Source: an optimization exercise on an open RTL-to-GDS flow (aim: small area and a short achievable clock period). Production flows keep margins and buffers that such runs may drop. At most, simulation tests tie the RTL to the original design; equivalence was not proved. Some runs may be left out. An edit can pass the tests and still lose a function that they never use. No functional check of the RTL was part of runs 2, 7 and 10 to 14. Power figures rest on the tool's default switching activity, not on a simulated workload.

==> run_1/clock_map.png <==
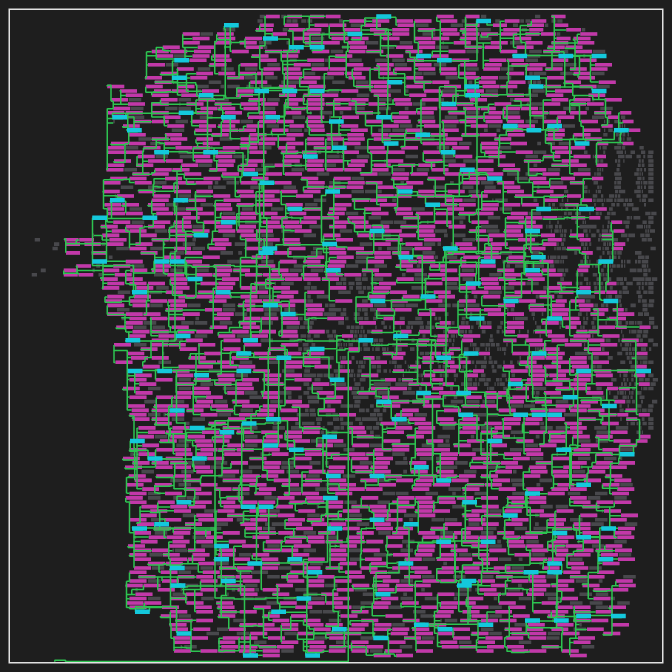
==> run_1/metal_stack.png <==
Scale bar: 100 um. Only two layers are drawn.
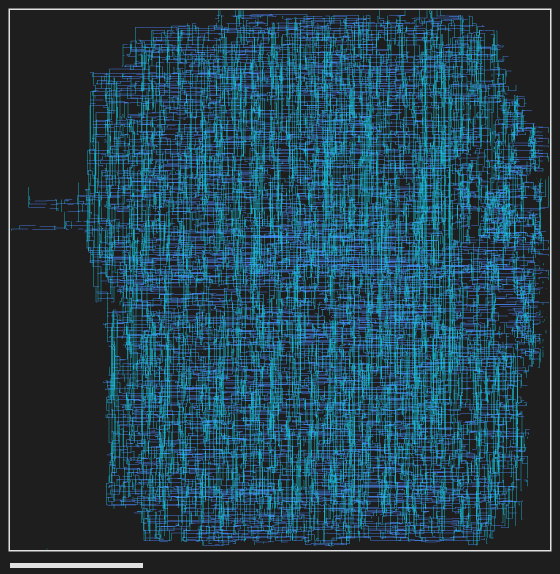
==> run_1/final_worst_path.png <==
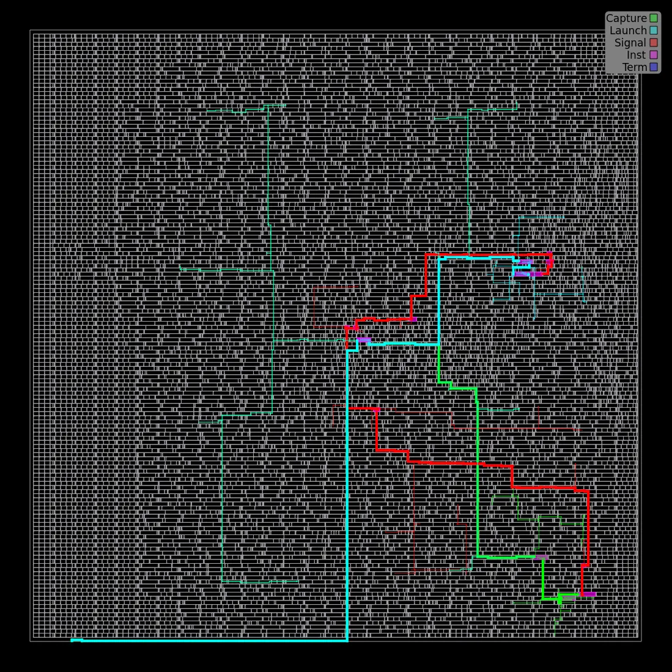
==> flow/run.sh <==
#!/bin/bash
# synth_recipe.tcl (not shown) runs the flow's synth.tcl, then flattens the netlist and writes it again
# the make line also repeats each setting of config.mk as NAME=value (left out here)
make -C /OpenROAD-flow-scripts/flow DESIGN_CONFIG=/design/flow/config.mk WORK_HOME=/design/flow/orfs CLKGATE_MAP_FILE= SYNTH_SCRIPT=/design/flow/synth_recipe.tcl finish
==> flow/config.mk <==
export PLATFORM = sky130hd
export DESIGN_NAME = camera_to_axis
export DESIGN_NICKNAME = camera_to_axis
export VERILOG_FILES = /design/flow/design.v
export SDC_FILE = /design/flow/constraint.sdc
export NUM_CORES = 4
export LEC_CHECK = 0
export CAP_MARGIN = 20
export CORE_MARGIN = 2
export CORE_UTILIZATION = 45
export PLACE_DENSITY = 0.6
export SLEW_MARGIN = 20
==> flow/constraint.sdc <==
create_clock -name core_clock -period 5.0 [get_ports {clk}]
set_input_delay 1.0000 -clock core_clock [delete_from_list [all_inputs] [get_ports {clk}]]
set_output_delay 1.0000 -clock core_clock [all_outputs]
set_load 0.01 [all_outputs]
==> flow/design.v <==
`timescale 1 ps / 1 ps
module Camera_To_AXIS_Converter # (
    parameter C_WIDTH = 8,  
    parameter TUSER_WIDTH = 1, 
    parameter FIFO_DEPTH = 4096,
    parameter PIXEL_PER_CLK = 1,
    parameter DEBUBBLE = 0,
    parameter LINES_TO_SKIP = 1
) (
    input   i_video_reset, 
    input   i_video_clk,
    input   i_frame_start,
    input   i_data_valid,
    input   [PIXEL_PER_CLK * C_WIDTH - 1 : 0] i_Data,
    input   [11:0]   i_vres,
    input   [11:0]   i_hres,
    output  reg [15:0]   o_frames_skipped,  
    output  reg o_pushback_detected,  
    input   i_axis_reset, 
    input   i_axis_clk,
    input   i_tready,
    output  o_tlast,
    output  o_tvalid,
    output  [TUSER_WIDTH-1:0] o_tuser,
    output  [PIXEL_PER_CLK * C_WIDTH - 1 : 0] o_tdata
);
    wire EOF, EOL, SOF, s, r;
    wire fifo_o_valid;
    reg SOF_delay;
    reg q;
    reg frame_start_delay;
    reg data_valid_fe, data_valid_re, frame_start_re;
    reg data_valid_delay [1:0];
    reg  [PIXEL_PER_CLK * C_WIDTH - 1 : 0] data_i_delay[1:0];
    reg [11:0] v_count;
    reg [12:0] flush_v_count, flush_h_count;
    reg skip_frame;
    reg i_frame_start_reg;
    assign o_tvalid = fifo_o_valid & !skip_frame;
    assign EOL = data_valid_fe;
    assign SOF = data_valid_re & q;
    assign s = frame_start_re;
    assign r = data_valid_re && (v_count == 1);
    wire axis_tvalid;
    always @ (posedge i_video_clk or posedge i_video_reset) begin
        if (i_video_reset)
            q <= 1;
        else begin
            if (s == 1)
                q <= 1;
            else if (r == 1)
                q <= 0;
            else
                q <= q;
        end
    end
    always @ (posedge i_video_clk or posedge i_video_reset) begin
        if (i_video_reset) begin 
            v_count <= 0;
        end
        else begin
            if (i_frame_start_reg == 0 && i_frame_start == 1)
                v_count <= 0;
            else if (data_valid_fe) begin 
                v_count <= v_count + 1;
            end
        end
    end
    integer i;
    always @ (posedge i_video_clk or posedge i_video_reset) begin
        if (i_video_reset) begin
            frame_start_delay <= 0;
            data_valid_delay[0] <= 0;
            data_valid_delay[1] <= 0;
            data_valid_fe <= 0;
            data_valid_re <= 0;
            frame_start_re <= 0;
            data_i_delay[0] <= 0;
            data_i_delay[1] <= 0;
            SOF_delay <= 0;
            i_frame_start_reg <= 0;
        end
        else begin
            SOF_delay <= SOF;
            i_frame_start_reg <= i_frame_start;
            for(i=0; i < PIXEL_PER_CLK; i = i + 1)
                data_i_delay[0][C_WIDTH * i +: C_WIDTH ] <= i_Data[C_WIDTH * i +: C_WIDTH];
            data_i_delay[1] <= data_i_delay[0]; 
            data_valid_delay[0] <= i_data_valid;
            data_valid_delay[1] <= data_valid_delay[0];
            frame_start_delay <= i_frame_start;
            data_valid_fe <= (data_valid_delay[0] & !i_data_valid) ? 1 : 0;
            data_valid_re <= (!data_valid_delay[0] & i_data_valid) ? 1 : 0;
            frame_start_re <= (!frame_start_delay & i_frame_start) ? 1 : 0;
        end
    end
    always @ (posedge i_axis_clk) begin
        if (i_axis_reset) begin
            skip_frame <= 0; 
            o_frames_skipped <= 0;
            o_pushback_detected <= 0;
        end
        else if (fifo_o_valid && (o_tuser[0] == 1) && !i_tready && !skip_frame) begin 
            skip_frame <= 1;
            o_frames_skipped <= o_frames_skipped + 1;
            o_pushback_detected <= 1;
        end
        else if(flush_v_count == i_vres-1 && flush_h_count == i_hres-1)begin
            skip_frame <= 0;
        end
    end
    always @ (posedge i_axis_clk) begin
        if (i_axis_reset) begin
            flush_v_count <= 0;
            flush_h_count <= 0;
        end
        else if (!skip_frame) begin 
            flush_v_count <= 0;
            flush_h_count <= 0;
        end
        else if(fifo_o_valid)begin
            if (flush_h_count < i_hres-1)
                flush_h_count <= flush_h_count+PIXEL_PER_CLK;
            else begin
                flush_h_count <= 0;
                if (flush_v_count < i_vres-1)
                    flush_v_count <= flush_v_count+1;
                else
                    flush_v_count <= 0;
            end
        end
    end
    assign axis_tvalid = (LINES_TO_SKIP > 0) ? (data_valid_delay[1] && (v_count > LINES_TO_SKIP - 1)) : data_valid_delay[1];
    axis_async_fifo #(
        .DEPTH          (FIFO_DEPTH),
        .DATA_WIDTH     (PIXEL_PER_CLK * C_WIDTH),
        .KEEP_ENABLE    (0),
        .LAST_ENABLE    (1),
        .USER_ENABLE    (1),
        .USER_WIDTH     (1),
        .FRAME_FIFO     (DEBUBBLE)
    ) FIFO_A(
        .s_clk          (i_video_clk),
        .s_rst          (i_video_reset),
        .s_axis_tdata   (data_i_delay[1]),
        .s_axis_tvalid  (axis_tvalid),
        .s_axis_tlast   (EOL),
        .s_axis_tuser   (SOF_delay),
        .m_clk          (i_axis_clk),
        .m_rst          (i_axis_reset),
        .m_axis_tlast   (o_tlast),
        .m_axis_tuser   (o_tuser),
        .m_axis_tdata   (o_tdata),
        .m_axis_tvalid  (fifo_o_valid),
        .m_axis_tready  (i_tready | skip_frame)
    );
endmodule
module axis_async_fifo #
(
    parameter DEPTH = 4096,
    parameter DATA_WIDTH = 8,
    parameter KEEP_ENABLE = (DATA_WIDTH>8),
    parameter KEEP_WIDTH = ((DATA_WIDTH+7)/8),
    parameter LAST_ENABLE = 1,
    parameter ID_ENABLE = 0,
    parameter ID_WIDTH = 8,
    parameter DEST_ENABLE = 0,
    parameter DEST_WIDTH = 8,
    parameter USER_ENABLE = 1,
    parameter USER_WIDTH = 1,
    parameter RAM_PIPELINE = 1,
    parameter OUTPUT_FIFO_ENABLE = 0,
    parameter FRAME_FIFO = 0,
    parameter USER_BAD_FRAME_VALUE = 1'b1,
    parameter USER_BAD_FRAME_MASK = 1'b1,
    parameter DROP_OVERSIZE_FRAME = FRAME_FIFO,
    parameter DROP_BAD_FRAME = 0,
    parameter DROP_WHEN_FULL = 0
)
(
    input  wire                   s_clk,
    input  wire                   s_rst,
    input  wire [DATA_WIDTH-1:0]  s_axis_tdata,
    input  wire [KEEP_WIDTH-1:0]  s_axis_tkeep,
    input  wire                   s_axis_tvalid,
    output wire                   s_axis_tready,
    input  wire                   s_axis_tlast,
    input  wire [ID_WIDTH-1:0]    s_axis_tid,
    input  wire [DEST_WIDTH-1:0]  s_axis_tdest,
    input  wire [USER_WIDTH-1:0]  s_axis_tuser,
    input  wire                   m_clk,
    input  wire                   m_rst,
    output wire [DATA_WIDTH-1:0]  m_axis_tdata,
    output wire [KEEP_WIDTH-1:0]  m_axis_tkeep,
    output wire                   m_axis_tvalid,
    input  wire                   m_axis_tready,
    output wire                   m_axis_tlast,
    output wire [ID_WIDTH-1:0]    m_axis_tid,
    output wire [DEST_WIDTH-1:0]  m_axis_tdest,
    output wire [USER_WIDTH-1:0]  m_axis_tuser,
    output wire                   s_status_overflow,
    output wire                   s_status_bad_frame,
    output wire                   s_status_good_frame,
    output wire                   m_status_overflow,
    output wire                   m_status_bad_frame,
    output wire                   m_status_good_frame
);
parameter ADDR_WIDTH = (KEEP_ENABLE && KEEP_WIDTH > 1) ? $clog2(DEPTH/KEEP_WIDTH) : $clog2(DEPTH);
parameter OUTPUT_FIFO_ADDR_WIDTH = RAM_PIPELINE < 2 ? 3 : $clog2(RAM_PIPELINE*2+7);
localparam KEEP_OFFSET = DATA_WIDTH;
localparam LAST_OFFSET = KEEP_OFFSET + (KEEP_ENABLE ? KEEP_WIDTH : 0);
localparam ID_OFFSET   = LAST_OFFSET + (LAST_ENABLE ? 1          : 0);
localparam DEST_OFFSET = ID_OFFSET   + (ID_ENABLE   ? ID_WIDTH   : 0);
localparam USER_OFFSET = DEST_OFFSET + (DEST_ENABLE ? DEST_WIDTH : 0);
localparam WIDTH       = USER_OFFSET + (USER_ENABLE ? USER_WIDTH : 0);
reg [ADDR_WIDTH:0] wr_ptr_reg;
reg [ADDR_WIDTH:0] wr_ptr_cur_reg;
reg [ADDR_WIDTH:0] wr_ptr_gray_reg;
reg [ADDR_WIDTH:0] wr_ptr_sync_gray_reg;
reg [ADDR_WIDTH:0] wr_ptr_cur_gray_reg;
reg [ADDR_WIDTH:0] rd_ptr_reg;
reg [ADDR_WIDTH:0] rd_ptr_gray_reg;
reg [ADDR_WIDTH:0] wr_ptr_temp;
reg [ADDR_WIDTH:0] rd_ptr_temp;
(* SHREG_EXTRACT = "NO" *)
reg [ADDR_WIDTH:0] wr_ptr_gray_sync1_reg;
(* SHREG_EXTRACT = "NO" *)
reg [ADDR_WIDTH:0] wr_ptr_gray_sync2_reg;
(* SHREG_EXTRACT = "NO" *)
reg [ADDR_WIDTH:0] rd_ptr_gray_sync1_reg;
(* SHREG_EXTRACT = "NO" *)
reg [ADDR_WIDTH:0] rd_ptr_gray_sync2_reg;
reg wr_ptr_update_valid_reg;
reg wr_ptr_update_reg;
(* SHREG_EXTRACT = "NO" *)
reg wr_ptr_update_sync1_reg;
(* SHREG_EXTRACT = "NO" *)
reg wr_ptr_update_sync2_reg;
(* SHREG_EXTRACT = "NO" *)
reg wr_ptr_update_sync3_reg;
(* SHREG_EXTRACT = "NO" *)
reg wr_ptr_update_ack_sync1_reg;
(* SHREG_EXTRACT = "NO" *)
reg wr_ptr_update_ack_sync2_reg;
(* SHREG_EXTRACT = "NO" *)
reg s_rst_sync1_reg;
(* SHREG_EXTRACT = "NO" *)
reg s_rst_sync2_reg;
(* SHREG_EXTRACT = "NO" *)
reg s_rst_sync3_reg;
(* SHREG_EXTRACT = "NO" *)
reg m_rst_sync1_reg;
(* SHREG_EXTRACT = "NO" *)
reg m_rst_sync2_reg;
(* SHREG_EXTRACT = "NO" *)
reg m_rst_sync3_reg;
(* ramstyle = "no_rw_check" *)
reg [WIDTH-1:0] mem[(2**ADDR_WIDTH)-1:0];
reg [WIDTH-1:0] mem_read_data_reg;
reg mem_read_data_valid_reg;
(* shreg_extract = "no" *)
reg [WIDTH-1:0] m_axis_pipe_reg[RAM_PIPELINE+1-1:0];
reg [RAM_PIPELINE+1-1:0] m_axis_tvalid_pipe_reg;
wire full = wr_ptr_gray_reg == (rd_ptr_gray_sync2_reg ^ {2'b11, {ADDR_WIDTH-1{1'b0}}});
wire full_cur = wr_ptr_cur_gray_reg == (rd_ptr_gray_sync2_reg ^ {2'b11, {ADDR_WIDTH-1{1'b0}}});
wire empty = rd_ptr_gray_reg == (FRAME_FIFO ? wr_ptr_gray_sync1_reg : wr_ptr_gray_sync2_reg);
wire full_wr = wr_ptr_reg == (wr_ptr_cur_reg ^ {1'b1, {ADDR_WIDTH{1'b0}}});
reg write;
reg read;
reg store_output;
reg s_frame_reg;
reg m_frame_reg;
reg drop_frame_reg;
reg send_frame_reg;
reg overflow_reg;
reg bad_frame_reg;
reg good_frame_reg;
reg m_drop_frame_reg;
reg m_terminate_frame_reg;
reg overflow_sync1_reg;
reg overflow_sync2_reg;
reg overflow_sync3_reg;
reg overflow_sync4_reg;
reg bad_frame_sync1_reg;
reg bad_frame_sync2_reg;
reg bad_frame_sync3_reg;
reg bad_frame_sync4_reg;
reg good_frame_sync1_reg;
reg good_frame_sync2_reg;
reg good_frame_sync3_reg;
reg good_frame_sync4_reg;
assign s_axis_tready = (FRAME_FIFO ? (!full_cur || (full_wr && DROP_OVERSIZE_FRAME) || DROP_WHEN_FULL) : !full) && !s_rst_sync3_reg;
wire [WIDTH-1:0] s_axis;
generate
    assign s_axis[DATA_WIDTH-1:0] = s_axis_tdata;
    if (KEEP_ENABLE) assign s_axis[KEEP_OFFSET +: KEEP_WIDTH] = s_axis_tkeep;
    if (LAST_ENABLE) assign s_axis[LAST_OFFSET]               = s_axis_tlast;
    if (ID_ENABLE)   assign s_axis[ID_OFFSET   +: ID_WIDTH]   = s_axis_tid;
    if (DEST_ENABLE) assign s_axis[DEST_OFFSET +: DEST_WIDTH] = s_axis_tdest;
    if (USER_ENABLE) assign s_axis[USER_OFFSET +: USER_WIDTH] = s_axis_tuser;
endgenerate
wire [WIDTH-1:0] m_axis = RAM_PIPELINE ? m_axis_pipe_reg[RAM_PIPELINE+1-1] : mem_read_data_reg;
wire                   m_axis_tvalid_pipe = m_axis_tvalid_pipe_reg[RAM_PIPELINE+1-1];
wire [DATA_WIDTH-1:0]  m_axis_tdata_pipe  = m_axis[DATA_WIDTH-1:0];
wire [KEEP_WIDTH-1:0]  m_axis_tkeep_pipe  = KEEP_ENABLE ? m_axis[KEEP_OFFSET +: KEEP_WIDTH] : {KEEP_WIDTH{1'b1}};
wire                   m_axis_tlast_pipe  = LAST_ENABLE ? m_axis[LAST_OFFSET] | m_terminate_frame_reg : 1'b1;
wire [ID_WIDTH-1:0]    m_axis_tid_pipe    = ID_ENABLE   ? m_axis[ID_OFFSET +: ID_WIDTH] : {ID_WIDTH{1'b0}};
wire [DEST_WIDTH-1:0]  m_axis_tdest_pipe  = DEST_ENABLE ? m_axis[DEST_OFFSET +: DEST_WIDTH] : {DEST_WIDTH{1'b0}};
wire [USER_WIDTH-1:0]  m_axis_tuser_pipe  = USER_ENABLE ? (m_terminate_frame_reg ? USER_BAD_FRAME_VALUE : m_axis[USER_OFFSET +: USER_WIDTH]) : {USER_WIDTH{1'b0}};
wire pipe_ready;
assign s_status_overflow = overflow_reg;
assign s_status_bad_frame = bad_frame_reg;
assign s_status_good_frame = good_frame_reg;
assign m_status_overflow = overflow_sync3_reg ^ overflow_sync4_reg;
assign m_status_bad_frame = bad_frame_sync3_reg ^ bad_frame_sync4_reg;
assign m_status_good_frame = good_frame_sync3_reg ^ good_frame_sync4_reg;
always @(posedge m_clk or posedge m_rst) begin
    if (m_rst) begin
        s_rst_sync1_reg <= 1'b1;
    end else begin
        s_rst_sync1_reg <= 1'b0;
    end
end
always @(posedge s_clk) begin
    s_rst_sync2_reg <= s_rst_sync1_reg;
    s_rst_sync3_reg <= s_rst_sync2_reg;
end
always @(posedge s_clk or posedge s_rst) begin
    if (s_rst) begin
        m_rst_sync1_reg <= 1'b1;
    end else begin
        m_rst_sync1_reg <= 1'b0;
    end
end
always @(posedge m_clk) begin
    m_rst_sync2_reg <= m_rst_sync1_reg;
    m_rst_sync3_reg <= m_rst_sync2_reg;
end
always @(posedge s_clk) begin
    overflow_reg <= 1'b0;
    bad_frame_reg <= 1'b0;
    good_frame_reg <= 1'b0;
    if (FRAME_FIFO && wr_ptr_update_valid_reg) begin
        if (wr_ptr_update_reg == wr_ptr_update_ack_sync2_reg) begin
            wr_ptr_update_valid_reg <= 1'b0;
            wr_ptr_sync_gray_reg <= wr_ptr_gray_reg;
            wr_ptr_update_reg <= !wr_ptr_update_ack_sync2_reg;
        end
    end
    if (s_axis_tready && s_axis_tvalid && LAST_ENABLE) begin
        s_frame_reg <= !s_axis_tlast;
    end
    if (s_rst_sync3_reg && LAST_ENABLE) begin
        if (s_frame_reg && !(s_axis_tready && s_axis_tvalid && s_axis_tlast)) begin
            drop_frame_reg <= 1'b1;
        end
        if (s_axis_tready && s_axis_tvalid && !s_axis_tlast) begin
            drop_frame_reg <= 1'b1;
        end
    end
    if (s_axis_tready && s_axis_tvalid) begin
        if (!FRAME_FIFO) begin
            mem[wr_ptr_reg[ADDR_WIDTH-1:0]] <= s_axis;
            if (drop_frame_reg && LAST_ENABLE) begin
                if (s_axis_tlast) begin
                    drop_frame_reg <= 1'b0;
                end
            end else begin
                wr_ptr_temp = wr_ptr_reg + 1;
                wr_ptr_reg <= wr_ptr_temp;
                wr_ptr_gray_reg <= wr_ptr_temp ^ (wr_ptr_temp >> 1);
            end
        end else if ((full_cur && DROP_WHEN_FULL) || (full_wr && DROP_OVERSIZE_FRAME) || drop_frame_reg) begin
            drop_frame_reg <= 1'b1;
            if (s_axis_tlast) begin
                wr_ptr_temp = wr_ptr_reg;
                wr_ptr_cur_reg <= wr_ptr_temp;
                wr_ptr_cur_gray_reg <= wr_ptr_temp ^ (wr_ptr_temp >> 1);
                drop_frame_reg <= 1'b0;
                overflow_reg <= 1'b1;
            end
        end else begin
            mem[wr_ptr_cur_reg[ADDR_WIDTH-1:0]] <= s_axis;
            wr_ptr_temp = wr_ptr_cur_reg + 1;
            wr_ptr_cur_reg <= wr_ptr_temp;
            wr_ptr_cur_gray_reg <= wr_ptr_temp ^ (wr_ptr_temp >> 1);
            if (s_axis_tlast || (!DROP_OVERSIZE_FRAME && (full_wr || send_frame_reg))) begin
                send_frame_reg <= !s_axis_tlast;
                if (s_axis_tlast && DROP_BAD_FRAME && USER_BAD_FRAME_MASK & ~(s_axis_tuser ^ USER_BAD_FRAME_VALUE)) begin
                    wr_ptr_temp = wr_ptr_reg;
                    wr_ptr_cur_reg <= wr_ptr_temp;
                    wr_ptr_cur_gray_reg <= wr_ptr_temp ^ (wr_ptr_temp >> 1);
                    bad_frame_reg <= 1'b1;
                end else begin
                    wr_ptr_temp = wr_ptr_cur_reg + 1;
                    wr_ptr_reg <= wr_ptr_temp;
                    wr_ptr_gray_reg <= wr_ptr_temp ^ (wr_ptr_temp >> 1);
                    if (wr_ptr_update_reg == wr_ptr_update_ack_sync2_reg) begin
                        wr_ptr_update_valid_reg <= 1'b0;
                        wr_ptr_sync_gray_reg <= wr_ptr_temp ^ (wr_ptr_temp >> 1);
                        wr_ptr_update_reg <= !wr_ptr_update_ack_sync2_reg;
                    end else begin
                        wr_ptr_update_valid_reg <= 1'b1;
                    end
                    good_frame_reg <= s_axis_tlast;
                end
            end
        end
    end else if (s_axis_tvalid && full_wr && FRAME_FIFO && !DROP_OVERSIZE_FRAME) begin
        send_frame_reg <= 1'b1;
        wr_ptr_temp = wr_ptr_cur_reg;
        wr_ptr_reg <= wr_ptr_temp;
        wr_ptr_gray_reg <= wr_ptr_temp ^ (wr_ptr_temp >> 1);
        if (wr_ptr_update_reg == wr_ptr_update_ack_sync2_reg) begin
            wr_ptr_update_valid_reg <= 1'b0;
            wr_ptr_sync_gray_reg <= wr_ptr_temp ^ (wr_ptr_temp >> 1);
            wr_ptr_update_reg <= !wr_ptr_update_ack_sync2_reg;
        end else begin
            wr_ptr_update_valid_reg <= 1'b1;
        end
    end
    if (s_rst_sync3_reg) begin
        wr_ptr_reg <= {ADDR_WIDTH+1{1'b0}};
        wr_ptr_cur_reg <= {ADDR_WIDTH+1{1'b0}};
        wr_ptr_gray_reg <= {ADDR_WIDTH+1{1'b0}};
        wr_ptr_sync_gray_reg <= {ADDR_WIDTH+1{1'b0}};
        wr_ptr_cur_gray_reg <= {ADDR_WIDTH+1{1'b0}};
        wr_ptr_update_valid_reg <= 1'b0;
        wr_ptr_update_reg <= 1'b0;
    end
    if (s_rst) begin
        wr_ptr_reg <= {ADDR_WIDTH+1{1'b0}};
        wr_ptr_cur_reg <= {ADDR_WIDTH+1{1'b0}};
        wr_ptr_gray_reg <= {ADDR_WIDTH+1{1'b0}};
        wr_ptr_sync_gray_reg <= {ADDR_WIDTH+1{1'b0}};
        wr_ptr_cur_gray_reg <= {ADDR_WIDTH+1{1'b0}};
        wr_ptr_update_valid_reg <= 1'b0;
        wr_ptr_update_reg <= 1'b0;
        s_frame_reg <= 1'b0;
        drop_frame_reg <= 1'b0;
        send_frame_reg <= 1'b0;
        overflow_reg <= 1'b0;
        bad_frame_reg <= 1'b0;
        good_frame_reg <= 1'b0;
    end
end
always @(posedge s_clk) begin
    rd_ptr_gray_sync1_reg <= rd_ptr_gray_reg;
    rd_ptr_gray_sync2_reg <= rd_ptr_gray_sync1_reg;
    wr_ptr_update_ack_sync1_reg <= wr_ptr_update_sync3_reg;
    wr_ptr_update_ack_sync2_reg <= wr_ptr_update_ack_sync1_reg;
    if (s_rst) begin
        rd_ptr_gray_sync1_reg <= {ADDR_WIDTH+1{1'b0}};
        rd_ptr_gray_sync2_reg <= {ADDR_WIDTH+1{1'b0}};
        wr_ptr_update_ack_sync1_reg <= 1'b0;
        wr_ptr_update_ack_sync2_reg <= 1'b0;
    end
end
always @(posedge m_clk) begin
    if (!FRAME_FIFO) begin
        wr_ptr_gray_sync1_reg <= wr_ptr_gray_reg;
    end else if (wr_ptr_update_sync2_reg ^ wr_ptr_update_sync3_reg) begin
        wr_ptr_gray_sync1_reg <= wr_ptr_sync_gray_reg;
    end
    wr_ptr_gray_sync2_reg <= wr_ptr_gray_sync1_reg;
    wr_ptr_update_sync1_reg <= wr_ptr_update_reg;
    wr_ptr_update_sync2_reg <= wr_ptr_update_sync1_reg;
    wr_ptr_update_sync3_reg <= wr_ptr_update_sync2_reg;
    if (FRAME_FIFO && m_rst_sync3_reg) begin
        wr_ptr_gray_sync1_reg <= {ADDR_WIDTH+1{1'b0}};
    end
    if (m_rst) begin
        wr_ptr_gray_sync1_reg <= {ADDR_WIDTH+1{1'b0}};
        wr_ptr_gray_sync2_reg <= {ADDR_WIDTH+1{1'b0}};
        wr_ptr_update_sync1_reg <= 1'b0;
        wr_ptr_update_sync2_reg <= 1'b0;
        wr_ptr_update_sync3_reg <= 1'b0;
    end
end
always @(posedge s_clk) begin
    overflow_sync1_reg <= overflow_sync1_reg ^ overflow_reg;
    bad_frame_sync1_reg <= bad_frame_sync1_reg ^ bad_frame_reg;
    good_frame_sync1_reg <= good_frame_sync1_reg ^ good_frame_reg;
    if (s_rst) begin
        overflow_sync1_reg <= 1'b0;
        bad_frame_sync1_reg <= 1'b0;
        good_frame_sync1_reg <= 1'b0;
    end
end
always @(posedge m_clk) begin
    overflow_sync2_reg <= overflow_sync1_reg;
    overflow_sync3_reg <= overflow_sync2_reg;
    overflow_sync4_reg <= overflow_sync3_reg;
    bad_frame_sync2_reg <= bad_frame_sync1_reg;
    bad_frame_sync3_reg <= bad_frame_sync2_reg;
    bad_frame_sync4_reg <= bad_frame_sync3_reg;
    good_frame_sync2_reg <= good_frame_sync1_reg;
    good_frame_sync3_reg <= good_frame_sync2_reg;
    good_frame_sync4_reg <= good_frame_sync3_reg;
    if (m_rst) begin
        overflow_sync2_reg <= 1'b0;
        overflow_sync3_reg <= 1'b0;
        overflow_sync4_reg <= 1'b0;
        bad_frame_sync2_reg <= 1'b0;
        bad_frame_sync3_reg <= 1'b0;
        bad_frame_sync4_reg <= 1'b0;
        good_frame_sync2_reg <= 1'b0;
        good_frame_sync3_reg <= 1'b0;
        good_frame_sync4_reg <= 1'b0;
    end
end
integer j;
always @(posedge m_clk) begin
    if (OUTPUT_FIFO_ENABLE || m_axis_tready) begin
        m_axis_tvalid_pipe_reg[RAM_PIPELINE+1-1] <= 1'b0;
        m_terminate_frame_reg <= 1'b0;
    end
    for (j = RAM_PIPELINE+1-1; j > 0; j = j - 1) begin
        if (OUTPUT_FIFO_ENABLE || m_axis_tready || ((~m_axis_tvalid_pipe_reg) >> j)) begin
            m_axis_tvalid_pipe_reg[j] <= m_axis_tvalid_pipe_reg[j-1];
            m_axis_pipe_reg[j] <= j == 1 ? mem_read_data_reg : m_axis_pipe_reg[j-1];
            m_axis_tvalid_pipe_reg[j-1] <= 1'b0;
        end
    end
    if (OUTPUT_FIFO_ENABLE || m_axis_tready || ~m_axis_tvalid_pipe_reg) begin
        m_axis_tvalid_pipe_reg[0] <= 1'b0;
        mem_read_data_reg <= mem[rd_ptr_reg[ADDR_WIDTH-1:0]];
        if (!empty && !m_rst_sync3_reg && !m_drop_frame_reg && pipe_ready) begin
            m_axis_tvalid_pipe_reg[0] <= 1'b1;
            rd_ptr_temp = rd_ptr_reg + 1;
            rd_ptr_reg <= rd_ptr_temp;
            rd_ptr_gray_reg <= rd_ptr_temp ^ (rd_ptr_temp >> 1);
        end
    end
    if (m_axis_tvalid_pipe && LAST_ENABLE) begin
        if (m_axis_tlast_pipe && (OUTPUT_FIFO_ENABLE || m_axis_tready)) begin
            m_frame_reg <= 1'b0;
        end else begin
            m_frame_reg <= 1'b1;
        end
    end
    if (m_drop_frame_reg && (OUTPUT_FIFO_ENABLE ? pipe_ready : m_axis_tready || !m_axis_tvalid_pipe) && LAST_ENABLE) begin
        m_axis_tvalid_pipe_reg[RAM_PIPELINE+1-1] <= 1'b1;
        m_terminate_frame_reg <= 1'b1;
        m_drop_frame_reg <= 1'b0;
    end
    if (m_rst_sync3_reg && LAST_ENABLE) begin
        if (RAM_PIPELINE > 0) begin
            m_axis_tvalid_pipe_reg[RAM_PIPELINE+1-2:0] <= 0;
        end
        if (m_frame_reg && (!m_axis_tvalid_pipe || (m_axis_tvalid_pipe && !m_axis_tlast_pipe)) &&
                !(m_drop_frame_reg || m_terminate_frame_reg)) begin
            m_drop_frame_reg <= 1'b1;
        end
    end
    if (m_rst_sync3_reg) begin
        rd_ptr_reg <= {ADDR_WIDTH+1{1'b0}};
        rd_ptr_gray_reg <= {ADDR_WIDTH+1{1'b0}};
    end
    if (m_rst) begin
        rd_ptr_reg <= {ADDR_WIDTH+1{1'b0}};
        rd_ptr_gray_reg <= {ADDR_WIDTH+1{1'b0}};
        m_axis_tvalid_pipe_reg <= 0;
        m_frame_reg <= 1'b0;
        m_drop_frame_reg <= 1'b0;
        m_terminate_frame_reg <= 1'b0;
    end
end
generate
if (!OUTPUT_FIFO_ENABLE) begin
    assign pipe_ready = 1'b1;
    assign m_axis_tvalid = m_axis_tvalid_pipe;
    assign m_axis_tdata = m_axis_tdata_pipe;
    assign m_axis_tkeep = m_axis_tkeep_pipe;
    assign m_axis_tlast = m_axis_tlast_pipe;
    assign m_axis_tid   = m_axis_tid_pipe;
    assign m_axis_tdest = m_axis_tdest_pipe;
    assign m_axis_tuser = m_axis_tuser_pipe;
end else begin
    reg [DATA_WIDTH-1:0] m_axis_tdata_reg;
    reg [KEEP_WIDTH-1:0] m_axis_tkeep_reg;
    reg                  m_axis_tvalid_reg;
    reg                  m_axis_tlast_reg;
    reg [ID_WIDTH-1:0]   m_axis_tid_reg;
    reg [DEST_WIDTH-1:0] m_axis_tdest_reg;
    reg [USER_WIDTH-1:0] m_axis_tuser_reg;
    reg [OUTPUT_FIFO_ADDR_WIDTH+1-1:0] out_fifo_wr_ptr_reg;
    reg [OUTPUT_FIFO_ADDR_WIDTH+1-1:0] out_fifo_rd_ptr_reg;
    reg out_fifo_half_full_reg;
    wire out_fifo_full = out_fifo_wr_ptr_reg == (out_fifo_rd_ptr_reg ^ {1'b1, {OUTPUT_FIFO_ADDR_WIDTH{1'b0}}});
    wire out_fifo_empty = out_fifo_wr_ptr_reg == out_fifo_rd_ptr_reg;
    (* ram_style = "distributed", ramstyle = "no_rw_check, mlab" *)
    reg [DATA_WIDTH-1:0] out_fifo_tdata[2**OUTPUT_FIFO_ADDR_WIDTH-1:0];
    (* ram_style = "distributed", ramstyle = "no_rw_check, mlab" *)
    reg [KEEP_WIDTH-1:0] out_fifo_tkeep[2**OUTPUT_FIFO_ADDR_WIDTH-1:0];
    (* ram_style = "distributed", ramstyle = "no_rw_check, mlab" *)
    reg                  out_fifo_tlast[2**OUTPUT_FIFO_ADDR_WIDTH-1:0];
    (* ram_style = "distributed", ramstyle = "no_rw_check, mlab" *)
    reg [ID_WIDTH-1:0]   out_fifo_tid[2**OUTPUT_FIFO_ADDR_WIDTH-1:0];
    (* ram_style = "distributed", ramstyle = "no_rw_check, mlab" *)
    reg [DEST_WIDTH-1:0] out_fifo_tdest[2**OUTPUT_FIFO_ADDR_WIDTH-1:0];
    (* ram_style = "distributed", ramstyle = "no_rw_check, mlab" *)
    reg [USER_WIDTH-1:0] out_fifo_tuser[2**OUTPUT_FIFO_ADDR_WIDTH-1:0];
    assign pipe_ready = !out_fifo_half_full_reg;
    assign m_axis_tdata  = m_axis_tdata_reg;
    assign m_axis_tkeep  = KEEP_ENABLE ? m_axis_tkeep_reg : {KEEP_WIDTH{1'b1}};
    assign m_axis_tvalid = m_axis_tvalid_reg;
    assign m_axis_tlast  = LAST_ENABLE ? m_axis_tlast_reg : 1'b1;
    assign m_axis_tid    = ID_ENABLE   ? m_axis_tid_reg   : {ID_WIDTH{1'b0}};
    assign m_axis_tdest  = DEST_ENABLE ? m_axis_tdest_reg : {DEST_WIDTH{1'b0}};
    assign m_axis_tuser  = USER_ENABLE ? m_axis_tuser_reg : {USER_WIDTH{1'b0}};
    always @(posedge m_clk) begin
        m_axis_tvalid_reg <= m_axis_tvalid_reg && !m_axis_tready;
        out_fifo_half_full_reg <= $unsigned(out_fifo_wr_ptr_reg - out_fifo_rd_ptr_reg) >= 2**(OUTPUT_FIFO_ADDR_WIDTH-1);
        if (!out_fifo_full && m_axis_tvalid_pipe) begin
            out_fifo_tdata[out_fifo_wr_ptr_reg[OUTPUT_FIFO_ADDR_WIDTH-1:0]] <= m_axis_tdata_pipe;
            out_fifo_tkeep[out_fifo_wr_ptr_reg[OUTPUT_FIFO_ADDR_WIDTH-1:0]] <= m_axis_tkeep_pipe;
            out_fifo_tlast[out_fifo_wr_ptr_reg[OUTPUT_FIFO_ADDR_WIDTH-1:0]] <= m_axis_tlast_pipe;
            out_fifo_tid[out_fifo_wr_ptr_reg[OUTPUT_FIFO_ADDR_WIDTH-1:0]] <= m_axis_tid_pipe;
            out_fifo_tdest[out_fifo_wr_ptr_reg[OUTPUT_FIFO_ADDR_WIDTH-1:0]] <= m_axis_tdest_pipe;
            out_fifo_tuser[out_fifo_wr_ptr_reg[OUTPUT_FIFO_ADDR_WIDTH-1:0]] <= m_axis_tuser_pipe;
            out_fifo_wr_ptr_reg <= out_fifo_wr_ptr_reg + 1;
        end
        if (!out_fifo_empty && (!m_axis_tvalid_reg || m_axis_tready)) begin
            m_axis_tdata_reg <= out_fifo_tdata[out_fifo_rd_ptr_reg[OUTPUT_FIFO_ADDR_WIDTH-1:0]];
            m_axis_tkeep_reg <= out_fifo_tkeep[out_fifo_rd_ptr_reg[OUTPUT_FIFO_ADDR_WIDTH-1:0]];
            m_axis_tvalid_reg <= 1'b1;
            m_axis_tlast_reg <= out_fifo_tlast[out_fifo_rd_ptr_reg[OUTPUT_FIFO_ADDR_WIDTH-1:0]];
            m_axis_tid_reg <= out_fifo_tid[out_fifo_rd_ptr_reg[OUTPUT_FIFO_ADDR_WIDTH-1:0]];
            m_axis_tdest_reg <= out_fifo_tdest[out_fifo_rd_ptr_reg[OUTPUT_FIFO_ADDR_WIDTH-1:0]];
            m_axis_tuser_reg <= out_fifo_tuser[out_fifo_rd_ptr_reg[OUTPUT_FIFO_ADDR_WIDTH-1:0]];
            out_fifo_rd_ptr_reg <= out_fifo_rd_ptr_reg + 1;
        end
        if (m_rst) begin
            out_fifo_wr_ptr_reg <= 0;
            out_fifo_rd_ptr_reg <= 0;
            m_axis_tvalid_reg <= 1'b0;
        end
    end
end
endgenerate
endmodule
`resetall
module camera_to_axis (
    input          clk,
    input          rst,
    input          i_frame_start,
    input          i_data_valid,
    input  [23:0]  i_data,
    input  [11:0]  i_vres,
    input  [11:0]  i_hres,
    input          i_tready,
    output         o_tvalid,
    output         o_tlast,
    output         o_tuser,
    output [23:0]  o_tdata,
    output [15:0]  o_frames_skipped,
    output         o_pushback_detected
);
    Camera_To_AXIS_Converter #(
        .C_WIDTH       (24),
        .TUSER_WIDTH   (1),
        .FIFO_DEPTH    (64),
        .PIXEL_PER_CLK (1),
        .DEBUBBLE      (0),
        .LINES_TO_SKIP (1)
    ) u_conv (
        .i_video_reset       (rst),
        .i_video_clk         (clk),
        .i_frame_start       (i_frame_start),
        .i_data_valid        (i_data_valid),
        .i_Data              (i_data),
        .i_vres              (i_vres),
        .i_hres              (i_hres),
        .o_frames_skipped    (o_frames_skipped),
        .o_pushback_detected (o_pushback_detected),
        .i_axis_reset        (rst),
        .i_axis_clk          (clk),
        .i_tready            (i_tready),
        .o_tlast             (o_tlast),
        .o_tvalid            (o_tvalid),
        .o_tuser             (o_tuser),
        .o_tdata             (o_tdata)
    );
endmodule
==> impl_metrics.ini, run 1 <==
[status]
outcome = complete, no violations

[logic_synthesis]
yosysTopAreaCell = edfxtp_1
synth_seq_cells = 1892
synth_adder_area_share_pct = 0.587
syn_area_um2 = 72500
synth-simple-area-share_pct = 2.68
syn_area_per_cell_um2 = 21.9
syn_nets = 3389
synth_top_family_by_area = multiplexers

[floorplanning]
die_x_um = 405
die_area_um2 = 164000
die_h_um = 405

[power_and_ir_drop]
p_seq_share_pct = 54.5
ir_drop_mv = 0.277
switching_share_pct = 20.2
p_clk_share_pct = 42.4
power_leakage_nw = 25.4

[routing]
ant_nets = 0
via_per_inst = 5.75
route.detailed.drc = 0
drt_pass1_iterations = 7
drt_iter0_markers = 3711
vias = 33700

[setup_path]
timing.rr.start = u_conv.v_count[0]$_DFFE_PP0P_
crit_buf_inv = 3
max_stage_delay_ns = 0.75
required_ns = 5.51
path_delay_family = simple AND/OR/NAND/NOR gates
cp.arrival_ns = 4.38
critPathKind = register to register
worstSetupPathDepth = 8

[placed_design]
dpl_worst_slack_ns = 0.382
port_buffers = 96
dp_cells = 5515

[global_routing]
track_usage_pct = 20.8
grt_use_met1_pct = 30.9
grt_overflow = 0

[cells_and_area]
clock_area_share_pct = 7.08
multi_input_cells = 1200
final_common_cell = edfxtp_1
inv_count = 23
nonClkBufAreaFrac_pct = 3.00

[timing]
slew_viol_final = 0
skew_ns = 0.0296
setup_viol = 0
About clock_map.png:
Key: cyan = cells driving clock nets [count 184]; green = clock wires [length 21.0 mm]; magenta = flip-flops [count 1,892]
Position of the flops: spread over the die.

About metal_stack.png:
Key: cyan = met2 [wire length 81.2 mm]; blue = met1 [wire length 73.6 mm]

About final_worst_path.png:
final std cells w/o fill: 5,864
final core utilization: 51.9%

[run 1: power groups by stage]
stage / clock network (mW) / registers, mW / logic, mW
after floorplan: 0 / 17.8 / 0.475
after global placement: 0 / 17.7 / 0.963
after detailed placement: 0 / 17.8 / 0.980
after CTS: 13.8 / 17.4 / 0.981
after global routing: 14.4 / 17.4 / 1.04
final: 13.6 / 17.4 / 0.966
[run 1: synth_stat cells, types with 3 or more instances]
master,n
edfxtp_1,1716
nand2_1,67
clkbuf_1,85
buf_4,44
and3_1,11
buf_2,30
nand2b_1,5
a22oi_1,53
nor3_1,19
or2_2,6
dfrtp_1,67
xor2_1,59
a32oi_1,9
mux4_2,520
a211oi_1,10
nor2b_1,40
inv_1,23
or3b_2,3
nand3b_1,5
or3_1,6
and2_1,4
nor4_1,8
xnor2_1,42
nor2_1,156
buf_6,6
o211ai_1,3
a21oi_1,20
o21ai_0,12
dfxtp_1,107
nand3_1,35
ha_1,34
nand4_1,27
buf_1,22
mux2i_1,11
a21o_1,3
o22ai_1,7
[run 1: cell families after synthesis]
kind of cell	count (synthesis)
compound gates	131
xor+xnor	101
fa+ha+maj	34
buf+inv	210
flops	1892
mux	531
other cells	1
simple gates	402
==> run_1/met2.png <==
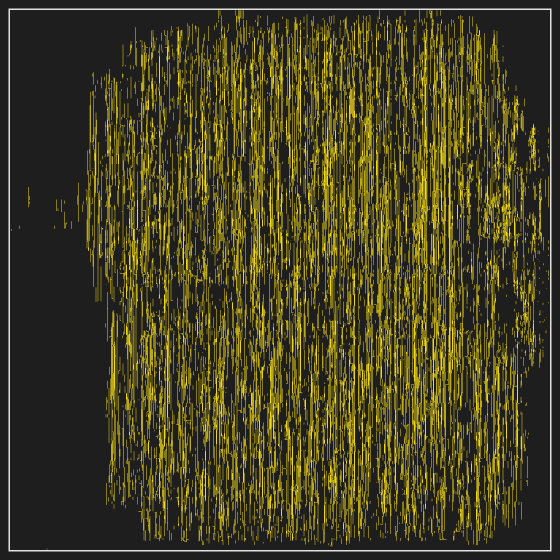

==> run 2: a larger rewrite; changed files in full <==
==> flow/design.v <==
module Camera_To_AXIS_Converter (
    input             clk,
    input             rst,
    input             i_frame_start,
    input             i_data_valid,
    input      [23:0] i_data,
    input      [11:0] i_vres,
    input      [11:0] i_hres,
    input             i_tready,
    output            o_tvalid,
    output            o_tlast,
    output            o_tuser,
    output     [23:0] o_tdata,
    output reg [15:0] o_frames_skipped,
    output reg        o_pushback_detected
);
    reg        fs_d;         
    reg        dv_d0, dv_d1;
    reg        dv_fe, dv_re, fs_re;
    reg        q;            
    reg        sof_d;
    reg [11:0] v_count;
    reg [23:0] data_d0, data_d1;
    wire fs_rise = ~fs_d & i_frame_start;
    always @(posedge clk or posedge rst) begin
        if (rst) begin
            fs_d    <= 1'b0;
            dv_d0   <= 1'b0;
            dv_d1   <= 1'b0;
            dv_fe   <= 1'b0;
            dv_re   <= 1'b0;
            fs_re   <= 1'b0;
            sof_d   <= 1'b0;
            q       <= 1'b1;
            v_count <= 12'd0;
        end else begin
            fs_d  <= i_frame_start;
            dv_d0 <= i_data_valid;
            dv_d1 <= dv_d0;
            dv_fe <= dv_d0 & ~i_data_valid;
            dv_re <= ~dv_d0 & i_data_valid;
            fs_re <= fs_rise;
            sof_d <= dv_re & q;
            if (fs_re)
                q <= 1'b1;
            else if (dv_re && v_count == 12'd1)
                q <= 1'b0;
            if (fs_rise)
                v_count <= 12'd0;
            else if (dv_fe)
                v_count <= v_count + 12'd1;
        end
    end
    always @(posedge clk) begin
        data_d0 <= i_data;
        data_d1 <= data_d0;
    end
    reg r1, r2, r3;
    always @(posedge clk or posedge rst) begin
        if (rst) r1 <= 1'b1;
        else     r1 <= 1'b0;
    end
    always @(posedge clk) begin
        r2 <= r1;
        r3 <= r2;
    end
    reg [6:0] wr_ptr;
    reg [6:0] rd_ptr_d1;     
    reg       wr_en;         
    reg [25:0] mem [0:63];
    wire [6:0] wr_ptr_next = r3 ? 7'd0 : wr_ptr + {6'd0, wr_en};
    wire [6:0] wr_fill_next = wr_ptr_next - rd_ptr_d1;
    wire       full_next = wr_fill_next == 7'd64;
    wire       v_nz_next = ~fs_rise & (dv_fe ? (v_count != 12'hfff) : (v_count != 12'd0));
    always @(posedge clk or posedge rst) begin
        if (rst) wr_en <= 1'b0;
        else     wr_en <= ~full_next & ~r2 & dv_d0 & v_nz_next;
    end
    always @(posedge clk) begin
        if (rst) wr_ptr <= 7'd0;
        else     wr_ptr <= wr_ptr_next;
    end
    always @(posedge clk) begin
        if (wr_en)
            mem[wr_ptr[5:0]] <= {sof_d, dv_fe, data_d1};
    end
    reg [6:0]  rd_ptr;
    reg [6:0]  wr_ptr_d1, wr_ptr_d2;
    reg        tv0, tv1;
    reg [25:0] st0, st1;
    reg        skip_frame;
    reg        tvalid_q;
    wire empty = rd_ptr == wr_ptr_d2;
    wire ready = i_tready | skip_frame;
    wire ld1   = ready | ~tv1;
    wire ld0   = ld1 | ~tv0;
    wire rd_en = ld0 & ~empty & ~r3;
    reg  [7:0] rd_lo, rd_hi;
    reg  [25:0] rd_grp [0:7];
    reg  [25:0] rd_data;
    integer g, k;
    always @(*) begin
        for (g = 0; g < 8; g = g + 1) begin
            rd_grp[g] = 26'd0;
            for (k = 0; k < 8; k = k + 1)
                rd_grp[g] = rd_grp[g] | (mem[8*g+k] & {26{rd_lo[k]}});
        end
        rd_data = 26'd0;
        for (g = 0; g < 8; g = g + 1)
            rd_data = rd_data | (rd_grp[g] & {26{rd_hi[g]}});
    end
    wire tv1_next = rst ? 1'b0 : (ld1 ? tv0 : tv1);
    always @(posedge clk) begin
        if (rst) begin
            rd_ptr    <= 7'd0;
            rd_lo     <= 8'd1;
            rd_hi     <= 8'd1;
            rd_ptr_d1 <= 7'd0;
            wr_ptr_d1 <= 7'd0;
            wr_ptr_d2 <= 7'd0;
            tv0       <= 1'b0;
        end else begin
            rd_ptr    <= r3 ? 7'd0 : rd_ptr + {6'd0, rd_en};
            if (r3) begin
                rd_lo <= 8'd1;
                rd_hi <= 8'd1;
            end else if (rd_en) begin
                rd_lo <= {rd_lo[6:0], rd_lo[7]};
                if (rd_lo[7]) rd_hi <= {rd_hi[6:0], rd_hi[7]};
            end
            rd_ptr_d1 <= rd_ptr;
            wr_ptr_d1 <= wr_ptr;
            wr_ptr_d2 <= wr_ptr_d1;
            tv0       <= ~r3 & (~ld0 | ~empty);
        end
        tv1 <= tv1_next;
        if (ld1) st1 <= st0;
        if (ld0) st0 <= rd_data;
    end
    reg [13:0] h_cnt1, v_cnt1;
    wire skip_set = tv1 & st1[25] & ~i_tready & ~skip_frame;
    wire skip_end = (h_cnt1 == {2'b00, i_hres}) & (v_cnt1 == {2'b00, i_vres});
    wire h_lt = (i_hres == 12'd0) | (h_cnt1 < {2'b00, i_hres});
    wire v_lt = (i_vres == 12'd0) | (v_cnt1 < {2'b00, i_vres});
    wire [13:0] h_inc = h_cnt1[13] ? 14'd1 : h_cnt1 + 14'd1;
    wire [13:0] v_inc = v_cnt1[13] ? 14'd1 : v_cnt1 + 14'd1;
    wire skip_next = rst ? 1'b0 : skip_set ? 1'b1 : skip_end ? 1'b0 : skip_frame;
    always @(posedge clk) begin
        skip_frame <= skip_next;
        tvalid_q   <= tv1_next & ~skip_next;
        if (rst) begin
            o_frames_skipped    <= 16'd0;
            o_pushback_detected <= 1'b0;
        end else if (skip_set) begin
            o_frames_skipped    <= o_frames_skipped + 16'd1;
            o_pushback_detected <= 1'b1;
        end
        if (rst || !skip_frame) begin
            h_cnt1 <= 14'd1;
            v_cnt1 <= 14'd1;
        end else if (tv1) begin
            if (h_lt) begin
                h_cnt1 <= h_inc;
            end else begin
                h_cnt1 <= 14'd1;
                v_cnt1 <= v_lt ? v_inc : 14'd1;
            end
        end
    end
    assign o_tvalid = tvalid_q;
    assign o_tdata  = st1[23:0];
    assign o_tlast  = st1[24];
    assign o_tuser  = st1[25];
endmodule
module camera_to_axis (
    input          clk,
    input          rst,
    input          i_frame_start,
    input          i_data_valid,
    input  [23:0]  i_data,
    input  [11:0]  i_vres,
    input  [11:0]  i_hres,
    input          i_tready,
    output         o_tvalid,
    output         o_tlast,
    output         o_tuser,
    output [23:0]  o_tdata,
    output [15:0]  o_frames_skipped,
    output         o_pushback_detected
);
    Camera_To_AXIS_Converter u_conv (
        .clk                 (clk),
        .rst                 (rst),
        .i_frame_start       (i_frame_start),
        .i_data_valid        (i_data_valid),
        .i_data              (i_data),
        .i_vres              (i_vres),
        .i_hres              (i_hres),
        .i_tready            (i_tready),
        .o_tvalid            (o_tvalid),
        .o_tlast             (o_tlast),
        .o_tuser             (o_tuser),
        .o_tdata             (o_tdata),
        .o_frames_skipped    (o_frames_skipped),
        .o_pushback_detected (o_pushback_detected)
    );
endmodule
==> flow/config.mk <==
export PLATFORM = sky130hd
export DESIGN_NAME = camera_to_axis
export DESIGN_NICKNAME = camera_to_axis
export VERILOG_FILES = /design/flow/design.v
export SDC_FILE = /design/flow/constraint.sdc
export NUM_CORES = 4
export LEC_CHECK = 0
export CAP_MARGIN = 20
export CORE_MARGIN = 2
export CORE_UTILIZATION = 45
export PLACE_DENSITY = 0.6
export SETUP_SLACK_MARGIN = 2.5
export SLEW_MARGIN = 20
==> run_2/met2.png <==
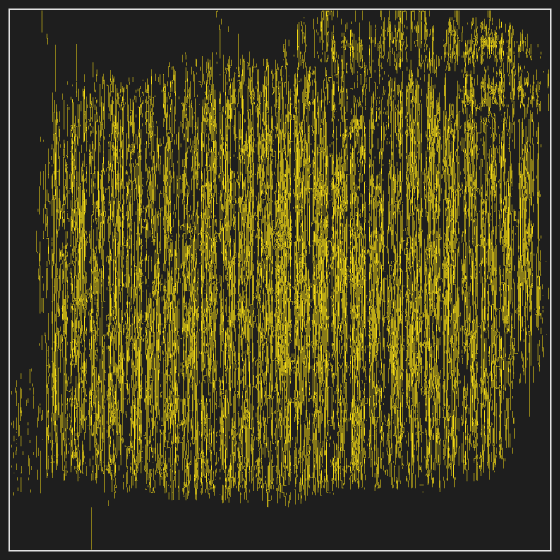
The layer holds 45% of the routed length. The wires run mostly vertical. The longest straight run is 132 um.

==> run_2/metal_stack.png <==
Scale bar: 100 um. Only two layers are drawn.
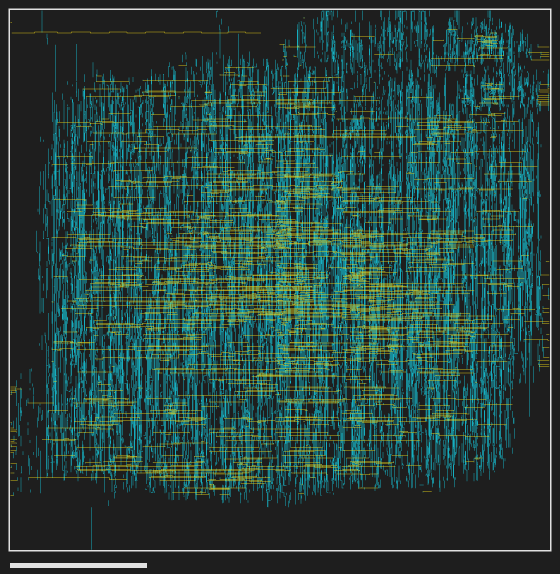
GRT Resource Usage Total: 27.0%
Total Routed Length: 215,000 um

==> run 2 against run 1 <==
  * Critical path type unchanged
  * Largest cell class unchanged
  * Cell count is 9.4% higher
  * Sequential share of layout area is 1.1 points higher
  * Sequential power hardly changed
==> impl_metrics.ini, run 2 <==
[status]
outcome = complete, no violations

[setup_path]
cp.arrival_ns = 3.43
critPathKind = register to register
required_ns = 5.69
critPathLaunch = u_conv.wr_en$_DFF_PP0_
cp_cell_sequence = ha_4, ha_4, xnor2_2, nor2_1, ha_1, o21ai_2, a21oi_2, o21ai_1, or4b_4, mux2_4, o31a_1
crit_buf_inv = 0
path_delay_family = adder cells
timing.rr.start = u_conv.wr_en$_DFF_PP0_
cp_max_fo = 3
start_kind = register
end_kind = register
max_stage_delay_ns = 0.46

[timing]
worst_pin_slew_ns = 1.25
fin_crit_sh_pct = 54.7
holdWs_ns = 0.267
layout_min_cycle_time_ns = 2.74
tns_ns = 0
slew_viol_final = 0
setup_viol = 0
skew_ns = 0.0386
slew_headroom_pct = 16.4
rsz0062_at_grt = true

[logic_synthesis]
ys_warn_count = 2
synth_mux_area_share_pct = 0.266
synth_top_family_by_area = compound AO/OA/AOI/OAI gates
synth_flop_cell = edfxtp_1
syn_area_per_cell_um2 = 17.4
yosysSeqAreaShare_pct = 80.8
yosysTopAreaCell = edfxtp_1
syn_nets = 4003
synth_most_common_cell = edfxtp_1
synth_seq_cells = 1887
synth-simple-area-share_pct = 4.83
synth-xor-area-share_pct = 0.565
synth-edff-count = 1716
synth_top_cell_area_share_pct = 75.6
syn_inst = 3910
synth_top_cells_by_count = edfxtp_1, a22oi_1, nand4_1
syn_area_um2 = 68100
yosys-top-cells-area = edfxtp_1, a22oi_1, dfxtp_1
synth_adder_area_share_pct = 0.734

[floorplanning]
initial_core_util_pct = 45.4
core-area_um2 = 150000
die_h_um = 393
die_x_um = 393
std_cell_rows = 142

[routing]
ant_nets = 0
vias = 41200
drt_pass1_iterations = 6
route.detailed.drc = 0
via_per_inst = 6.42
drt_iter0_markers = 6589

[placed_design]
dpl_worst_slack_ns = 1.22
dp_cells = 5905
port_buffers = 96
dp_hpwl_um = 110000

[cells_and_area]
largest_reg_flops = 1664
synthToLayoutAreaGrowth_pct = 19.3
final_cells = 6417
register_area_um2 = 55200
drive_gt1_share_pct = 18.9
n_fill_cell = 11700
multi_input_area_um2 = 13500
final_common_cell = edfxtp_1
final_cell_mix = edfxtp_1, a22oi_1, nand4_1
final_nets = 4345
fin_area_um2 = 81300

[power_and_ir_drop]
power_leakage_nw = 25.5
p_switching_mw = 6.32
ir_drop_mv = 0.388
finalPower_mw = 31.4
switching_share_pct = 20.2
p_clk_share_pct = 43.0
internal_power_mw = 25.0
power-top-group = registers
p_seq_mw = 17.3
p_comb_mw = 0.568
p_seq_share_pct = 55.2
power_clock_mw = 13.5

[clock_network]
cts-root-buf = clkbuf_16
cts_sinks = 1887
cts_tree = built
cts_buffers = 185
cts_resized = 210
cts_buffer_depth = 3
postCtsSetupBuffers = 86
clk_latency_ns = 0.83

[global_routing]
grt_pass1_vias = 38100
grt_start_max_net_pins = 72
grt_pass1_wl_um = 293000
antenna_found_initial = 14
grt_overflow = 0
==> run_2/final_all.png <==
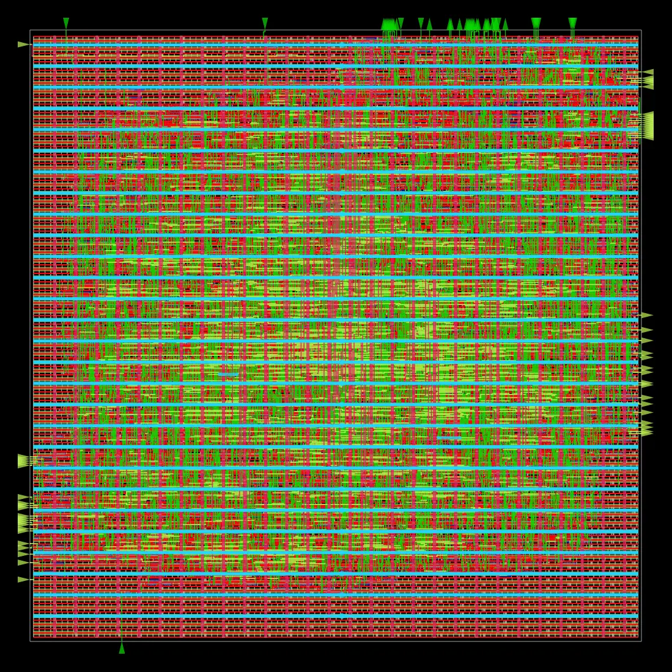
Die Area: 155,000 um2
final core utilization: 54.2%
# IOs: 97

-- run 2: per-layer routing --
layer	track usage (%)	vias to the layer above	wire (um)
met5	0	-	24
met4	9.65	4	7630
met3	5.92	362	25100
met2	40.6	2666	97000
met1	38.9	21300	84900
li1	-	16900	-
-- run 2: cell type report --
cell class,count,area share (%)
Clock inverter,72,0.722
Multi-Input combinational cell,1771,16.6
Clock buffer,262,6.41
Tap cell,2016,3.10
Timing Repair Buffer,368,5.11
Sequential cell,1887,67.8
Antenna cell,2,0.00615
Inverter,39,0.206
-- run 2: worst paths after layout --
| kind | end | slack, ns | cells after the start |
|---|---|---|---|
| worst max-delay path | u_conv.wr_en$_DFF_PP0_ | 2.26 | 11 |
| worst min-delay path | u_conv.v_count[0]$_DFFE_PP0P_ | 0.27 | 2 |
| worst max register to register | u_conv.wr_en$_DFF_PP0_ | 2.26 | 11 |
| worst min register to register | u_conv.data_d1[23]$_DFF_P_ | 0.33 | 0 |
| max in group asynchronous | u_conv.sof_d$_DFF_PP0_ | 4.38 | 2 |
| min in group core_clock | u_conv.data_d1[23]$_DFF_P_ | 0.33 | 0 |
==> run_2/clock_map.png <==
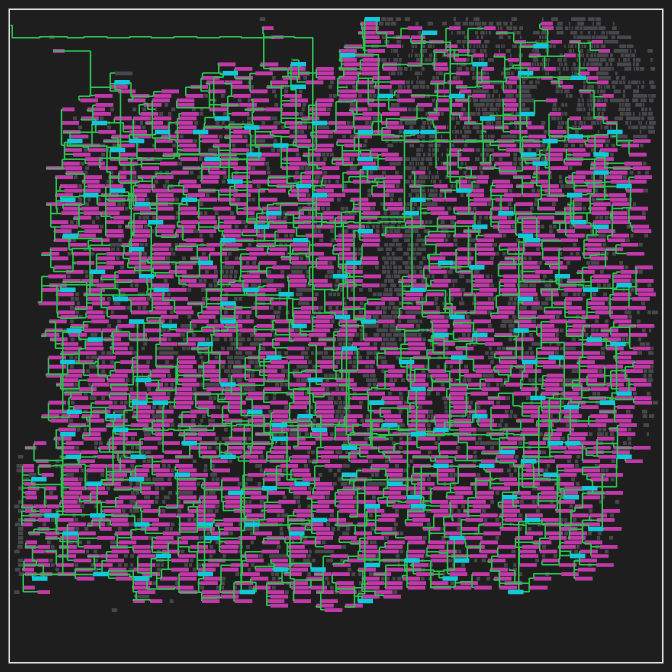

==> run 3: changes to the inputs <==
--- a/flow/design.v
+++ b/flow/design.v
@@ -95,39 +95,16 @@
     wire ld1   = ready | ~tv1;
     wire ld0   = ld1 | ~tv0;
     wire rd_en = ld0 & ~empty & ~r3;
-    reg  [7:0] rd_lo, rd_hi;
-    reg  [25:0] rd_grp [0:7];
-    reg  [25:0] rd_data;
-    integer g, k;
-    always @(*) begin
-        for (g = 0; g < 8; g = g + 1) begin
-            rd_grp[g] = 26'd0;
-            for (k = 0; k < 8; k = k + 1)
-                rd_grp[g] = rd_grp[g] | (mem[8*g+k] & {26{rd_lo[k]}});
-        end
-        rd_data = 26'd0;
-        for (g = 0; g < 8; g = g + 1)
-            rd_data = rd_data | (rd_grp[g] & {26{rd_hi[g]}});
-    end
     wire tv1_next = rst ? 1'b0 : (ld1 ? tv0 : tv1);
     always @(posedge clk) begin
         if (rst) begin
             rd_ptr    <= 7'd0;
-            rd_lo     <= 8'd1;
-            rd_hi     <= 8'd1;
             rd_ptr_d1 <= 7'd0;
             wr_ptr_d1 <= 7'd0;
             wr_ptr_d2 <= 7'd0;
             tv0       <= 1'b0;
         end else begin
             rd_ptr    <= r3 ? 7'd0 : rd_ptr + {6'd0, rd_en};
-            if (r3) begin
-                rd_lo <= 8'd1;
-                rd_hi <= 8'd1;
-            end else if (rd_en) begin
-                rd_lo <= {rd_lo[6:0], rd_lo[7]};
-                if (rd_lo[7]) rd_hi <= {rd_hi[6:0], rd_hi[7]};
-            end
             rd_ptr_d1 <= rd_ptr;
             wr_ptr_d1 <= wr_ptr;
             wr_ptr_d2 <= wr_ptr_d1;
@@ -135,7 +112,7 @@
         end
         tv1 <= tv1_next;
         if (ld1) st1 <= st0;
-        if (ld0) st0 <= rd_data;
+        if (ld0) st0 <= mem[rd_ptr[5:0]];
     end
     reg [13:0] h_cnt1, v_cnt1;
     wire skip_set = tv1 & st1[25] & ~i_tready & ~skip_frame;
--- a/flow/config.mk
+++ b/flow/config.mk
@@ -9,5 +9,4 @@
 export CORE_MARGIN = 2
 export CORE_UTILIZATION = 45
 export PLACE_DENSITY = 0.6
-export SETUP_SLACK_MARGIN = 2.5
 export SLEW_MARGIN = 20
==> run_3/clock_map.png <==
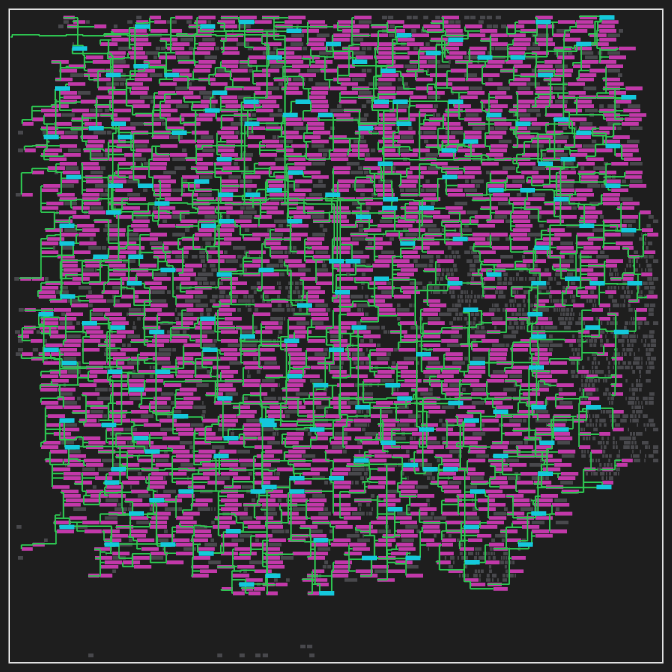
Key: green = clock wires [length 20.8 mm]; magenta = flip-flops [count 1,871]; cyan = cells driving clock nets [count 182]
Position of the flops: spread over the die. There are 183 routed clock nets.

==> run_3/final_all.png <==
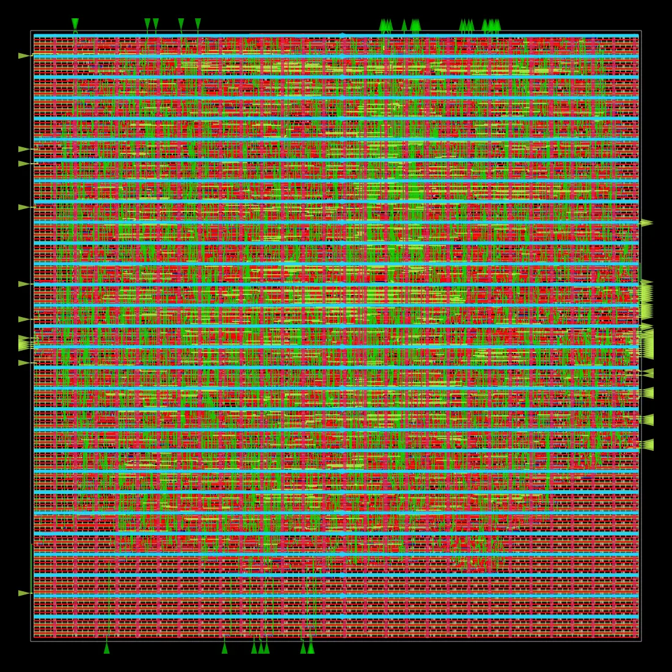
die width: 400 um
final core utilization: 51.8%

==> run_3/final_worst_path.png <==
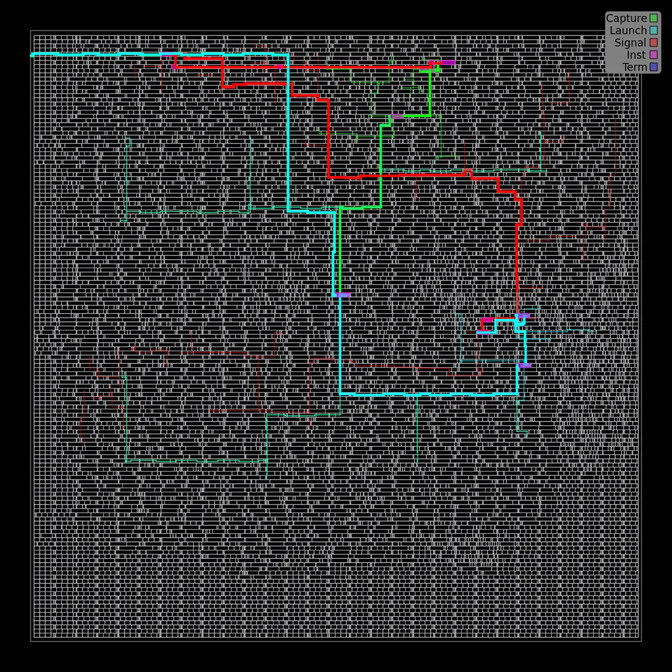
minimum clock period: 3.44 ns
setup TNS: 0 ns
setup ws final: 1.56 ns
final std cells w/o fill: 5,830

==> run 3 against run 2 <==
  * Maximum frequency is 20% lower
  * Clock power is 3% lower
  * Clock skew is 0.013 ns lower
  * Still clean on timing, DRC and antenna
  * First-iteration DRC count is 44% lower
  * Via count is 17% lower
  * Clock-buffer cell count is 22 lower
  * Register-to-register slack worse by 0.70 ns
  * Non-clock buffer count is 130 lower
  * Power is 1.6% lower
  * Setup slack worse by 0.70 ns
==> impl_metrics.ini, run 3 <==
[setup_path]
critical_path.endpoint = u_conv.st0[7]$_DFFE_PP_
end_kind = register
worstSetupPathDepth = 5
critPathKind = register to register
worstReg2RegEnd = u_conv.st0[7]$_DFFE_PP_
worstRegToRegCells = 5
r2r_slack_ns = 1.56
cp_cell_sequence = buf_12, mux4_2, a22o_1, a221oi_1, o221ai_1
crit_buf_inv = 1
cp_max_fo = 61
cp.arrival_ns = 3.95
timing.rr.start = u_conv.rd_ptr[0]$_SDFF_PP0_
start_kind = register
path_delay_family = compound AO/OA/AOI/OAI gates
required_ns = 5.51
critPathLaunch = u_conv.rd_ptr[0]$_SDFF_PP0_
max_stage_delay_ns = 0.74

[global_routing]
grt_use_met1_pct = 31.7
use_met2_pct = 31.1
top_usage_layer = met1
grt_start_max_net_pins = 105
track_usage_pct = 20.9
grt_use_met3_pct = 4.25
grt_overflow = 0
antenna_found_initial = 1
grt_pass1_wl_um = 242000
grt_pass1_vias = 34400

[logic_synthesis]
synth_top_cells_by_count = edfxtp_1, mux4_2, dfxtp_1
ys_warn_count = 1
synth_top_cell_area_share_pct = 72.9
synth_top_family_by_area = multiplexers
syn_area_um2 = 70700
synth_flop_cell = edfxtp_1
synth_seq_cells = 1871
synth_adder_area_share_pct = 0.726
synth.distinct_cells = 66
synth_mux_area_share_pct = 13.3
synth-simple-area-share_pct = 2.92
synth-edff-count = 1716
yosys-top-cells-area = edfxtp_1, mux4_2, dfxtp_1
yosysTopAreaCell = edfxtp_1
synth-xor-area-share_pct = 0.533
syn_nets = 3459
syn_area_per_cell_um2 = 21.0
synth_most_common_cell = edfxtp_1
syn_inst = 3365
yosysSeqAreaShare_pct = 77.4

[placed_design]
dp_cells = 5481
port_buffers = 96
dp_hpwl_um = 93600
routabilityCongestion = 0.860
dpl_worst_slack_ns = 1.28

[power_and_ir_drop]
p_seq_share_pct = 55.7
p_clk_share_pct = 42.6
switching_share_pct = 20.3
internal_power_mw = 24.6
p_switching_mw = 6.27
power_leakage_nw = 25.3
ir_drop_mv = 0.353
finalPower_mw = 30.9

[floorplanning]
std_cell_rows = 145
initial_core_util_pct = 45.3
die_area_um2 = 160000
core-area_um2 = 156000

[routing]
via_per_inst = 5.90
drt_pass1_iterations = 5
drt_iter0_markers = 3708
ant_nets = 0
wirelength_um = 167000
route.detailed.drc = 0
vias = 34400

[clock_network]
cts_resized = 0
postCtsSetupBuffers = 0
cts_tree = built
cts-root-buf = clkbuf_16
clk_latency_ns = 0.81
cts_sinks = 1871
cts_buffer_depth = 3
cts_buffers = 182

[cells_and_area]
final_nets = 3704
final_cell_mix = edfxtp_1, mux4_2, clkbuf_16
fin_area_um2 = 80900
n_fill_cell = 12100
final_common_cell = edfxtp_1
drive_gt1_share_pct = 24.5
largest_reg_flops = 1664
synthToLayoutAreaGrowth_pct = 14.5

[timing]
worst_pin_slew_ns = 1.10
slew_headroom_pct = 26.6
setup_viol = 0
fin_crit_sh_pct = 68.8
rsz0062_at_grt = false
slew_viol_final = 0
skew_ns = 0.0257
holdWs_ns = 0.279

[min_path]
min_path_type = primary input to asynchronous set/reset pin

[status]
outcome = complete, no violations
## run 3: power groups by stage
stage               clock [mW]  sequential, mW  combinational [mW]
floorplan                    0            17.6               0.116
global placement             0            17.5               0.528
detailed placement           0            17.5               0.542
CTS                       13.4            17.2               0.542
global route              14.0            17.2               0.579
finish                    13.1            17.2               0.538
## run 3: area by class of cell
cell class | instances | area (um2) | area share, %
antenna | 3 | 7.51 | 0.00927
inverter | 42 | 158 | 0.195
clock inverter | 103 | 810 | 1.00
clock buffer | 240 | 4920 | 6.07
timing repair buffer | 238 | 2300 | 2.85
sequential | 1871 | 54800 | 67.7
multi-input combinational | 1275 | 15400 | 19.0
tap | 2058 | 2570 | 3.18
## run 3: metal layers
metal	share of wire [%]	wire length, um	vias up
met5	0	0	-
met4	2.0	3350	0
met3	7.8	13100	186
met2	46	76100	1267
met1	45	74500	18300
li1	-	-	14600
## run 3: logic make-up after synthesis
logic type | count (synthesis)
compound gates | 349
xor+xnor | 43
fa+ha+maj | 41
buf+inv | 219
flops | 1871
mux | 419
other cells | 1
simple gates | 422
==> run_3/wire_density.png <==
The die is cut into 20 by 20 equal tiles; dark blue is low, red is high, scaled to the fullest tile. Values are wire area over tile area, all layers added.
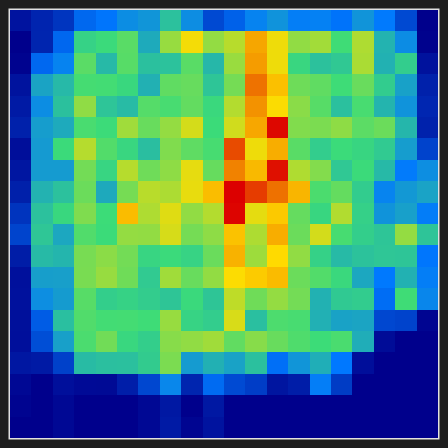

==> run 4: a larger rewrite; changed files in full <==
==> flow/design.v <==
module Camera_To_AXIS_Converter (
    input             clk,
    input             rst,
    input             i_frame_start,
    input             i_data_valid,
    input      [23:0] i_data,
    input      [11:0] i_vres,
    input      [11:0] i_hres,
    input             i_tready,
    output            o_tvalid,
    output            o_tlast,
    output            o_tuser,
    output     [23:0] o_tdata,
    output reg [15:0] o_frames_skipped,
    output reg        o_pushback_detected
);
    reg        fs_d;         
    reg        dv_d0;
    reg        dv_fe, dv_re, fs_re;
    reg        q;            
    reg [11:0] v_count;
    reg [23:0] data_d0;
    wire fs_rise = ~fs_d & i_frame_start;
    always @(posedge clk or posedge rst) begin
        if (rst) begin
            fs_d    <= 1'b0;
            dv_d0   <= 1'b0;
            dv_fe   <= 1'b0;
            dv_re   <= 1'b0;
            fs_re   <= 1'b0;
            q       <= 1'b1;
            v_count <= 12'd0;
        end else begin
            fs_d  <= i_frame_start;
            dv_d0 <= i_data_valid;
            dv_fe <= dv_d0 & ~i_data_valid;
            dv_re <= ~dv_d0 & i_data_valid;
            fs_re <= fs_rise;
            if (fs_re)
                q <= 1'b1;
            else if (dv_re && v_count == 12'd1)
                q <= 1'b0;
            if (fs_rise)
                v_count <= 12'd0;
            else if (dv_fe)
                v_count <= v_count + 12'd1;
        end
    end
    always @(posedge clk)
        data_d0 <= i_data;
    reg r1, r2, r3;
    always @(posedge clk or posedge rst) begin
        if (rst) r1 <= 1'b1;
        else     r1 <= 1'b0;
    end
    always @(posedge clk) begin
        r2 <= r1;
        r3 <= r2;
    end
    reg [6:0] wr_ptr_ahead;
    reg [6:0] wr_ptr;
    reg [6:0] rd_ptr_d1;     
    reg [25:0] mem [0:63];
    wire full_next = (wr_ptr_ahead[6] != rd_ptr_d1[6]) & (wr_ptr_ahead[5:0] == rd_ptr_d1[5:0]);
    wire v_nz_next = ~fs_rise & (dv_fe ? (v_count != 12'hfff) : (v_count != 12'd0));
    wire wr_now    = ~full_next & ~r2 & dv_d0 & v_nz_next;
    always @(posedge clk or posedge rst) begin
        if (rst)     wr_ptr_ahead <= 7'd0;
        else if (r2) wr_ptr_ahead <= 7'd0;
        else         wr_ptr_ahead <= wr_ptr_ahead + {6'd0, wr_now};
    end
    always @(posedge clk) begin
        wr_ptr <= wr_ptr_ahead;
        if (wr_now)
            mem[wr_ptr_ahead[5:0]] <= {dv_re & q, dv_d0 & ~i_data_valid, data_d0};
    end
    reg [6:0]  rd_ptr;
    reg [6:0]  wr_ptr_d1, wr_ptr_d2;
    reg        tv0, tv1;
    reg [25:0] st0, st1;
    reg        skip_frame;
    reg        tvalid_q;
    wire empty = rd_ptr == wr_ptr_d2;
    wire ready = i_tready | skip_frame;
    wire ld1   = ready | ~tv1;
    wire ld0   = ld1 | ~tv0;
    wire rd_en = ld0 & ~empty & ~r3;
    reg  [7:0] rd_lo, rd_hi;
    reg  [25:0] rd_grp [0:7];
    reg  [25:0] rd_data;
    integer g, k;
    always @(*) begin
        for (g = 0; g < 8; g = g + 1) begin
            rd_grp[g] = 26'd0;
            for (k = 0; k < 8; k = k + 1)
                rd_grp[g] = rd_grp[g] | (mem[8*g+k] & {26{rd_lo[k]}});
        end
        rd_data = 26'd0;
        for (g = 0; g < 8; g = g + 1)
            rd_data = rd_data | (rd_grp[g] & {26{rd_hi[g]}});
    end
    wire tv1_next = rst ? 1'b0 : (ld1 ? tv0 : tv1);
    always @(posedge clk) begin
        if (rst) begin
            rd_ptr    <= 7'd0;
            rd_lo     <= 8'd1;
            rd_hi     <= 8'd1;
            rd_ptr_d1 <= 7'd0;
            wr_ptr_d1 <= 7'd0;
            wr_ptr_d2 <= 7'd0;
            tv0       <= 1'b0;
        end else begin
            rd_ptr    <= r3 ? 7'd0 : rd_ptr + {6'd0, rd_en};
            if (r3) begin
                rd_lo <= 8'd1;
                rd_hi <= 8'd1;
            end else if (rd_en) begin
                rd_lo <= {rd_lo[6:0], rd_lo[7]};
                if (rd_lo[7]) rd_hi <= {rd_hi[6:0], rd_hi[7]};
            end
            rd_ptr_d1 <= rd_ptr;
            wr_ptr_d1 <= wr_ptr;
            wr_ptr_d2 <= wr_ptr_d1;
            tv0       <= ~r3 & (~ld0 | ~empty);
        end
        tv1 <= tv1_next;
        if (ld1) st1 <= st0;
        if (ld0) st0 <= rd_data;
    end
    reg [13:0] h_cnt1, v_cnt1;
    wire skip_set = tv1 & st1[25] & ~i_tready & ~skip_frame;
    wire skip_end = (h_cnt1 == {2'b00, i_hres}) & (v_cnt1 == {2'b00, i_vres});
    wire h_lt = (i_hres == 12'd0) | (h_cnt1 < {2'b00, i_hres});
    wire v_lt = (i_vres == 12'd0) | (v_cnt1 < {2'b00, i_vres});
    wire [13:0] h_inc = h_cnt1[13] ? 14'd1 : h_cnt1 + 14'd1;
    wire [13:0] v_inc = v_cnt1[13] ? 14'd1 : v_cnt1 + 14'd1;
    wire skip_next = rst ? 1'b0 : skip_set ? 1'b1 : skip_end ? 1'b0 : skip_frame;
    always @(posedge clk) begin
        skip_frame <= skip_next;
        tvalid_q   <= tv1_next & ~skip_next;
        if (rst) begin
            o_frames_skipped    <= 16'd0;
            o_pushback_detected <= 1'b0;
        end else if (skip_set) begin
            o_frames_skipped    <= o_frames_skipped + 16'd1;
            o_pushback_detected <= 1'b1;
        end
        if (rst || !skip_frame) begin
            h_cnt1 <= 14'd1;
            v_cnt1 <= 14'd1;
        end else if (tv1) begin
            if (h_lt) begin
                h_cnt1 <= h_inc;
            end else begin
                h_cnt1 <= 14'd1;
                v_cnt1 <= v_lt ? v_inc : 14'd1;
            end
        end
    end
    assign o_tvalid = tvalid_q;
    assign o_tdata  = st1[23:0];
    assign o_tlast  = st1[24];
    assign o_tuser  = st1[25];
endmodule
module camera_to_axis (
    input          clk,
    input          rst,
    input          i_frame_start,
    input          i_data_valid,
    input  [23:0]  i_data,
    input  [11:0]  i_vres,
    input  [11:0]  i_hres,
    input          i_tready,
    output         o_tvalid,
    output         o_tlast,
    output         o_tuser,
    output [23:0]  o_tdata,
    output [15:0]  o_frames_skipped,
    output         o_pushback_detected
);
    Camera_To_AXIS_Converter u_conv (
        .clk                 (clk),
        .rst                 (rst),
        .i_frame_start       (i_frame_start),
        .i_data_valid        (i_data_valid),
        .i_data              (i_data),
        .i_vres              (i_vres),
        .i_hres              (i_hres),
        .i_tready            (i_tready),
        .o_tvalid            (o_tvalid),
        .o_tlast             (o_tlast),
        .o_tuser             (o_tuser),
        .o_tdata             (o_tdata),
        .o_frames_skipped    (o_frames_skipped),
        .o_pushback_detected (o_pushback_detected)
    );
endmodule
==> flow/config.mk <==
export PLATFORM = sky130hd
export DESIGN_NAME = camera_to_axis
export DESIGN_NICKNAME = camera_to_axis
export VERILOG_FILES = /design/flow/design.v
export SDC_FILE = /design/flow/constraint.sdc
export NUM_CORES = 4
export LEC_CHECK = 0
export CAP_MARGIN = 20
export CORE_MARGIN = 2
export CORE_UTILIZATION = 70
export CTS_CLUSTER_DIAMETER = 60
export CTS_CLUSTER_SIZE = 30
export PLACE_DENSITY = 0.8
export SETUP_SLACK_MARGIN = 2.5
export SLEW_MARGIN = 20
==> run_4/wire_density.png <==
The die is cut into 31 by 31 equal tiles; dark blue is low, red is high, scaled to the fullest tile. Values are wire area over tile area, all layers added.
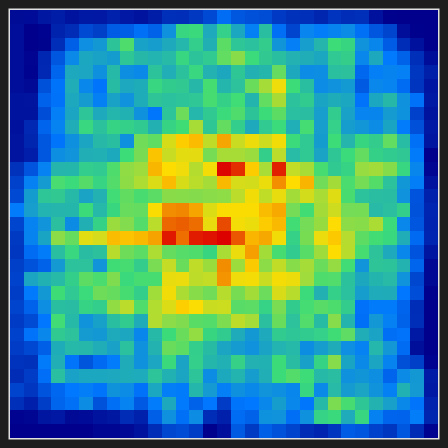
The fullest tile reaches 1.0. 28% of the tiles are over half the peak. The densest ninth of the die: centre. 3.6% of the tiles are nearly empty.

==> run_4/met2.png <==
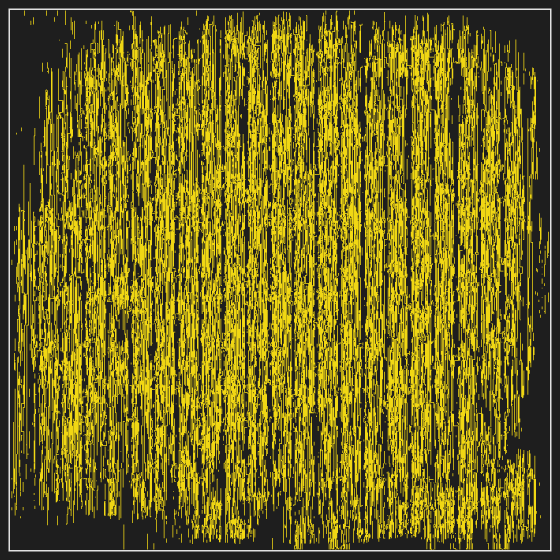
The longest straight run is 161 um. The wires run mostly vertical. 3,834 nets have wire on it.

==> run_4/final_all.png <==
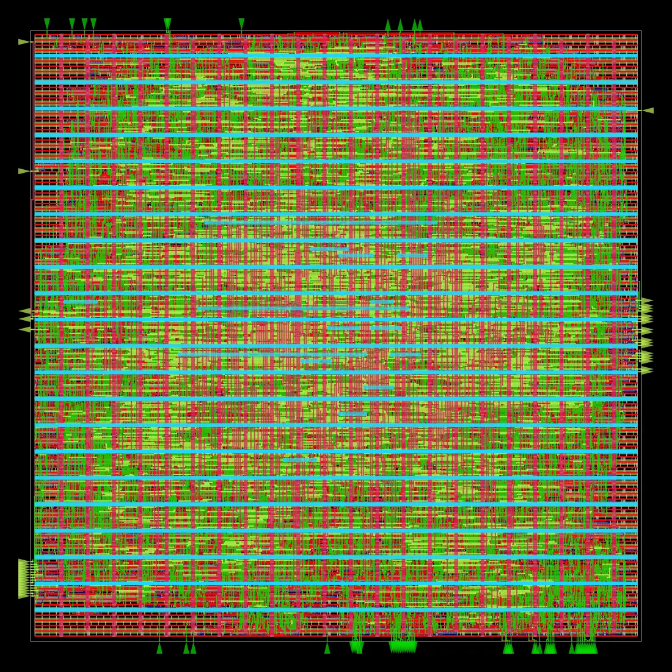
Die Span Y: 315 um
row cnt: 114
Die Area: 99,200 um2
Total Routed Length: 211,000 um

==> run 4 against run 3 <==
  * Clock-buffer cell count down 130
  * Worst hold slack better by 0.10 ns
  * Global-route usage increased by 17 points
  * First-iteration DRC count rose to 2.5 times the previous value
  * Critical path depth unchanged
  * Maximum frequency rose by 17%
  * Setup slack gained 0.51 ns
  * Via count rose by 25%
==> impl_metrics.ini, run 4 <==
[status]
outcome = complete, no violations

[clock_network]
cts_tree = built
cts_sinks = 1868
cts-root-buf = clkbuf_16
htreeDepth = 3
clk_latency_ns = 0.75
cts_buffer_depth = 3
cts_buffers = 108

[power_and_ir_drop]
switching_share_pct = 22.9
p_seq_share_pct = 60.5
power_clock_mw = 10.5
finalPower_mw = 28.4
p_seq_mw = 17.2
power_leakage_nw = 25.0
power-top-group = registers
ir_drop_mv = 0.441

[setup_path]
cp.arrival_ns = 3.36
path_delay_family = simple AND/OR/NAND/NOR gates
worstRegToRegCells = 5
cp_cell_sequence = buf_12, a22oi_1, nand4_1, a22oi_1, nand4_1
timing.rr.start = u_conv.rd_lo[3]$_SDFFE_PP0P_
crit_buf_inv = 1
cp_max_fo = 77
worstReg2RegEnd = u_conv.st0[25]$_DFFE_PP_
max_stage_delay_ns = 0.70
critical_path.endpoint = u_conv.st0[25]$_DFFE_PP_
r2r_slack_ns = 2.07
end_kind = register
critPathKind = register to register

[logic_synthesis]
synth_most_common_cell = edfxtp_1
synth_top_cells_by_count = edfxtp_1, a22oi_1, nand4_1
synth_mux_area_share_pct = 0.251
synth_adder_area_share_pct = 0.629
ys_warn_count = 2
syn_area_per_cell_um2 = 17.6
synth_seq_cells = 1868
yosysSeqAreaShare_pct = 80.8
syn_inst = 3850
synth-edff-count = 1716
syn_area_um2 = 67700
synth_top_cell_area_share_pct = 76.1
synth_top_family_by_area = compound AO/OA/AOI/OAI gates
synth-simple-area-share_pct = 4.83
syn_nets = 3937
synth_flop_cell = edfxtp_1
yosysTopAreaCell = edfxtp_1
synth.distinct_cells = 54
yosys-top-cells-area = edfxtp_1, a22oi_1, dfxtp_1
synth-xor-area-share_pct = 0.582

[cells_and_area]
final_common_cell = edfxtp_1
largest_reg_flops = 1664
drive_gt1_share_pct = 17.9
final_cells = 5505
fin_area_um2 = 79200
final_cell_mix = edfxtp_1, a22oi_1, nand4_1

[placed_design]
dp_hpwl_um = 101000
dpl_worst_slack_ns = 0.678
routabilityCongestion = 0.935

[timing]
slew_headroom_pct = 24.7
fin_crit_sh_pct = 58.6
setup_viol = 0
slew_viol_final = 0
setup_ws_ns = 2.07
fmax_mhz = 341
worst_pin_slew_ns = 1.13
skew_ns = 0.0347
tns_ns = 0
layout_min_cycle_time_ns = 2.93

[routing]
dr_wl_met3_um = 34400
vias = 43000
via_per_inst = 7.81
routed.top_layer = met5
drt_iter0_markers = 9401
route.detailed.drc = 0
ant_nets = 0
drt_pass1_iterations = 10
met1_length_um = 64600

[floorplanning]
initial_core_util_pct = 70.3
core-area_um2 = 96300
die_x_um = 315

[global_routing]
grt_pass1_wl_um = 269000
antenna_found_initial = 23
grt_overflow = 0
grt_pass1_vias = 38500
track_usage_pct = 38.3
grt_start_max_net_pins = 107

[min_path]
min_path_type = primary input to register
[run 4: area by class of cell]
type                    instances  area (um2)  area share, %
clock buffers                 110        2710           3.42
flip-flops and latches       1868       54800           69.2
inverters                      36         135          0.171
diodes                          7        17.5         0.0221
well taps                    1276        1600           2.02
repair buffers                412        5420           6.85
clock inverters                92        1290           1.63
multi-input cells            1704       13200           16.7
[run 4: logic make-up (layout without fill, tap and decap cells)]
kind of cell,count (synthesis),in the layout
buffers and inverters,283,650
adder cells (fa/ha/maj),34,34
XOR/XNOR,45,45
AND/OR/NAND/NOR,581,586
AO/OA/AOI/OAI,1021,1021
flip-flops,1868,1868
multiplexers,17,17
other,1,8
[run 4: what timing repair did]
action / 4_1_cts / 5_1_grt
gates cloned: 14 / 40
gates resized for setup: 294 / 180
pin swaps: 52 / 51
endpoints found under the setup margin: 1760 / 1688
hold buffers: 0 / 0
setup buffers: 64 / 60
[run 4: metal layers]
| layer | GRT usage (%) | vias to the layer above |
|---|---|---|
| met5 | 0.774 | - |
| met4 | 20.4 | 30 |
| met3 | 10.9 | 943 |
| met2 | 57.7 | 4505 |
| met1 | 51.8 | 21000 |
| li1 | - | 16500 |
==> run_4/final_worst_path.png <==
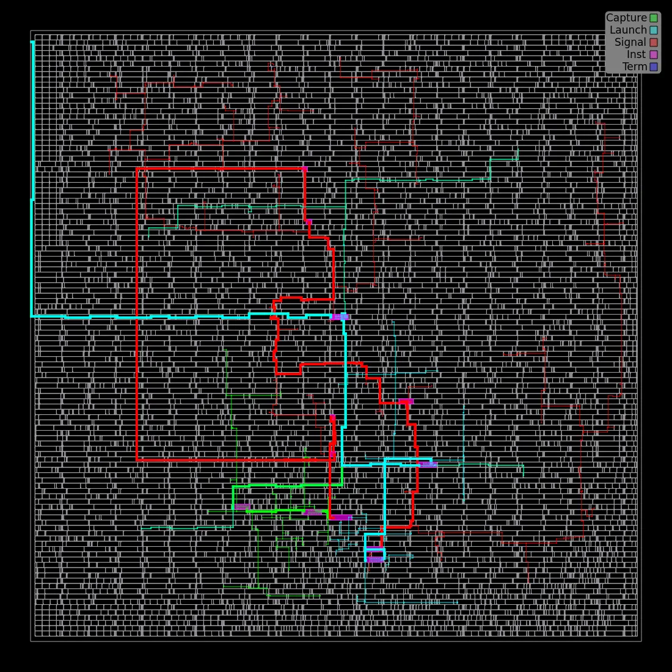

==> run 5: changes to the inputs <==
--- a/flow/config.mk
+++ b/flow/config.mk
@@ -7,9 +7,9 @@
 export LEC_CHECK = 0
 export CAP_MARGIN = 20
 export CORE_MARGIN = 2
-export CORE_UTILIZATION = 70
+export CORE_UTILIZATION = 45
 export CTS_CLUSTER_DIAMETER = 60
 export CTS_CLUSTER_SIZE = 30
-export PLACE_DENSITY = 0.8
+export PLACE_DENSITY = 0.6
 export SETUP_SLACK_MARGIN = 2.5
 export SLEW_MARGIN = 20
==> run_5/final_worst_path.png <==
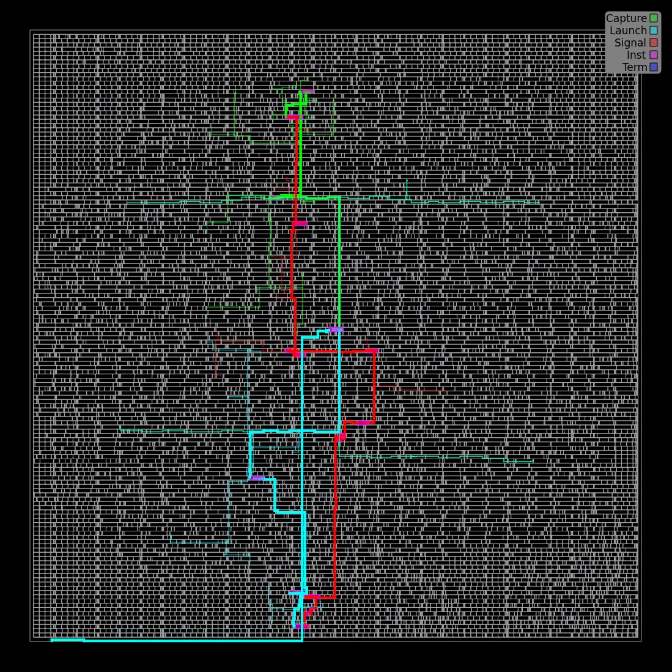
minimum clock period: 2.79 ns
final core utilization: 55.3%

==> run_5/met2.png <==
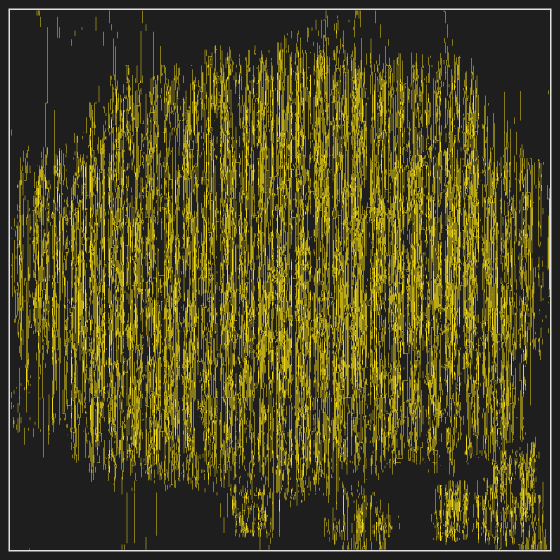
3,616 nets have wire on it. The layer holds 46% of the routed length. The longest straight run is 134 um.

==> run 5 against run 4 <==
  * Still clean
  * Die area increased by 55%
  * Register-to-register slack improved by 0.14 ns
  * Clock power increased by 9.5%
  * Via count decreased by 5.5%
  * Sequential cell count unchanged
  * Maximum frequency increased by 5.0%
  * Cell count increased by 15%
  * Combinational power decreased by 6.6%
  * Power increased by 3.7%
  * Area after synthesis unchanged
  * Design area increased by 4.5%
  * Largest cell class unchanged
  * Highest routed layer unchanged
==> impl_metrics.ini, run 5 <==
[status]
outcome = complete, no violations

[logic_synthesis]
synth_flop_cell = edfxtp_1
ys_async_sr_fraction_pct = 1.39
synth_most_common_cell = edfxtp_1
syn_area_um2 = 67700
synth.distinct_cells = 54
syn_inst = 3850
synth_top_cells_by_count = edfxtp_1, a22oi_1, nand4_1
yosys-top-cells-area = edfxtp_1, a22oi_1, dfxtp_1
syn_nets = 3937
syn_area_per_cell_um2 = 17.6
ys_warn_count = 2
synth_top_cell_area_share_pct = 76.1
yosysTopAreaCell = edfxtp_1
synth-edff-count = 1716
yosysSeqAreaShare_pct = 80.8
synth_seq_cells = 1868

[power_and_ir_drop]
switching_share_pct = 22.9
power_leakage_nw = 26.3
power-top-group = registers
p_seq_share_pct = 58.6
p_seq_mw = 17.3
p_switching_mw = 6.73
power_clock_mw = 11.5
ir_drop_mv = 0.305
finalPower_mw = 29.4
internal_power_mw = 22.7
p_comb_mw = 0.653

[global_routing]
grt_pass1_vias = 37400
grt_start_max_net_pins = 103
grt_overflow = 0
grt_pass1_wl_um = 285000
antenna_found_initial = 8
track_usage_pct = 26.1

[clock_network]
cts_resized = 404
hold_buffers = 0
htreeDepth = 3
clk_latency_ns = 0.80
postCtsSetupBuffers = 115
cts_tree = built
cts_sinks = 1868
cts-root-buf = clkbuf_16
cts_buffer_depth = 3
cts_buffers = 121

[cells_and_area]
fin_area_um2 = 82700
final_cells = 6356
final_cell_mix = edfxtp_1, a22oi_1, nand4_1
largest_reg_flops = 1664
drive_gt1_share_pct = 19.6

[setup_path]
path_delay_family = simple AND/OR/NAND/NOR gates
worstRegToRegCells = 10
critical_path.endpoint = u_conv.mem[9][14]$_DFFE_PP_
timing.rr.start = u_conv.v_count[7]$_DFFE_PP0P_
end_kind = register
r2r_slack_ns = 2.21
max_stage_delay_ns = 0.43
cp_max_fo = 8
worstReg2RegEnd = u_conv.mem[9][14]$_DFFE_PP_
cp.arrival_ns = 3.30
critPathKind = register to register
cp_cell_sequence = and3_4, nand4_1, o32ai_4, or3_4, or3b_4, buf_12, buf_12, nor2_4, buf_12, clkbuf_16

[placed_design]
dpl_worst_slack_ns = 0.825
dp_hpwl_um = 105000
routabilityCongestion = 0.849

[routing]
via_per_inst = 6.39
vias = 40600
wirelength_um = 214000
drt_pass1_iterations = 9
route.detailed.drc = 0
drt_iter0_markers = 6099
ant_nets = 0

[timing]
tns_ns = 0
slew_viol_final = 0
fin_crit_sh_pct = 55.9
slew_headroom_pct = 27.4
fmax_mhz = 358
setup_viol = 0
worst_pin_slew_ns = 1.09
setup_ws_ns = 2.21
skew_ns = 0.0565

[floorplanning]
die_area_um2 = 153000
core-area_um2 = 150000
die_h_um = 392
die_x_um = 392
initial_core_util_pct = 45.2
std_cell_rows = 142

[min_path]
min_path_type = primary input to register
whs_endpoint = u_conv.fs_d$_DFF_PP0_

[run]
max_cap_viol_count = 0
==> run_5/clock_map.png <==
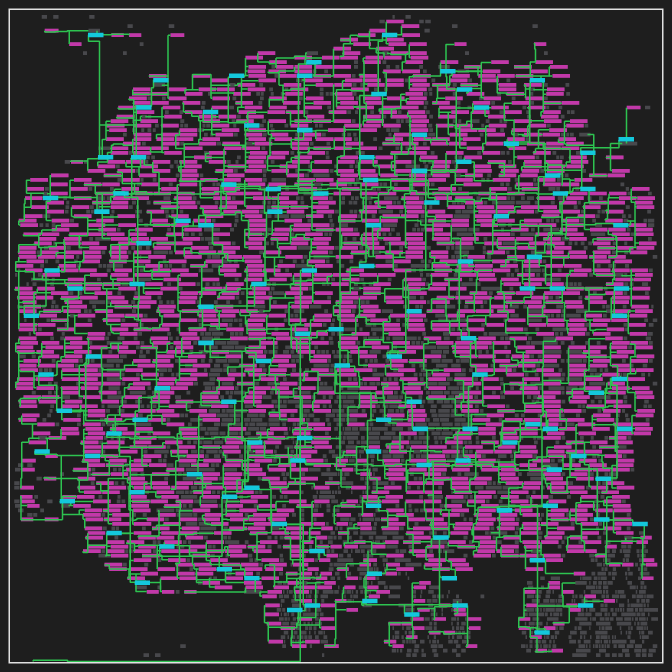
Key: cyan = cells driving clock nets [count 121]; magenta = flip-flops [count 1,868]; green = clock wires [length 19,200 um]
Position of the flops: spread over the die.

[run 5: logic make-up after synthesis]
| kind of cell | after synthesis | share of synthesized area, % |
|---|---|---|
| adders and majority gates | 34 | 0.629 |
| and+or+nand+nor | 581 | 4.83 |
| AOI/OAI and AO/OA | 1021 | 11.3 |
| buffers and inverters | 283 | 1.60 |
| muxes | 17 | 0.251 |
| other | 1 | 0.00554 |
| DFF | 1868 | 80.8 |
| xor gates and xnor gates | 45 | 0.582 |
[run 5: metal layers]
layer / track usage [%] / wire [um] / up-vias
met5: 0 / 14 / -
met4: 7.48 / 7790 / 2
met2: 40.5 / 99100 / 2467
li1: - / - / 16800
met3: 5.51 / 24000 / 326
met1: 37.4 / 83400 / 21100
[run 5: cell type report]
type	count	area, um2	area share [%]
Timing Repair Buffer	503	7600	9.19
Clock inverter	105	1510	1.82
Tap cell	2016	2520	3.05
Antenna cell	1	2.50	0.00303
Multi-Input combinational cell	1700	13000	15.8
Inverter	36	135	0.163
Clock buffer	127	3090	3.74
Sequential cell	1868	54800	66.3
==> run_5/metal_stack.png <==
Scale bar: 100 um. Only two layers are drawn.
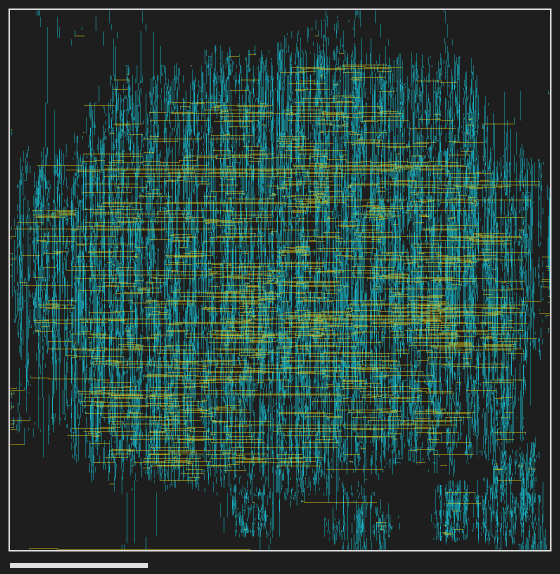

==> run 6: changes to the inputs <==
--- a/flow/config.mk
+++ b/flow/config.mk
@@ -8,8 +8,6 @@
 export CAP_MARGIN = 20
 export CORE_MARGIN = 2
 export CORE_UTILIZATION = 45
-export CTS_CLUSTER_DIAMETER = 60
-export CTS_CLUSTER_SIZE = 30
 export PLACE_DENSITY = 0.6
 export SETUP_SLACK_MARGIN = 2.5
 export SLEW_MARGIN = 20
==> run_6/metal_stack.png <==
Scale bar: 100 um. Only two layers are drawn.
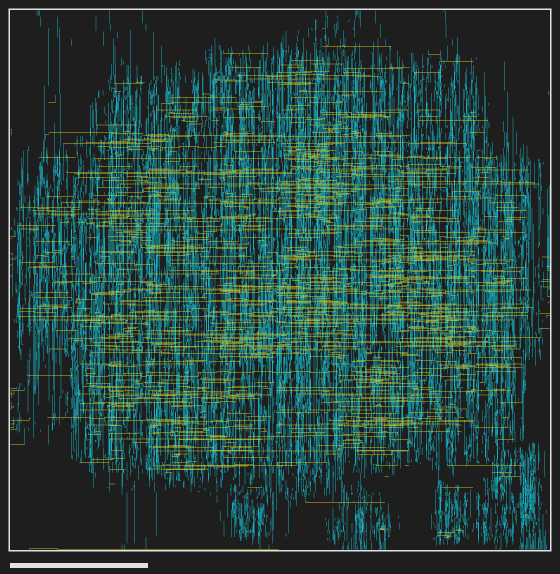
Key: yellow = met3 [wire length 25.9 mm]; cyan = met2 [wire length 102 mm]

==> run_6/final_worst_path.png <==
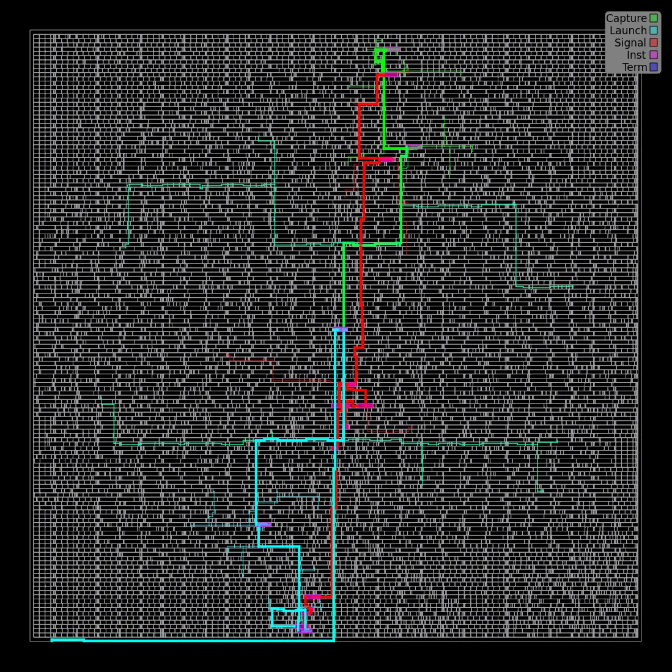
minimum clock period: 2.76 ns
final core utilization: 57.0%
final std cells w/o fill: 6,512

==> run_6/wire_density.png <==
The die is cut into 39 by 39 equal tiles; dark blue is low, red is high, scaled to the fullest tile. Values are wire area over tile area, all layers added.
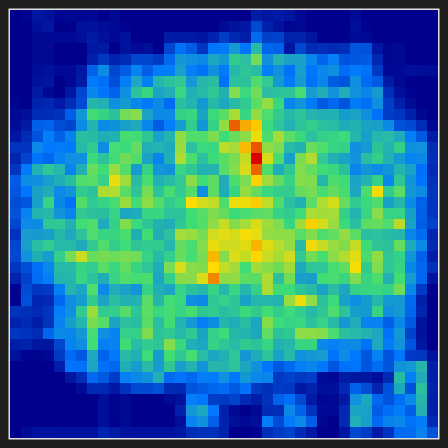
wire per inst: 34.1 um
Total Routed Length: 222,000 um
via count: 41,700
GRT Resource Usage Total: 26.8%

==> run 6 against run 5 <==
  * Clock power grew 18%
  * Highest routed layer unchanged
  * First-iteration DRC count grew 8.9%
  * Global-route usage grew 0.73 points
==> impl_metrics.ini, run 6 <==
[logic_synthesis]
syn_area_per_cell_um2 = 17.6
synth_top_cell_area_share_pct = 76.1
syn_nets = 3937
yosysSeqAreaShare_pct = 80.8
ys_async_sr_fraction_pct = 1.39
synth_flop_cell = edfxtp_1
ys_warn_count = 2
synth_seq_cells = 1868
yosys-top-cells-area = edfxtp_1, a22oi_1, dfxtp_1
synth.distinct_cells = 54
yosysTopAreaCell = edfxtp_1
syn_inst = 3850
synth_most_common_cell = edfxtp_1
synth-edff-count = 1716
syn_area_um2 = 67700

[global_routing]
grt_use_met1_pct = 37.9
grt_pass1_wl_um = 291000
use_met2_pct = 41.5
grt_use_met3_pct = 5.82
antenna_found_initial = 14
grt_start_max_net_pins = 103
top_usage_layer = met2
grt_overflow = 0
grt_pass1_vias = 38300

[routing]
route.detailed.drc = 0
wl_met2_um = 102000
ant_nets = 0
drt_iter0_markers = 6642
dr_wl_met3_um = 25900
drt_pass1_iterations = 6
met1_length_um = 84600
routed.top_layer = met5
via_per_inst = 6.41

[placed_design]
dpl_worst_slack_ns = 0.825
dp_hpwl_um = 105000
routabilityCongestion = 0.849

[floorplanning]
die_h_um = 392
initial_core_util_pct = 45.2
die_area_um2 = 153000
std_cell_rows = 142
die_x_um = 392
well_tap_count = 2016
core-area_um2 = 150000

[clock_network]
htreeDepth = 4
cts_buffer_depth = 3
cts-root-buf = clkbuf_16
cts_resized = 472
cts_sinks = 1868
postCtsSetupBuffers = 120
cts_tree = built
cts_buffers = 186
clk_latency_ns = 0.84
hold_buffers = 0

[timing]
setup_ws_ns = 2.24
worst_pin_slew_ns = 1.12
skew_ns = 0.0321
slew_headroom_pct = 25.2
fin_crit_sh_pct = 55.2
tns_ns = 0
fmax_mhz = 363

[power_and_ir_drop]
p_seq_share_pct = 54.7
ir_drop_mv = 0.332
power_leakage_nw = 27.3
power_clock_mw = 13.6
p_switching_mw = 6.58
internal_power_mw = 25.0
p_comb_mw = 0.663
combPwrFrac_pct = 2.1
switching_share_pct = 20.8
power-top-group = registers
finalPower_mw = 31.6

[setup_path]
end_kind = register
critPathKind = register to register
cp_max_fo = 6
cp.arrival_ns = 3.29
path_delay_family = buffers and inverters
timing.rr.start = u_conv.v_count[7]$_DFFE_PP0P_
cp_cell_sequence = and3_4, nand4_1, o32ai_4, or3_4, buf_6, buf_6, buf_16, buf_12, nor4_4, buf_6, clkbuf_16
max_stage_delay_ns = 0.42

[cells_and_area]
fin_area_um2 = 85300
clock_area_share_pct = 6.91
nClkBuffers = 238
largest_reg_flops = 1664
buffers = 544
antennaDiodeCount = 2
multi_input_area_share_pct = 15.4
drive_gt1_share_pct = 20.9
inv_count = 36
n_fill_cell = 11200
sh_seq_area_pct = 64.3
largest_class = registers
final_nets = 4423
final_cell_mix = edfxtp_1, a22oi_1, nand4_1
seq_cell_count = 1868
register_area_um2 = 54800
multi_input_cells = 1700
nonClkBufAreaFrac_pct = 10.3
multi_input_area_um2 = 13100

[run]
max_cap_viol_count = 0

[status]
outcome = complete, no violations

[min_path]
min_path_type = primary input to register
## run 6: cell counts after synthesis
Identical to the previous run, type by type.
## run 6: logic make-up (layout without fill, tap and decap cells)
kind of cell / Yosys count / in the layout / share of synthesized area (%)
other: 1 / 3 / 0.00554
flip-flops: 1868 / 1868 / 80.8
AO/OA/AOI/OAI: 1021 / 1021 / 11.3
adder cells (fa/ha/maj): 34 / 34 / 0.629
multiplexers: 17 / 17 / 0.251
XOR/XNOR: 45 / 45 / 0.582
buffers and inverters: 283 / 926 / 1.60
AND/OR/NAND/NOR: 581 / 582 / 4.83
## run 6: final timing paths
path | endpoint | slack (ns) | cells past startpoint
min reg2reg | u_conv.r2$_DFF_P_ | 0.40 | 0
min in group asynchronous | u_conv.v_count[10]$_DFFE_PP0P_ | 0.66 | 3
max in group asynchronous | u_conv.q$_DFFE_PP1P_ | 4.00 | 3
max | u_conv.mem[56][8]$_DFFE_PP_ | 2.24 | 11
max reg2reg | u_conv.mem[56][8]$_DFFE_PP_ | 2.24 | 11
min | u_conv.fs_d$_DFF_PP0_ | 0.39 | 1
==> run_6/met2.png <==
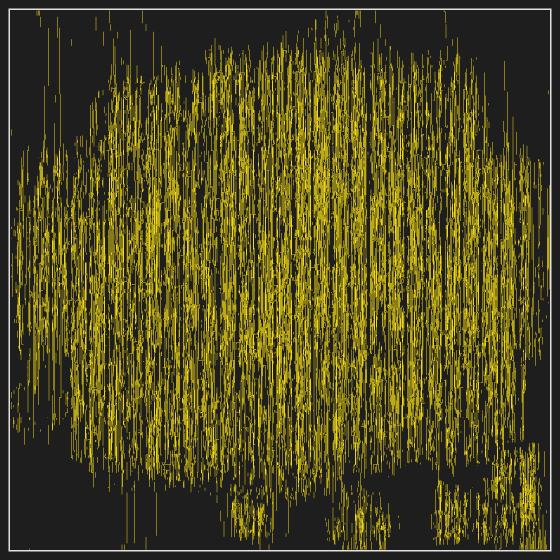

==> run 7: changes to the inputs <==
--- a/flow/design.v
+++ b/flow/design.v
@@ -62,8 +62,9 @@
     reg [6:0] rd_ptr_d1;     
     reg [25:0] mem [0:63];
     wire full_next = (wr_ptr_ahead[6] != rd_ptr_d1[6]) & (wr_ptr_ahead[5:0] == rd_ptr_d1[5:0]);
-    wire v_nz_next = ~fs_rise & (dv_fe ? (v_count != 12'hfff) : (v_count != 12'd0));
-    wire wr_now    = ~full_next & ~r2 & dv_d0 & v_nz_next;
+    wire v_nz_inc  = dv_fe ? (v_count != 12'hfff) : (v_count != 12'd0);
+    wire wr_try    = ~full_next & ~r2 & dv_d0 & v_nz_inc;
+    wire wr_now    = wr_try & ~fs_rise;
     always @(posedge clk or posedge rst) begin
         if (rst)     wr_ptr_ahead <= 7'd0;
         else if (r2) wr_ptr_ahead <= 7'd0;
@@ -71,7 +72,7 @@
     end
     always @(posedge clk) begin
         wr_ptr <= wr_ptr_ahead;
-        if (wr_now)
+        if (wr_try)
             mem[wr_ptr_ahead[5:0]] <= {dv_re & q, dv_d0 & ~i_data_valid, data_d0};
     end
     reg [6:0]  rd_ptr;
--- a/flow/config.mk
+++ b/flow/config.mk
@@ -8,6 +8,8 @@
 export CAP_MARGIN = 20
 export CORE_MARGIN = 2
 export CORE_UTILIZATION = 45
+export CTS_CLUSTER_DIAMETER = 60
+export CTS_CLUSTER_SIZE = 30
 export PLACE_DENSITY = 0.6
 export SETUP_SLACK_MARGIN = 2.5
 export SLEW_MARGIN = 20
==> run_7/met2.png <==
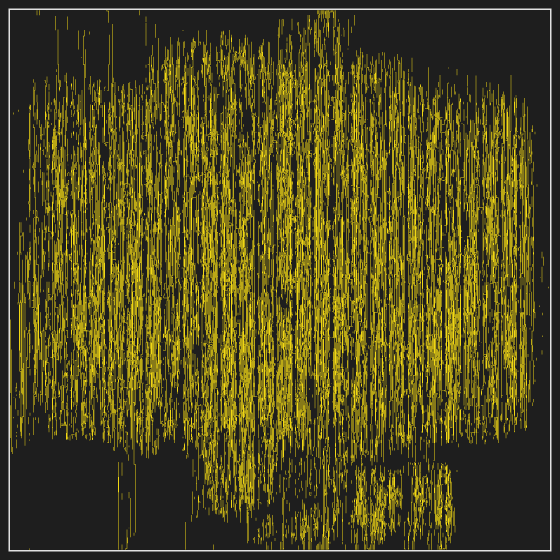
The wires run mostly vertical. The layer holds 47% of the routed length. The longest straight run is 172 um. The layer carries 102 mm of wire.

==> run_7/clock_map.png <==
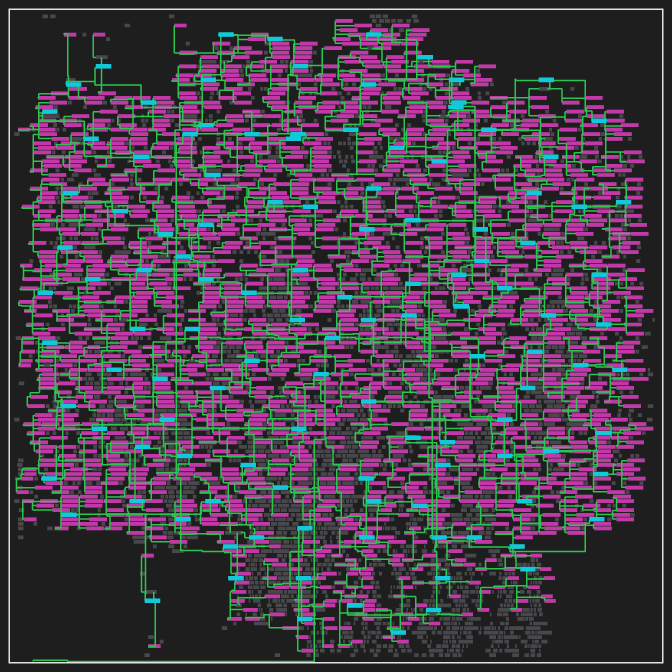
worst setup skew after layout: 0.0770 ns
Clock group: 11.4 mW

==> run 7 against run 6 <==
  * Routed wire length shrank 2.8%
  * Sequential share of layout area is 1.2 points higher
  * Critical endpoint is now u_conv.mem[39][8]$_DFFE_PP_
  * Largest cell class unchanged
  * Non-clock buffer count is 47 higher
==> impl_metrics.ini, run 7 <==
[floorplanning]
die_x_um = 391
std_cell_rows = 142
core-area_um2 = 149000

[global_routing]
grt_pass1_vias = 38800
antenna_found_initial = 7
grt_start_max_net_pins = 87
track_usage_pct = 27.0
grt_use_met1_pct = 37.1

[logic_synthesis]
syn_area_um2 = 67600
ys_warn_count = 2
synth.distinct_cells = 54
syn_inst = 3832
synth-edff-count = 1716
synth_flop_cell = edfxtp_1
yosys-top-cells-area = edfxtp_1, a22oi_1, dfxtp_1
synth_top_cell_area_share_pct = 76.3
syn_area_per_cell_um2 = 17.6
yosysTopAreaCell = edfxtp_1

[timing]
setup_ws_ns = 2.12
tns_ns = 0
slew_headroom_pct = 20.1

[status]
outcome = complete, no violations

[routing]
drt_pass1_iterations = 7
dr_wl_met3_um = 22800
wl_met2_um = 102000
vias = 41200
ant_nets = 0
routedWlPerCell_um = 33.3
routed.top_layer = met5
via_per_inst = 6.37

[setup_path]
cp_max_fo = 13
cp.arrival_ns = 3.37
critPathKind = register to register
timing.rr.start = u_conv.v_count[1]$_DFFE_PP0P_
worstReg2RegEnd = u_conv.mem[39][8]$_DFFE_PP_
r2r_slack_ns = 2.12
critical_path.endpoint = u_conv.mem[39][8]$_DFFE_PP_

[clock_network]
htreeDepth = 3
clk_latency_ns = 0.83
cts_sinks = 1868
cts_buffer_depth = 3
cts_buffers = 120
cts_resized = 299
postCtsSetupBuffers = 303

[cells_and_area]
final_cells = 6478
register_area_um2 = 54800
multi_input_area_um2 = 13500
final_nets = 4443
fin_area_um2 = 83800
post-route-util_pct = 56.1

[power_and_ir_drop]
ir_drop_mv = 0.313

[run]
max_cap_viol_count = 0

[placed_design]
dpl_worst_slack_ns = 1.37
routabilityCongestion = 0.835
==> run_7/wire_density.png <==
The die is cut into 39 by 39 equal tiles; dark blue is low, red is high, scaled to the fullest tile. Values are wire area over tile area, all layers added.
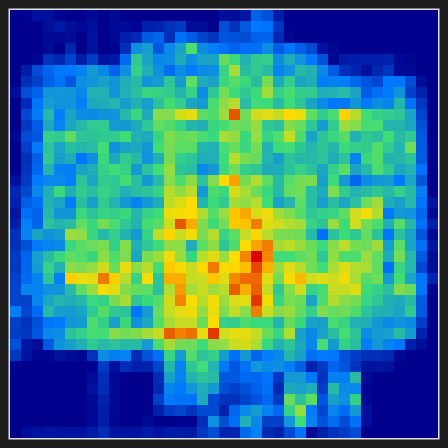
The fullest tile reaches 0.72. 25% of the tiles are over half the peak. The mean over all tiles is 0.24. The emptiest ninth of the die: south-west. 17% of the tiles are nearly empty.

-- run 7: area by class of cell --
| cell class | count | share of cell area [%] |
|---|---|---|
| antenna | 3 | 0.00896 |
| clock buffer | 127 | 3.67 |
| clock inverter | 98 | 1.61 |
| inverter | 35 | 0.184 |
| multi-input combinational | 1740 | 16.1 |
| sequential | 1868 | 65.4 |
| tap | 2016 | 3.01 |
| timing repair buffer | 591 | 9.95 |
-- run 7: cells by family after synthesis --
family                     after synthesis  synth area share (%)
DFF                                   1868                  81.0
other                                    1               0.00555
muxes                                   17                 0.252
AOI/OAI and AO/OA                     1020                  11.3
buffers and inverters                  275                  1.55
and+or+nand+nor                        569                  4.64
adders and majority gates               34                 0.630
xor gates and xnor gates                48                 0.622
-- run 7: critical path, stage by stage, from the launching register on --
cell,delay [ns]
dfrtp_2,0.45
ha_4,0.18
nand4_1,0.13
nor2_4,0.06
a311oi_4,0.32
buf_6,0.15
buf_6,0.09
buf_6,0.08
nand4_1,0.27
buf_6,0.24
buf_16,0.15
buf_4,0.15
nor2_4,0.13
buf_12,0.18
-- run 7: power by group --
group	internal, mW	switching [mW]
combinational	0.254	0.488
clock	5.60	5.79
sequential	17.1	0.0662
total	23.0	6.34
==> run_7/final_all.png <==
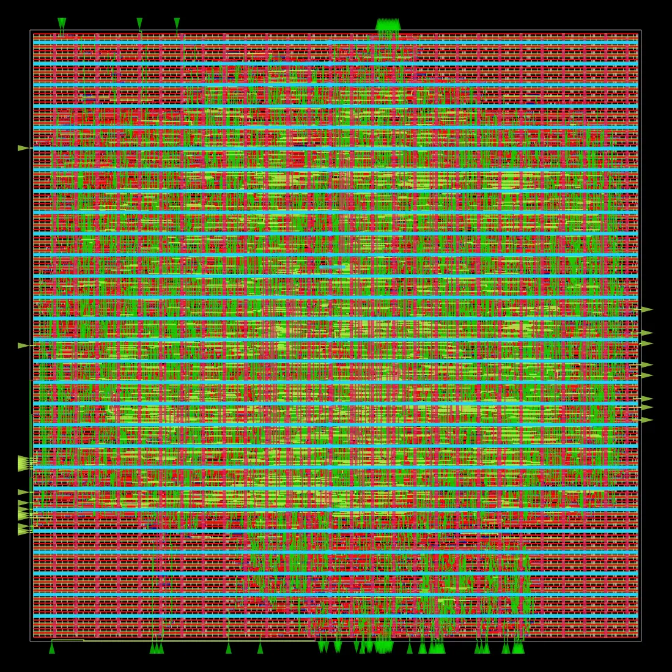

==> run 8: changes to the inputs <==
--- a/flow/design.v
+++ b/flow/design.v
@@ -86,26 +86,41 @@
     wire ld1   = ready | ~tv1;
     wire ld0   = ld1 | ~tv0;
     wire rd_en = ld0 & ~empty & ~r3;
-    reg  [7:0] rd_lo, rd_hi;
-    reg  [25:0] rd_grp [0:7];
-    reg  [25:0] rd_data;
+    reg  [7:0]  ev_lo, od_lo;
+    reg  [3:0]  ev_hi, od_hi;
+    reg  [25:0] pf_even, pf_odd;
+    reg  [25:0] ev_grp [0:3];
+    reg  [25:0] od_grp [0:3];
+    reg  [25:0] ev_data, od_data;
     integer g, k;
     always @(*) begin
-        for (g = 0; g < 8; g = g + 1) begin
-            rd_grp[g] = 26'd0;
-            for (k = 0; k < 8; k = k + 1)
-                rd_grp[g] = rd_grp[g] | (mem[8*g+k] & {26{rd_lo[k]}});
-        end
-        rd_data = 26'd0;
-        for (g = 0; g < 8; g = g + 1)
-            rd_data = rd_data | (rd_grp[g] & {26{rd_hi[g]}});
+        for (g = 0; g < 4; g = g + 1) begin
+            ev_grp[g] = 26'd0;
+            od_grp[g] = 26'd0;
+            for (k = 0; k < 8; k = k + 1) begin
+                ev_grp[g] = ev_grp[g] | (mem[16*g+2*k]   & {26{ev_lo[k]}});
+                od_grp[g] = od_grp[g] | (mem[16*g+2*k+1] & {26{od_lo[k]}});
+            end
+        end
+        ev_data = 26'd0;
+        od_data = 26'd0;
+        for (g = 0; g < 4; g = g + 1) begin
+            ev_data = ev_data | (ev_grp[g] & {26{ev_hi[g]}});
+            od_data = od_data | (od_grp[g] & {26{od_hi[g]}});
+        end
+    end
+    always @(posedge clk) begin
+        pf_even <= ev_data;
+        pf_odd  <= od_data;
     end
     wire tv1_next = rst ? 1'b0 : (ld1 ? tv0 : tv1);
     always @(posedge clk) begin
         if (rst) begin
             rd_ptr    <= 7'd0;
-            rd_lo     <= 8'd1;
-            rd_hi     <= 8'd1;
+            ev_lo     <= 8'd1;
+            ev_hi     <= 4'd1;
+            od_lo     <= 8'd1;
+            od_hi     <= 4'd1;
             rd_ptr_d1 <= 7'd0;
             wr_ptr_d1 <= 7'd0;
             wr_ptr_d2 <= 7'd0;
@@ -113,11 +128,18 @@
         end else begin
             rd_ptr    <= r3 ? 7'd0 : rd_ptr + {6'd0, rd_en};
             if (r3) begin
-                rd_lo <= 8'd1;
-                rd_hi <= 8'd1;
+                ev_lo <= 8'd1;
+                ev_hi <= 4'd1;
+                od_lo <= 8'd1;
+                od_hi <= 4'd1;
             end else if (rd_en) begin
-                rd_lo <= {rd_lo[6:0], rd_lo[7]};
-                if (rd_lo[7]) rd_hi <= {rd_hi[6:0], rd_hi[7]};
+                if (!rd_ptr[0]) begin
+                    ev_lo <= {ev_lo[6:0], ev_lo[7]};
+                    if (ev_lo[7]) ev_hi <= {ev_hi[2:0], ev_hi[3]};
+                end else begin
+                    od_lo <= {od_lo[6:0], od_lo[7]};
+                    if (od_lo[7]) od_hi <= {od_hi[2:0], od_hi[3]};
+                end
             end
             rd_ptr_d1 <= rd_ptr;
             wr_ptr_d1 <= wr_ptr;
@@ -126,7 +148,7 @@
         end
         tv1 <= tv1_next;
         if (ld1) st1 <= st0;
-        if (ld0) st0 <= rd_data;
+        if (ld0) st0 <= rd_ptr[0] ? pf_odd : pf_even;
     end
     reg [13:0] h_cnt1, v_cnt1;
     wire skip_set = tv1 & st1[25] & ~i_tready & ~skip_frame;
==> flow/flow/run.sh (new file) <==
#!/bin/bash
export BUFFER_PORTS_ARGS="-buffer_cell sky130_fd_sc_hd__buf_4"
export CTS_ARGS="-sink_clustering_enable -repair_clock_nets -sink_clustering_size 30 -sink_clustering_max_diameter 60 -dont_use_dummy_load"
bash standard.sh > standard.log 2>&1
==> flow/standard.sh (new file) <==
#!/bin/bash
# synth_recipe.tcl (not shown) runs the flow's synth.tcl, then flattens the netlist and writes it again
# the make line also repeats each setting of config.mk as NAME=value (left out here)
make -C /OpenROAD-flow-scripts/flow DESIGN_CONFIG=/design/flow/config.mk WORK_HOME=/design/flow/orfs CLKGATE_MAP_FILE= SYNTH_SCRIPT=/design/flow/synth_recipe.tcl "${@:-finish}"
removed: flow/run.sh
==> run_8/final_all.png <==
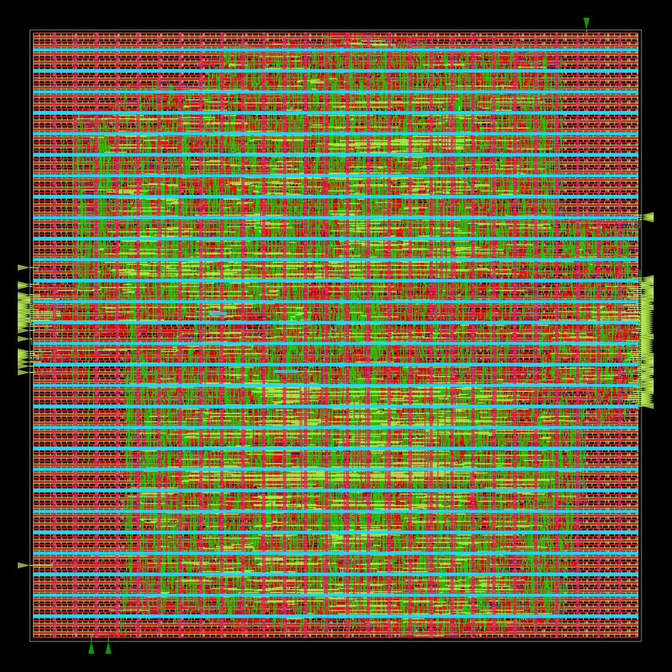
Total Routed Length: 201,000 um
row cnt: 144
final std cells w/o fill: 6,356

==> run_8/metal_stack.png <==
Scale bar: 100 um. Only two layers are drawn.
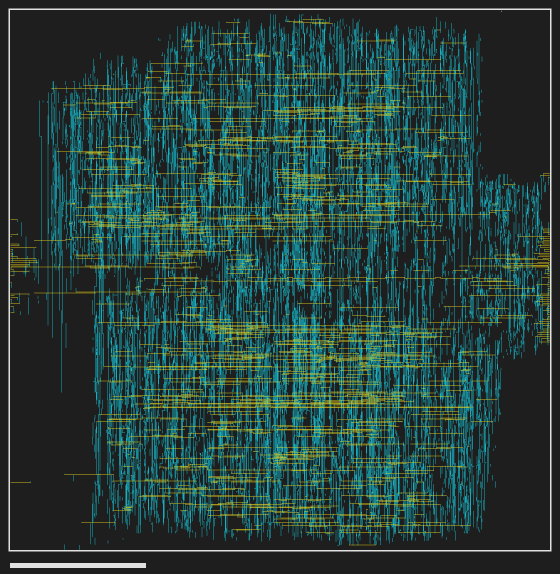
Key: cyan = met2 [wire length 89.9 mm]; yellow = met3 [wire length 21.6 mm]

==> run_8/final_worst_path.png <==
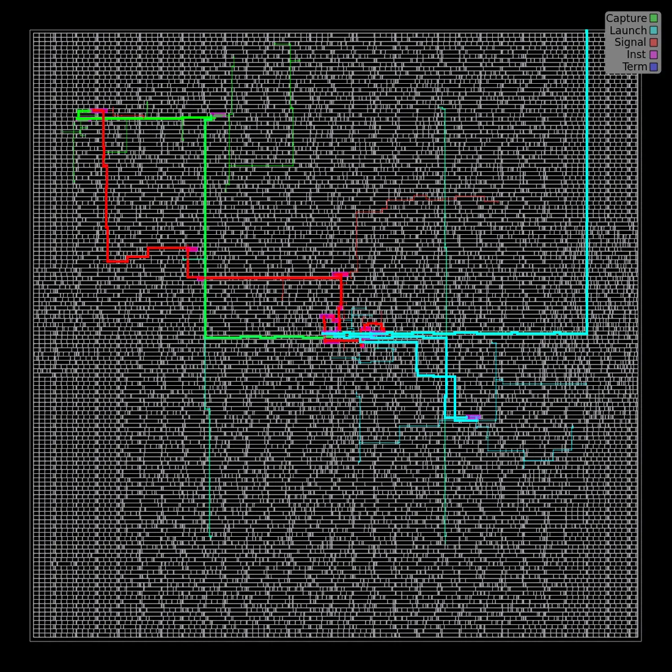
setup ws final: 2.36 ns
final core utilization: 53.0%
minimum clock period: 2.64 ns

==> run 8 against run 7 <==
  * Maximum frequency grew 9.3%
  * Sequential cell count grew 60
  * Combinational power shrank 9.3%
  * Critical path type unchanged
  * Utilization shrank 3.1 points
  * Setup slack gained 0.25 ns
  * Sequential share of layout area grew 3.5 points
  * Clock-buffer cell count shrank 6
==> impl_metrics.ini, run 8 <==
[logic_synthesis]
ys_warn_count = 3
syn_area_um2 = 69300
synth_top_family_by_area = compound AO/OA/AOI/OAI gates
synth_top_cells_by_count = edfxtp_1, a22oi_1, nand4_1
yosysTopAreaCell = edfxtp_1
synth_compound_area_share_pct = 10.9
syn_inst = 3990
synth_top_cell_area_share_pct = 74.3
synth-simple-area-share_pct = 4.80
synth_mux_area_share_pct = 0.798
synth_adder_area_share_pct = 0.632
syn_area_per_cell_um2 = 17.4
synth_flop_cell = edfxtp_1
synth_most_common_cell = edfxtp_1
synth.distinct_cells = 59
synth-edff-count = 1716
yosys-top-cells-area = edfxtp_1, a22oi_1, dfxtp_1
synth-xor-area-share_pct = 0.644

[clock_network]
clk_latency_ns = 0.79
cts_buffer_depth = 3
clkTransAtPathRegs_ns = 0.08
cts_resized = 263
cts_buffers = 121
cts_sinks = 1928
postCtsSetupBuffers = 121
htreeDepth = 3

[routing]
routed.top_layer = met5
vias = 40200
via_per_inst = 6.33
drt_pass1_iterations = 5
met1_length_um = 85100
wl_met2_um = 89900
routedWlPerCell_um = 31.7
dr_wl_met3_um = 21600
ant_nets = 0

[global_routing]
grt_use_met1_pct = 37.6
antenna_found_initial = 17
grt_start_max_net_pins = 73
grt_pass1_wl_um = 278000
grt_pass1_vias = 37600
track_usage_pct = 24.4

[setup_path]
timing.rr.start = u_conv.wr_ptr_ahead[3]$_DFF_PP0_
required_ns = 5.42
r2r_slack_ns = 2.36
cp.arrival_ns = 3.06
cp_max_fo = 9
slowest_stage = dfrtp_2
path_delay_family = simple AND/OR/NAND/NOR gates
critPathKind = register to register
cp_cell_sequence = xnor2_2, nand4_1, o32ai_4, nor4b_4, buf_6, nand4b_1, buf_4, buf_16, nor2_4, buf_12
worstReg2RegEnd = u_conv.mem[62][14]$_DFFE_PP_
crit_buf_inv = 4
max_stage_delay_ns = 0.47

[power_and_ir_drop]
p_comb_mw = 0.673
power.density_nw_per_um2 = 339
p_seq_share_pct = 64.2
ir_drop_mv = 0.299
p_switching_mw = 5.51
internal_power_mw = 22.1
p_clk_share_pct = 33.3
combPwrFrac_pct = 2.4
power_clock_mw = 9.18
switching_share_pct = 20.0
p_seq_mw = 17.7
power-top-group = registers

[floorplanning]
core-area_um2 = 154000
die_x_um = 396

[run]
max_cap_viol_count = 0

[timing]
skew_ns = 0.0828
tns_ns = 0
slew_viol_final = 0
slew_headroom_pct = 29.2

[min_path]
whs_path_depth = 1

[placed_design]
routabilityCongestion = 0.811
dp_cells = 6002
dpl_worst_slack_ns = 1.56

[cells_and_area]
fin_area_um2 = 81300
n_fill_cell = 12000
final_nets = 4400

[status]
outcome = complete, no violations
run 8: layout make-up:
class	instances	area, um2	share of cell area (%)
sequential	1928	56000	68.9
multi-input combinational	1783	13600	16.7
timing repair buffer	440	5900	7.25
clock buffer	121	3030	3.73
tap	2044	2560	3.15
inverter	37	175	0.216
timing repair inverter	1	5.00	0.00616
antenna	2	5.00	0.00616
run 8: worst max path at each step:
stage / start / end / cells after the start
2_1_floorplan: u_conv.v_count[0]$_DFFE_PP0P_ / u_conv.mem[13][0]$_DFFE_PP_ / 7
3_3_place_gp: u_conv.v_count[0]$_DFFE_PP0P_ / u_conv.mem[27][19]$_DFFE_PP_ / 8
3_5_place_dp: u_conv.v_count[0]$_DFFE_PP0P_ / u_conv.mem[27][19]$_DFFE_PP_ / 8
4_1_cts: u_conv.v_count[0]$_DFFE_PP0P_ / u_conv.mem[38][17]$_DFFE_PP_ / 10
5_1_grt: u_conv.wr_ptr_ahead[4]$_DFF_PP0_ / u_conv.mem[62][14]$_DFFE_PP_ / 10
6_report: u_conv.wr_ptr_ahead[3]$_DFF_PP0_ / u_conv.mem[62][14]$_DFFE_PP_ / 10
==> run_8/wire_density.png <==
The die is cut into 40 by 40 equal tiles; dark blue is low, red is high, scaled to the fullest tile. Values are wire area over tile area, all layers added.
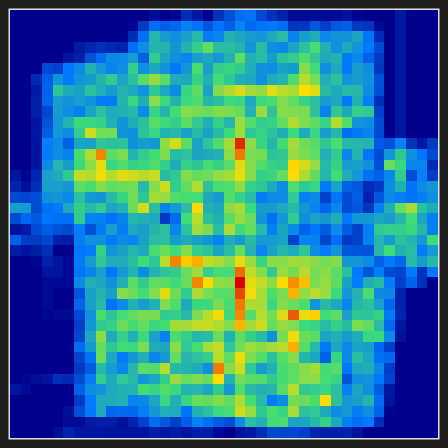

==> run 9: changes to the inputs <==
==> flow/run.sh (new file) <==
#!/bin/bash
# synth_recipe.tcl (not shown) runs the flow's synth.tcl, then flattens the netlist and writes it again
# the make line also repeats each setting of config.mk as NAME=value (left out here)
make -C /OpenROAD-flow-scripts/flow DESIGN_CONFIG=/design/flow/config.mk WORK_HOME=/design/flow/orfs CLKGATE_MAP_FILE= SYNTH_SCRIPT=/design/flow/synth_recipe.tcl finish
removed: flow/flow/run.sh
removed: flow/standard.sh
==> run_9/wire_density.png <==
The die is cut into 40 by 40 equal tiles; dark blue is low, red is high, scaled to the fullest tile. Values are wire area over tile area, all layers added.
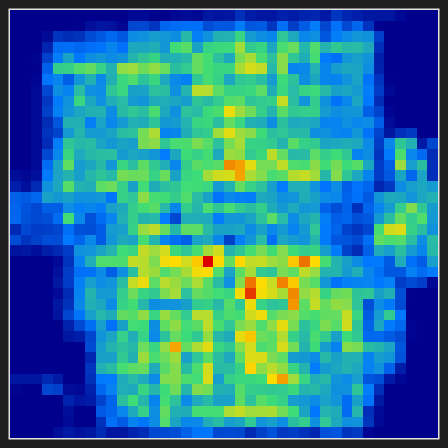
GRT Resource Usage Total: 24.3%
via count: 39,800
Total Routed Length: 197,000 um

==> run_9/met2.png <==
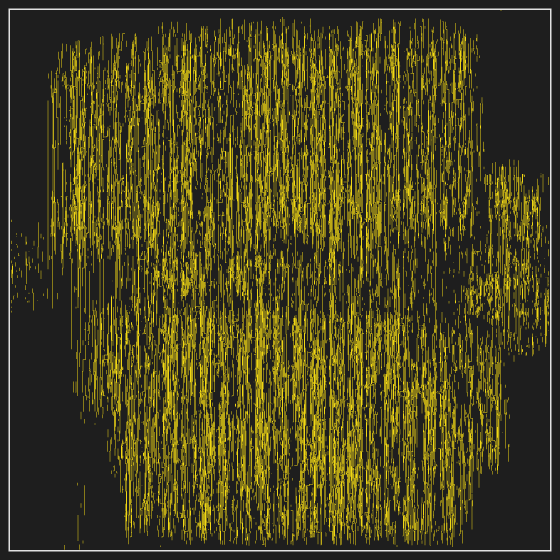
The layer holds 45% of the routed length. The wires run mostly vertical. The longest straight run is 142 um.

==> run_9/metal_stack.png <==
Scale bar: 100 um. Only two layers are drawn.
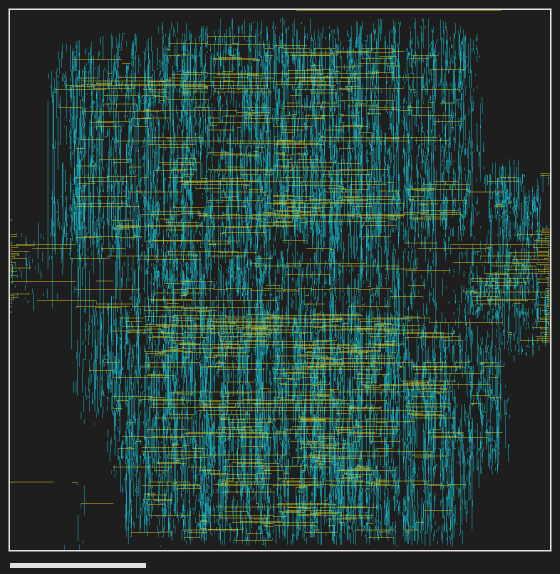
wire per inst: 30.9 um

==> run 9 against run 8 <==
  * Non-clock buffer count decreased by 74
  * Sequential power about the same
  * Routed wire length decreased by 2.1%
  * First-iteration DRC count decreased by 13%
  * Power increased by 7.1%
  * Design area about the same
  * Die area unchanged
  * Utilization increased by 0.050 points
  * Clock skew decreased by 0.038 ns
  * Clock power increased by 22%
  * Critical path depth unchanged
  * Worst hold slack improved by 0.034 ns
==> impl_metrics.ini, run 9 <==
[status]
outcome = complete, no violations

[routing]
routed.top_layer = met5
met1_length_um = 85000
dr_wl_met3_um = 20400
wl_met2_um = 87800
via_per_inst = 6.22

[clock_network]
cts_buffer_depth = 3
cts_buffers = 121
postCtsSetupBuffers = 104
clk_latency_ns = 0.78
cts_sinks = 1928
clkTransAtPathRegs_ns = 0.09

[logic_synthesis]
synth_mux_area_share_pct = 0.798
yosysTopAreaCell = edfxtp_1
synth_compound_area_share_pct = 10.9
syn_area_um2 = 69300
synth_most_common_cell = edfxtp_1
synth_top_cells_by_count = edfxtp_1, a22oi_1, nand4_1
syn_inst = 3990
synth-edff-count = 1716
synth-xor-area-share_pct = 0.644
yosys-top-cells-area = edfxtp_1, a22oi_1, dfxtp_1
syn_area_per_cell_um2 = 17.4

[global_routing]
grt_use_met1_pct = 37.4
grt_pass1_vias = 37500
grt_pass1_wl_um = 277000

[cells_and_area]
fin_area_um2 = 81400
post-route-util_pct = 53.0
n_fill_cell = 12100

[floorplanning]
die_x_um = 396
core-area_um2 = 154000

[setup_path]
slowest_stage = dfrtp_1
path_delay_family = simple AND/OR/NAND/NOR gates
critPathKind = register to register
cp_max_fo = 12
cp.arrival_ns = 3.06

[timing]
slew_headroom_pct = 34.4
layout_min_cycle_time_ns = 2.59

[run]
max_cap_viol_count = 0

[placed_design]
dp_cells = 6004
dpl_worst_slack_ns = 1.21
routabilityCongestion = 0.801

[power_and_ir_drop]
combPwrFrac_pct = 2.2
power-top-group = registers
p_seq_share_pct = 59.9
p_seq_mw = 17.7
p_switching_mw = 6.52
p_comb_mw = 0.657
p_clk_share_pct = 37.8
internal_power_mw = 23.0
## run 9: cell counts after synthesis
Identical to the previous run, type by type.
## run 9: final timing paths
check                                                    from  cells past startpoint                          endpoint  slack (ns)
worst min register to register            u_conv.r1$_DFF_PP1_                      0                 u_conv.r2$_DFF_P_        0.40
worst max-delay path            u_conv.v_count[7]$_DFFE_PP0P_                     10       u_conv.mem[41][2]$_DFFE_PP_        2.41
worst min-delay path                                      rst                      2     u_conv.v_count[6]$_DFFE_PP0P_        0.36
worst max register to register  u_conv.v_count[7]$_DFFE_PP0P_                     10       u_conv.mem[41][2]$_DFFE_PP_        2.41
min in group core_clock                   u_conv.r1$_DFF_PP1_                      0                 u_conv.r2$_DFF_P_        0.40
max in group asynchronous                                 rst                      2  u_conv.wr_ptr_ahead[1]$_DFF_PP0_        4.16
## run 9: layout make-up
cell class | count | area, um2 | share of cell area [%]
well taps | 2044 | 2560 | 3.14
repair buffers | 366 | 4620 | 5.68
clock inverters | 96 | 1210 | 1.49
inverters | 37 | 175 | 0.215
multi-input cells | 1783 | 13600 | 16.7
diodes | 3 | 7.51 | 0.00923
flip-flops and latches | 1928 | 56000 | 68.9
clock buffers | 133 | 3180 | 3.91
==> run_9/final_worst_path.png <==
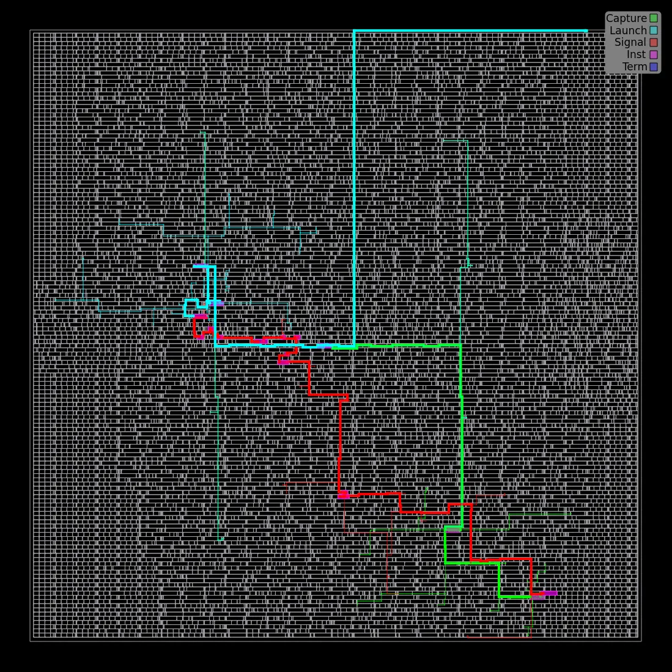

==> run 10: changes to the inputs <==
--- a/flow/design.v
+++ b/flow/design.v
@@ -19,6 +19,7 @@
     reg        dv_fe, dv_re, fs_re;
     reg        q;            
     reg [11:0] v_count;
+    reg        v_zero, v_one, v_max;    
     reg [23:0] data_d0;
     wire fs_rise = ~fs_d & i_frame_start;
     always @(posedge clk or posedge rst) begin
@@ -30,6 +31,9 @@
             fs_re   <= 1'b0;
             q       <= 1'b1;
             v_count <= 12'd0;
+            v_zero  <= 1'b1;
+            v_one   <= 1'b0;
+            v_max   <= 1'b0;
         end else begin
             fs_d  <= i_frame_start;
             dv_d0 <= i_data_valid;
@@ -38,12 +42,19 @@
             fs_re <= fs_rise;
             if (fs_re)
                 q <= 1'b1;
-            else if (dv_re && v_count == 12'd1)
+            else if (dv_re && v_one)
                 q <= 1'b0;
-            if (fs_rise)
+            if (fs_rise) begin
                 v_count <= 12'd0;
-            else if (dv_fe)
+                v_zero  <= 1'b1;
+                v_one   <= 1'b0;
+                v_max   <= 1'b0;
+            end else if (dv_fe) begin
                 v_count <= v_count + 12'd1;
+                v_zero  <= v_max;
+                v_one   <= v_zero;
+                v_max   <= v_count == 12'hffe;
+            end
         end
     end
     always @(posedge clk)
@@ -62,7 +73,7 @@
     reg [6:0] rd_ptr_d1;     
     reg [25:0] mem [0:63];
     wire full_next = (wr_ptr_ahead[6] != rd_ptr_d1[6]) & (wr_ptr_ahead[5:0] == rd_ptr_d1[5:0]);
-    wire v_nz_inc  = dv_fe ? (v_count != 12'hfff) : (v_count != 12'd0);
+    wire v_nz_inc  = dv_fe ? ~v_max : ~v_zero;
     wire wr_try    = ~full_next & ~r2 & dv_d0 & v_nz_inc;
     wire wr_now    = wr_try & ~fs_rise;
     always @(posedge clk or posedge rst) begin
--- a/flow/config.mk
+++ b/flow/config.mk
@@ -5,11 +5,11 @@
 export SDC_FILE = /design/flow/constraint.sdc
 export NUM_CORES = 4
 export LEC_CHECK = 0
-export CAP_MARGIN = 20
+export CAP_MARGIN = 0
 export CORE_MARGIN = 2
 export CORE_UTILIZATION = 45
 export CTS_CLUSTER_DIAMETER = 60
 export CTS_CLUSTER_SIZE = 30
 export PLACE_DENSITY = 0.6
 export SETUP_SLACK_MARGIN = 2.5
-export SLEW_MARGIN = 20
+export SLEW_MARGIN = 0
==> run_10/final_worst_path.png <==
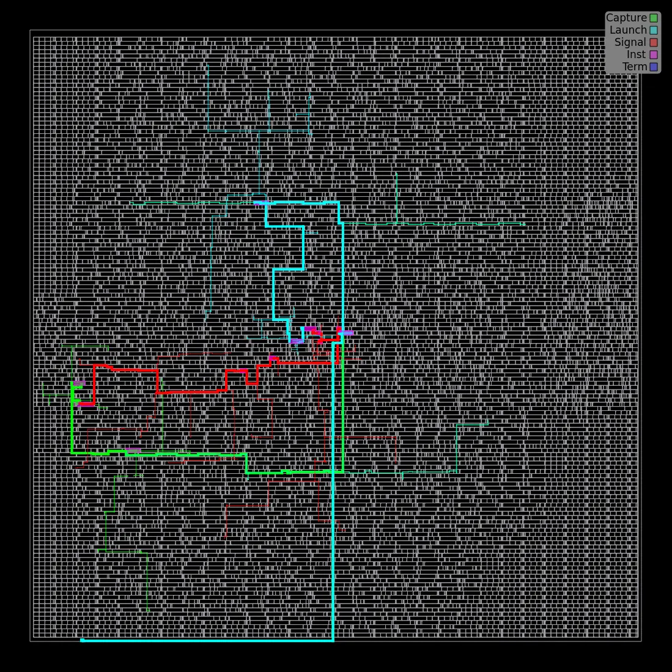
minimum clock period: 2.66 ns
final core utilization: 53.2%
setup ws final: 2.34 ns
final std cells w/o fill: 6,454

==> run_10/metal_stack.png <==
Scale bar: 100 um. Only two layers are drawn.
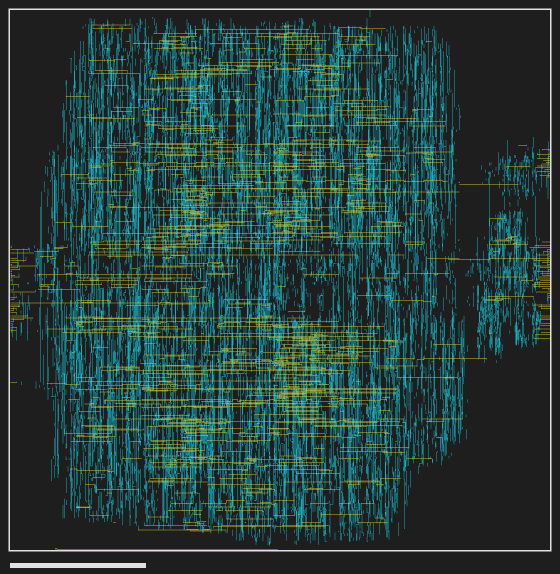
Key: cyan = met2 [wire length 88.4 mm]; yellow = met3 [wire length 19,700 um]

==> run_10/final_all.png <==
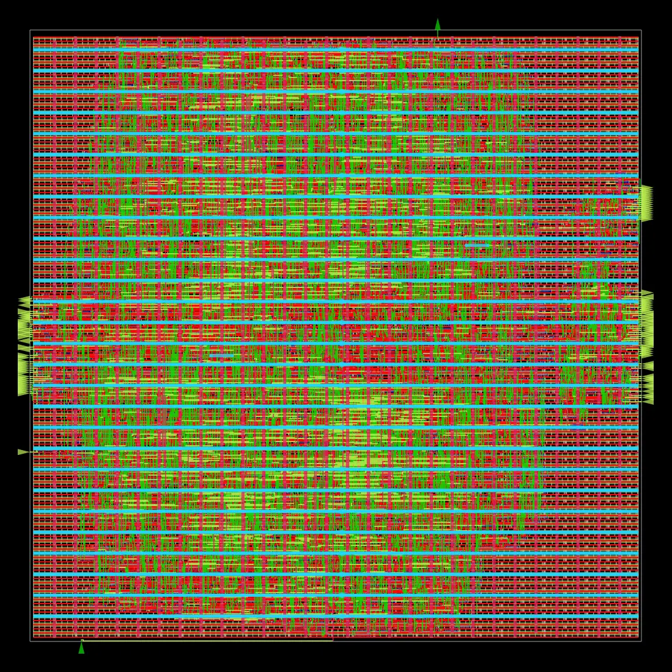
Final Instance Area: 81,100 um2
Die Area: 157,000 um2

==> run 10 against run 9 <==
  * Power shrank 0.58%
  * Sequential share of layout area grew 0.27 points
  * Via count is 1.1% higher
  * Highest routed layer unchanged
  * Global-route usage decreased by 0.084 points
  * Register-to-register slack got worse by 0.07 ns
  * Non-clock buffer count is 35 higher
  * Critical endpoint is now u_conv.mem[45][8]$_DFFE_PP_
==> impl_metrics.ini, run 10 <==
[status]
outcome = complete, no violations

[logic_synthesis]
synth_flop_cell = edfxtp_1
synth-xor-area-share_pct = 0.632
synth_most_common_cell = edfxtp_1
yosys-top-cells-area = edfxtp_1, a22oi_1, dfxtp_1
synth_compound_area_share_pct = 10.9
syn_area_um2 = 69300
synth_top_cells_by_count = edfxtp_1, a22oi_1, nand4_1
synth-edff-count = 1716
synth.distinct_cells = 56
synth_mux_area_share_pct = 0.827
yosysTopAreaCell = edfxtp_1
syn_area_per_cell_um2 = 17.4
synth_top_family_by_area = compound AO/OA/AOI/OAI gates
ys_warn_count = 3
yosysSeqAreaShare_pct = 80.8
syn_nets = 4070
synth_top_cell_area_share_pct = 74.4
syn_inst = 3983

[placed_design]
dpl_worst_slack_ns = 1.41
dpl_cell_area_um2 = 73300
port_buffers = 96
dp_cells = 5947
dp_hpwl_um = 99600
routabilityCongestion = 0.820

[cells_and_area]
antennaDiodeCount = 4
sh_seq_area_pct = 69.1
seq_cell_count = 1931
largest_class = registers
clock_area_share_pct = 5.38
register_area_um2 = 56100
nonClkBufAreaFrac_pct = 5.24
multi_input_cells = 1828
nClkBuffers = 121
multi_input_area_um2 = 13700
inv_count = 35
buffers = 401
multi_input_area_share_pct = 16.9
n_fill_cell = 12000
drive_gt1_share_pct = 18.6

[floorplanning]
ios = 97
die_x_um = 396
well_tap_count = 2030
std_cell_rows = 143
initial_core_util_pct = 45.4
core-area_um2 = 152000

[global_routing]
top_usage_layer = met1
grt_use_met1_pct = 36.7
use_met2_pct = 36.6
grt_pass1_wl_um = 276000
track_usage_pct = 24.2
antenna_found_initial = 8
grt_overflow = 0
grt_use_met3_pct = 4.43
grt_pass1_vias = 37800

[routing]
dr_wl_met3_um = 19700
drt_pass1_iterations = 6
routedWlPerCell_um = 30.4
met1_length_um = 83600
route.detailed.drc = 0
routed.top_layer = met5
wirelength_um = 196000
via_per_inst = 6.23
drt_iter0_markers = 5622
vias = 40200
wl_met2_um = 88400

[power_and_ir_drop]
p_seq_share_pct = 60.1
switching_share_pct = 21.7
p_comb_mw = 0.524
power-top-group = registers
p_clk_share_pct = 38.1
p_seq_mw = 17.6
p_switching_mw = 6.36
finalPower_mw = 29.4
combPwrFrac_pct = 1.8
power.density_nw_per_um2 = 362
internal_power_mw = 23.0

[setup_path]
max_stage_delay_ns = 0.52
worstSetupPathDepth = 5
cp_max_fo = 21
path_delay_family = simple AND/OR/NAND/NOR gates
cp_cell_sequence = buf_4, nor2b_1, nand2_4, nor2_4, buf_6
required_ns = 5.44
worstReg2RegEnd = u_conv.mem[45][8]$_DFFE_PP_
timing.rr.start = u_conv.wr_ptr_ahead[2]$_DFF_PP0_
cp.arrival_ns = 3.10
slowest_stage = nor2b_1
critPathKind = register to register
r2r_slack_ns = 2.34
worstRegToRegCells = 5

[min_path]
whs_path_depth = 0
worstHoldStart = u_conv.r1$_DFF_PP1_
min_path_type = register to register
whs_endpoint = u_conv.r2$_DFF_P_

[clock_network]
cts_buffer_depth = 3
cts_tree = built
cts_sinks = 1931
clk_latency_ns = 0.80
cts_resized = 143
cts-root-buf = clkbuf_16
clkTransAtPathRegs_ns = 0.09
cts_buffers = 118
postCtsSetupBuffers = 161

[timing]
worst_pin_slew_ns = 1.08
slew_viol_final = 0
slew_headroom_pct = 27.7
hold_violations = 0

[run]
max_cap_viol_count = 0
==> run 10: worst max path at each step <==
stage / from / end / slack [ns]
floorplan: u_conv.dv_fe$_DFF_PP0_ / u_conv.mem[63][0]$_DFFE_PP_ / 1.97
global placement: i_vres[4] / u_conv.v_cnt1[12]$_SDFFE_PP0P_ / 1.41
detailed placement: i_vres[4] / u_conv.v_cnt1[12]$_SDFFE_PP0P_ / 1.41
CTS: u_conv.wr_ptr_ahead[1]$_DFF_PP0_ / u_conv.mem[27][24]$_DFFE_PP_ / 1.87
global route: u_conv.wr_ptr_ahead[2]$_DFF_PP0_ / u_conv.mem[37][22]$_DFFE_PP_ / 2.31
finish: u_conv.wr_ptr_ahead[2]$_DFF_PP0_ / u_conv.mem[45][8]$_DFFE_PP_ / 2.34
==> run 10: cell families after synthesis <==
family	after synthesis
XOR/XNOR	50
flip-flops	1931
multiplexers	54
AO/OA/AOI/OAI	1011
buffers and inverters	278
AND/OR/NAND/NOR	624
other	1
adder cells (fa/ha/maj)	34
==> run_10/wire_density.png <==
The die is cut into 40 by 40 equal tiles; dark blue is low, red is high, scaled to the fullest tile. Values are wire area over tile area, all layers added.
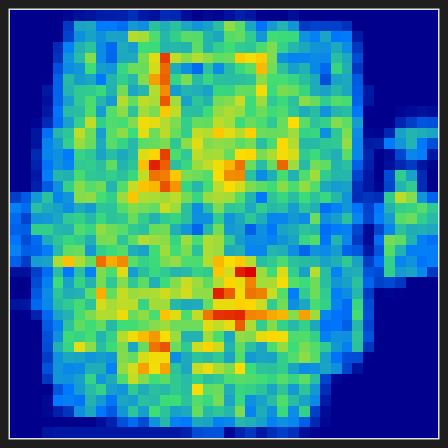

==> run 11: changes to the inputs <==
--- a/flow/config.mk
+++ b/flow/config.mk
@@ -5,11 +5,11 @@
 export SDC_FILE = /design/flow/constraint.sdc
 export NUM_CORES = 4
 export LEC_CHECK = 0
-export CAP_MARGIN = 0
+export CAP_MARGIN = 20
 export CORE_MARGIN = 2
 export CORE_UTILIZATION = 45
 export CTS_CLUSTER_DIAMETER = 60
 export CTS_CLUSTER_SIZE = 30
 export PLACE_DENSITY = 0.6
 export SETUP_SLACK_MARGIN = 2.5
-export SLEW_MARGIN = 0
+export SLEW_MARGIN = 20
==> run_11/wire_density.png <==
The die is cut into 40 by 40 equal tiles; dark blue is low, red is high, scaled to the fullest tile. Values are wire area over tile area, all layers added.
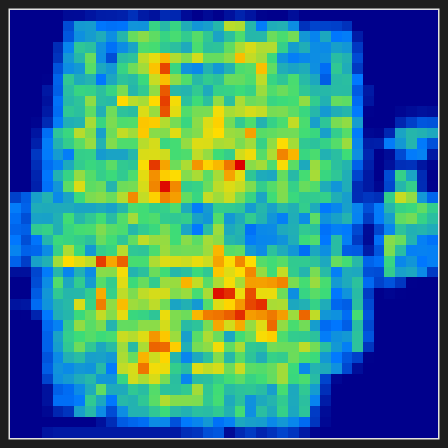
The densest ninth of the die: centre. The mean over all tiles is 0.21. 19% of the tiles are nearly empty. 31% of the tiles are over half the peak. The fullest tile reaches 0.58.

==> run_11/met2.png <==
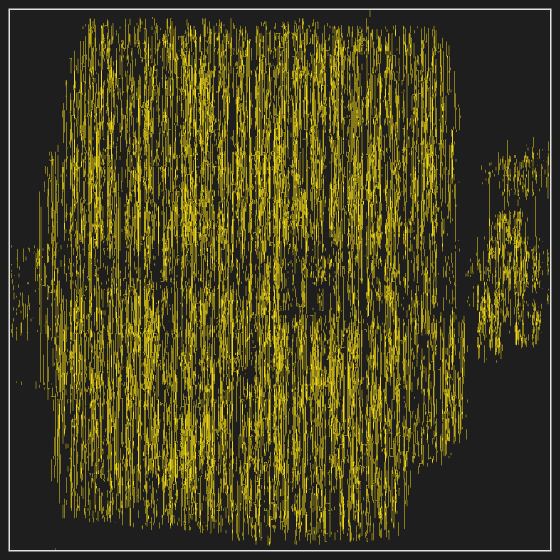
The layer carries 88.7 mm of wire. The longest straight run is 135 um. The layer holds 45% of the routed length. 3,617 nets have wire on it.

==> run_11/clock_map.png <==
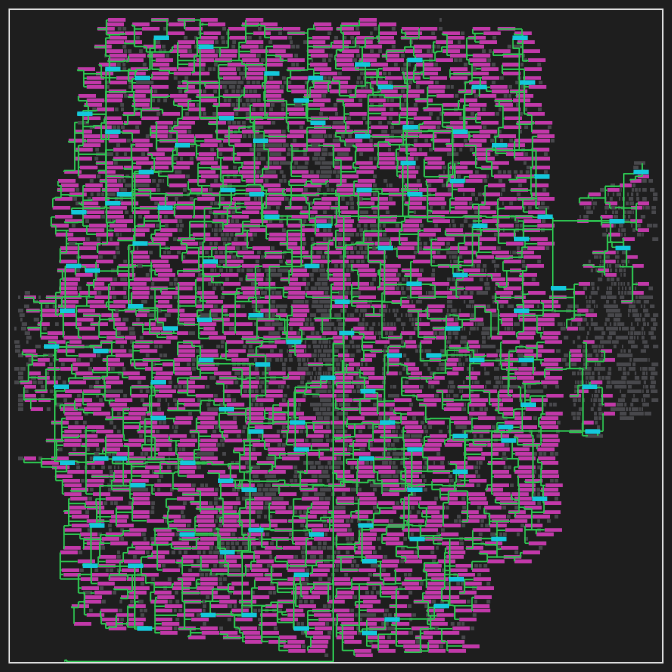
worst setup skew after layout: 0.0627 ns
clock network fraction of design power: 38.2%
worst skew pair latency: 0.80 ns

==> run 11 against run 10 <==
  * Still clean on timing, DRC and antenna
  * Non-clock buffer count rose by 8
  * Combinational power is essentially flat
  * First-iteration DRC count is 1.4% higher
  * Area after synthesis did not move
  * Critical path type unchanged
  * Largest power group unchanged
==> impl_metrics.ini, run 11 <==
[cells_and_area]
post-route-util_pct = 53.3
final_cells = 6462
n_fill_cell = 12000
fin_area_um2 = 81200

[floorplanning]
die_x_um = 396
die_area_um2 = 157000
ios = 97

[min_path]
whs_endpoint = u_conv.r2$_DFF_P_
whs_path_depth = 0
min_path_type = register to register

[logic_synthesis]
synth-xor-area-share_pct = 0.632
syn_nets = 4070
syn_area_um2 = 69300
yosysSeqAreaShare_pct = 80.8
yosys-top-cells-area = edfxtp_1, a22oi_1, dfxtp_1
synth_most_common_cell = edfxtp_1
synth_top_cells_by_count = edfxtp_1, a22oi_1, nand4_1
ys_warn_count = 3
synth_top_family_by_area = compound AO/OA/AOI/OAI gates
synth_mux_area_share_pct = 0.827
synth_compound_area_share_pct = 10.9
synth_top_cell_area_share_pct = 74.4
syn_area_per_cell_um2 = 17.4

[setup_path]
required_ns = 5.46
worstRegToRegCells = 6
worstReg2RegEnd = u_conv.mem[24][12]$_DFFE_PP_
critPathLaunch = u_conv.wr_ptr_ahead[1]$_DFF_PP0_
timing.rr.start = u_conv.wr_ptr_ahead[1]$_DFF_PP0_
r2r_slack_ns = 2.37
critPathKind = register to register

[timing]
hold_violations = 0
setup_ws_ns = 2.37
slew_headroom_pct = 28.5
layout_min_cycle_time_ns = 2.63

[clock_network]
cts_sinks = 1931
postCtsSetupBuffers = 161
cts_buffers = 118
clkTransAtPathRegs_ns = 0.09
cts_tree = built
cts_buffer_depth = 3
cts_resized = 143
cts-root-buf = clkbuf_16

[power_and_ir_drop]
power.density_nw_per_um2 = 362
combPwrFrac_pct = 1.8
p_comb_mw = 0.524
p_seq_share_pct = 60.1
finalPower_mw = 29.4
internal_power_mw = 23.0
p_seq_mw = 17.6

[placed_design]
dp_cells = 5947
dpl_worst_slack_ns = 1.41
port_buffers = 96

[global_routing]
grt_overflow = 0
grt_pass1_vias = 37800
track_usage_pct = 24.2

[routing]
route.detailed.drc = 0
drt_iter0_markers = 5700
wirelength_um = 197000
routedWlPerCell_um = 30.5

[run]
max_cap_viol_count = 0

[status]
outcome = complete, no violations
==> run 11: changes by cell type in the layout (fill, tap and decap cells not counted) <==
cell	delta
buf_12	+1
buf_16	+1
buf_4	+6
nor2_2	-1
mux2i_4	-1
mux2i_2	+1
clkbuf_8	-1
nor2_4	+1
buf_6	+1
==> run 11: area by class of cell <==
cell class	count	area [um2]	share of cell area [%]
clock inverter	104	1380	1.70
timing repair buffer	409	4340	5.34
sequential	1931	56100	69.1
multi-input combinational	1828	13700	16.9
antenna	4	10.0	0.0123
inverter	34	146	0.180
timing repair inverter	1	5.00	0.00616
tap	2030	2540	3.13
clock buffer	121	2990	3.67
==> run 11: metal layers <==
| metal | routed length, um | share of wire [%] | up-vias | GRT usage [%] |
|---|---|---|---|---|
| met5 | 27 | 0.014 | - | 0 |
| met4 | 4340 | 2.2 | 4 | 5.28 |
| met3 | 20600 | 10 | 252 | 4.43 |
| met2 | 88700 | 45 | 2221 | 36.6 |
| met1 | 83200 | 42 | 20800 | 36.7 |
| li1 | - | - | 17000 | - |
==> run 11: critical path, stage by stage (launching register included) <==
cell and delay (ns):
dfrtp_2 0.47, buf_4 0.15, buf_4 0.13, nor2_1 0.61, nand2_8 0.36, nor2_4 0.31
buf_8 0.24
==> run_11/final_worst_path.png <==
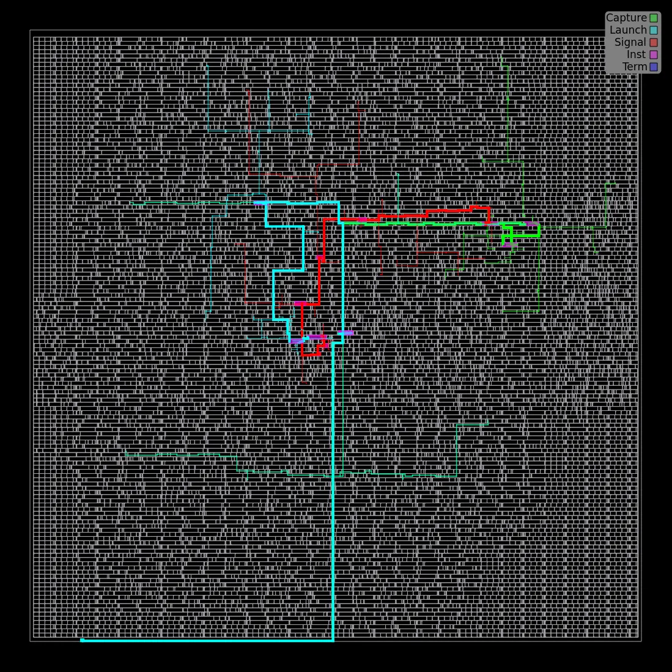

==> run 12: changes to the inputs <==
--- a/flow/config.mk
+++ b/flow/config.mk
@@ -7,9 +7,9 @@
 export LEC_CHECK = 0
 export CAP_MARGIN = 20
 export CORE_MARGIN = 2
-export CORE_UTILIZATION = 45
+export CORE_UTILIZATION = 55
 export CTS_CLUSTER_DIAMETER = 60
 export CTS_CLUSTER_SIZE = 30
-export PLACE_DENSITY = 0.6
+export PLACE_DENSITY = 0.7
 export SETUP_SLACK_MARGIN = 2.5
 export SLEW_MARGIN = 20
==> run_12/final_worst_path.png <==
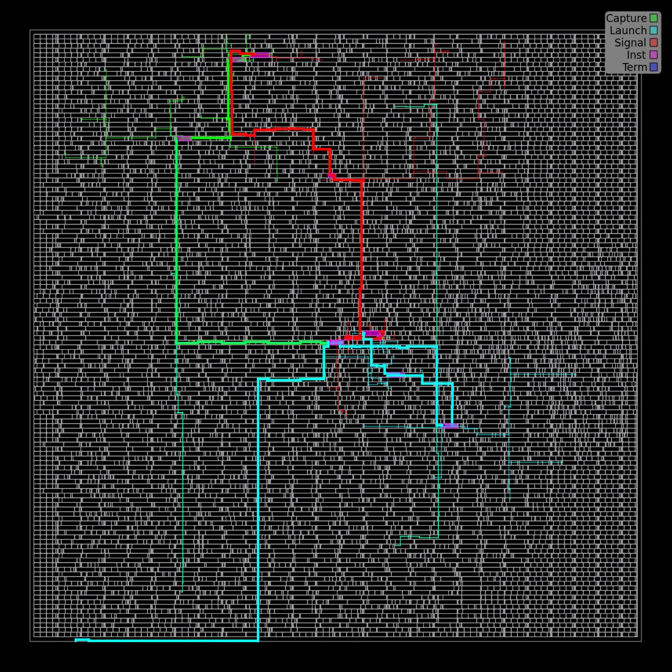
minimum clock period: 2.85 ns
final std cells w/o fill: 5,933
setup ws final: 2.15 ns
final core utilization: 63.3%

==> run_12/final_all.png <==
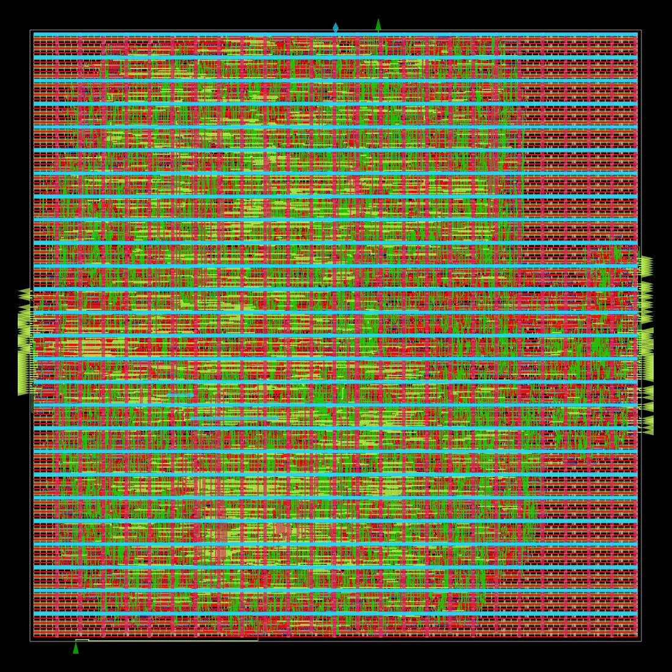
Die Span Y: 359 um
Total Routed Length: 184,000 um
Die Area: 129,000 um2

==> run_12/met2.png <==
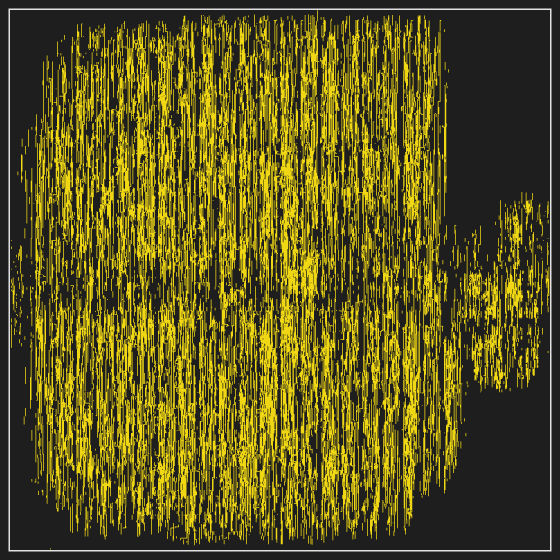
The layer carries 83.8 mm of wire. The longest straight run is 134 um. The layer holds 46% of the routed length. The wires run mostly vertical.

==> run 12 against run 11 <==
  * Die area down 18%
  * Worst hold slack better by 0.0019 ns
  * Sequential share of layout area up 1.7 points
  * Non-clock buffer count down 102
  * Combinational power down 8.2%
  * Routed wire length down 6.6%
  * Sequential power about the same
  * Clock skew down 0.015 ns
  * Critical endpoint is now u_conv.mem[8][2]$_DFFE_PP_
  * Sequential cell count unchanged
  * Global-route usage up 3.2 points
  * Power down 0.83%
  * Clock-buffer cell count down 1
==> impl_metrics.ini, run 12 <==
[clock_network]
postCtsSetupBuffers = 41
clkTransAtPathRegs_ns = 0.10
cts-root-buf = clkbuf_16
cts_sinks = 1931
cts_resized = 151
cts_tree = built

[logic_synthesis]
synth_compound_area_share_pct = 10.9
synth_top_cell_area_share_pct = 74.4
syn_area_um2 = 69300
syn_area_per_cell_um2 = 17.4
yosysSeqAreaShare_pct = 80.8
ys_warn_count = 3
synth-xor-area-share_pct = 0.632
synth_top_family_by_area = compound AO/OA/AOI/OAI gates
syn_nets = 4070
yosys-top-cells-area = edfxtp_1, a22oi_1, dfxtp_1
synth_mux_area_share_pct = 0.827
synth_top_cells_by_count = edfxtp_1, a22oi_1, nand4_1

[cells_and_area]
multi_input_cells = 1795
sh_seq_area_pct = 70.8
buffers = 307
seq_cell_count = 1931
register_area_um2 = 56100
nonClkBufAreaFrac_pct = 4.14
n_fill_cell = 8491
inv_count = 35
multi_input_area_share_pct = 16.9
antennaDiodeCount = 0
fin_area_um2 = 79200
clock_area_share_pct = 5.35
largest_class = registers

[timing]
skew_ns = 0.0478
fin_crit_sh_pct = 57.0
slew_headroom_pct = 25.9
hold_violations = 0

[setup_path]
r2r_slack_ns = 2.15
crit_buf_inv = 1
max_stage_delay_ns = 1.11
path_delay_family = simple AND/OR/NAND/NOR gates
slowest_stage = nor2_4
critPathKind = register to register
cp_cell_sequence = buf_4, nor2_1, nand2_1, nor2_4

[status]
outcome = complete, no violations

[power_and_ir_drop]
power.density_nw_per_um2 = 368

[global_routing]
grt_overflow = 0
grt_pass1_vias = 38200
track_usage_pct = 27.5

[routing]
route.detailed.drc = 0
wl_met2_um = 83800
routed.top_layer = met5
met1_length_um = 72100
drt_iter0_markers = 6113

[placed_design]
dpl_worst_slack_ns = 1.42
dp_cells = 5575
port_buffers = 96

[floorplanning]
ios = 97
well_tap_count = 1650
die_x_um = 359

[min_path]
min_path_type = register to register
## run 12: layer usage
metal	up-vias	global-route usage [%]
met3	342	5.75
li1	16700	-
met1	20400	39.6
met2	2652	42.1
met4	4	9.45
met5	-	0
## run 12: power by group
group	switching, mW	internal [mW]	total (mW)
sequential	0.0673	17.6	17.6
clock	5.70	5.29	11.0
combinational	0.360	0.121	0.481
## run 12: path summary, 6_finish.rpt
check / from / to / cells past startpoint
hold reg to reg: u_conv.r1$_DFF_PP1_ / u_conv.r2$_DFF_P_ / 0
setup reg to reg: u_conv.wr_ptr_ahead[5]$_DFF_PP0_ / u_conv.mem[8][2]$_DFFE_PP_ / 4
setup / recovery: u_conv.wr_ptr_ahead[5]$_DFF_PP0_ / u_conv.mem[8][2]$_DFFE_PP_ / 4
hold / removal: u_conv.r1$_DFF_PP1_ / u_conv.r2$_DFF_P_ / 0
max in group asynchronous: rst / u_conv.dv_fe$_DFF_PP0_ / 2
min in group asynchronous: rst / u_conv.v_count[7]$_DFFE_PP0P_ / 2
## run 12: worst reg2reg max path, delay by kind of cell (launching register included)
kind,cells,cell delay (ns)
and+or+nand+nor,3,1.82
buffers and inverters,1,0.17
DFF,1,0.44
==> run_12/metal_stack.png <==
Scale bar: 100 um. Only two layers are drawn.
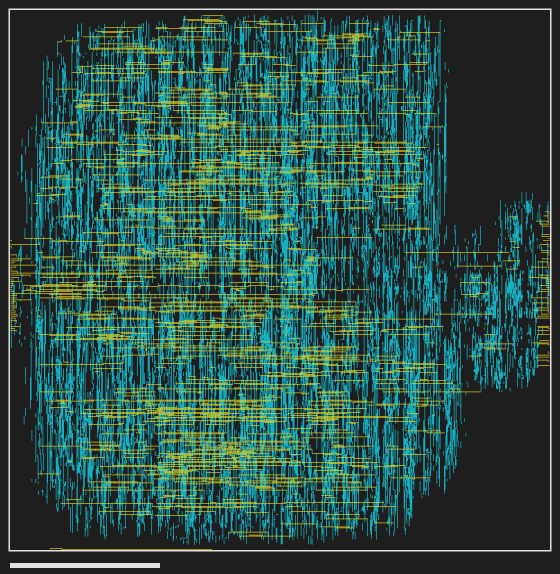

==> run 13: changes to the inputs <==
--- a/flow/config.mk
+++ b/flow/config.mk
@@ -7,9 +7,9 @@
 export LEC_CHECK = 0
 export CAP_MARGIN = 20
 export CORE_MARGIN = 2
-export CORE_UTILIZATION = 55
+export CORE_UTILIZATION = 60
 export CTS_CLUSTER_DIAMETER = 60
 export CTS_CLUSTER_SIZE = 30
-export PLACE_DENSITY = 0.7
+export PLACE_DENSITY = 0.75
 export SETUP_SLACK_MARGIN = 2.5
 export SLEW_MARGIN = 20
==> run_13/metal_stack.png <==
Scale bar: 100 um. Only two layers are drawn.
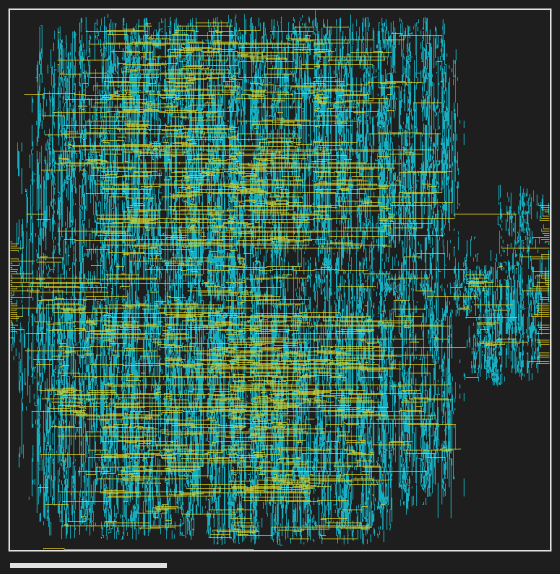
Total Routed Length: 190,000 um
wire per inst: 32.7 um
via count: 41,100
GRT Resource Usage Total: 31.5%

==> run_13/final_worst_path.png <==
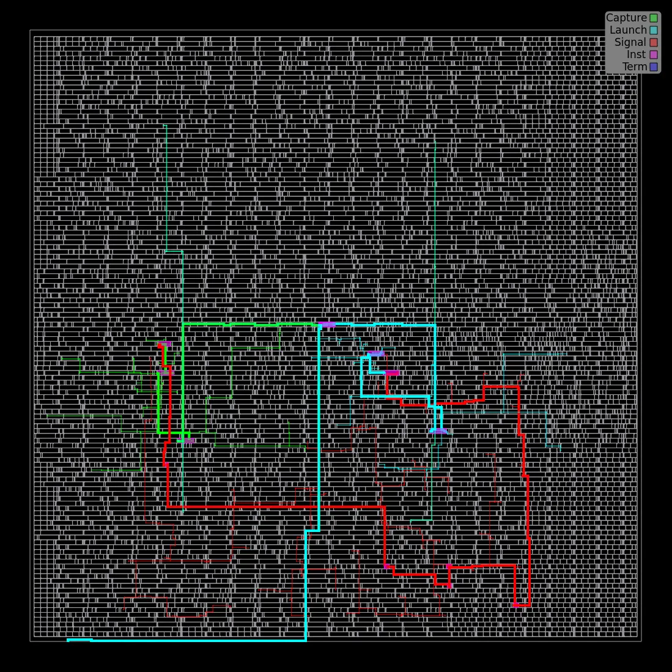
minimum clock period: 2.56 ns
final core utilization: 69.5%
setup ws final: 2.44 ns

==> run_13/met2.png <==
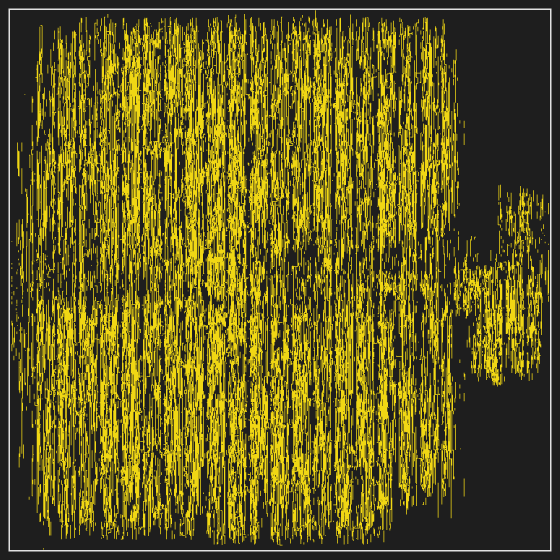
The layer carries 86.5 mm of wire. The layer holds 46% of the routed length. 3,718 nets have wire on it.

==> run 13 against run 12 <==
  * Die area fell by 8.2%
  * Power fell by 0.97%
  * Register-to-register slack improved by 0.29 ns
  * Still clean
  * Via count rose by 2.6%
  * Clock power barely moved
  * Clock skew fell by 0.0026 ns
==> impl_metrics.ini, run 13 <==
[logic_synthesis]
yosysTopAreaCell = edfxtp_1
syn_area_per_cell_um2 = 17.4
synth_mux_area_share_pct = 0.827
syn_inst = 3983
synth.distinct_cells = 56
synth_seq_cells = 1931
syn_area_um2 = 69300
synth_compound_area_share_pct = 10.9
synth_top_cell_area_share_pct = 74.4
syn_nets = 4070
yosys-top-cells-area = edfxtp_1, a22oi_1, dfxtp_1
synth-xor-area-share_pct = 0.632
synth_top_cells_by_count = edfxtp_1, a22oi_1, nand4_1
synth_most_common_cell = edfxtp_1
synth_top_family_by_area = compound AO/OA/AOI/OAI gates
ys_warn_count = 3
yosysSeqAreaShare_pct = 80.8
synth_flop_cell = edfxtp_1

[min_path]
min_path_type = register to register
worstHoldStart = u_conv.r1$_DFF_PP1_
whs_endpoint = u_conv.r2$_DFF_P_
whs_path_depth = 0

[placed_design]
port_buffers = 96
dpl_worst_slack_ns = 1.43
dp_cells = 5441

[setup_path]
cp.arrival_ns = 3.13
crit_path_frequent_cell = a22oi_1
start_kind = register
critPathLaunch = u_conv.od_lo[0]$_SDFFE_PP1P_
slowest_stage = a22oi_1
r2r_slack_ns = 2.44
timing.rr.start = u_conv.od_lo[0]$_SDFFE_PP1P_
critPathKind = register to register
worstReg2RegEnd = u_conv.pf_odd[8]$_DFF_P_
cp_cell_sequence = buf_4, a22oi_1, nand4_1, a22oi_1, nand2_1
max_stage_delay_ns = 0.68
worstRegToRegCells = 5
cp_max_fo = 45
critical_path.endpoint = u_conv.pf_odd[8]$_DFF_P_

[clock_network]
cts_sinks = 1931
cts-root-buf = clkbuf_16
clkTransAtPathRegs_ns = 0.09
htreeDepth = 3
clk_latency_ns = 0.75
cts_tree = built
hold_buffers = 0

[power_and_ir_drop]
power.density_nw_per_um2 = 363
ir_drop_mv = 0.361
finalPower_mw = 28.8

[routing]
drt_iter0_markers = 7182
route.detailed.drc = 0
drt_pass1_iterations = 6

[timing]
fin_crit_sh_pct = 51.2
skew_ns = 0.0452
holdWs_ns = 0.411
slew_headroom_pct = 34.1
rsz0062_at_grt = true
hold_violations = 0

[floorplanning]
die_h_um = 344
ios = 97
initial_core_util_pct = 60.6
die_area_um2 = 118000
die_x_um = 344

[cells_and_area]
final_cells = 5816
fin_area_um2 = 79500
drive_gt1_share_pct = 16.4
antennaDiodeCount = 0

[global_routing]
grt_pass1_wl_um = 269000
grt_overflow = 0
grt_pass1_vias = 38800

[status]
outcome = complete, no violations
## run 13: area by class of cell
class                   count  area [um2]
flip-flops and latches   1931       56100
fillers                  6724       34800
multi-input cells        1806       13600
repair buffers            320        3690
clock buffers             126        2970
well taps                1512        1890
clock inverters            86        1130
inverters                  34         146
repair inverters            1        5.00
## run 13: repair_timing
action	4_1_cts	5_1_grt
buffers inserted	103	25
endpoints found under the setup margin	1743	1579
endpoints found under the hold margin	0	0
pin swaps	66	27
cloned	34	1
resized for setup	189	79
## run 13: per-layer routing
metal,part of all wire [%],vias up,track usage (%)
li1,-,16700,-
met1,37,20600,45.8
met2,46,3375,47.6
met3,14,448,7.31
met4,3.7,8,10.9
met5,0.027,-,0
## run 13: power breakdown
part	internal, mW	switching [mW]
sequential	17.6	0.0674
combinational	0.129	0.382
clock	5.05	5.63
total	22.8	6.08
## run 13: worst max-delay path, delay by kind of cell, from the launching register on
kind	cells	cell delay, ns
compound gates	2	0.92
flops	1	0.59
simple gates	2	0.46
buf+inv	1	0.40
==> run_13/wire_density.png <==
The die is cut into 34 by 34 equal tiles; dark blue is low, red is high, scaled to the fullest tile. Values are wire area over tile area, all layers added.
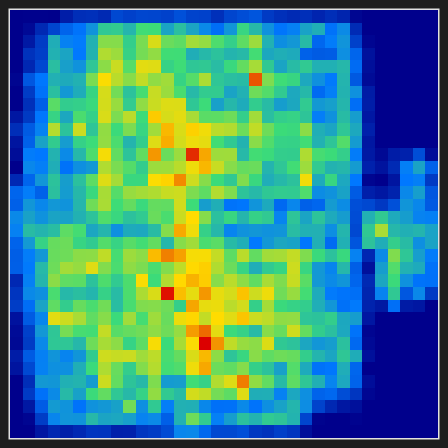

==> run 14: changes to the inputs <==
--- a/flow/config.mk
+++ b/flow/config.mk
@@ -11,5 +11,5 @@
 export CTS_CLUSTER_DIAMETER = 60
 export CTS_CLUSTER_SIZE = 30
 export PLACE_DENSITY = 0.75
-export SETUP_SLACK_MARGIN = 2.5
+export SETUP_SLACK_MARGIN = 2.7
 export SLEW_MARGIN = 20
==> run_14/wire_density.png <==
The die is cut into 34 by 34 equal tiles; dark blue is low, red is high, scaled to the fullest tile. Values are wire area over tile area, all layers added.
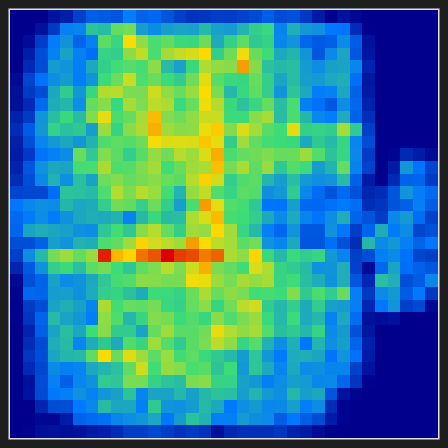
The fullest tile reaches 0.96. The densest ninth of the die: centre. The mean over all tiles is 0.33. 13% of the tiles are nearly empty.

==> run_14/metal_stack.png <==
Scale bar: 100 um. Only two layers are drawn.
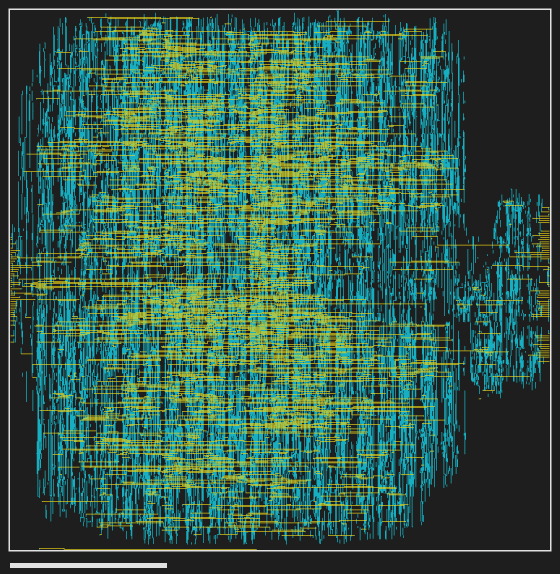
Key: yellow = met3 [wire length 34.5 mm]; cyan = met2 [wire length 94.7 mm]

==> run_14/final_worst_path.png <==
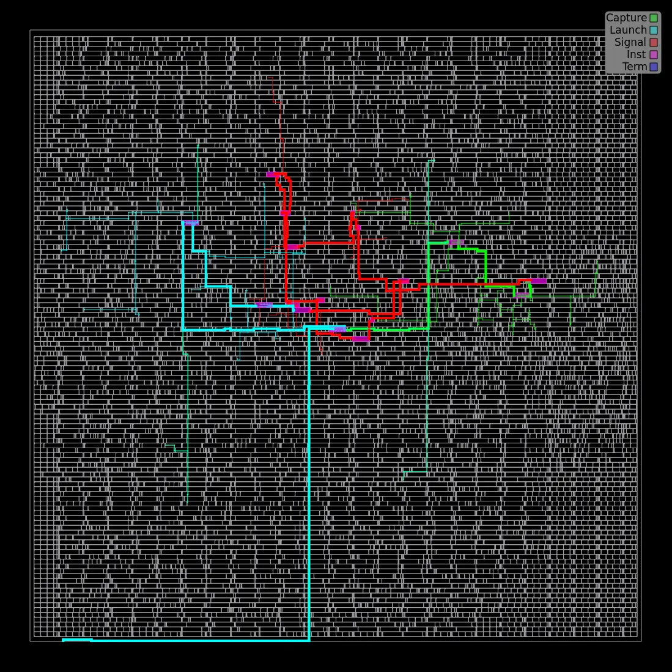
final core utilization: 71.7%
setup ws final: 2.50 ns
minimum clock period: 2.50 ns

==> run 14 against run 13 <==
  * Still clean on timing, DRC and antenna
  * Combinational power is 9.2% higher
  * Setup slack better by 0.059 ns
  * Register-to-register slack better by 0.06 ns
  * Non-clock buffer count is 158 higher
  * Maximum frequency is 2.4% higher
  * Design area is 3.2% higher
  * Worst hold slack better by 0.0080 ns
  * Sequential power hardly changed
==> impl_metrics.ini, run 14 <==
[clock_network]
cts_tree = built
cts-root-buf = clkbuf_16
clk_latency_ns = 0.75
clkTransAtPathRegs_ns = 0.10
hold_buffers = 0
postCtsSetupBuffers = 167
cts_sinks = 1931
cts_resized = 314

[setup_path]
worstReg2RegEnd = u_conv.mem[20][3]$_DFFE_PP_
critPathLaunch = u_conv.wr_ptr_ahead[0]$_DFF_PP0_
worstRegToRegCells = 10
cp_max_fo = 6
cp.arrival_ns = 2.95
r2r_slack_ns = 2.50
timing.rr.start = u_conv.wr_ptr_ahead[0]$_DFF_PP0_
critPathKind = register to register

[timing]
holdWs_ns = 0.419
slew_headroom_pct = 26.1
fin_crit_sh_pct = 50.0
rsz0062_at_grt = true
hold_violations = 0

[power_and_ir_drop]
power-top-group = registers
power.density_nw_per_um2 = 349
power_clock_mw = 10.4
p_clk_share_pct = 36.5
p_seq_share_pct = 61.6
internal_power_mw = 22.4
ir_drop_mv = 0.301
finalPower_mw = 28.6
switching_share_pct = 21.8
p_comb_mw = 0.557
p_seq_mw = 17.6

[cells_and_area]
final_cells = 6006
n_fill_cell = 6314
drive_gt1_share_pct = 22.3

[min_path]
min_path_type = register to register
whs_endpoint = u_conv.r2$_DFF_P_
worstHoldStart = u_conv.r1$_DFF_PP1_

[logic_synthesis]
syn_nets = 4070
syn_area_per_cell_um2 = 17.4
syn_inst = 3983
synth_flop_cell = edfxtp_1
synth_seq_cells = 1931
synth_top_cell_area_share_pct = 74.4
synth_top_cells_by_count = edfxtp_1, a22oi_1, nand4_1
synth_most_common_cell = edfxtp_1
yosys-top-cells-area = edfxtp_1, a22oi_1, dfxtp_1
synth.distinct_cells = 56
yosysSeqAreaShare_pct = 80.8

[global_routing]
grt_use_met3_pct = 8.10
grt_pass1_vias = 38900
grt_pass1_wl_um = 269000
track_usage_pct = 31.6
grt_overflow = 0
grt_use_met1_pct = 45.3
top_usage_layer = met2

[routing]
drt_iter0_markers = 8041
met1_length_um = 71200
vias = 43900
wl_met2_um = 94700
wirelength_um = 212000
drt_pass1_iterations = 8
dr_wl_met3_um = 34500
route.detailed.drc = 0
routed.top_layer = met5
routedWlPerCell_um = 35.3

[placed_design]
port_buffers = 96
dpl_worst_slack_ns = 1.35
dp_cells = 5412

[floorplanning]
die_x_um = 344
die_h_um = 344
initial_core_util_pct = 60.6

[status]
outcome = complete, no violations
==> run 14: cell counts after synthesis <==
No cell type changed its count.
==> run 14: kinds of logic after synthesis <==
| logic type | Yosys count | synth area share [%] |
|---|---|---|
| compound gates | 1011 | 10.9 |
| xor+xnor | 50 | 0.632 |
| fa+ha+maj | 34 | 0.614 |
| buf+inv | 278 | 1.52 |
| flops | 1931 | 80.8 |
| mux | 54 | 0.827 |
| other cells | 1 | 0.00541 |
| simple gates | 624 | 4.68 |
==> run 14: area by class of cell <==
type	instances	area [um2]	area share, %
sequential	1931	56100	68.4
timing repair buffer	478	5660	6.90
clock inverter	80	930	1.13
clock buffer	127	2970	3.62
inverter	34	161	0.197
multi-input combinational	1837	14300	17.4
timing repair inverter	1	5.00	0.00610
tap	1512	1890	2.31
antenna	6	15.0	0.0183
==> run 14: critical path, stage by stage, from the launching register on <==
cell and delay, ns:
dfrtp_2 0.48, xnor2_2 0.16, nand4_1 0.15, o2111ai_4 0.22, nor2_4 0.26, buf_12 0.18, buf_8 0.12, nand2_8 0.09
buf_12 0.17, nor2_2 0.12, buf_4 0.25
==> run_14/met2.png <==
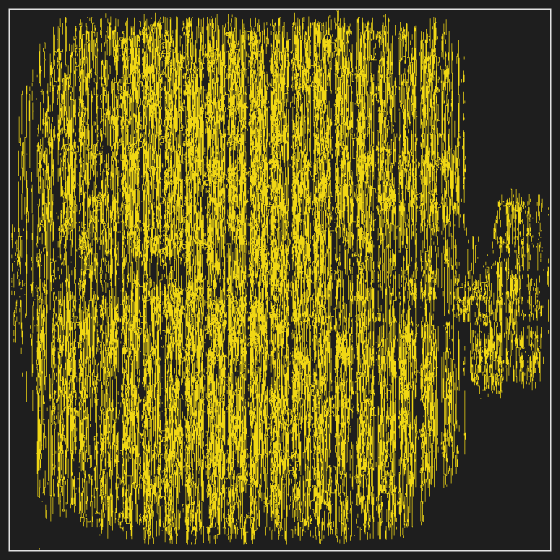

==> run 15: changes to the inputs <==
--- a/flow/design.v
+++ b/flow/design.v
@@ -70,23 +70,49 @@
     end
     reg [6:0] wr_ptr_ahead;
     reg [6:0] wr_ptr;
-    reg [6:0] rd_ptr_d1;     
+    reg [7:0] wr_lo, wr_hi;
+    reg       full_q;
     reg [25:0] mem [0:63];
-    wire full_next = (wr_ptr_ahead[6] != rd_ptr_d1[6]) & (wr_ptr_ahead[5:0] == rd_ptr_d1[5:0]);
+    wire [6:0] rd_ptr;
     wire v_nz_inc  = dv_fe ? ~v_max : ~v_zero;
-    wire wr_try    = ~full_next & ~r2 & dv_d0 & v_nz_inc;
+    wire wr_try    = ~full_q & ~r2 & dv_d0 & v_nz_inc;
     wire wr_now    = wr_try & ~fs_rise;
     always @(posedge clk or posedge rst) begin
-        if (rst)     wr_ptr_ahead <= 7'd0;
-        else if (r2) wr_ptr_ahead <= 7'd0;
-        else         wr_ptr_ahead <= wr_ptr_ahead + {6'd0, wr_now};
+        if (rst) begin
+            wr_ptr_ahead <= 7'd0;
+            wr_lo        <= 8'd1;
+            wr_hi        <= 8'd1;
+        end else if (r2) begin
+            wr_ptr_ahead <= 7'd0;
+            wr_lo        <= 8'd1;
+            wr_hi        <= 8'd1;
+        end else if (wr_now) begin
+            wr_ptr_ahead <= wr_ptr_ahead + 7'd1;
+            wr_lo        <= {wr_lo[6:0], wr_lo[7]};
+            if (wr_lo[7]) wr_hi <= {wr_hi[6:0], wr_hi[7]};
+        end
+    end
+    wire [6:0] wr_fill = wr_ptr_ahead - rd_ptr;
+    always @(posedge clk) begin
+        if (rst)
+            full_q <= 1'b0;
+        else if (r2)
+            full_q <= rd_ptr == 7'd64;
+        else
+            full_q <= wr_now ? (wr_fill == 7'd63) : (wr_fill == 7'd64);
     end
     always @(posedge clk) begin
         wr_ptr <= wr_ptr_ahead;
-        if (wr_try)
-            mem[wr_ptr_ahead[5:0]] <= {dv_re & q, dv_d0 & ~i_data_valid, data_d0};
-    end
-    reg [6:0]  rd_ptr;
+    end
+    wire [25:0] wr_data = {dv_re & q, dv_d0 & ~i_data_valid, data_d0};
+    integer w;
+    always @(posedge clk) begin
+        for (w = 0; w < 64; w = w + 1)
+            if (wr_try & wr_hi[w / 8] & wr_lo[w % 8])
+                mem[w] <= wr_data;
+    end
+    reg [6:0]  rd_ptr_q;
+    assign rd_ptr = rd_ptr_q;
     reg [6:0]  wr_ptr_d1, wr_ptr_d2;
     reg        tv0, tv1;
     reg [25:0] st0, st1;
@@ -127,17 +153,16 @@
     wire tv1_next = rst ? 1'b0 : (ld1 ? tv0 : tv1);
     always @(posedge clk) begin
         if (rst) begin
-            rd_ptr    <= 7'd0;
+            rd_ptr_q  <= 7'd0;
             ev_lo     <= 8'd1;
             ev_hi     <= 4'd1;
             od_lo     <= 8'd1;
             od_hi     <= 4'd1;
-            rd_ptr_d1 <= 7'd0;
             wr_ptr_d1 <= 7'd0;
             wr_ptr_d2 <= 7'd0;
             tv0       <= 1'b0;
         end else begin
-            rd_ptr    <= r3 ? 7'd0 : rd_ptr + {6'd0, rd_en};
+            rd_ptr_q  <= r3 ? 7'd0 : rd_ptr + {6'd0, rd_en};
             if (r3) begin
                 ev_lo <= 8'd1;
                 ev_hi <= 4'd1;
@@ -152,7 +177,6 @@
                     if (od_lo[7]) od_hi <= {od_hi[2:0], od_hi[3]};
                 end
             end
-            rd_ptr_d1 <= rd_ptr;
             wr_ptr_d1 <= wr_ptr;
             wr_ptr_d2 <= wr_ptr_d1;
             tv0       <= ~r3 & (~ld0 | ~empty);
--- a/flow/config.mk
+++ b/flow/config.mk
@@ -11,5 +11,5 @@
 export CTS_CLUSTER_DIAMETER = 60
 export CTS_CLUSTER_SIZE = 30
 export PLACE_DENSITY = 0.75
-export SETUP_SLACK_MARGIN = 2.7
+export SETUP_SLACK_MARGIN = 2.5
 export SLEW_MARGIN = 20
==> run_15/met2.png <==
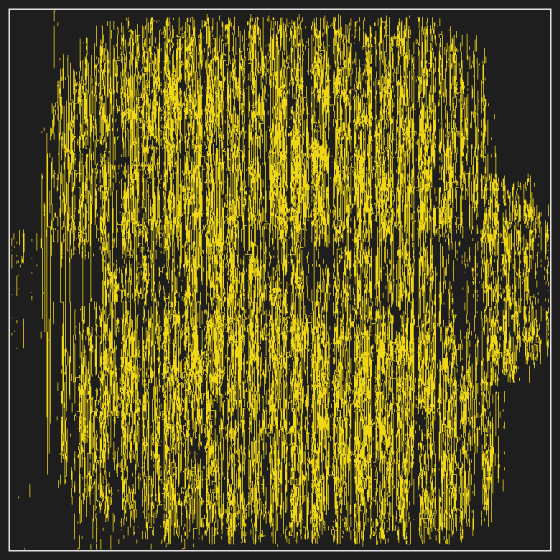
The layer holds 45% of the routed length. The wires run mostly vertical. 3,668 nets have wire on it.

==> run_15/wire_density.png <==
The die is cut into 35 by 35 equal tiles; dark blue is low, red is high, scaled to the fullest tile. Values are wire area over tile area, all layers added.
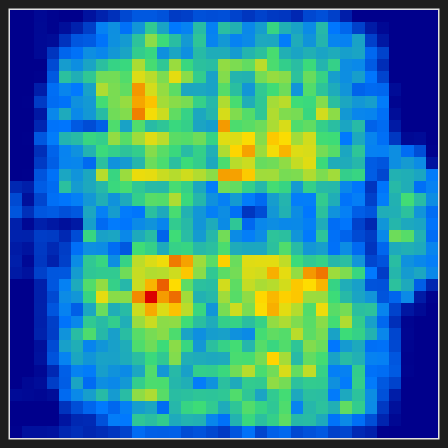
The densest ninth of the die: centre. The mean over all tiles is 0.29. 24% of the tiles are over half the peak. 12% of the tiles are nearly empty. The fullest tile reaches 0.85.

==> run 15 against run 14 <==
  * Maximum frequency fell by 3.3%
  * Register-to-register slack worse by 0.09 ns
  * Critical path type unchanged
  * Combinational power down 6.1%
  * Still clean on timing, DRC and antenna
  * Cell count fell by 2.5%
  * Clock-buffer cell count unchanged
  * Sequential cell count grew 10
  * Critical path depth down 5
  * Clock power rose by 5%
  * Critical endpoint is now u_conv.pf_odd[11]$_DFF_P_
  * Sequential power is essentially flat
  * Design area fell by 2.8%
  * Sequential share of layout area grew 2.3 points
==> impl_metrics.ini, run 15 <==
[setup_path]
crit_buf_inv = 1
timing.rr.start = u_conv.od_lo[7]$_SDFFE_PP0P_
worstSetupPathDepth = 5
cp.arrival_ns = 3.15
crit_path_frequent_cell = a22oi_1
max_stage_delay_ns = 0.63
cp_cell_sequence = buf_4, a22oi_1, nand4_1, a22oi_1, nand2_1
critPathLaunch = u_conv.od_lo[7]$_SDFFE_PP0P_
critPathKind = register to register
worstRegToRegCells = 5
r2r_slack_ns = 2.41

[logic_synthesis]
syn_nets = 4146
yosysSeqAreaShare_pct = 80.2
synth_flop_cell = edfxtp_1
yosys-top-cells-area = edfxtp_1, a22oi_1, dfxtp_1
syn_inst = 4053
synth_top_cells_by_count = edfxtp_1, a22oi_1, nand4_1
synth_most_common_cell = edfxtp_1
synth_top_cell_area_share_pct = 73.5
synth.distinct_cells = 70

[cells_and_area]
multi_input_cells = 1879
register_area_um2 = 56400
multi_input_area_share_pct = 17.8
nonClkBufAreaFrac_pct = 3.52
inv_count = 44
antennaDiodeCount = 0
drive_gt1_share_pct = 15.5
multi_input_area_um2 = 14200
final_cells = 5855

[timing]
rsz0062_at_grt = true
holdWs_ns = 0.405
slew_headroom_pct = 23.5
setup_ws_ns = 2.41
fin_crit_sh_pct = 51.7
layout_min_cycle_time_ns = 2.59

[placed_design]
dpl_worst_slack_ns = 0.957
port_buffers = 96

[power_and_ir_drop]
switching_share_pct = 21.7
internal_power_mw = 22.9
power.density_nw_per_um2 = 366
p_seq_share_pct = 60.8
ir_drop_mv = 0.362
finalPower_mw = 29.2

[status]
outcome = complete, no violations

[min_path]
whs_endpoint = u_conv.r2$_DFF_P_
min_path_type = register to register

[routing]
drt_pass1_iterations = 8
vias = 41800
met1_length_um = 70300
routedWlPerCell_um = 33.3
dr_wl_met3_um = 28800
routed.top_layer = met5
drt_iter0_markers = 7246
wirelength_um = 195000

[global_routing]
grt_use_met1_pct = 45.3
grt_pass1_wl_um = 274000
top_usage_layer = met2
grt_pass1_vias = 39600
track_usage_pct = 31.6

[floorplanning]
die_h_um = 346

[clock_network]
clkTransAtPathRegs_ns = 0.09
cts_tree = built
cts-root-buf = clkbuf_16
cts_sinks = 1941
==> run_15/clock_map.png <==
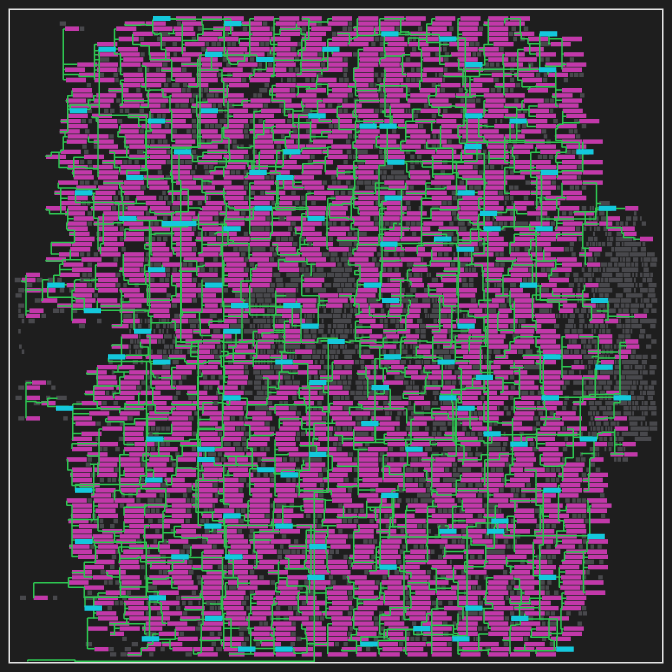
worst skew pair latency: 0.75 ns
clock network fraction of design power: 37.4%

==> run 15: changes by cell type after synthesis, moves of 9 or more <==
cell	delta
o21ai_0	+10
clkbuf_1	+15
a21oi_1	+16
nand2_1	+21
nor2b_1	-10
nor2_1	-63
inv_1	+9
buf_1	-9
dfrtp_1	+14
and3_1	+68
nand3_1	-16
==> run 15: cell families (layout without fill, tap and decap cells) <==
kind of cell    count (synthesis)  in the layout  share of synthesized area [%]
compound gates               1056           1056                           11.2
simple gates                  619            680                           4.84
xor+xnor                       47             47                          0.587
flops                        1941           1941                           80.2
buf+inv                       294            511                           1.61
fa+ha+maj                      40             40                          0.724
mux                            55             55                          0.839
other cells                     1              1                        0.00535
==> run 15: power groups by stage <==
stage          logic (mW)  registers, mW  clock network [mW]
2_1_floorplan       0.140           18.2                   0
3_3_place_gp        0.454           18.1                   0
3_5_place_dp        0.471           18.1                   0
4_1_cts             0.498           17.8                11.0
5_1_grt             0.552           17.8                11.5
6_report            0.523           17.8                10.9
==> run 15: timing repair <==
item	4_1_cts	5_1_grt
gates resized for setup	221	60
setup buffers	20	55
endpoints found under the setup margin	1736	1201
hold buffers	0	0
cloned	63	1
pin swaps	19	17
==> run_15/final_worst_path.png <==
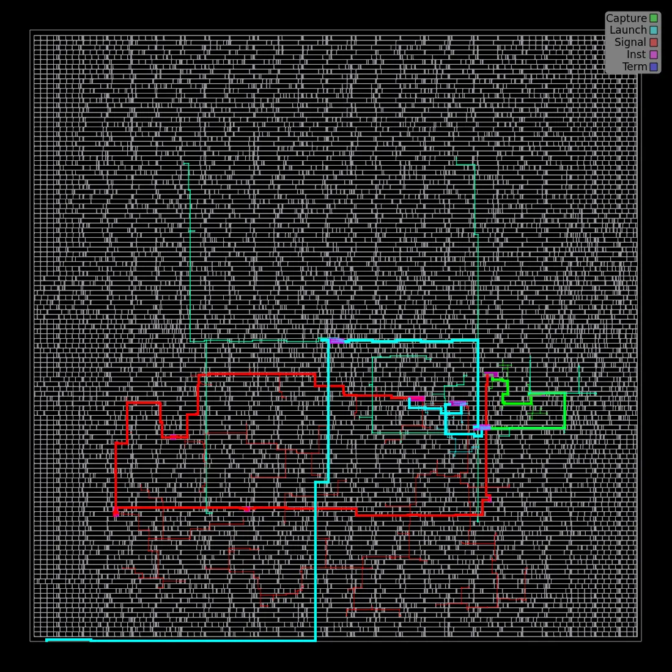

==> run 16: changes to the inputs <==
--- a/flow/config.mk
+++ b/flow/config.mk
@@ -11,5 +11,5 @@
 export CTS_CLUSTER_DIAMETER = 60
 export CTS_CLUSTER_SIZE = 30
 export PLACE_DENSITY = 0.75
-export SETUP_SLACK_MARGIN = 2.5
+export SETUP_SLACK_MARGIN = 2.7
 export SLEW_MARGIN = 20
==> run_16/final_worst_path.png <==
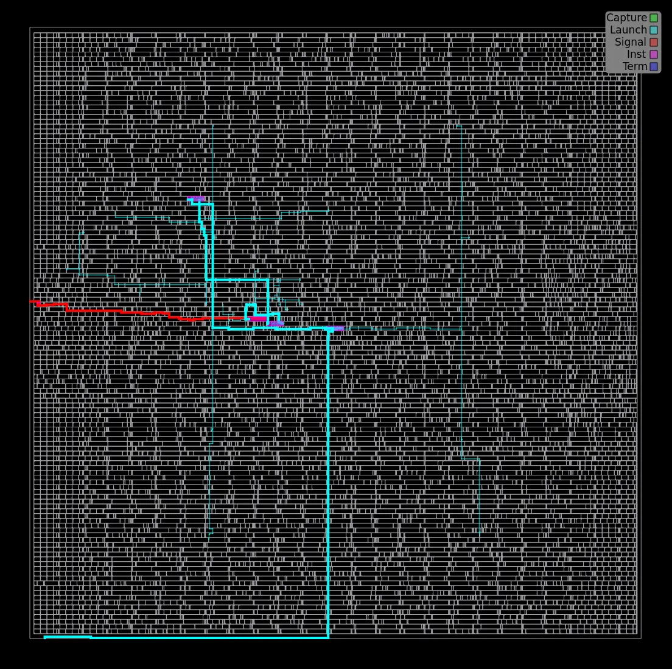
setup ws final: 2.53 ns
minimum clock period: 2.47 ns
final std cells w/o fill: 5,948
final core utilization: 70.2%

==> run_16/wire_density.png <==
The die is cut into 35 by 35 equal tiles; dark blue is low, red is high, scaled to the fullest tile. Values are wire area over tile area, all layers added.
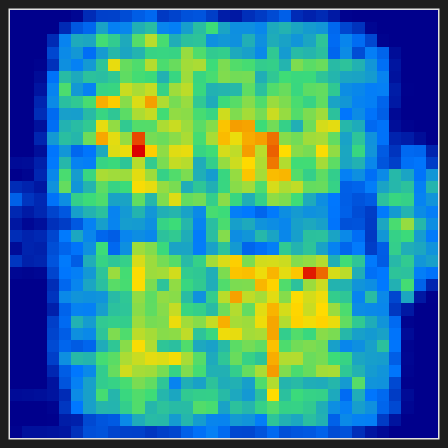
The mean over all tiles is 0.31. 29% of the tiles are over half the peak. 12% of the tiles are nearly empty. The emptiest ninth of the die: north-east. The fullest tile reaches 0.85.

==> run_16/clock_map.png <==
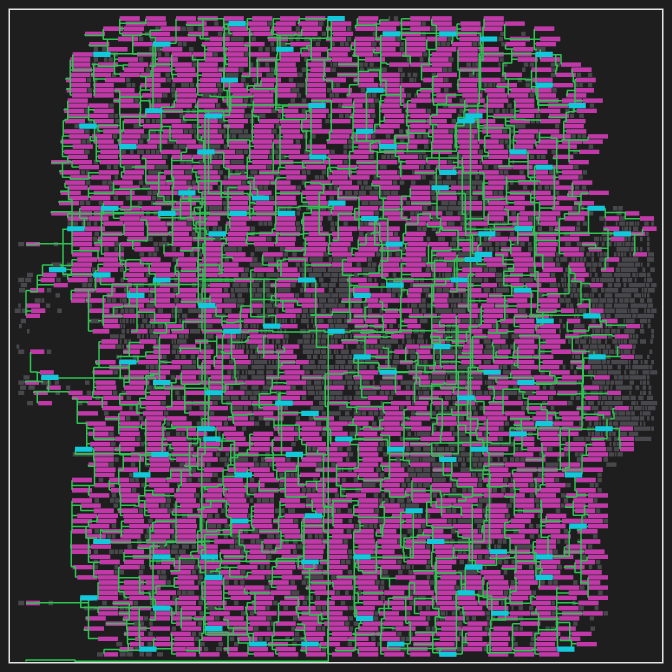
Key: green = clock wires [length 18,000 um]; magenta = flip-flops [count 1,941]; cyan = cells driving clock nets [count 115]
There are 116 routed clock nets.

==> run 16 against run 15 <==
  * Power increased by 0.47%
  * Sequential share of layout area decreased by 1.5 points
  * Die area unchanged
  * Sequential cell count unchanged
  * Clock-buffer cell count decreased by 6
  * Maximum frequency increased by 4.6%
  * Cell count increased by 1.6%
  * Largest cell class unchanged
==> impl_metrics.ini, run 16 <==
[logic_synthesis]
yosys-top-cells-area = edfxtp_1, a22oi_1, dfxtp_1
synth_top_cells_by_count = edfxtp_1, a22oi_1, nand4_1
synth_adder_area_share_pct = 0.724
synth_mux_area_share_pct = 0.839
syn_inst = 4053
synth_seq_cells = 1941
synth_flop_cell = edfxtp_1
synth.distinct_cells = 70
synth-xor-area-share_pct = 0.587
synth_compound_area_share_pct = 11.2
yosysSeqAreaShare_pct = 80.2
synth-simple-area-share_pct = 4.84
synth_most_common_cell = edfxtp_1
synth_top_family_by_area = compound AO/OA/AOI/OAI gates
syn_nets = 4146

[routing]
vias = 43300
drt_pass1_iterations = 6
routedWlPerCell_um = 34.7
wirelength_um = 206000
drt_iter0_markers = 7880

[setup_path]
path_delay_family = flip-flops
end_kind = output pin
timing.rr.start = u_conv.od_lo[1]$_SDFFE_PP0P_
cp_cell_sequence = buf_2
max_stage_delay_ns = 0.51
cp.arrival_ns = 1.47
critPathKind = register to output pin
critPathLaunch = u_conv.st1[21]$_DFFE_PP_
crit_buf_inv = 1

[clock_network]
hold_buffers = 0
cts-root-buf = clkbuf_16
postCtsSetupBuffers = 124
clk_latency_ns = 0.76
cts_tree = built
cts_sinks = 1941

[status]
outcome = complete, no violations

[placed_design]
port_buffers = 96
dpl_worst_slack_ns = 1.03

[global_routing]
grt_pass1_wl_um = 286000
grt_pass1_vias = 40700
track_usage_pct = 33.1

[cells_and_area]
drive_gt1_share_pct = 19.9

[timing]
fin_crit_sh_pct = 49.4
slew_headroom_pct = 14.6
tns_ns = 0
holdWs_ns = 0.374
rsz0062_at_grt = true

[power_and_ir_drop]
switching_share_pct = 21.6
power_clock_mw = 11.1
p_seq_share_pct = 60.4
internal_power_mw = 23.0
ir_drop_mv = 0.284
p_comb_mw = 0.566
p_seq_mw = 17.7
p_clk_share_pct = 37.7
power-top-group = registers
finalPower_mw = 29.4

[floorplanning]
die_h_um = 346
run 16: cell counts after synthesis:
No cell type changed its count.
run 16: final timing paths:
check / endpoint / depth (start not counted) / slack, ns
max in group asynchronous: u_conv.dv_fe$_DFF_PP0_ / 4 / 3.43
max: o_tdata[21] / 1 / 2.53
min: u_conv.r2$_DFF_P_ / 0 / 0.37
min reg2reg: u_conv.r2$_DFF_P_ / 0 / 0.37
max reg2reg: u_conv.pf_odd[12]$_DFF_P_ / 5 / 2.68
min in group asynchronous: u_conv.wr_ptr_ahead[5]$_DFFE_PP0P_ / 4 / 1.10
run 16: layer usage:
| metal | global-route usage, % | vias to the layer above | part of all wire [%] |
|---|---|---|---|
| li1 | - | 17300 | - |
| met2 | 49.6 | 3920 | 45 |
| met3 | 8.34 | 645 | 15 |
| met5 | 0 | - | 0.034 |
| met1 | 46.7 | 21500 | 35 |
| met4 | 14.7 | 10 | 5.2 |
run 16: layout make-up:
type	count	area, um2	area share [%]
flip-flops and latches	1941	56400	69.2
well taps	1524	1910	2.34
clock buffers	121	2960	3.64
diodes	1	2.50	0.00307
clock inverters	98	1290	1.58
inverters	44	194	0.238
multi-input cells	1883	14500	17.8
repair buffers	336	4200	5.15
==> run_16/final_all.png <==
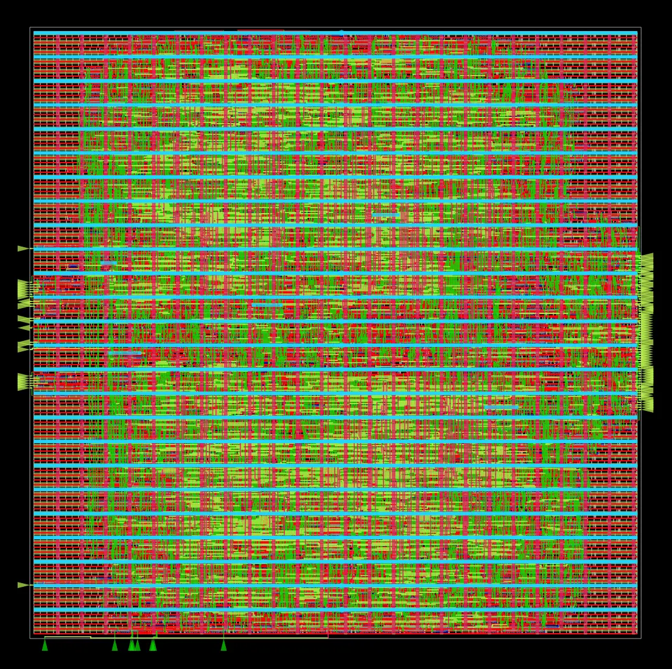

==> run 17: changes to the inputs <==
--- a/flow/config.mk
+++ b/flow/config.mk
@@ -7,9 +7,9 @@
 export LEC_CHECK = 0
 export CAP_MARGIN = 20
 export CORE_MARGIN = 2
-export CORE_UTILIZATION = 60
+export CORE_UTILIZATION = 65
 export CTS_CLUSTER_DIAMETER = 60
 export CTS_CLUSTER_SIZE = 30
-export PLACE_DENSITY = 0.75
+export PLACE_DENSITY = 0.8
 export SETUP_SLACK_MARGIN = 2.7
 export SLEW_MARGIN = 20
==> run_17/final_all.png <==
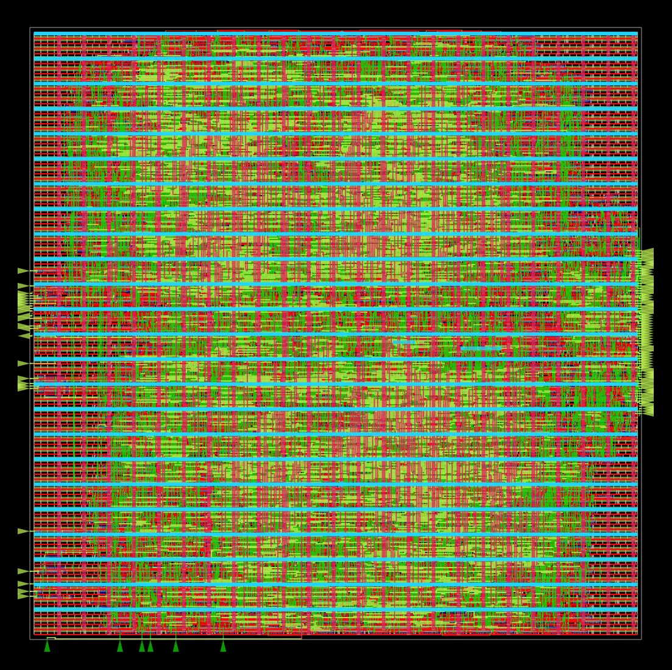
Die Area: 111,000 um2
Final Instance Area: 81,500 um2
row cnt: 120
die width: 332 um

==> run_17/clock_map.png <==
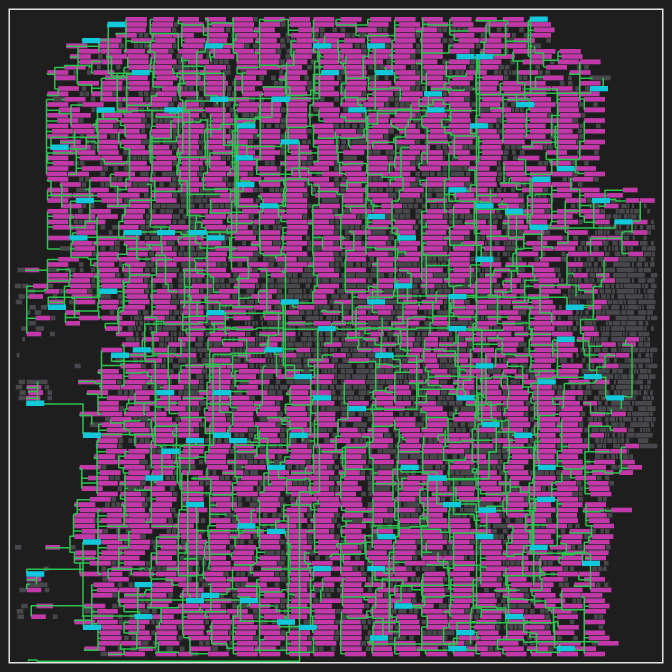
Key: magenta = flip-flops [count 1,941]; green = clock wires [length 18,400 um]; cyan = cells driving clock nets [count 111]
Position of the flops: spread over the die.

==> run_17/wire_density.png <==
The die is cut into 33 by 33 equal tiles; dark blue is low, red is high, scaled to the fullest tile. Values are wire area over tile area, all layers added.
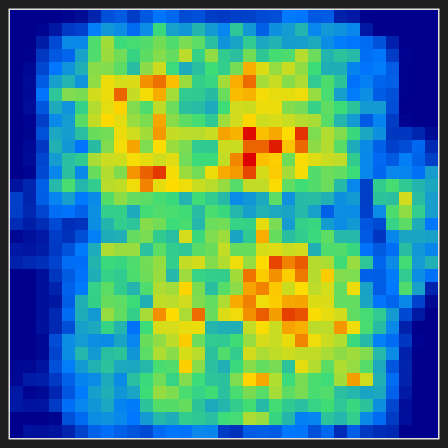
The fullest tile reaches 0.92. The mean over all tiles is 0.37. 9.5% of the tiles are nearly empty. 39% of the tiles are over half the peak.

==> run 17 against run 16 <==
  * Now fails the layout checks on max-capacitance violations, max-slew violations
  * Global-route usage is 1.3 points higher
  * Die area fell by 7.6%
  * Routed wire length up 7.0%
  * Combinational power is 4.6% higher
  * Clock skew grew 0.029 ns
  * Design area barely moved
  * Power barely moved
==> impl_metrics.ini, run 17 <==
[setup_path]
worstReg2RegEnd = u_conv.pf_odd[2]$_DFF_P_
critPathKind = register to register
critical_path.endpoint = u_conv.pf_odd[2]$_DFF_P_
cp_cell_sequence = buf_6, a22oi_1, nand4_1, a22oi_1, nand2_1
critPathLaunch = u_conv.od_lo[4]$_SDFFE_PP0P_
crit_buf_inv = 1
timing.rr.start = u_conv.od_lo[4]$_SDFFE_PP0P_
worstSetupPathDepth = 5
cp.arrival_ns = 3.12
end_kind = register
r2r_slack_ns = 2.46

[global_routing]
use_met2_pct = 51.6
track_usage_pct = 34.5
grt_pass1_vias = 40200
grt_use_met3_pct = 9.22

[routing]
routed.top_layer = met5
drt_iter0_markers = 9156
drt_pass1_iterations = 9
wl_met2_um = 96600
wirelength_um = 221000
vias = 45500
met1_length_um = 69600

[clock_network]
hold_buffers = 0
cts_tree = built
cts_sinks = 1941

[timing]
slew_viol_final = 54
layout_min_cycle_time_ns = 2.54
setup_ws_ns = 2.46
slew_headroom_pct = -6.56
rsz0062_at_grt = true
fin_crit_sh_pct = 50.9

[status]
outcome = complete, but fails checks
violations = max-capacitance violations, max-slew violations

[min_path]
whs_endpoint = u_conv.r2$_DFF_P_
whs_path_depth = 0

[power_and_ir_drop]
power-top-group = registers
p_seq_mw = 17.8
power_clock_mw = 11.0
p_seq_share_pct = 60.4
ir_drop_mv = 0.453
p_comb_mw = 0.592
internal_power_mw = 22.7
switching_share_pct = 22.6
p_clk_share_pct = 37.6

[logic_synthesis]
yosys-top-cells-area = edfxtp_1, a22oi_1, dfxtp_1
synth_seq_cells = 1941
yosysSeqAreaShare_pct = 80.2
syn_inst = 4053
synth_most_common_cell = edfxtp_1

[run]
max_cap_viol_count = 2
## run 17: cell counts after synthesis
No cell type changed its count.
## run 17: layout make-up
class                           count  area, um2  area share [%]
Inverter                           44        194           0.238
Multi-Input combinational cell   1928      14900            18.3
Clock inverter                     88       1280            1.57
Clock buffer                      124       2950            3.62
Antenna cell                        8       20.0          0.0246
Tap cell                         1403       1760            2.15
Sequential cell                  1941      56400            69.2
Timing Repair Buffer              329       3990            4.89
## run 17: through the flow
stage / hold WS (ns) / total power, mW / cell area [um2]
4_1_cts: 0.407 / 29.1 / 78600
6_report: 0.422 / 29.4 / 81500
5_1_grt: 0.418 / 29.8 / 81500
3_5_place_dp: 0.393 / 18.6 / 73100
2_1_floorplan: 0.329 / 18.3 / 70800
3_3_place_gp: 0.387 / 18.6 / 73100
## run 17: logic make-up after synthesis
logic type / Yosys count / synth area share [%]
AO/OA/AOI/OAI: 1056 / 11.2
XOR/XNOR: 47 / 0.587
adder cells (fa/ha/maj): 40 / 0.724
buffers and inverters: 294 / 1.61
flip-flops: 1941 / 80.2
multiplexers: 55 / 0.839
other: 1 / 0.00535
AND/OR/NAND/NOR: 619 / 4.84
==> run_17/met2.png <==
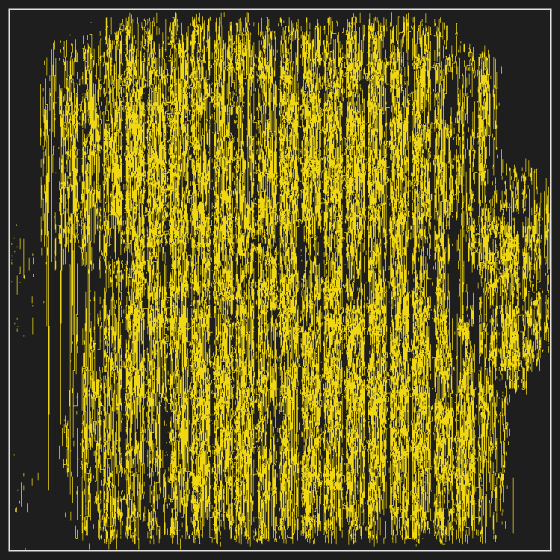

==> run 18: changes to the inputs <==
--- a/flow/config.mk
+++ b/flow/config.mk
@@ -11,5 +11,5 @@
 export CTS_CLUSTER_DIAMETER = 60
 export CTS_CLUSTER_SIZE = 30
 export PLACE_DENSITY = 0.8
-export SETUP_SLACK_MARGIN = 2.7
+export SETUP_SLACK_MARGIN = 2.5
 export SLEW_MARGIN = 20
==> run_18/met2.png <==
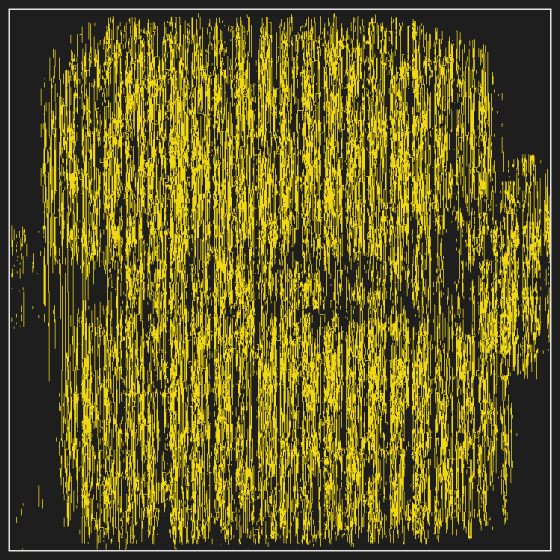
The layer holds 46% of the routed length. The wires run mostly vertical.

==> run_18/final_all.png <==
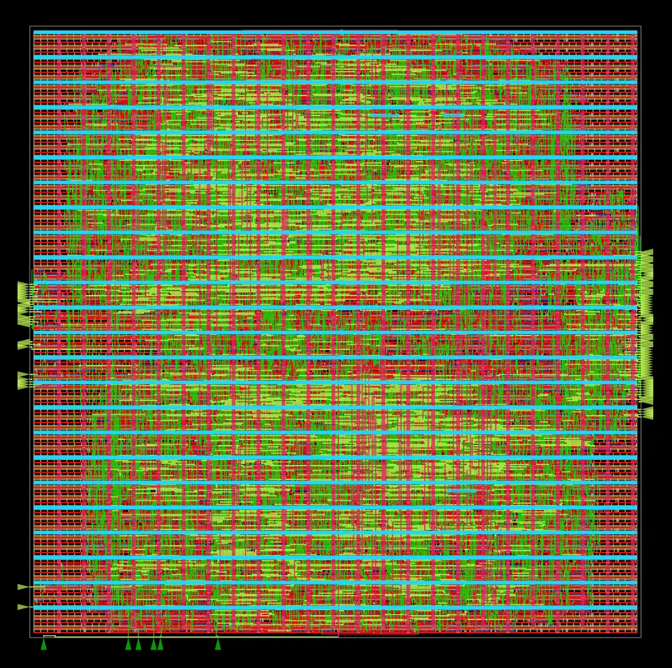
final core utilization: 72.7%
Die Span Y: 332 um
final std cells w/o fill: 5,615
Total Routed Length: 185,000 um
Final Instance Area: 77,800 um2

==> run_18/final_worst_path.png <==
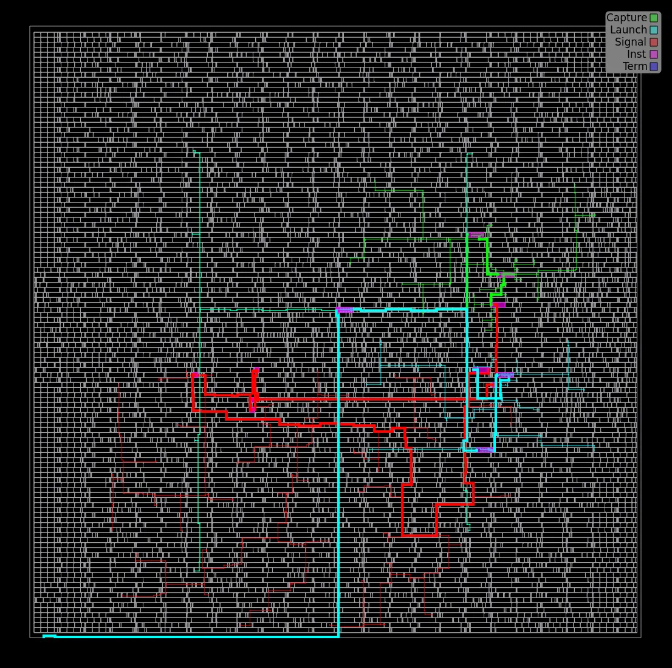
setup ws final: 2.48 ns
minimum clock period: 2.52 ns

==> run 18 against run 17 <==
  * The run now finishes clean
  * Sequential power is essentially flat
  * Maximum frequency grew 0.83%
  * Cell count shrank 4.3%
  * Non-clock buffer count shrank 153
  * Critical path depth is the same
  * Worst hold slack lost 0.015 ns
  * Sequential share of layout area grew 3.3 points
  * First-iteration DRC count shrank 30%
  * Area after synthesis is the same
  * Global-route usage shrank 2.3 points
  * Sequential cell count is the same
  * Register-to-register slack gained 0.02 ns
  * Critical endpoint is now u_conv.pf_odd[14]$_DFF_P_
==> impl_metrics.ini, run 18 <==
[status]
outcome = complete, no violations

[global_routing]
grt_pass1_vias = 39000
grt_start_max_net_pins = 84
track_usage_pct = 32.2
use_met2_pct = 48.7
top_usage_layer = met2
grt_use_met3_pct = 7.62
grt_use_met1_pct = 46.6
antenna_found_initial = 6

[floorplanning]
std_cell_rows = 120
die_x_um = 332
ios = 97
die_area_um2 = 111000

[setup_path]
r2r_slack_ns = 2.48
crit_buf_inv = 1
worstSetupPathDepth = 5
max_stage_delay_ns = 0.64
timing.rr.start = u_conv.od_lo[6]$_SDFFE_PP0P_
critPathLaunch = u_conv.od_lo[6]$_SDFFE_PP0P_
cp.arrival_ns = 3.10
cp_max_fo = 56
cp_cell_sequence = buf_4, a22oi_1, nand4_1, a22oi_1, nand2_1
worstRegToRegCells = 5
critPathKind = register to register
worstReg2RegEnd = u_conv.pf_odd[14]$_DFF_P_
end_kind = register
critical_path.endpoint = u_conv.pf_odd[14]$_DFF_P_
crit_path_frequent_cell = a22oi_1

[logic_synthesis]
synth-edff-count = 1716
synth_top_cell_area_share_pct = 73.5
synth_adder_area_share_pct = 0.724
synth_most_common_cell = edfxtp_1
synth-simple-area-share_pct = 4.84
synth-xor-area-share_pct = 0.587
syn_area_um2 = 70100
synth_top_family_by_area = compound AO/OA/AOI/OAI gates
yosysSeqAreaShare_pct = 80.2
syn_area_per_cell_um2 = 17.3
synth_mux_area_share_pct = 0.839
synth_top_cells_by_count = edfxtp_1, a22oi_1, nand4_1
synth_compound_area_share_pct = 11.2
synth_seq_cells = 1941
yosys-top-cells-area = edfxtp_1, a22oi_1, dfxtp_1
synth.distinct_cells = 70
syn_inst = 4053
yosysTopAreaCell = edfxtp_1
ys_warn_count = 4

[clock_network]
cts-root-buf = clkbuf_16
cts_tree = built
postCtsSetupBuffers = 9
cts_sinks = 1941
hold_buffers = 0
cts_resized = 160
cts_buffers = 109

[routing]
drt_iter0_markers = 6417
route.detailed.drc = 0
vias = 41100
routedWlPerCell_um = 32.9
drt_pass1_iterations = 6

[timing]
fin_crit_sh_pct = 50.4
tns_ns = 0
slew_viol_final = 0
slew_headroom_pct = 26.7
worst_pin_slew_ns = 1.10
rsz0062_at_grt = true
fmax_mhz = 397
setup_viol = 0
skew_ns = 0.0329
hold_violations = 0

[power_and_ir_drop]
p_clk_share_pct = 36.6
p_seq_mw = 17.8
p_comb_mw = 0.490
power-top-group = registers
power_clock_mw = 10.6
p_switching_mw = 6.32
ir_drop_mv = 0.340
internal_power_mw = 22.5
p_seq_share_pct = 61.7
switching_share_pct = 22.0
power_leakage_nw = 24.5
power.density_nw_per_um2 = 370

[cells_and_area]
largest_reg_flops = 1664
final_nets = 4208
final_cell_mix = edfxtp_1, a22oi_1, nand4_1
final_common_cell = edfxtp_1
drive_gt1_share_pct = 13.1

[min_path]
whs_endpoint = u_conv.r2$_DFF_P_
whs_path_depth = 0

[run]
max_cap_viol_count = 0
[run 18: layer usage]
layer  share of wire (%)  vias up
met5               0.019        -
li1                    -    16700
met3                  15      383
met1                  35    20400
met2                  46     3486
met4                 3.5        6
[run 18: final cells by class]
cell class	instances	area [um2]	area share, %
Sequential cell	1941	56400	72.5
Clock inverter	93	1290	1.66
Tap cell	1403	1760	2.26
Clock buffer	114	2790	3.58
Multi-Input combinational cell	1843	13800	17.7
Timing Repair Buffer	176	1610	2.06
Inverter	44	195	0.251
Antenna cell	1	2.50	0.00322
[run 18: stage by stage]
stage	worst slack, ns	area (um2)	total power [mW]	hold slack, ns
floorplan	2.33	70500	18.3	0.329
global placement	1.10	72900	18.6	0.386
detailed placement	1.01	72900	18.6	0.390
CTS	2.50	77400	28.8	0.404
global route	2.43	77800	29.3	0.410
finish	2.48	77800	28.8	0.407
[run 18: kinds of logic (layout without fill, tap and decap cells)]
logic type | count (synthesis) | count (layout)
flops | 1941 | 1941
compound gates | 1056 | 1058
xor+xnor | 47 | 47
buf+inv | 294 | 427
simple gates | 619 | 642
mux | 55 | 55
other cells | 1 | 2
fa+ha+maj | 40 | 40
==> run_18/metal_stack.png <==
Scale bar: 100 um. Only two layers are drawn.
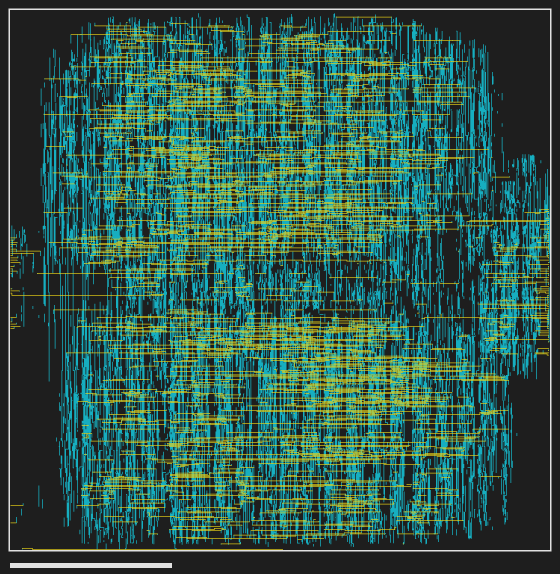

==> run 19: changes to the inputs <==
--- a/flow/config.mk
+++ b/flow/config.mk
@@ -11,5 +11,5 @@
 export CTS_CLUSTER_DIAMETER = 60
 export CTS_CLUSTER_SIZE = 30
 export PLACE_DENSITY = 0.8
-export SETUP_SLACK_MARGIN = 2.5
+export SETUP_SLACK_MARGIN = 2.6
 export SLEW_MARGIN = 20
==> run_19/metal_stack.png <==
Scale bar: 100 um. Only two layers are drawn.
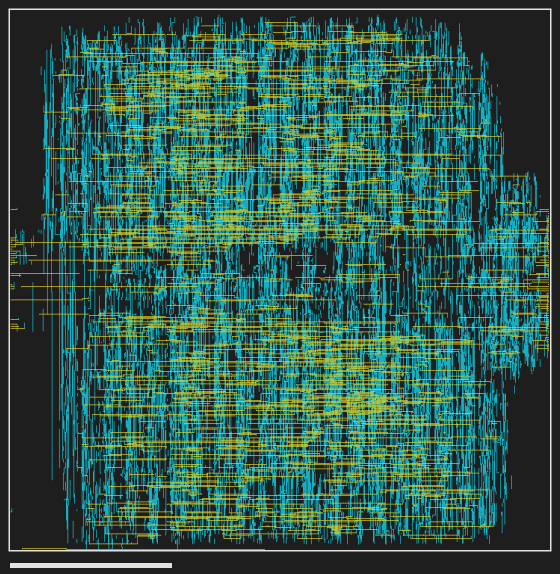
via count: 41,300
wire per inst: 33.1 um
Total Routed Length: 187,000 um
GRT Resource Usage Total: 32.3%

==> run_19/wire_density.png <==
The die is cut into 33 by 33 equal tiles; dark blue is low, red is high, scaled to the fullest tile. Values are wire area over tile area, all layers added.
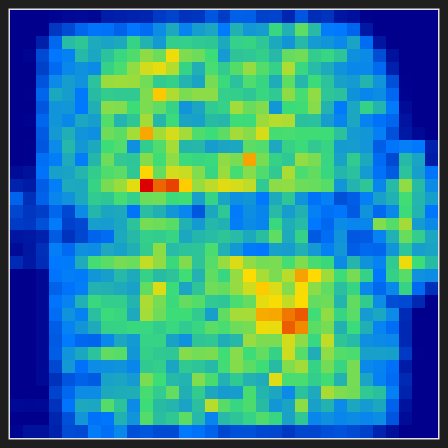

==> run 19 against run 18 <==
  * Sequential power about the same
  * Largest power group unchanged
  * Register-to-register slack better by 0.06 ns
  * Via count up 0.61%
  * Largest cell class unchanged
  * Area after synthesis did not move
==> impl_metrics.ini, run 19 <==
[power_and_ir_drop]
ir_drop_mv = 0.287
finalPower_mw = 28.8
power_leakage_nw = 24.5
power.density_nw_per_um2 = 369

[min_path]
whs_endpoint = u_conv.r2$_DFF_P_
worstHoldStart = u_conv.r1$_DFF_PP1_
whs_path_depth = 0
min_path_type = register to register

[floorplanning]
well_tap_count = 1403
die_area_um2 = 111000
initial_core_util_pct = 65.5
ios = 97
std_cell_rows = 120
die_h_um = 332
die_x_um = 332
core-area_um2 = 107000

[setup_path]
end_kind = register
cp.arrival_ns = 2.82
path_delay_family = simple AND/OR/NAND/NOR gates
required_ns = 5.35
critPathKind = register to register
max_stage_delay_ns = 0.57
start_kind = register
cp_max_fo = 26
crit_buf_inv = 2
slowest_stage = and3_4
critPathLaunch = u_conv.dv_fe$_DFF_PP0_
cp_cell_sequence = mux2_4, nor3_4, buf_4, buf_6, and3_4
r2r_slack_ns = 2.54
worstRegToRegCells = 5
worstSetupPathDepth = 5
timing.rr.start = u_conv.dv_fe$_DFF_PP0_
critical_path.endpoint = u_conv.mem[20][11]$_DFFE_PP_
worstReg2RegEnd = u_conv.mem[20][11]$_DFFE_PP_

[timing]
slew_headroom_pct = 33.6
slew_viol_final = 0
rsz0062_at_grt = true
setup_viol = 0
worst_pin_slew_ns = 0.996
tns_ns = 0
skew_ns = 0.0435
hold_violations = 0
fmax_mhz = 406
holdWs_ns = 0.402
fin_crit_sh_pct = 49.3

[logic_synthesis]
syn_area_um2 = 70100
synth_seq_cells = 1941
synth.distinct_cells = 70
ys_async_sr_fraction_pct = 2.32
synth-edff-count = 1716
syn_area_per_cell_um2 = 17.3
yosysTopAreaCell = edfxtp_1
synth_top_cell_area_share_pct = 73.5
synth_flop_cell = edfxtp_1
ys_warn_count = 4
syn_nets = 4146
synth_top_cells_by_count = edfxtp_1, a22oi_1, nand4_1
syn_inst = 4053
synth_most_common_cell = edfxtp_1
yosysSeqAreaShare_pct = 80.2
yosys-top-cells-area = edfxtp_1, a22oi_1, dfxtp_1

[cells_and_area]
buffers = 199
final_nets = 4230
clock_area_share_pct = 5.15
largest_class = registers
sh_seq_area_pct = 72.3
nonClkBufAreaFrac_pct = 2.38
register_area_um2 = 56400
multi_input_area_um2 = 13800
largest_reg_flops = 1664
fin_area_um2 = 78100
antennaDiodeCount = 2
drive_gt1_share_pct = 14.9
seq_cell_count = 1941
n_fill_cell = 5863
nClkBuffers = 125
final_cell_mix = edfxtp_1, a22oi_1, nand4_1
final_common_cell = edfxtp_1
inv_count = 44
multi_input_cells = 1839
multi_input_area_share_pct = 17.7

[placed_design]
dp_hpwl_um = 91800
dp_cells = 5370
dpl_worst_slack_ns = 0.972
dpl_cell_area_um2 = 72900

[routing]
ant_nets = 0
drt_iter0_markers = 7154
route.detailed.drc = 0
via_per_inst = 7.32
drt_pass1_iterations = 8

[run]
max_cap_viol_count = 0

[clock_network]
clkTransAtPathRegs_ns = 0.10
clk_latency_ns = 0.74
cts_buffer_depth = 3
cts-root-buf = clkbuf_16
cts_sinks = 1941
hold_buffers = 0
cts_buffers = 112
cts_tree = built

[global_routing]
grt_start_max_net_pins = 107
antenna_found_initial = 8
grt_pass1_vias = 39800

[status]
outcome = complete, no violations
==> run_19/final_worst_path.png <==
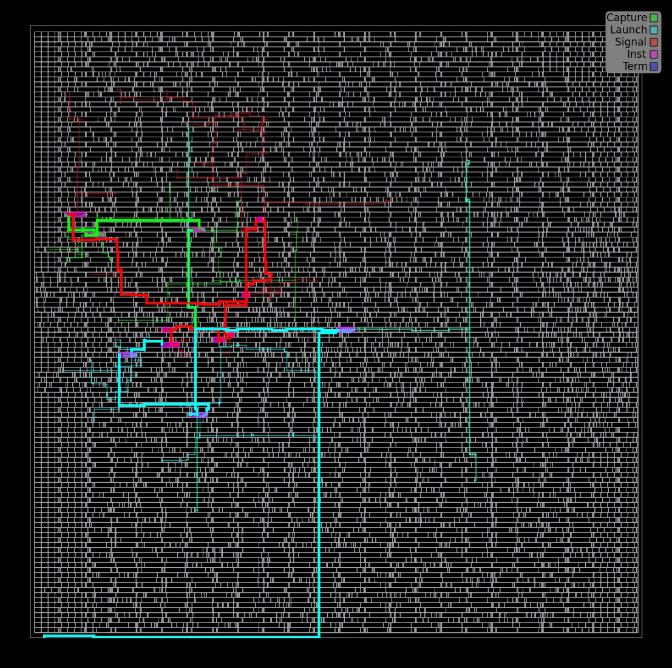
final core utilization: 72.9%
minimum clock period: 2.46 ns
final std cells w/o fill: 5,641
setup ws final: 2.54 ns

-- run 19: cell counts after synthesis --
Identical to the previous run, type by type.
-- run 19: worst register-to-register path, cell delays in order (launching register included) --
cell and delay (ns):
dfrtp_2 0.48, mux2_4 0.36, nor3_4 0.22, buf_4 0.19, buf_6 0.25, and3_4 0.58
-- run 19: routing by layer --
layer  global-route usage (%)  wire length, um  up-vias
met5                        0              118        -
met4                     11.6             6690       14
met3                     8.26            28200      433
met2                     49.2            86100     3494
met1                     45.8            65700    20600
li1                         -                -    16800
-- run 19: what timing repair did --
item | CTS | global route
pin swaps | 14 | 20
endpoints found under the setup margin | 1678 | 1711
buffers inserted | 20 | 11
gates resized for setup | 273 | 104
gates cloned | 2 | 23
-- run 19: kinds of logic after synthesis --
kind of cell	after synthesis	synth area share, %
adder cells (fa/ha/maj)	40	0.724
AO/OA/AOI/OAI	1056	11.2
flip-flops	1941	80.2
AND/OR/NAND/NOR	619	4.84
XOR/XNOR	47	0.587
buffers and inverters	294	1.61
multiplexers	55	0.839
other	1	0.00535
-- run 19: report_power, final --
part           switching [mW]  internal (mW)
registers              0.0900           17.7
logic                   0.372          0.133
clock network            5.63           4.88

==> gallery <==
Full-chip view from the flow's report step.
(a)
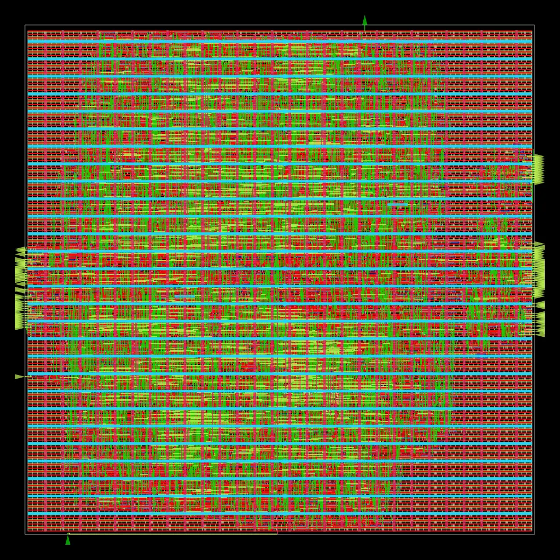
(b)
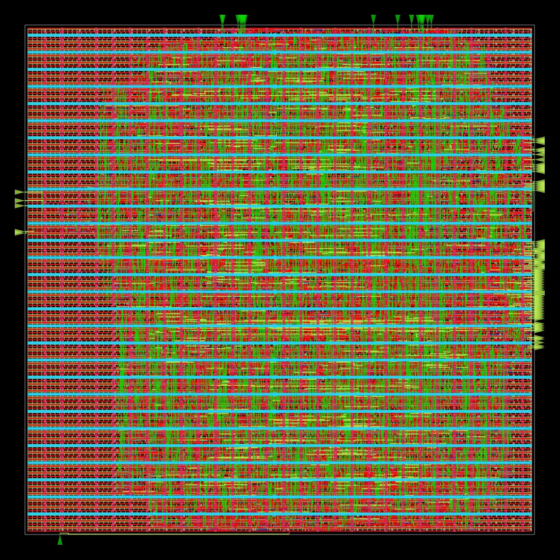
(c)
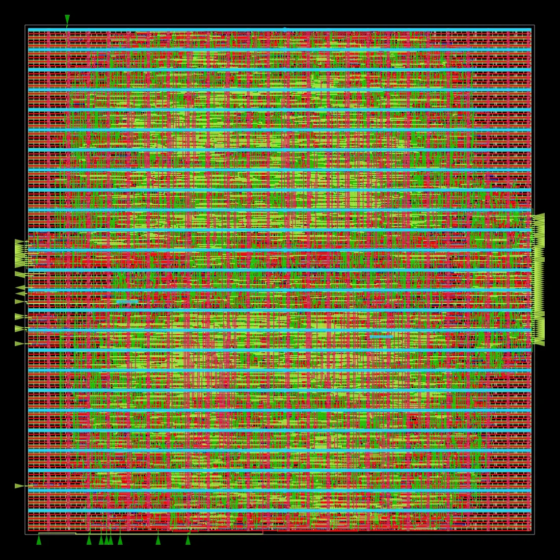
(d)
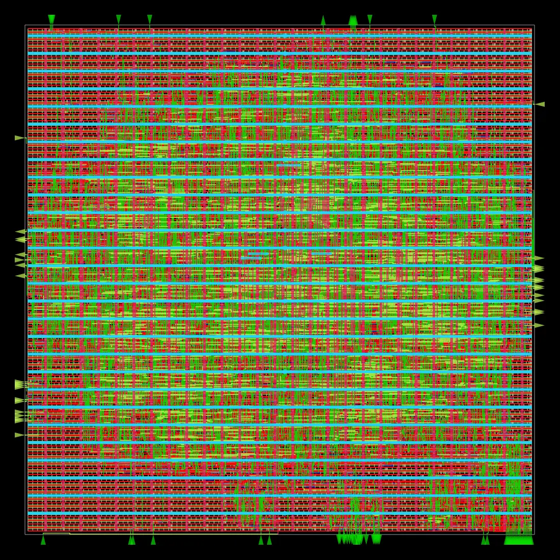
The one with the least wire is (b).
The one with the highest utilization is (c).
For run 11, see (a).
For run 15, see (c).
For run 6, see (d).
For run 1, see (b).

## what the ideal ports hide
In the flow no input, the clock included, has a driving cell. The finished layouts below were timed again as built, in two steps.
Step 1 (the two cells are an assumption about what drives the block):
set clk [get_ports {clk}]
set_driving_cell -lib_cell sky130_fd_sc_hd__clkbuf_16 $clk
set_driving_cell -lib_cell sky130_fd_sc_hd__buf_2 [delete_from_list [all_inputs] $clk]
Step 2 times the ports against the registers' clock, not the clock port: input delays grow and output delays shrink by t, the midpoint of the rising clock arrivals with the driver on.
Slacks: ideal ports / drivers / drivers and shift; pairs: ideal ports / drivers.
run	t (ns)	setup WS [ns]	worst register clock-pin slew, ns	worst slew at a driven data input, ns	pins driven straight from the clock port
run 1	0.879	1.132 / 1.132 / 0.354	0.07 / 0.07	0.06	1
run 2	0.885	2.263 / 2.263 / 1.719	0.06 / 0.06	0.04	1
run 3	0.875	1.562 / 1.562 / 1.260	0.07 / 0.07	0.07	1
run 4	0.797	2.068 / 2.068 / 1.467	0.11 / 0.11	0.05	1
run 5	0.847	2.207 / 2.207 / 1.524	0.10 / 0.10	0.05	1
run 6	0.900	2.242 / 2.242 / 1.442	0.07 / 0.07	0.05	1
run 7	0.865	2.118 / 2.118 / 1.723	0.11 / 0.11	0.06	1
run 8	0.826	2.363 / 2.363 / 1.788	0.10 / 0.10	0.21	1
run 9	0.839	2.409 / 2.409 / 1.786	0.10 / 0.10	0.07	1
run 10	0.838	2.341 / 2.341 / 1.693	0.10 / 0.10	0.15	1
run 11	0.840	2.374 / 2.374 / 1.688	0.10 / 0.10	0.15	1
run 12	0.821	2.152 / 2.152 / 1.762	0.11 / 0.11	0.04	1
run 13	0.800	2.440 / 2.440 / 1.734	0.11 / 0.11	0.07	1
run 14	0.802	2.500 / 2.478 / 1.932	0.12 / 0.12	0.05	1
run 15	0.804	2.414 / 2.414 / 1.784	0.10 / 0.10	0.08	1
run 16	0.812	2.528 / 2.455 / 1.905	0.10 / 0.10	0.07	1
run 17	0.820	2.457 / 2.451 / 1.987	0.12 / 0.12	0.07	1
run 18	0.800	2.478 / 2.433 / 1.764	0.11 / 0.11	0.08	1
run 19	0.787	2.537 / 2.517 / 1.856	0.11 / 0.11	0.05	1
For run 6, which loses most, drivers alone change the setup slack by 0.000 ns; drivers and shift together by -0.800 ns.
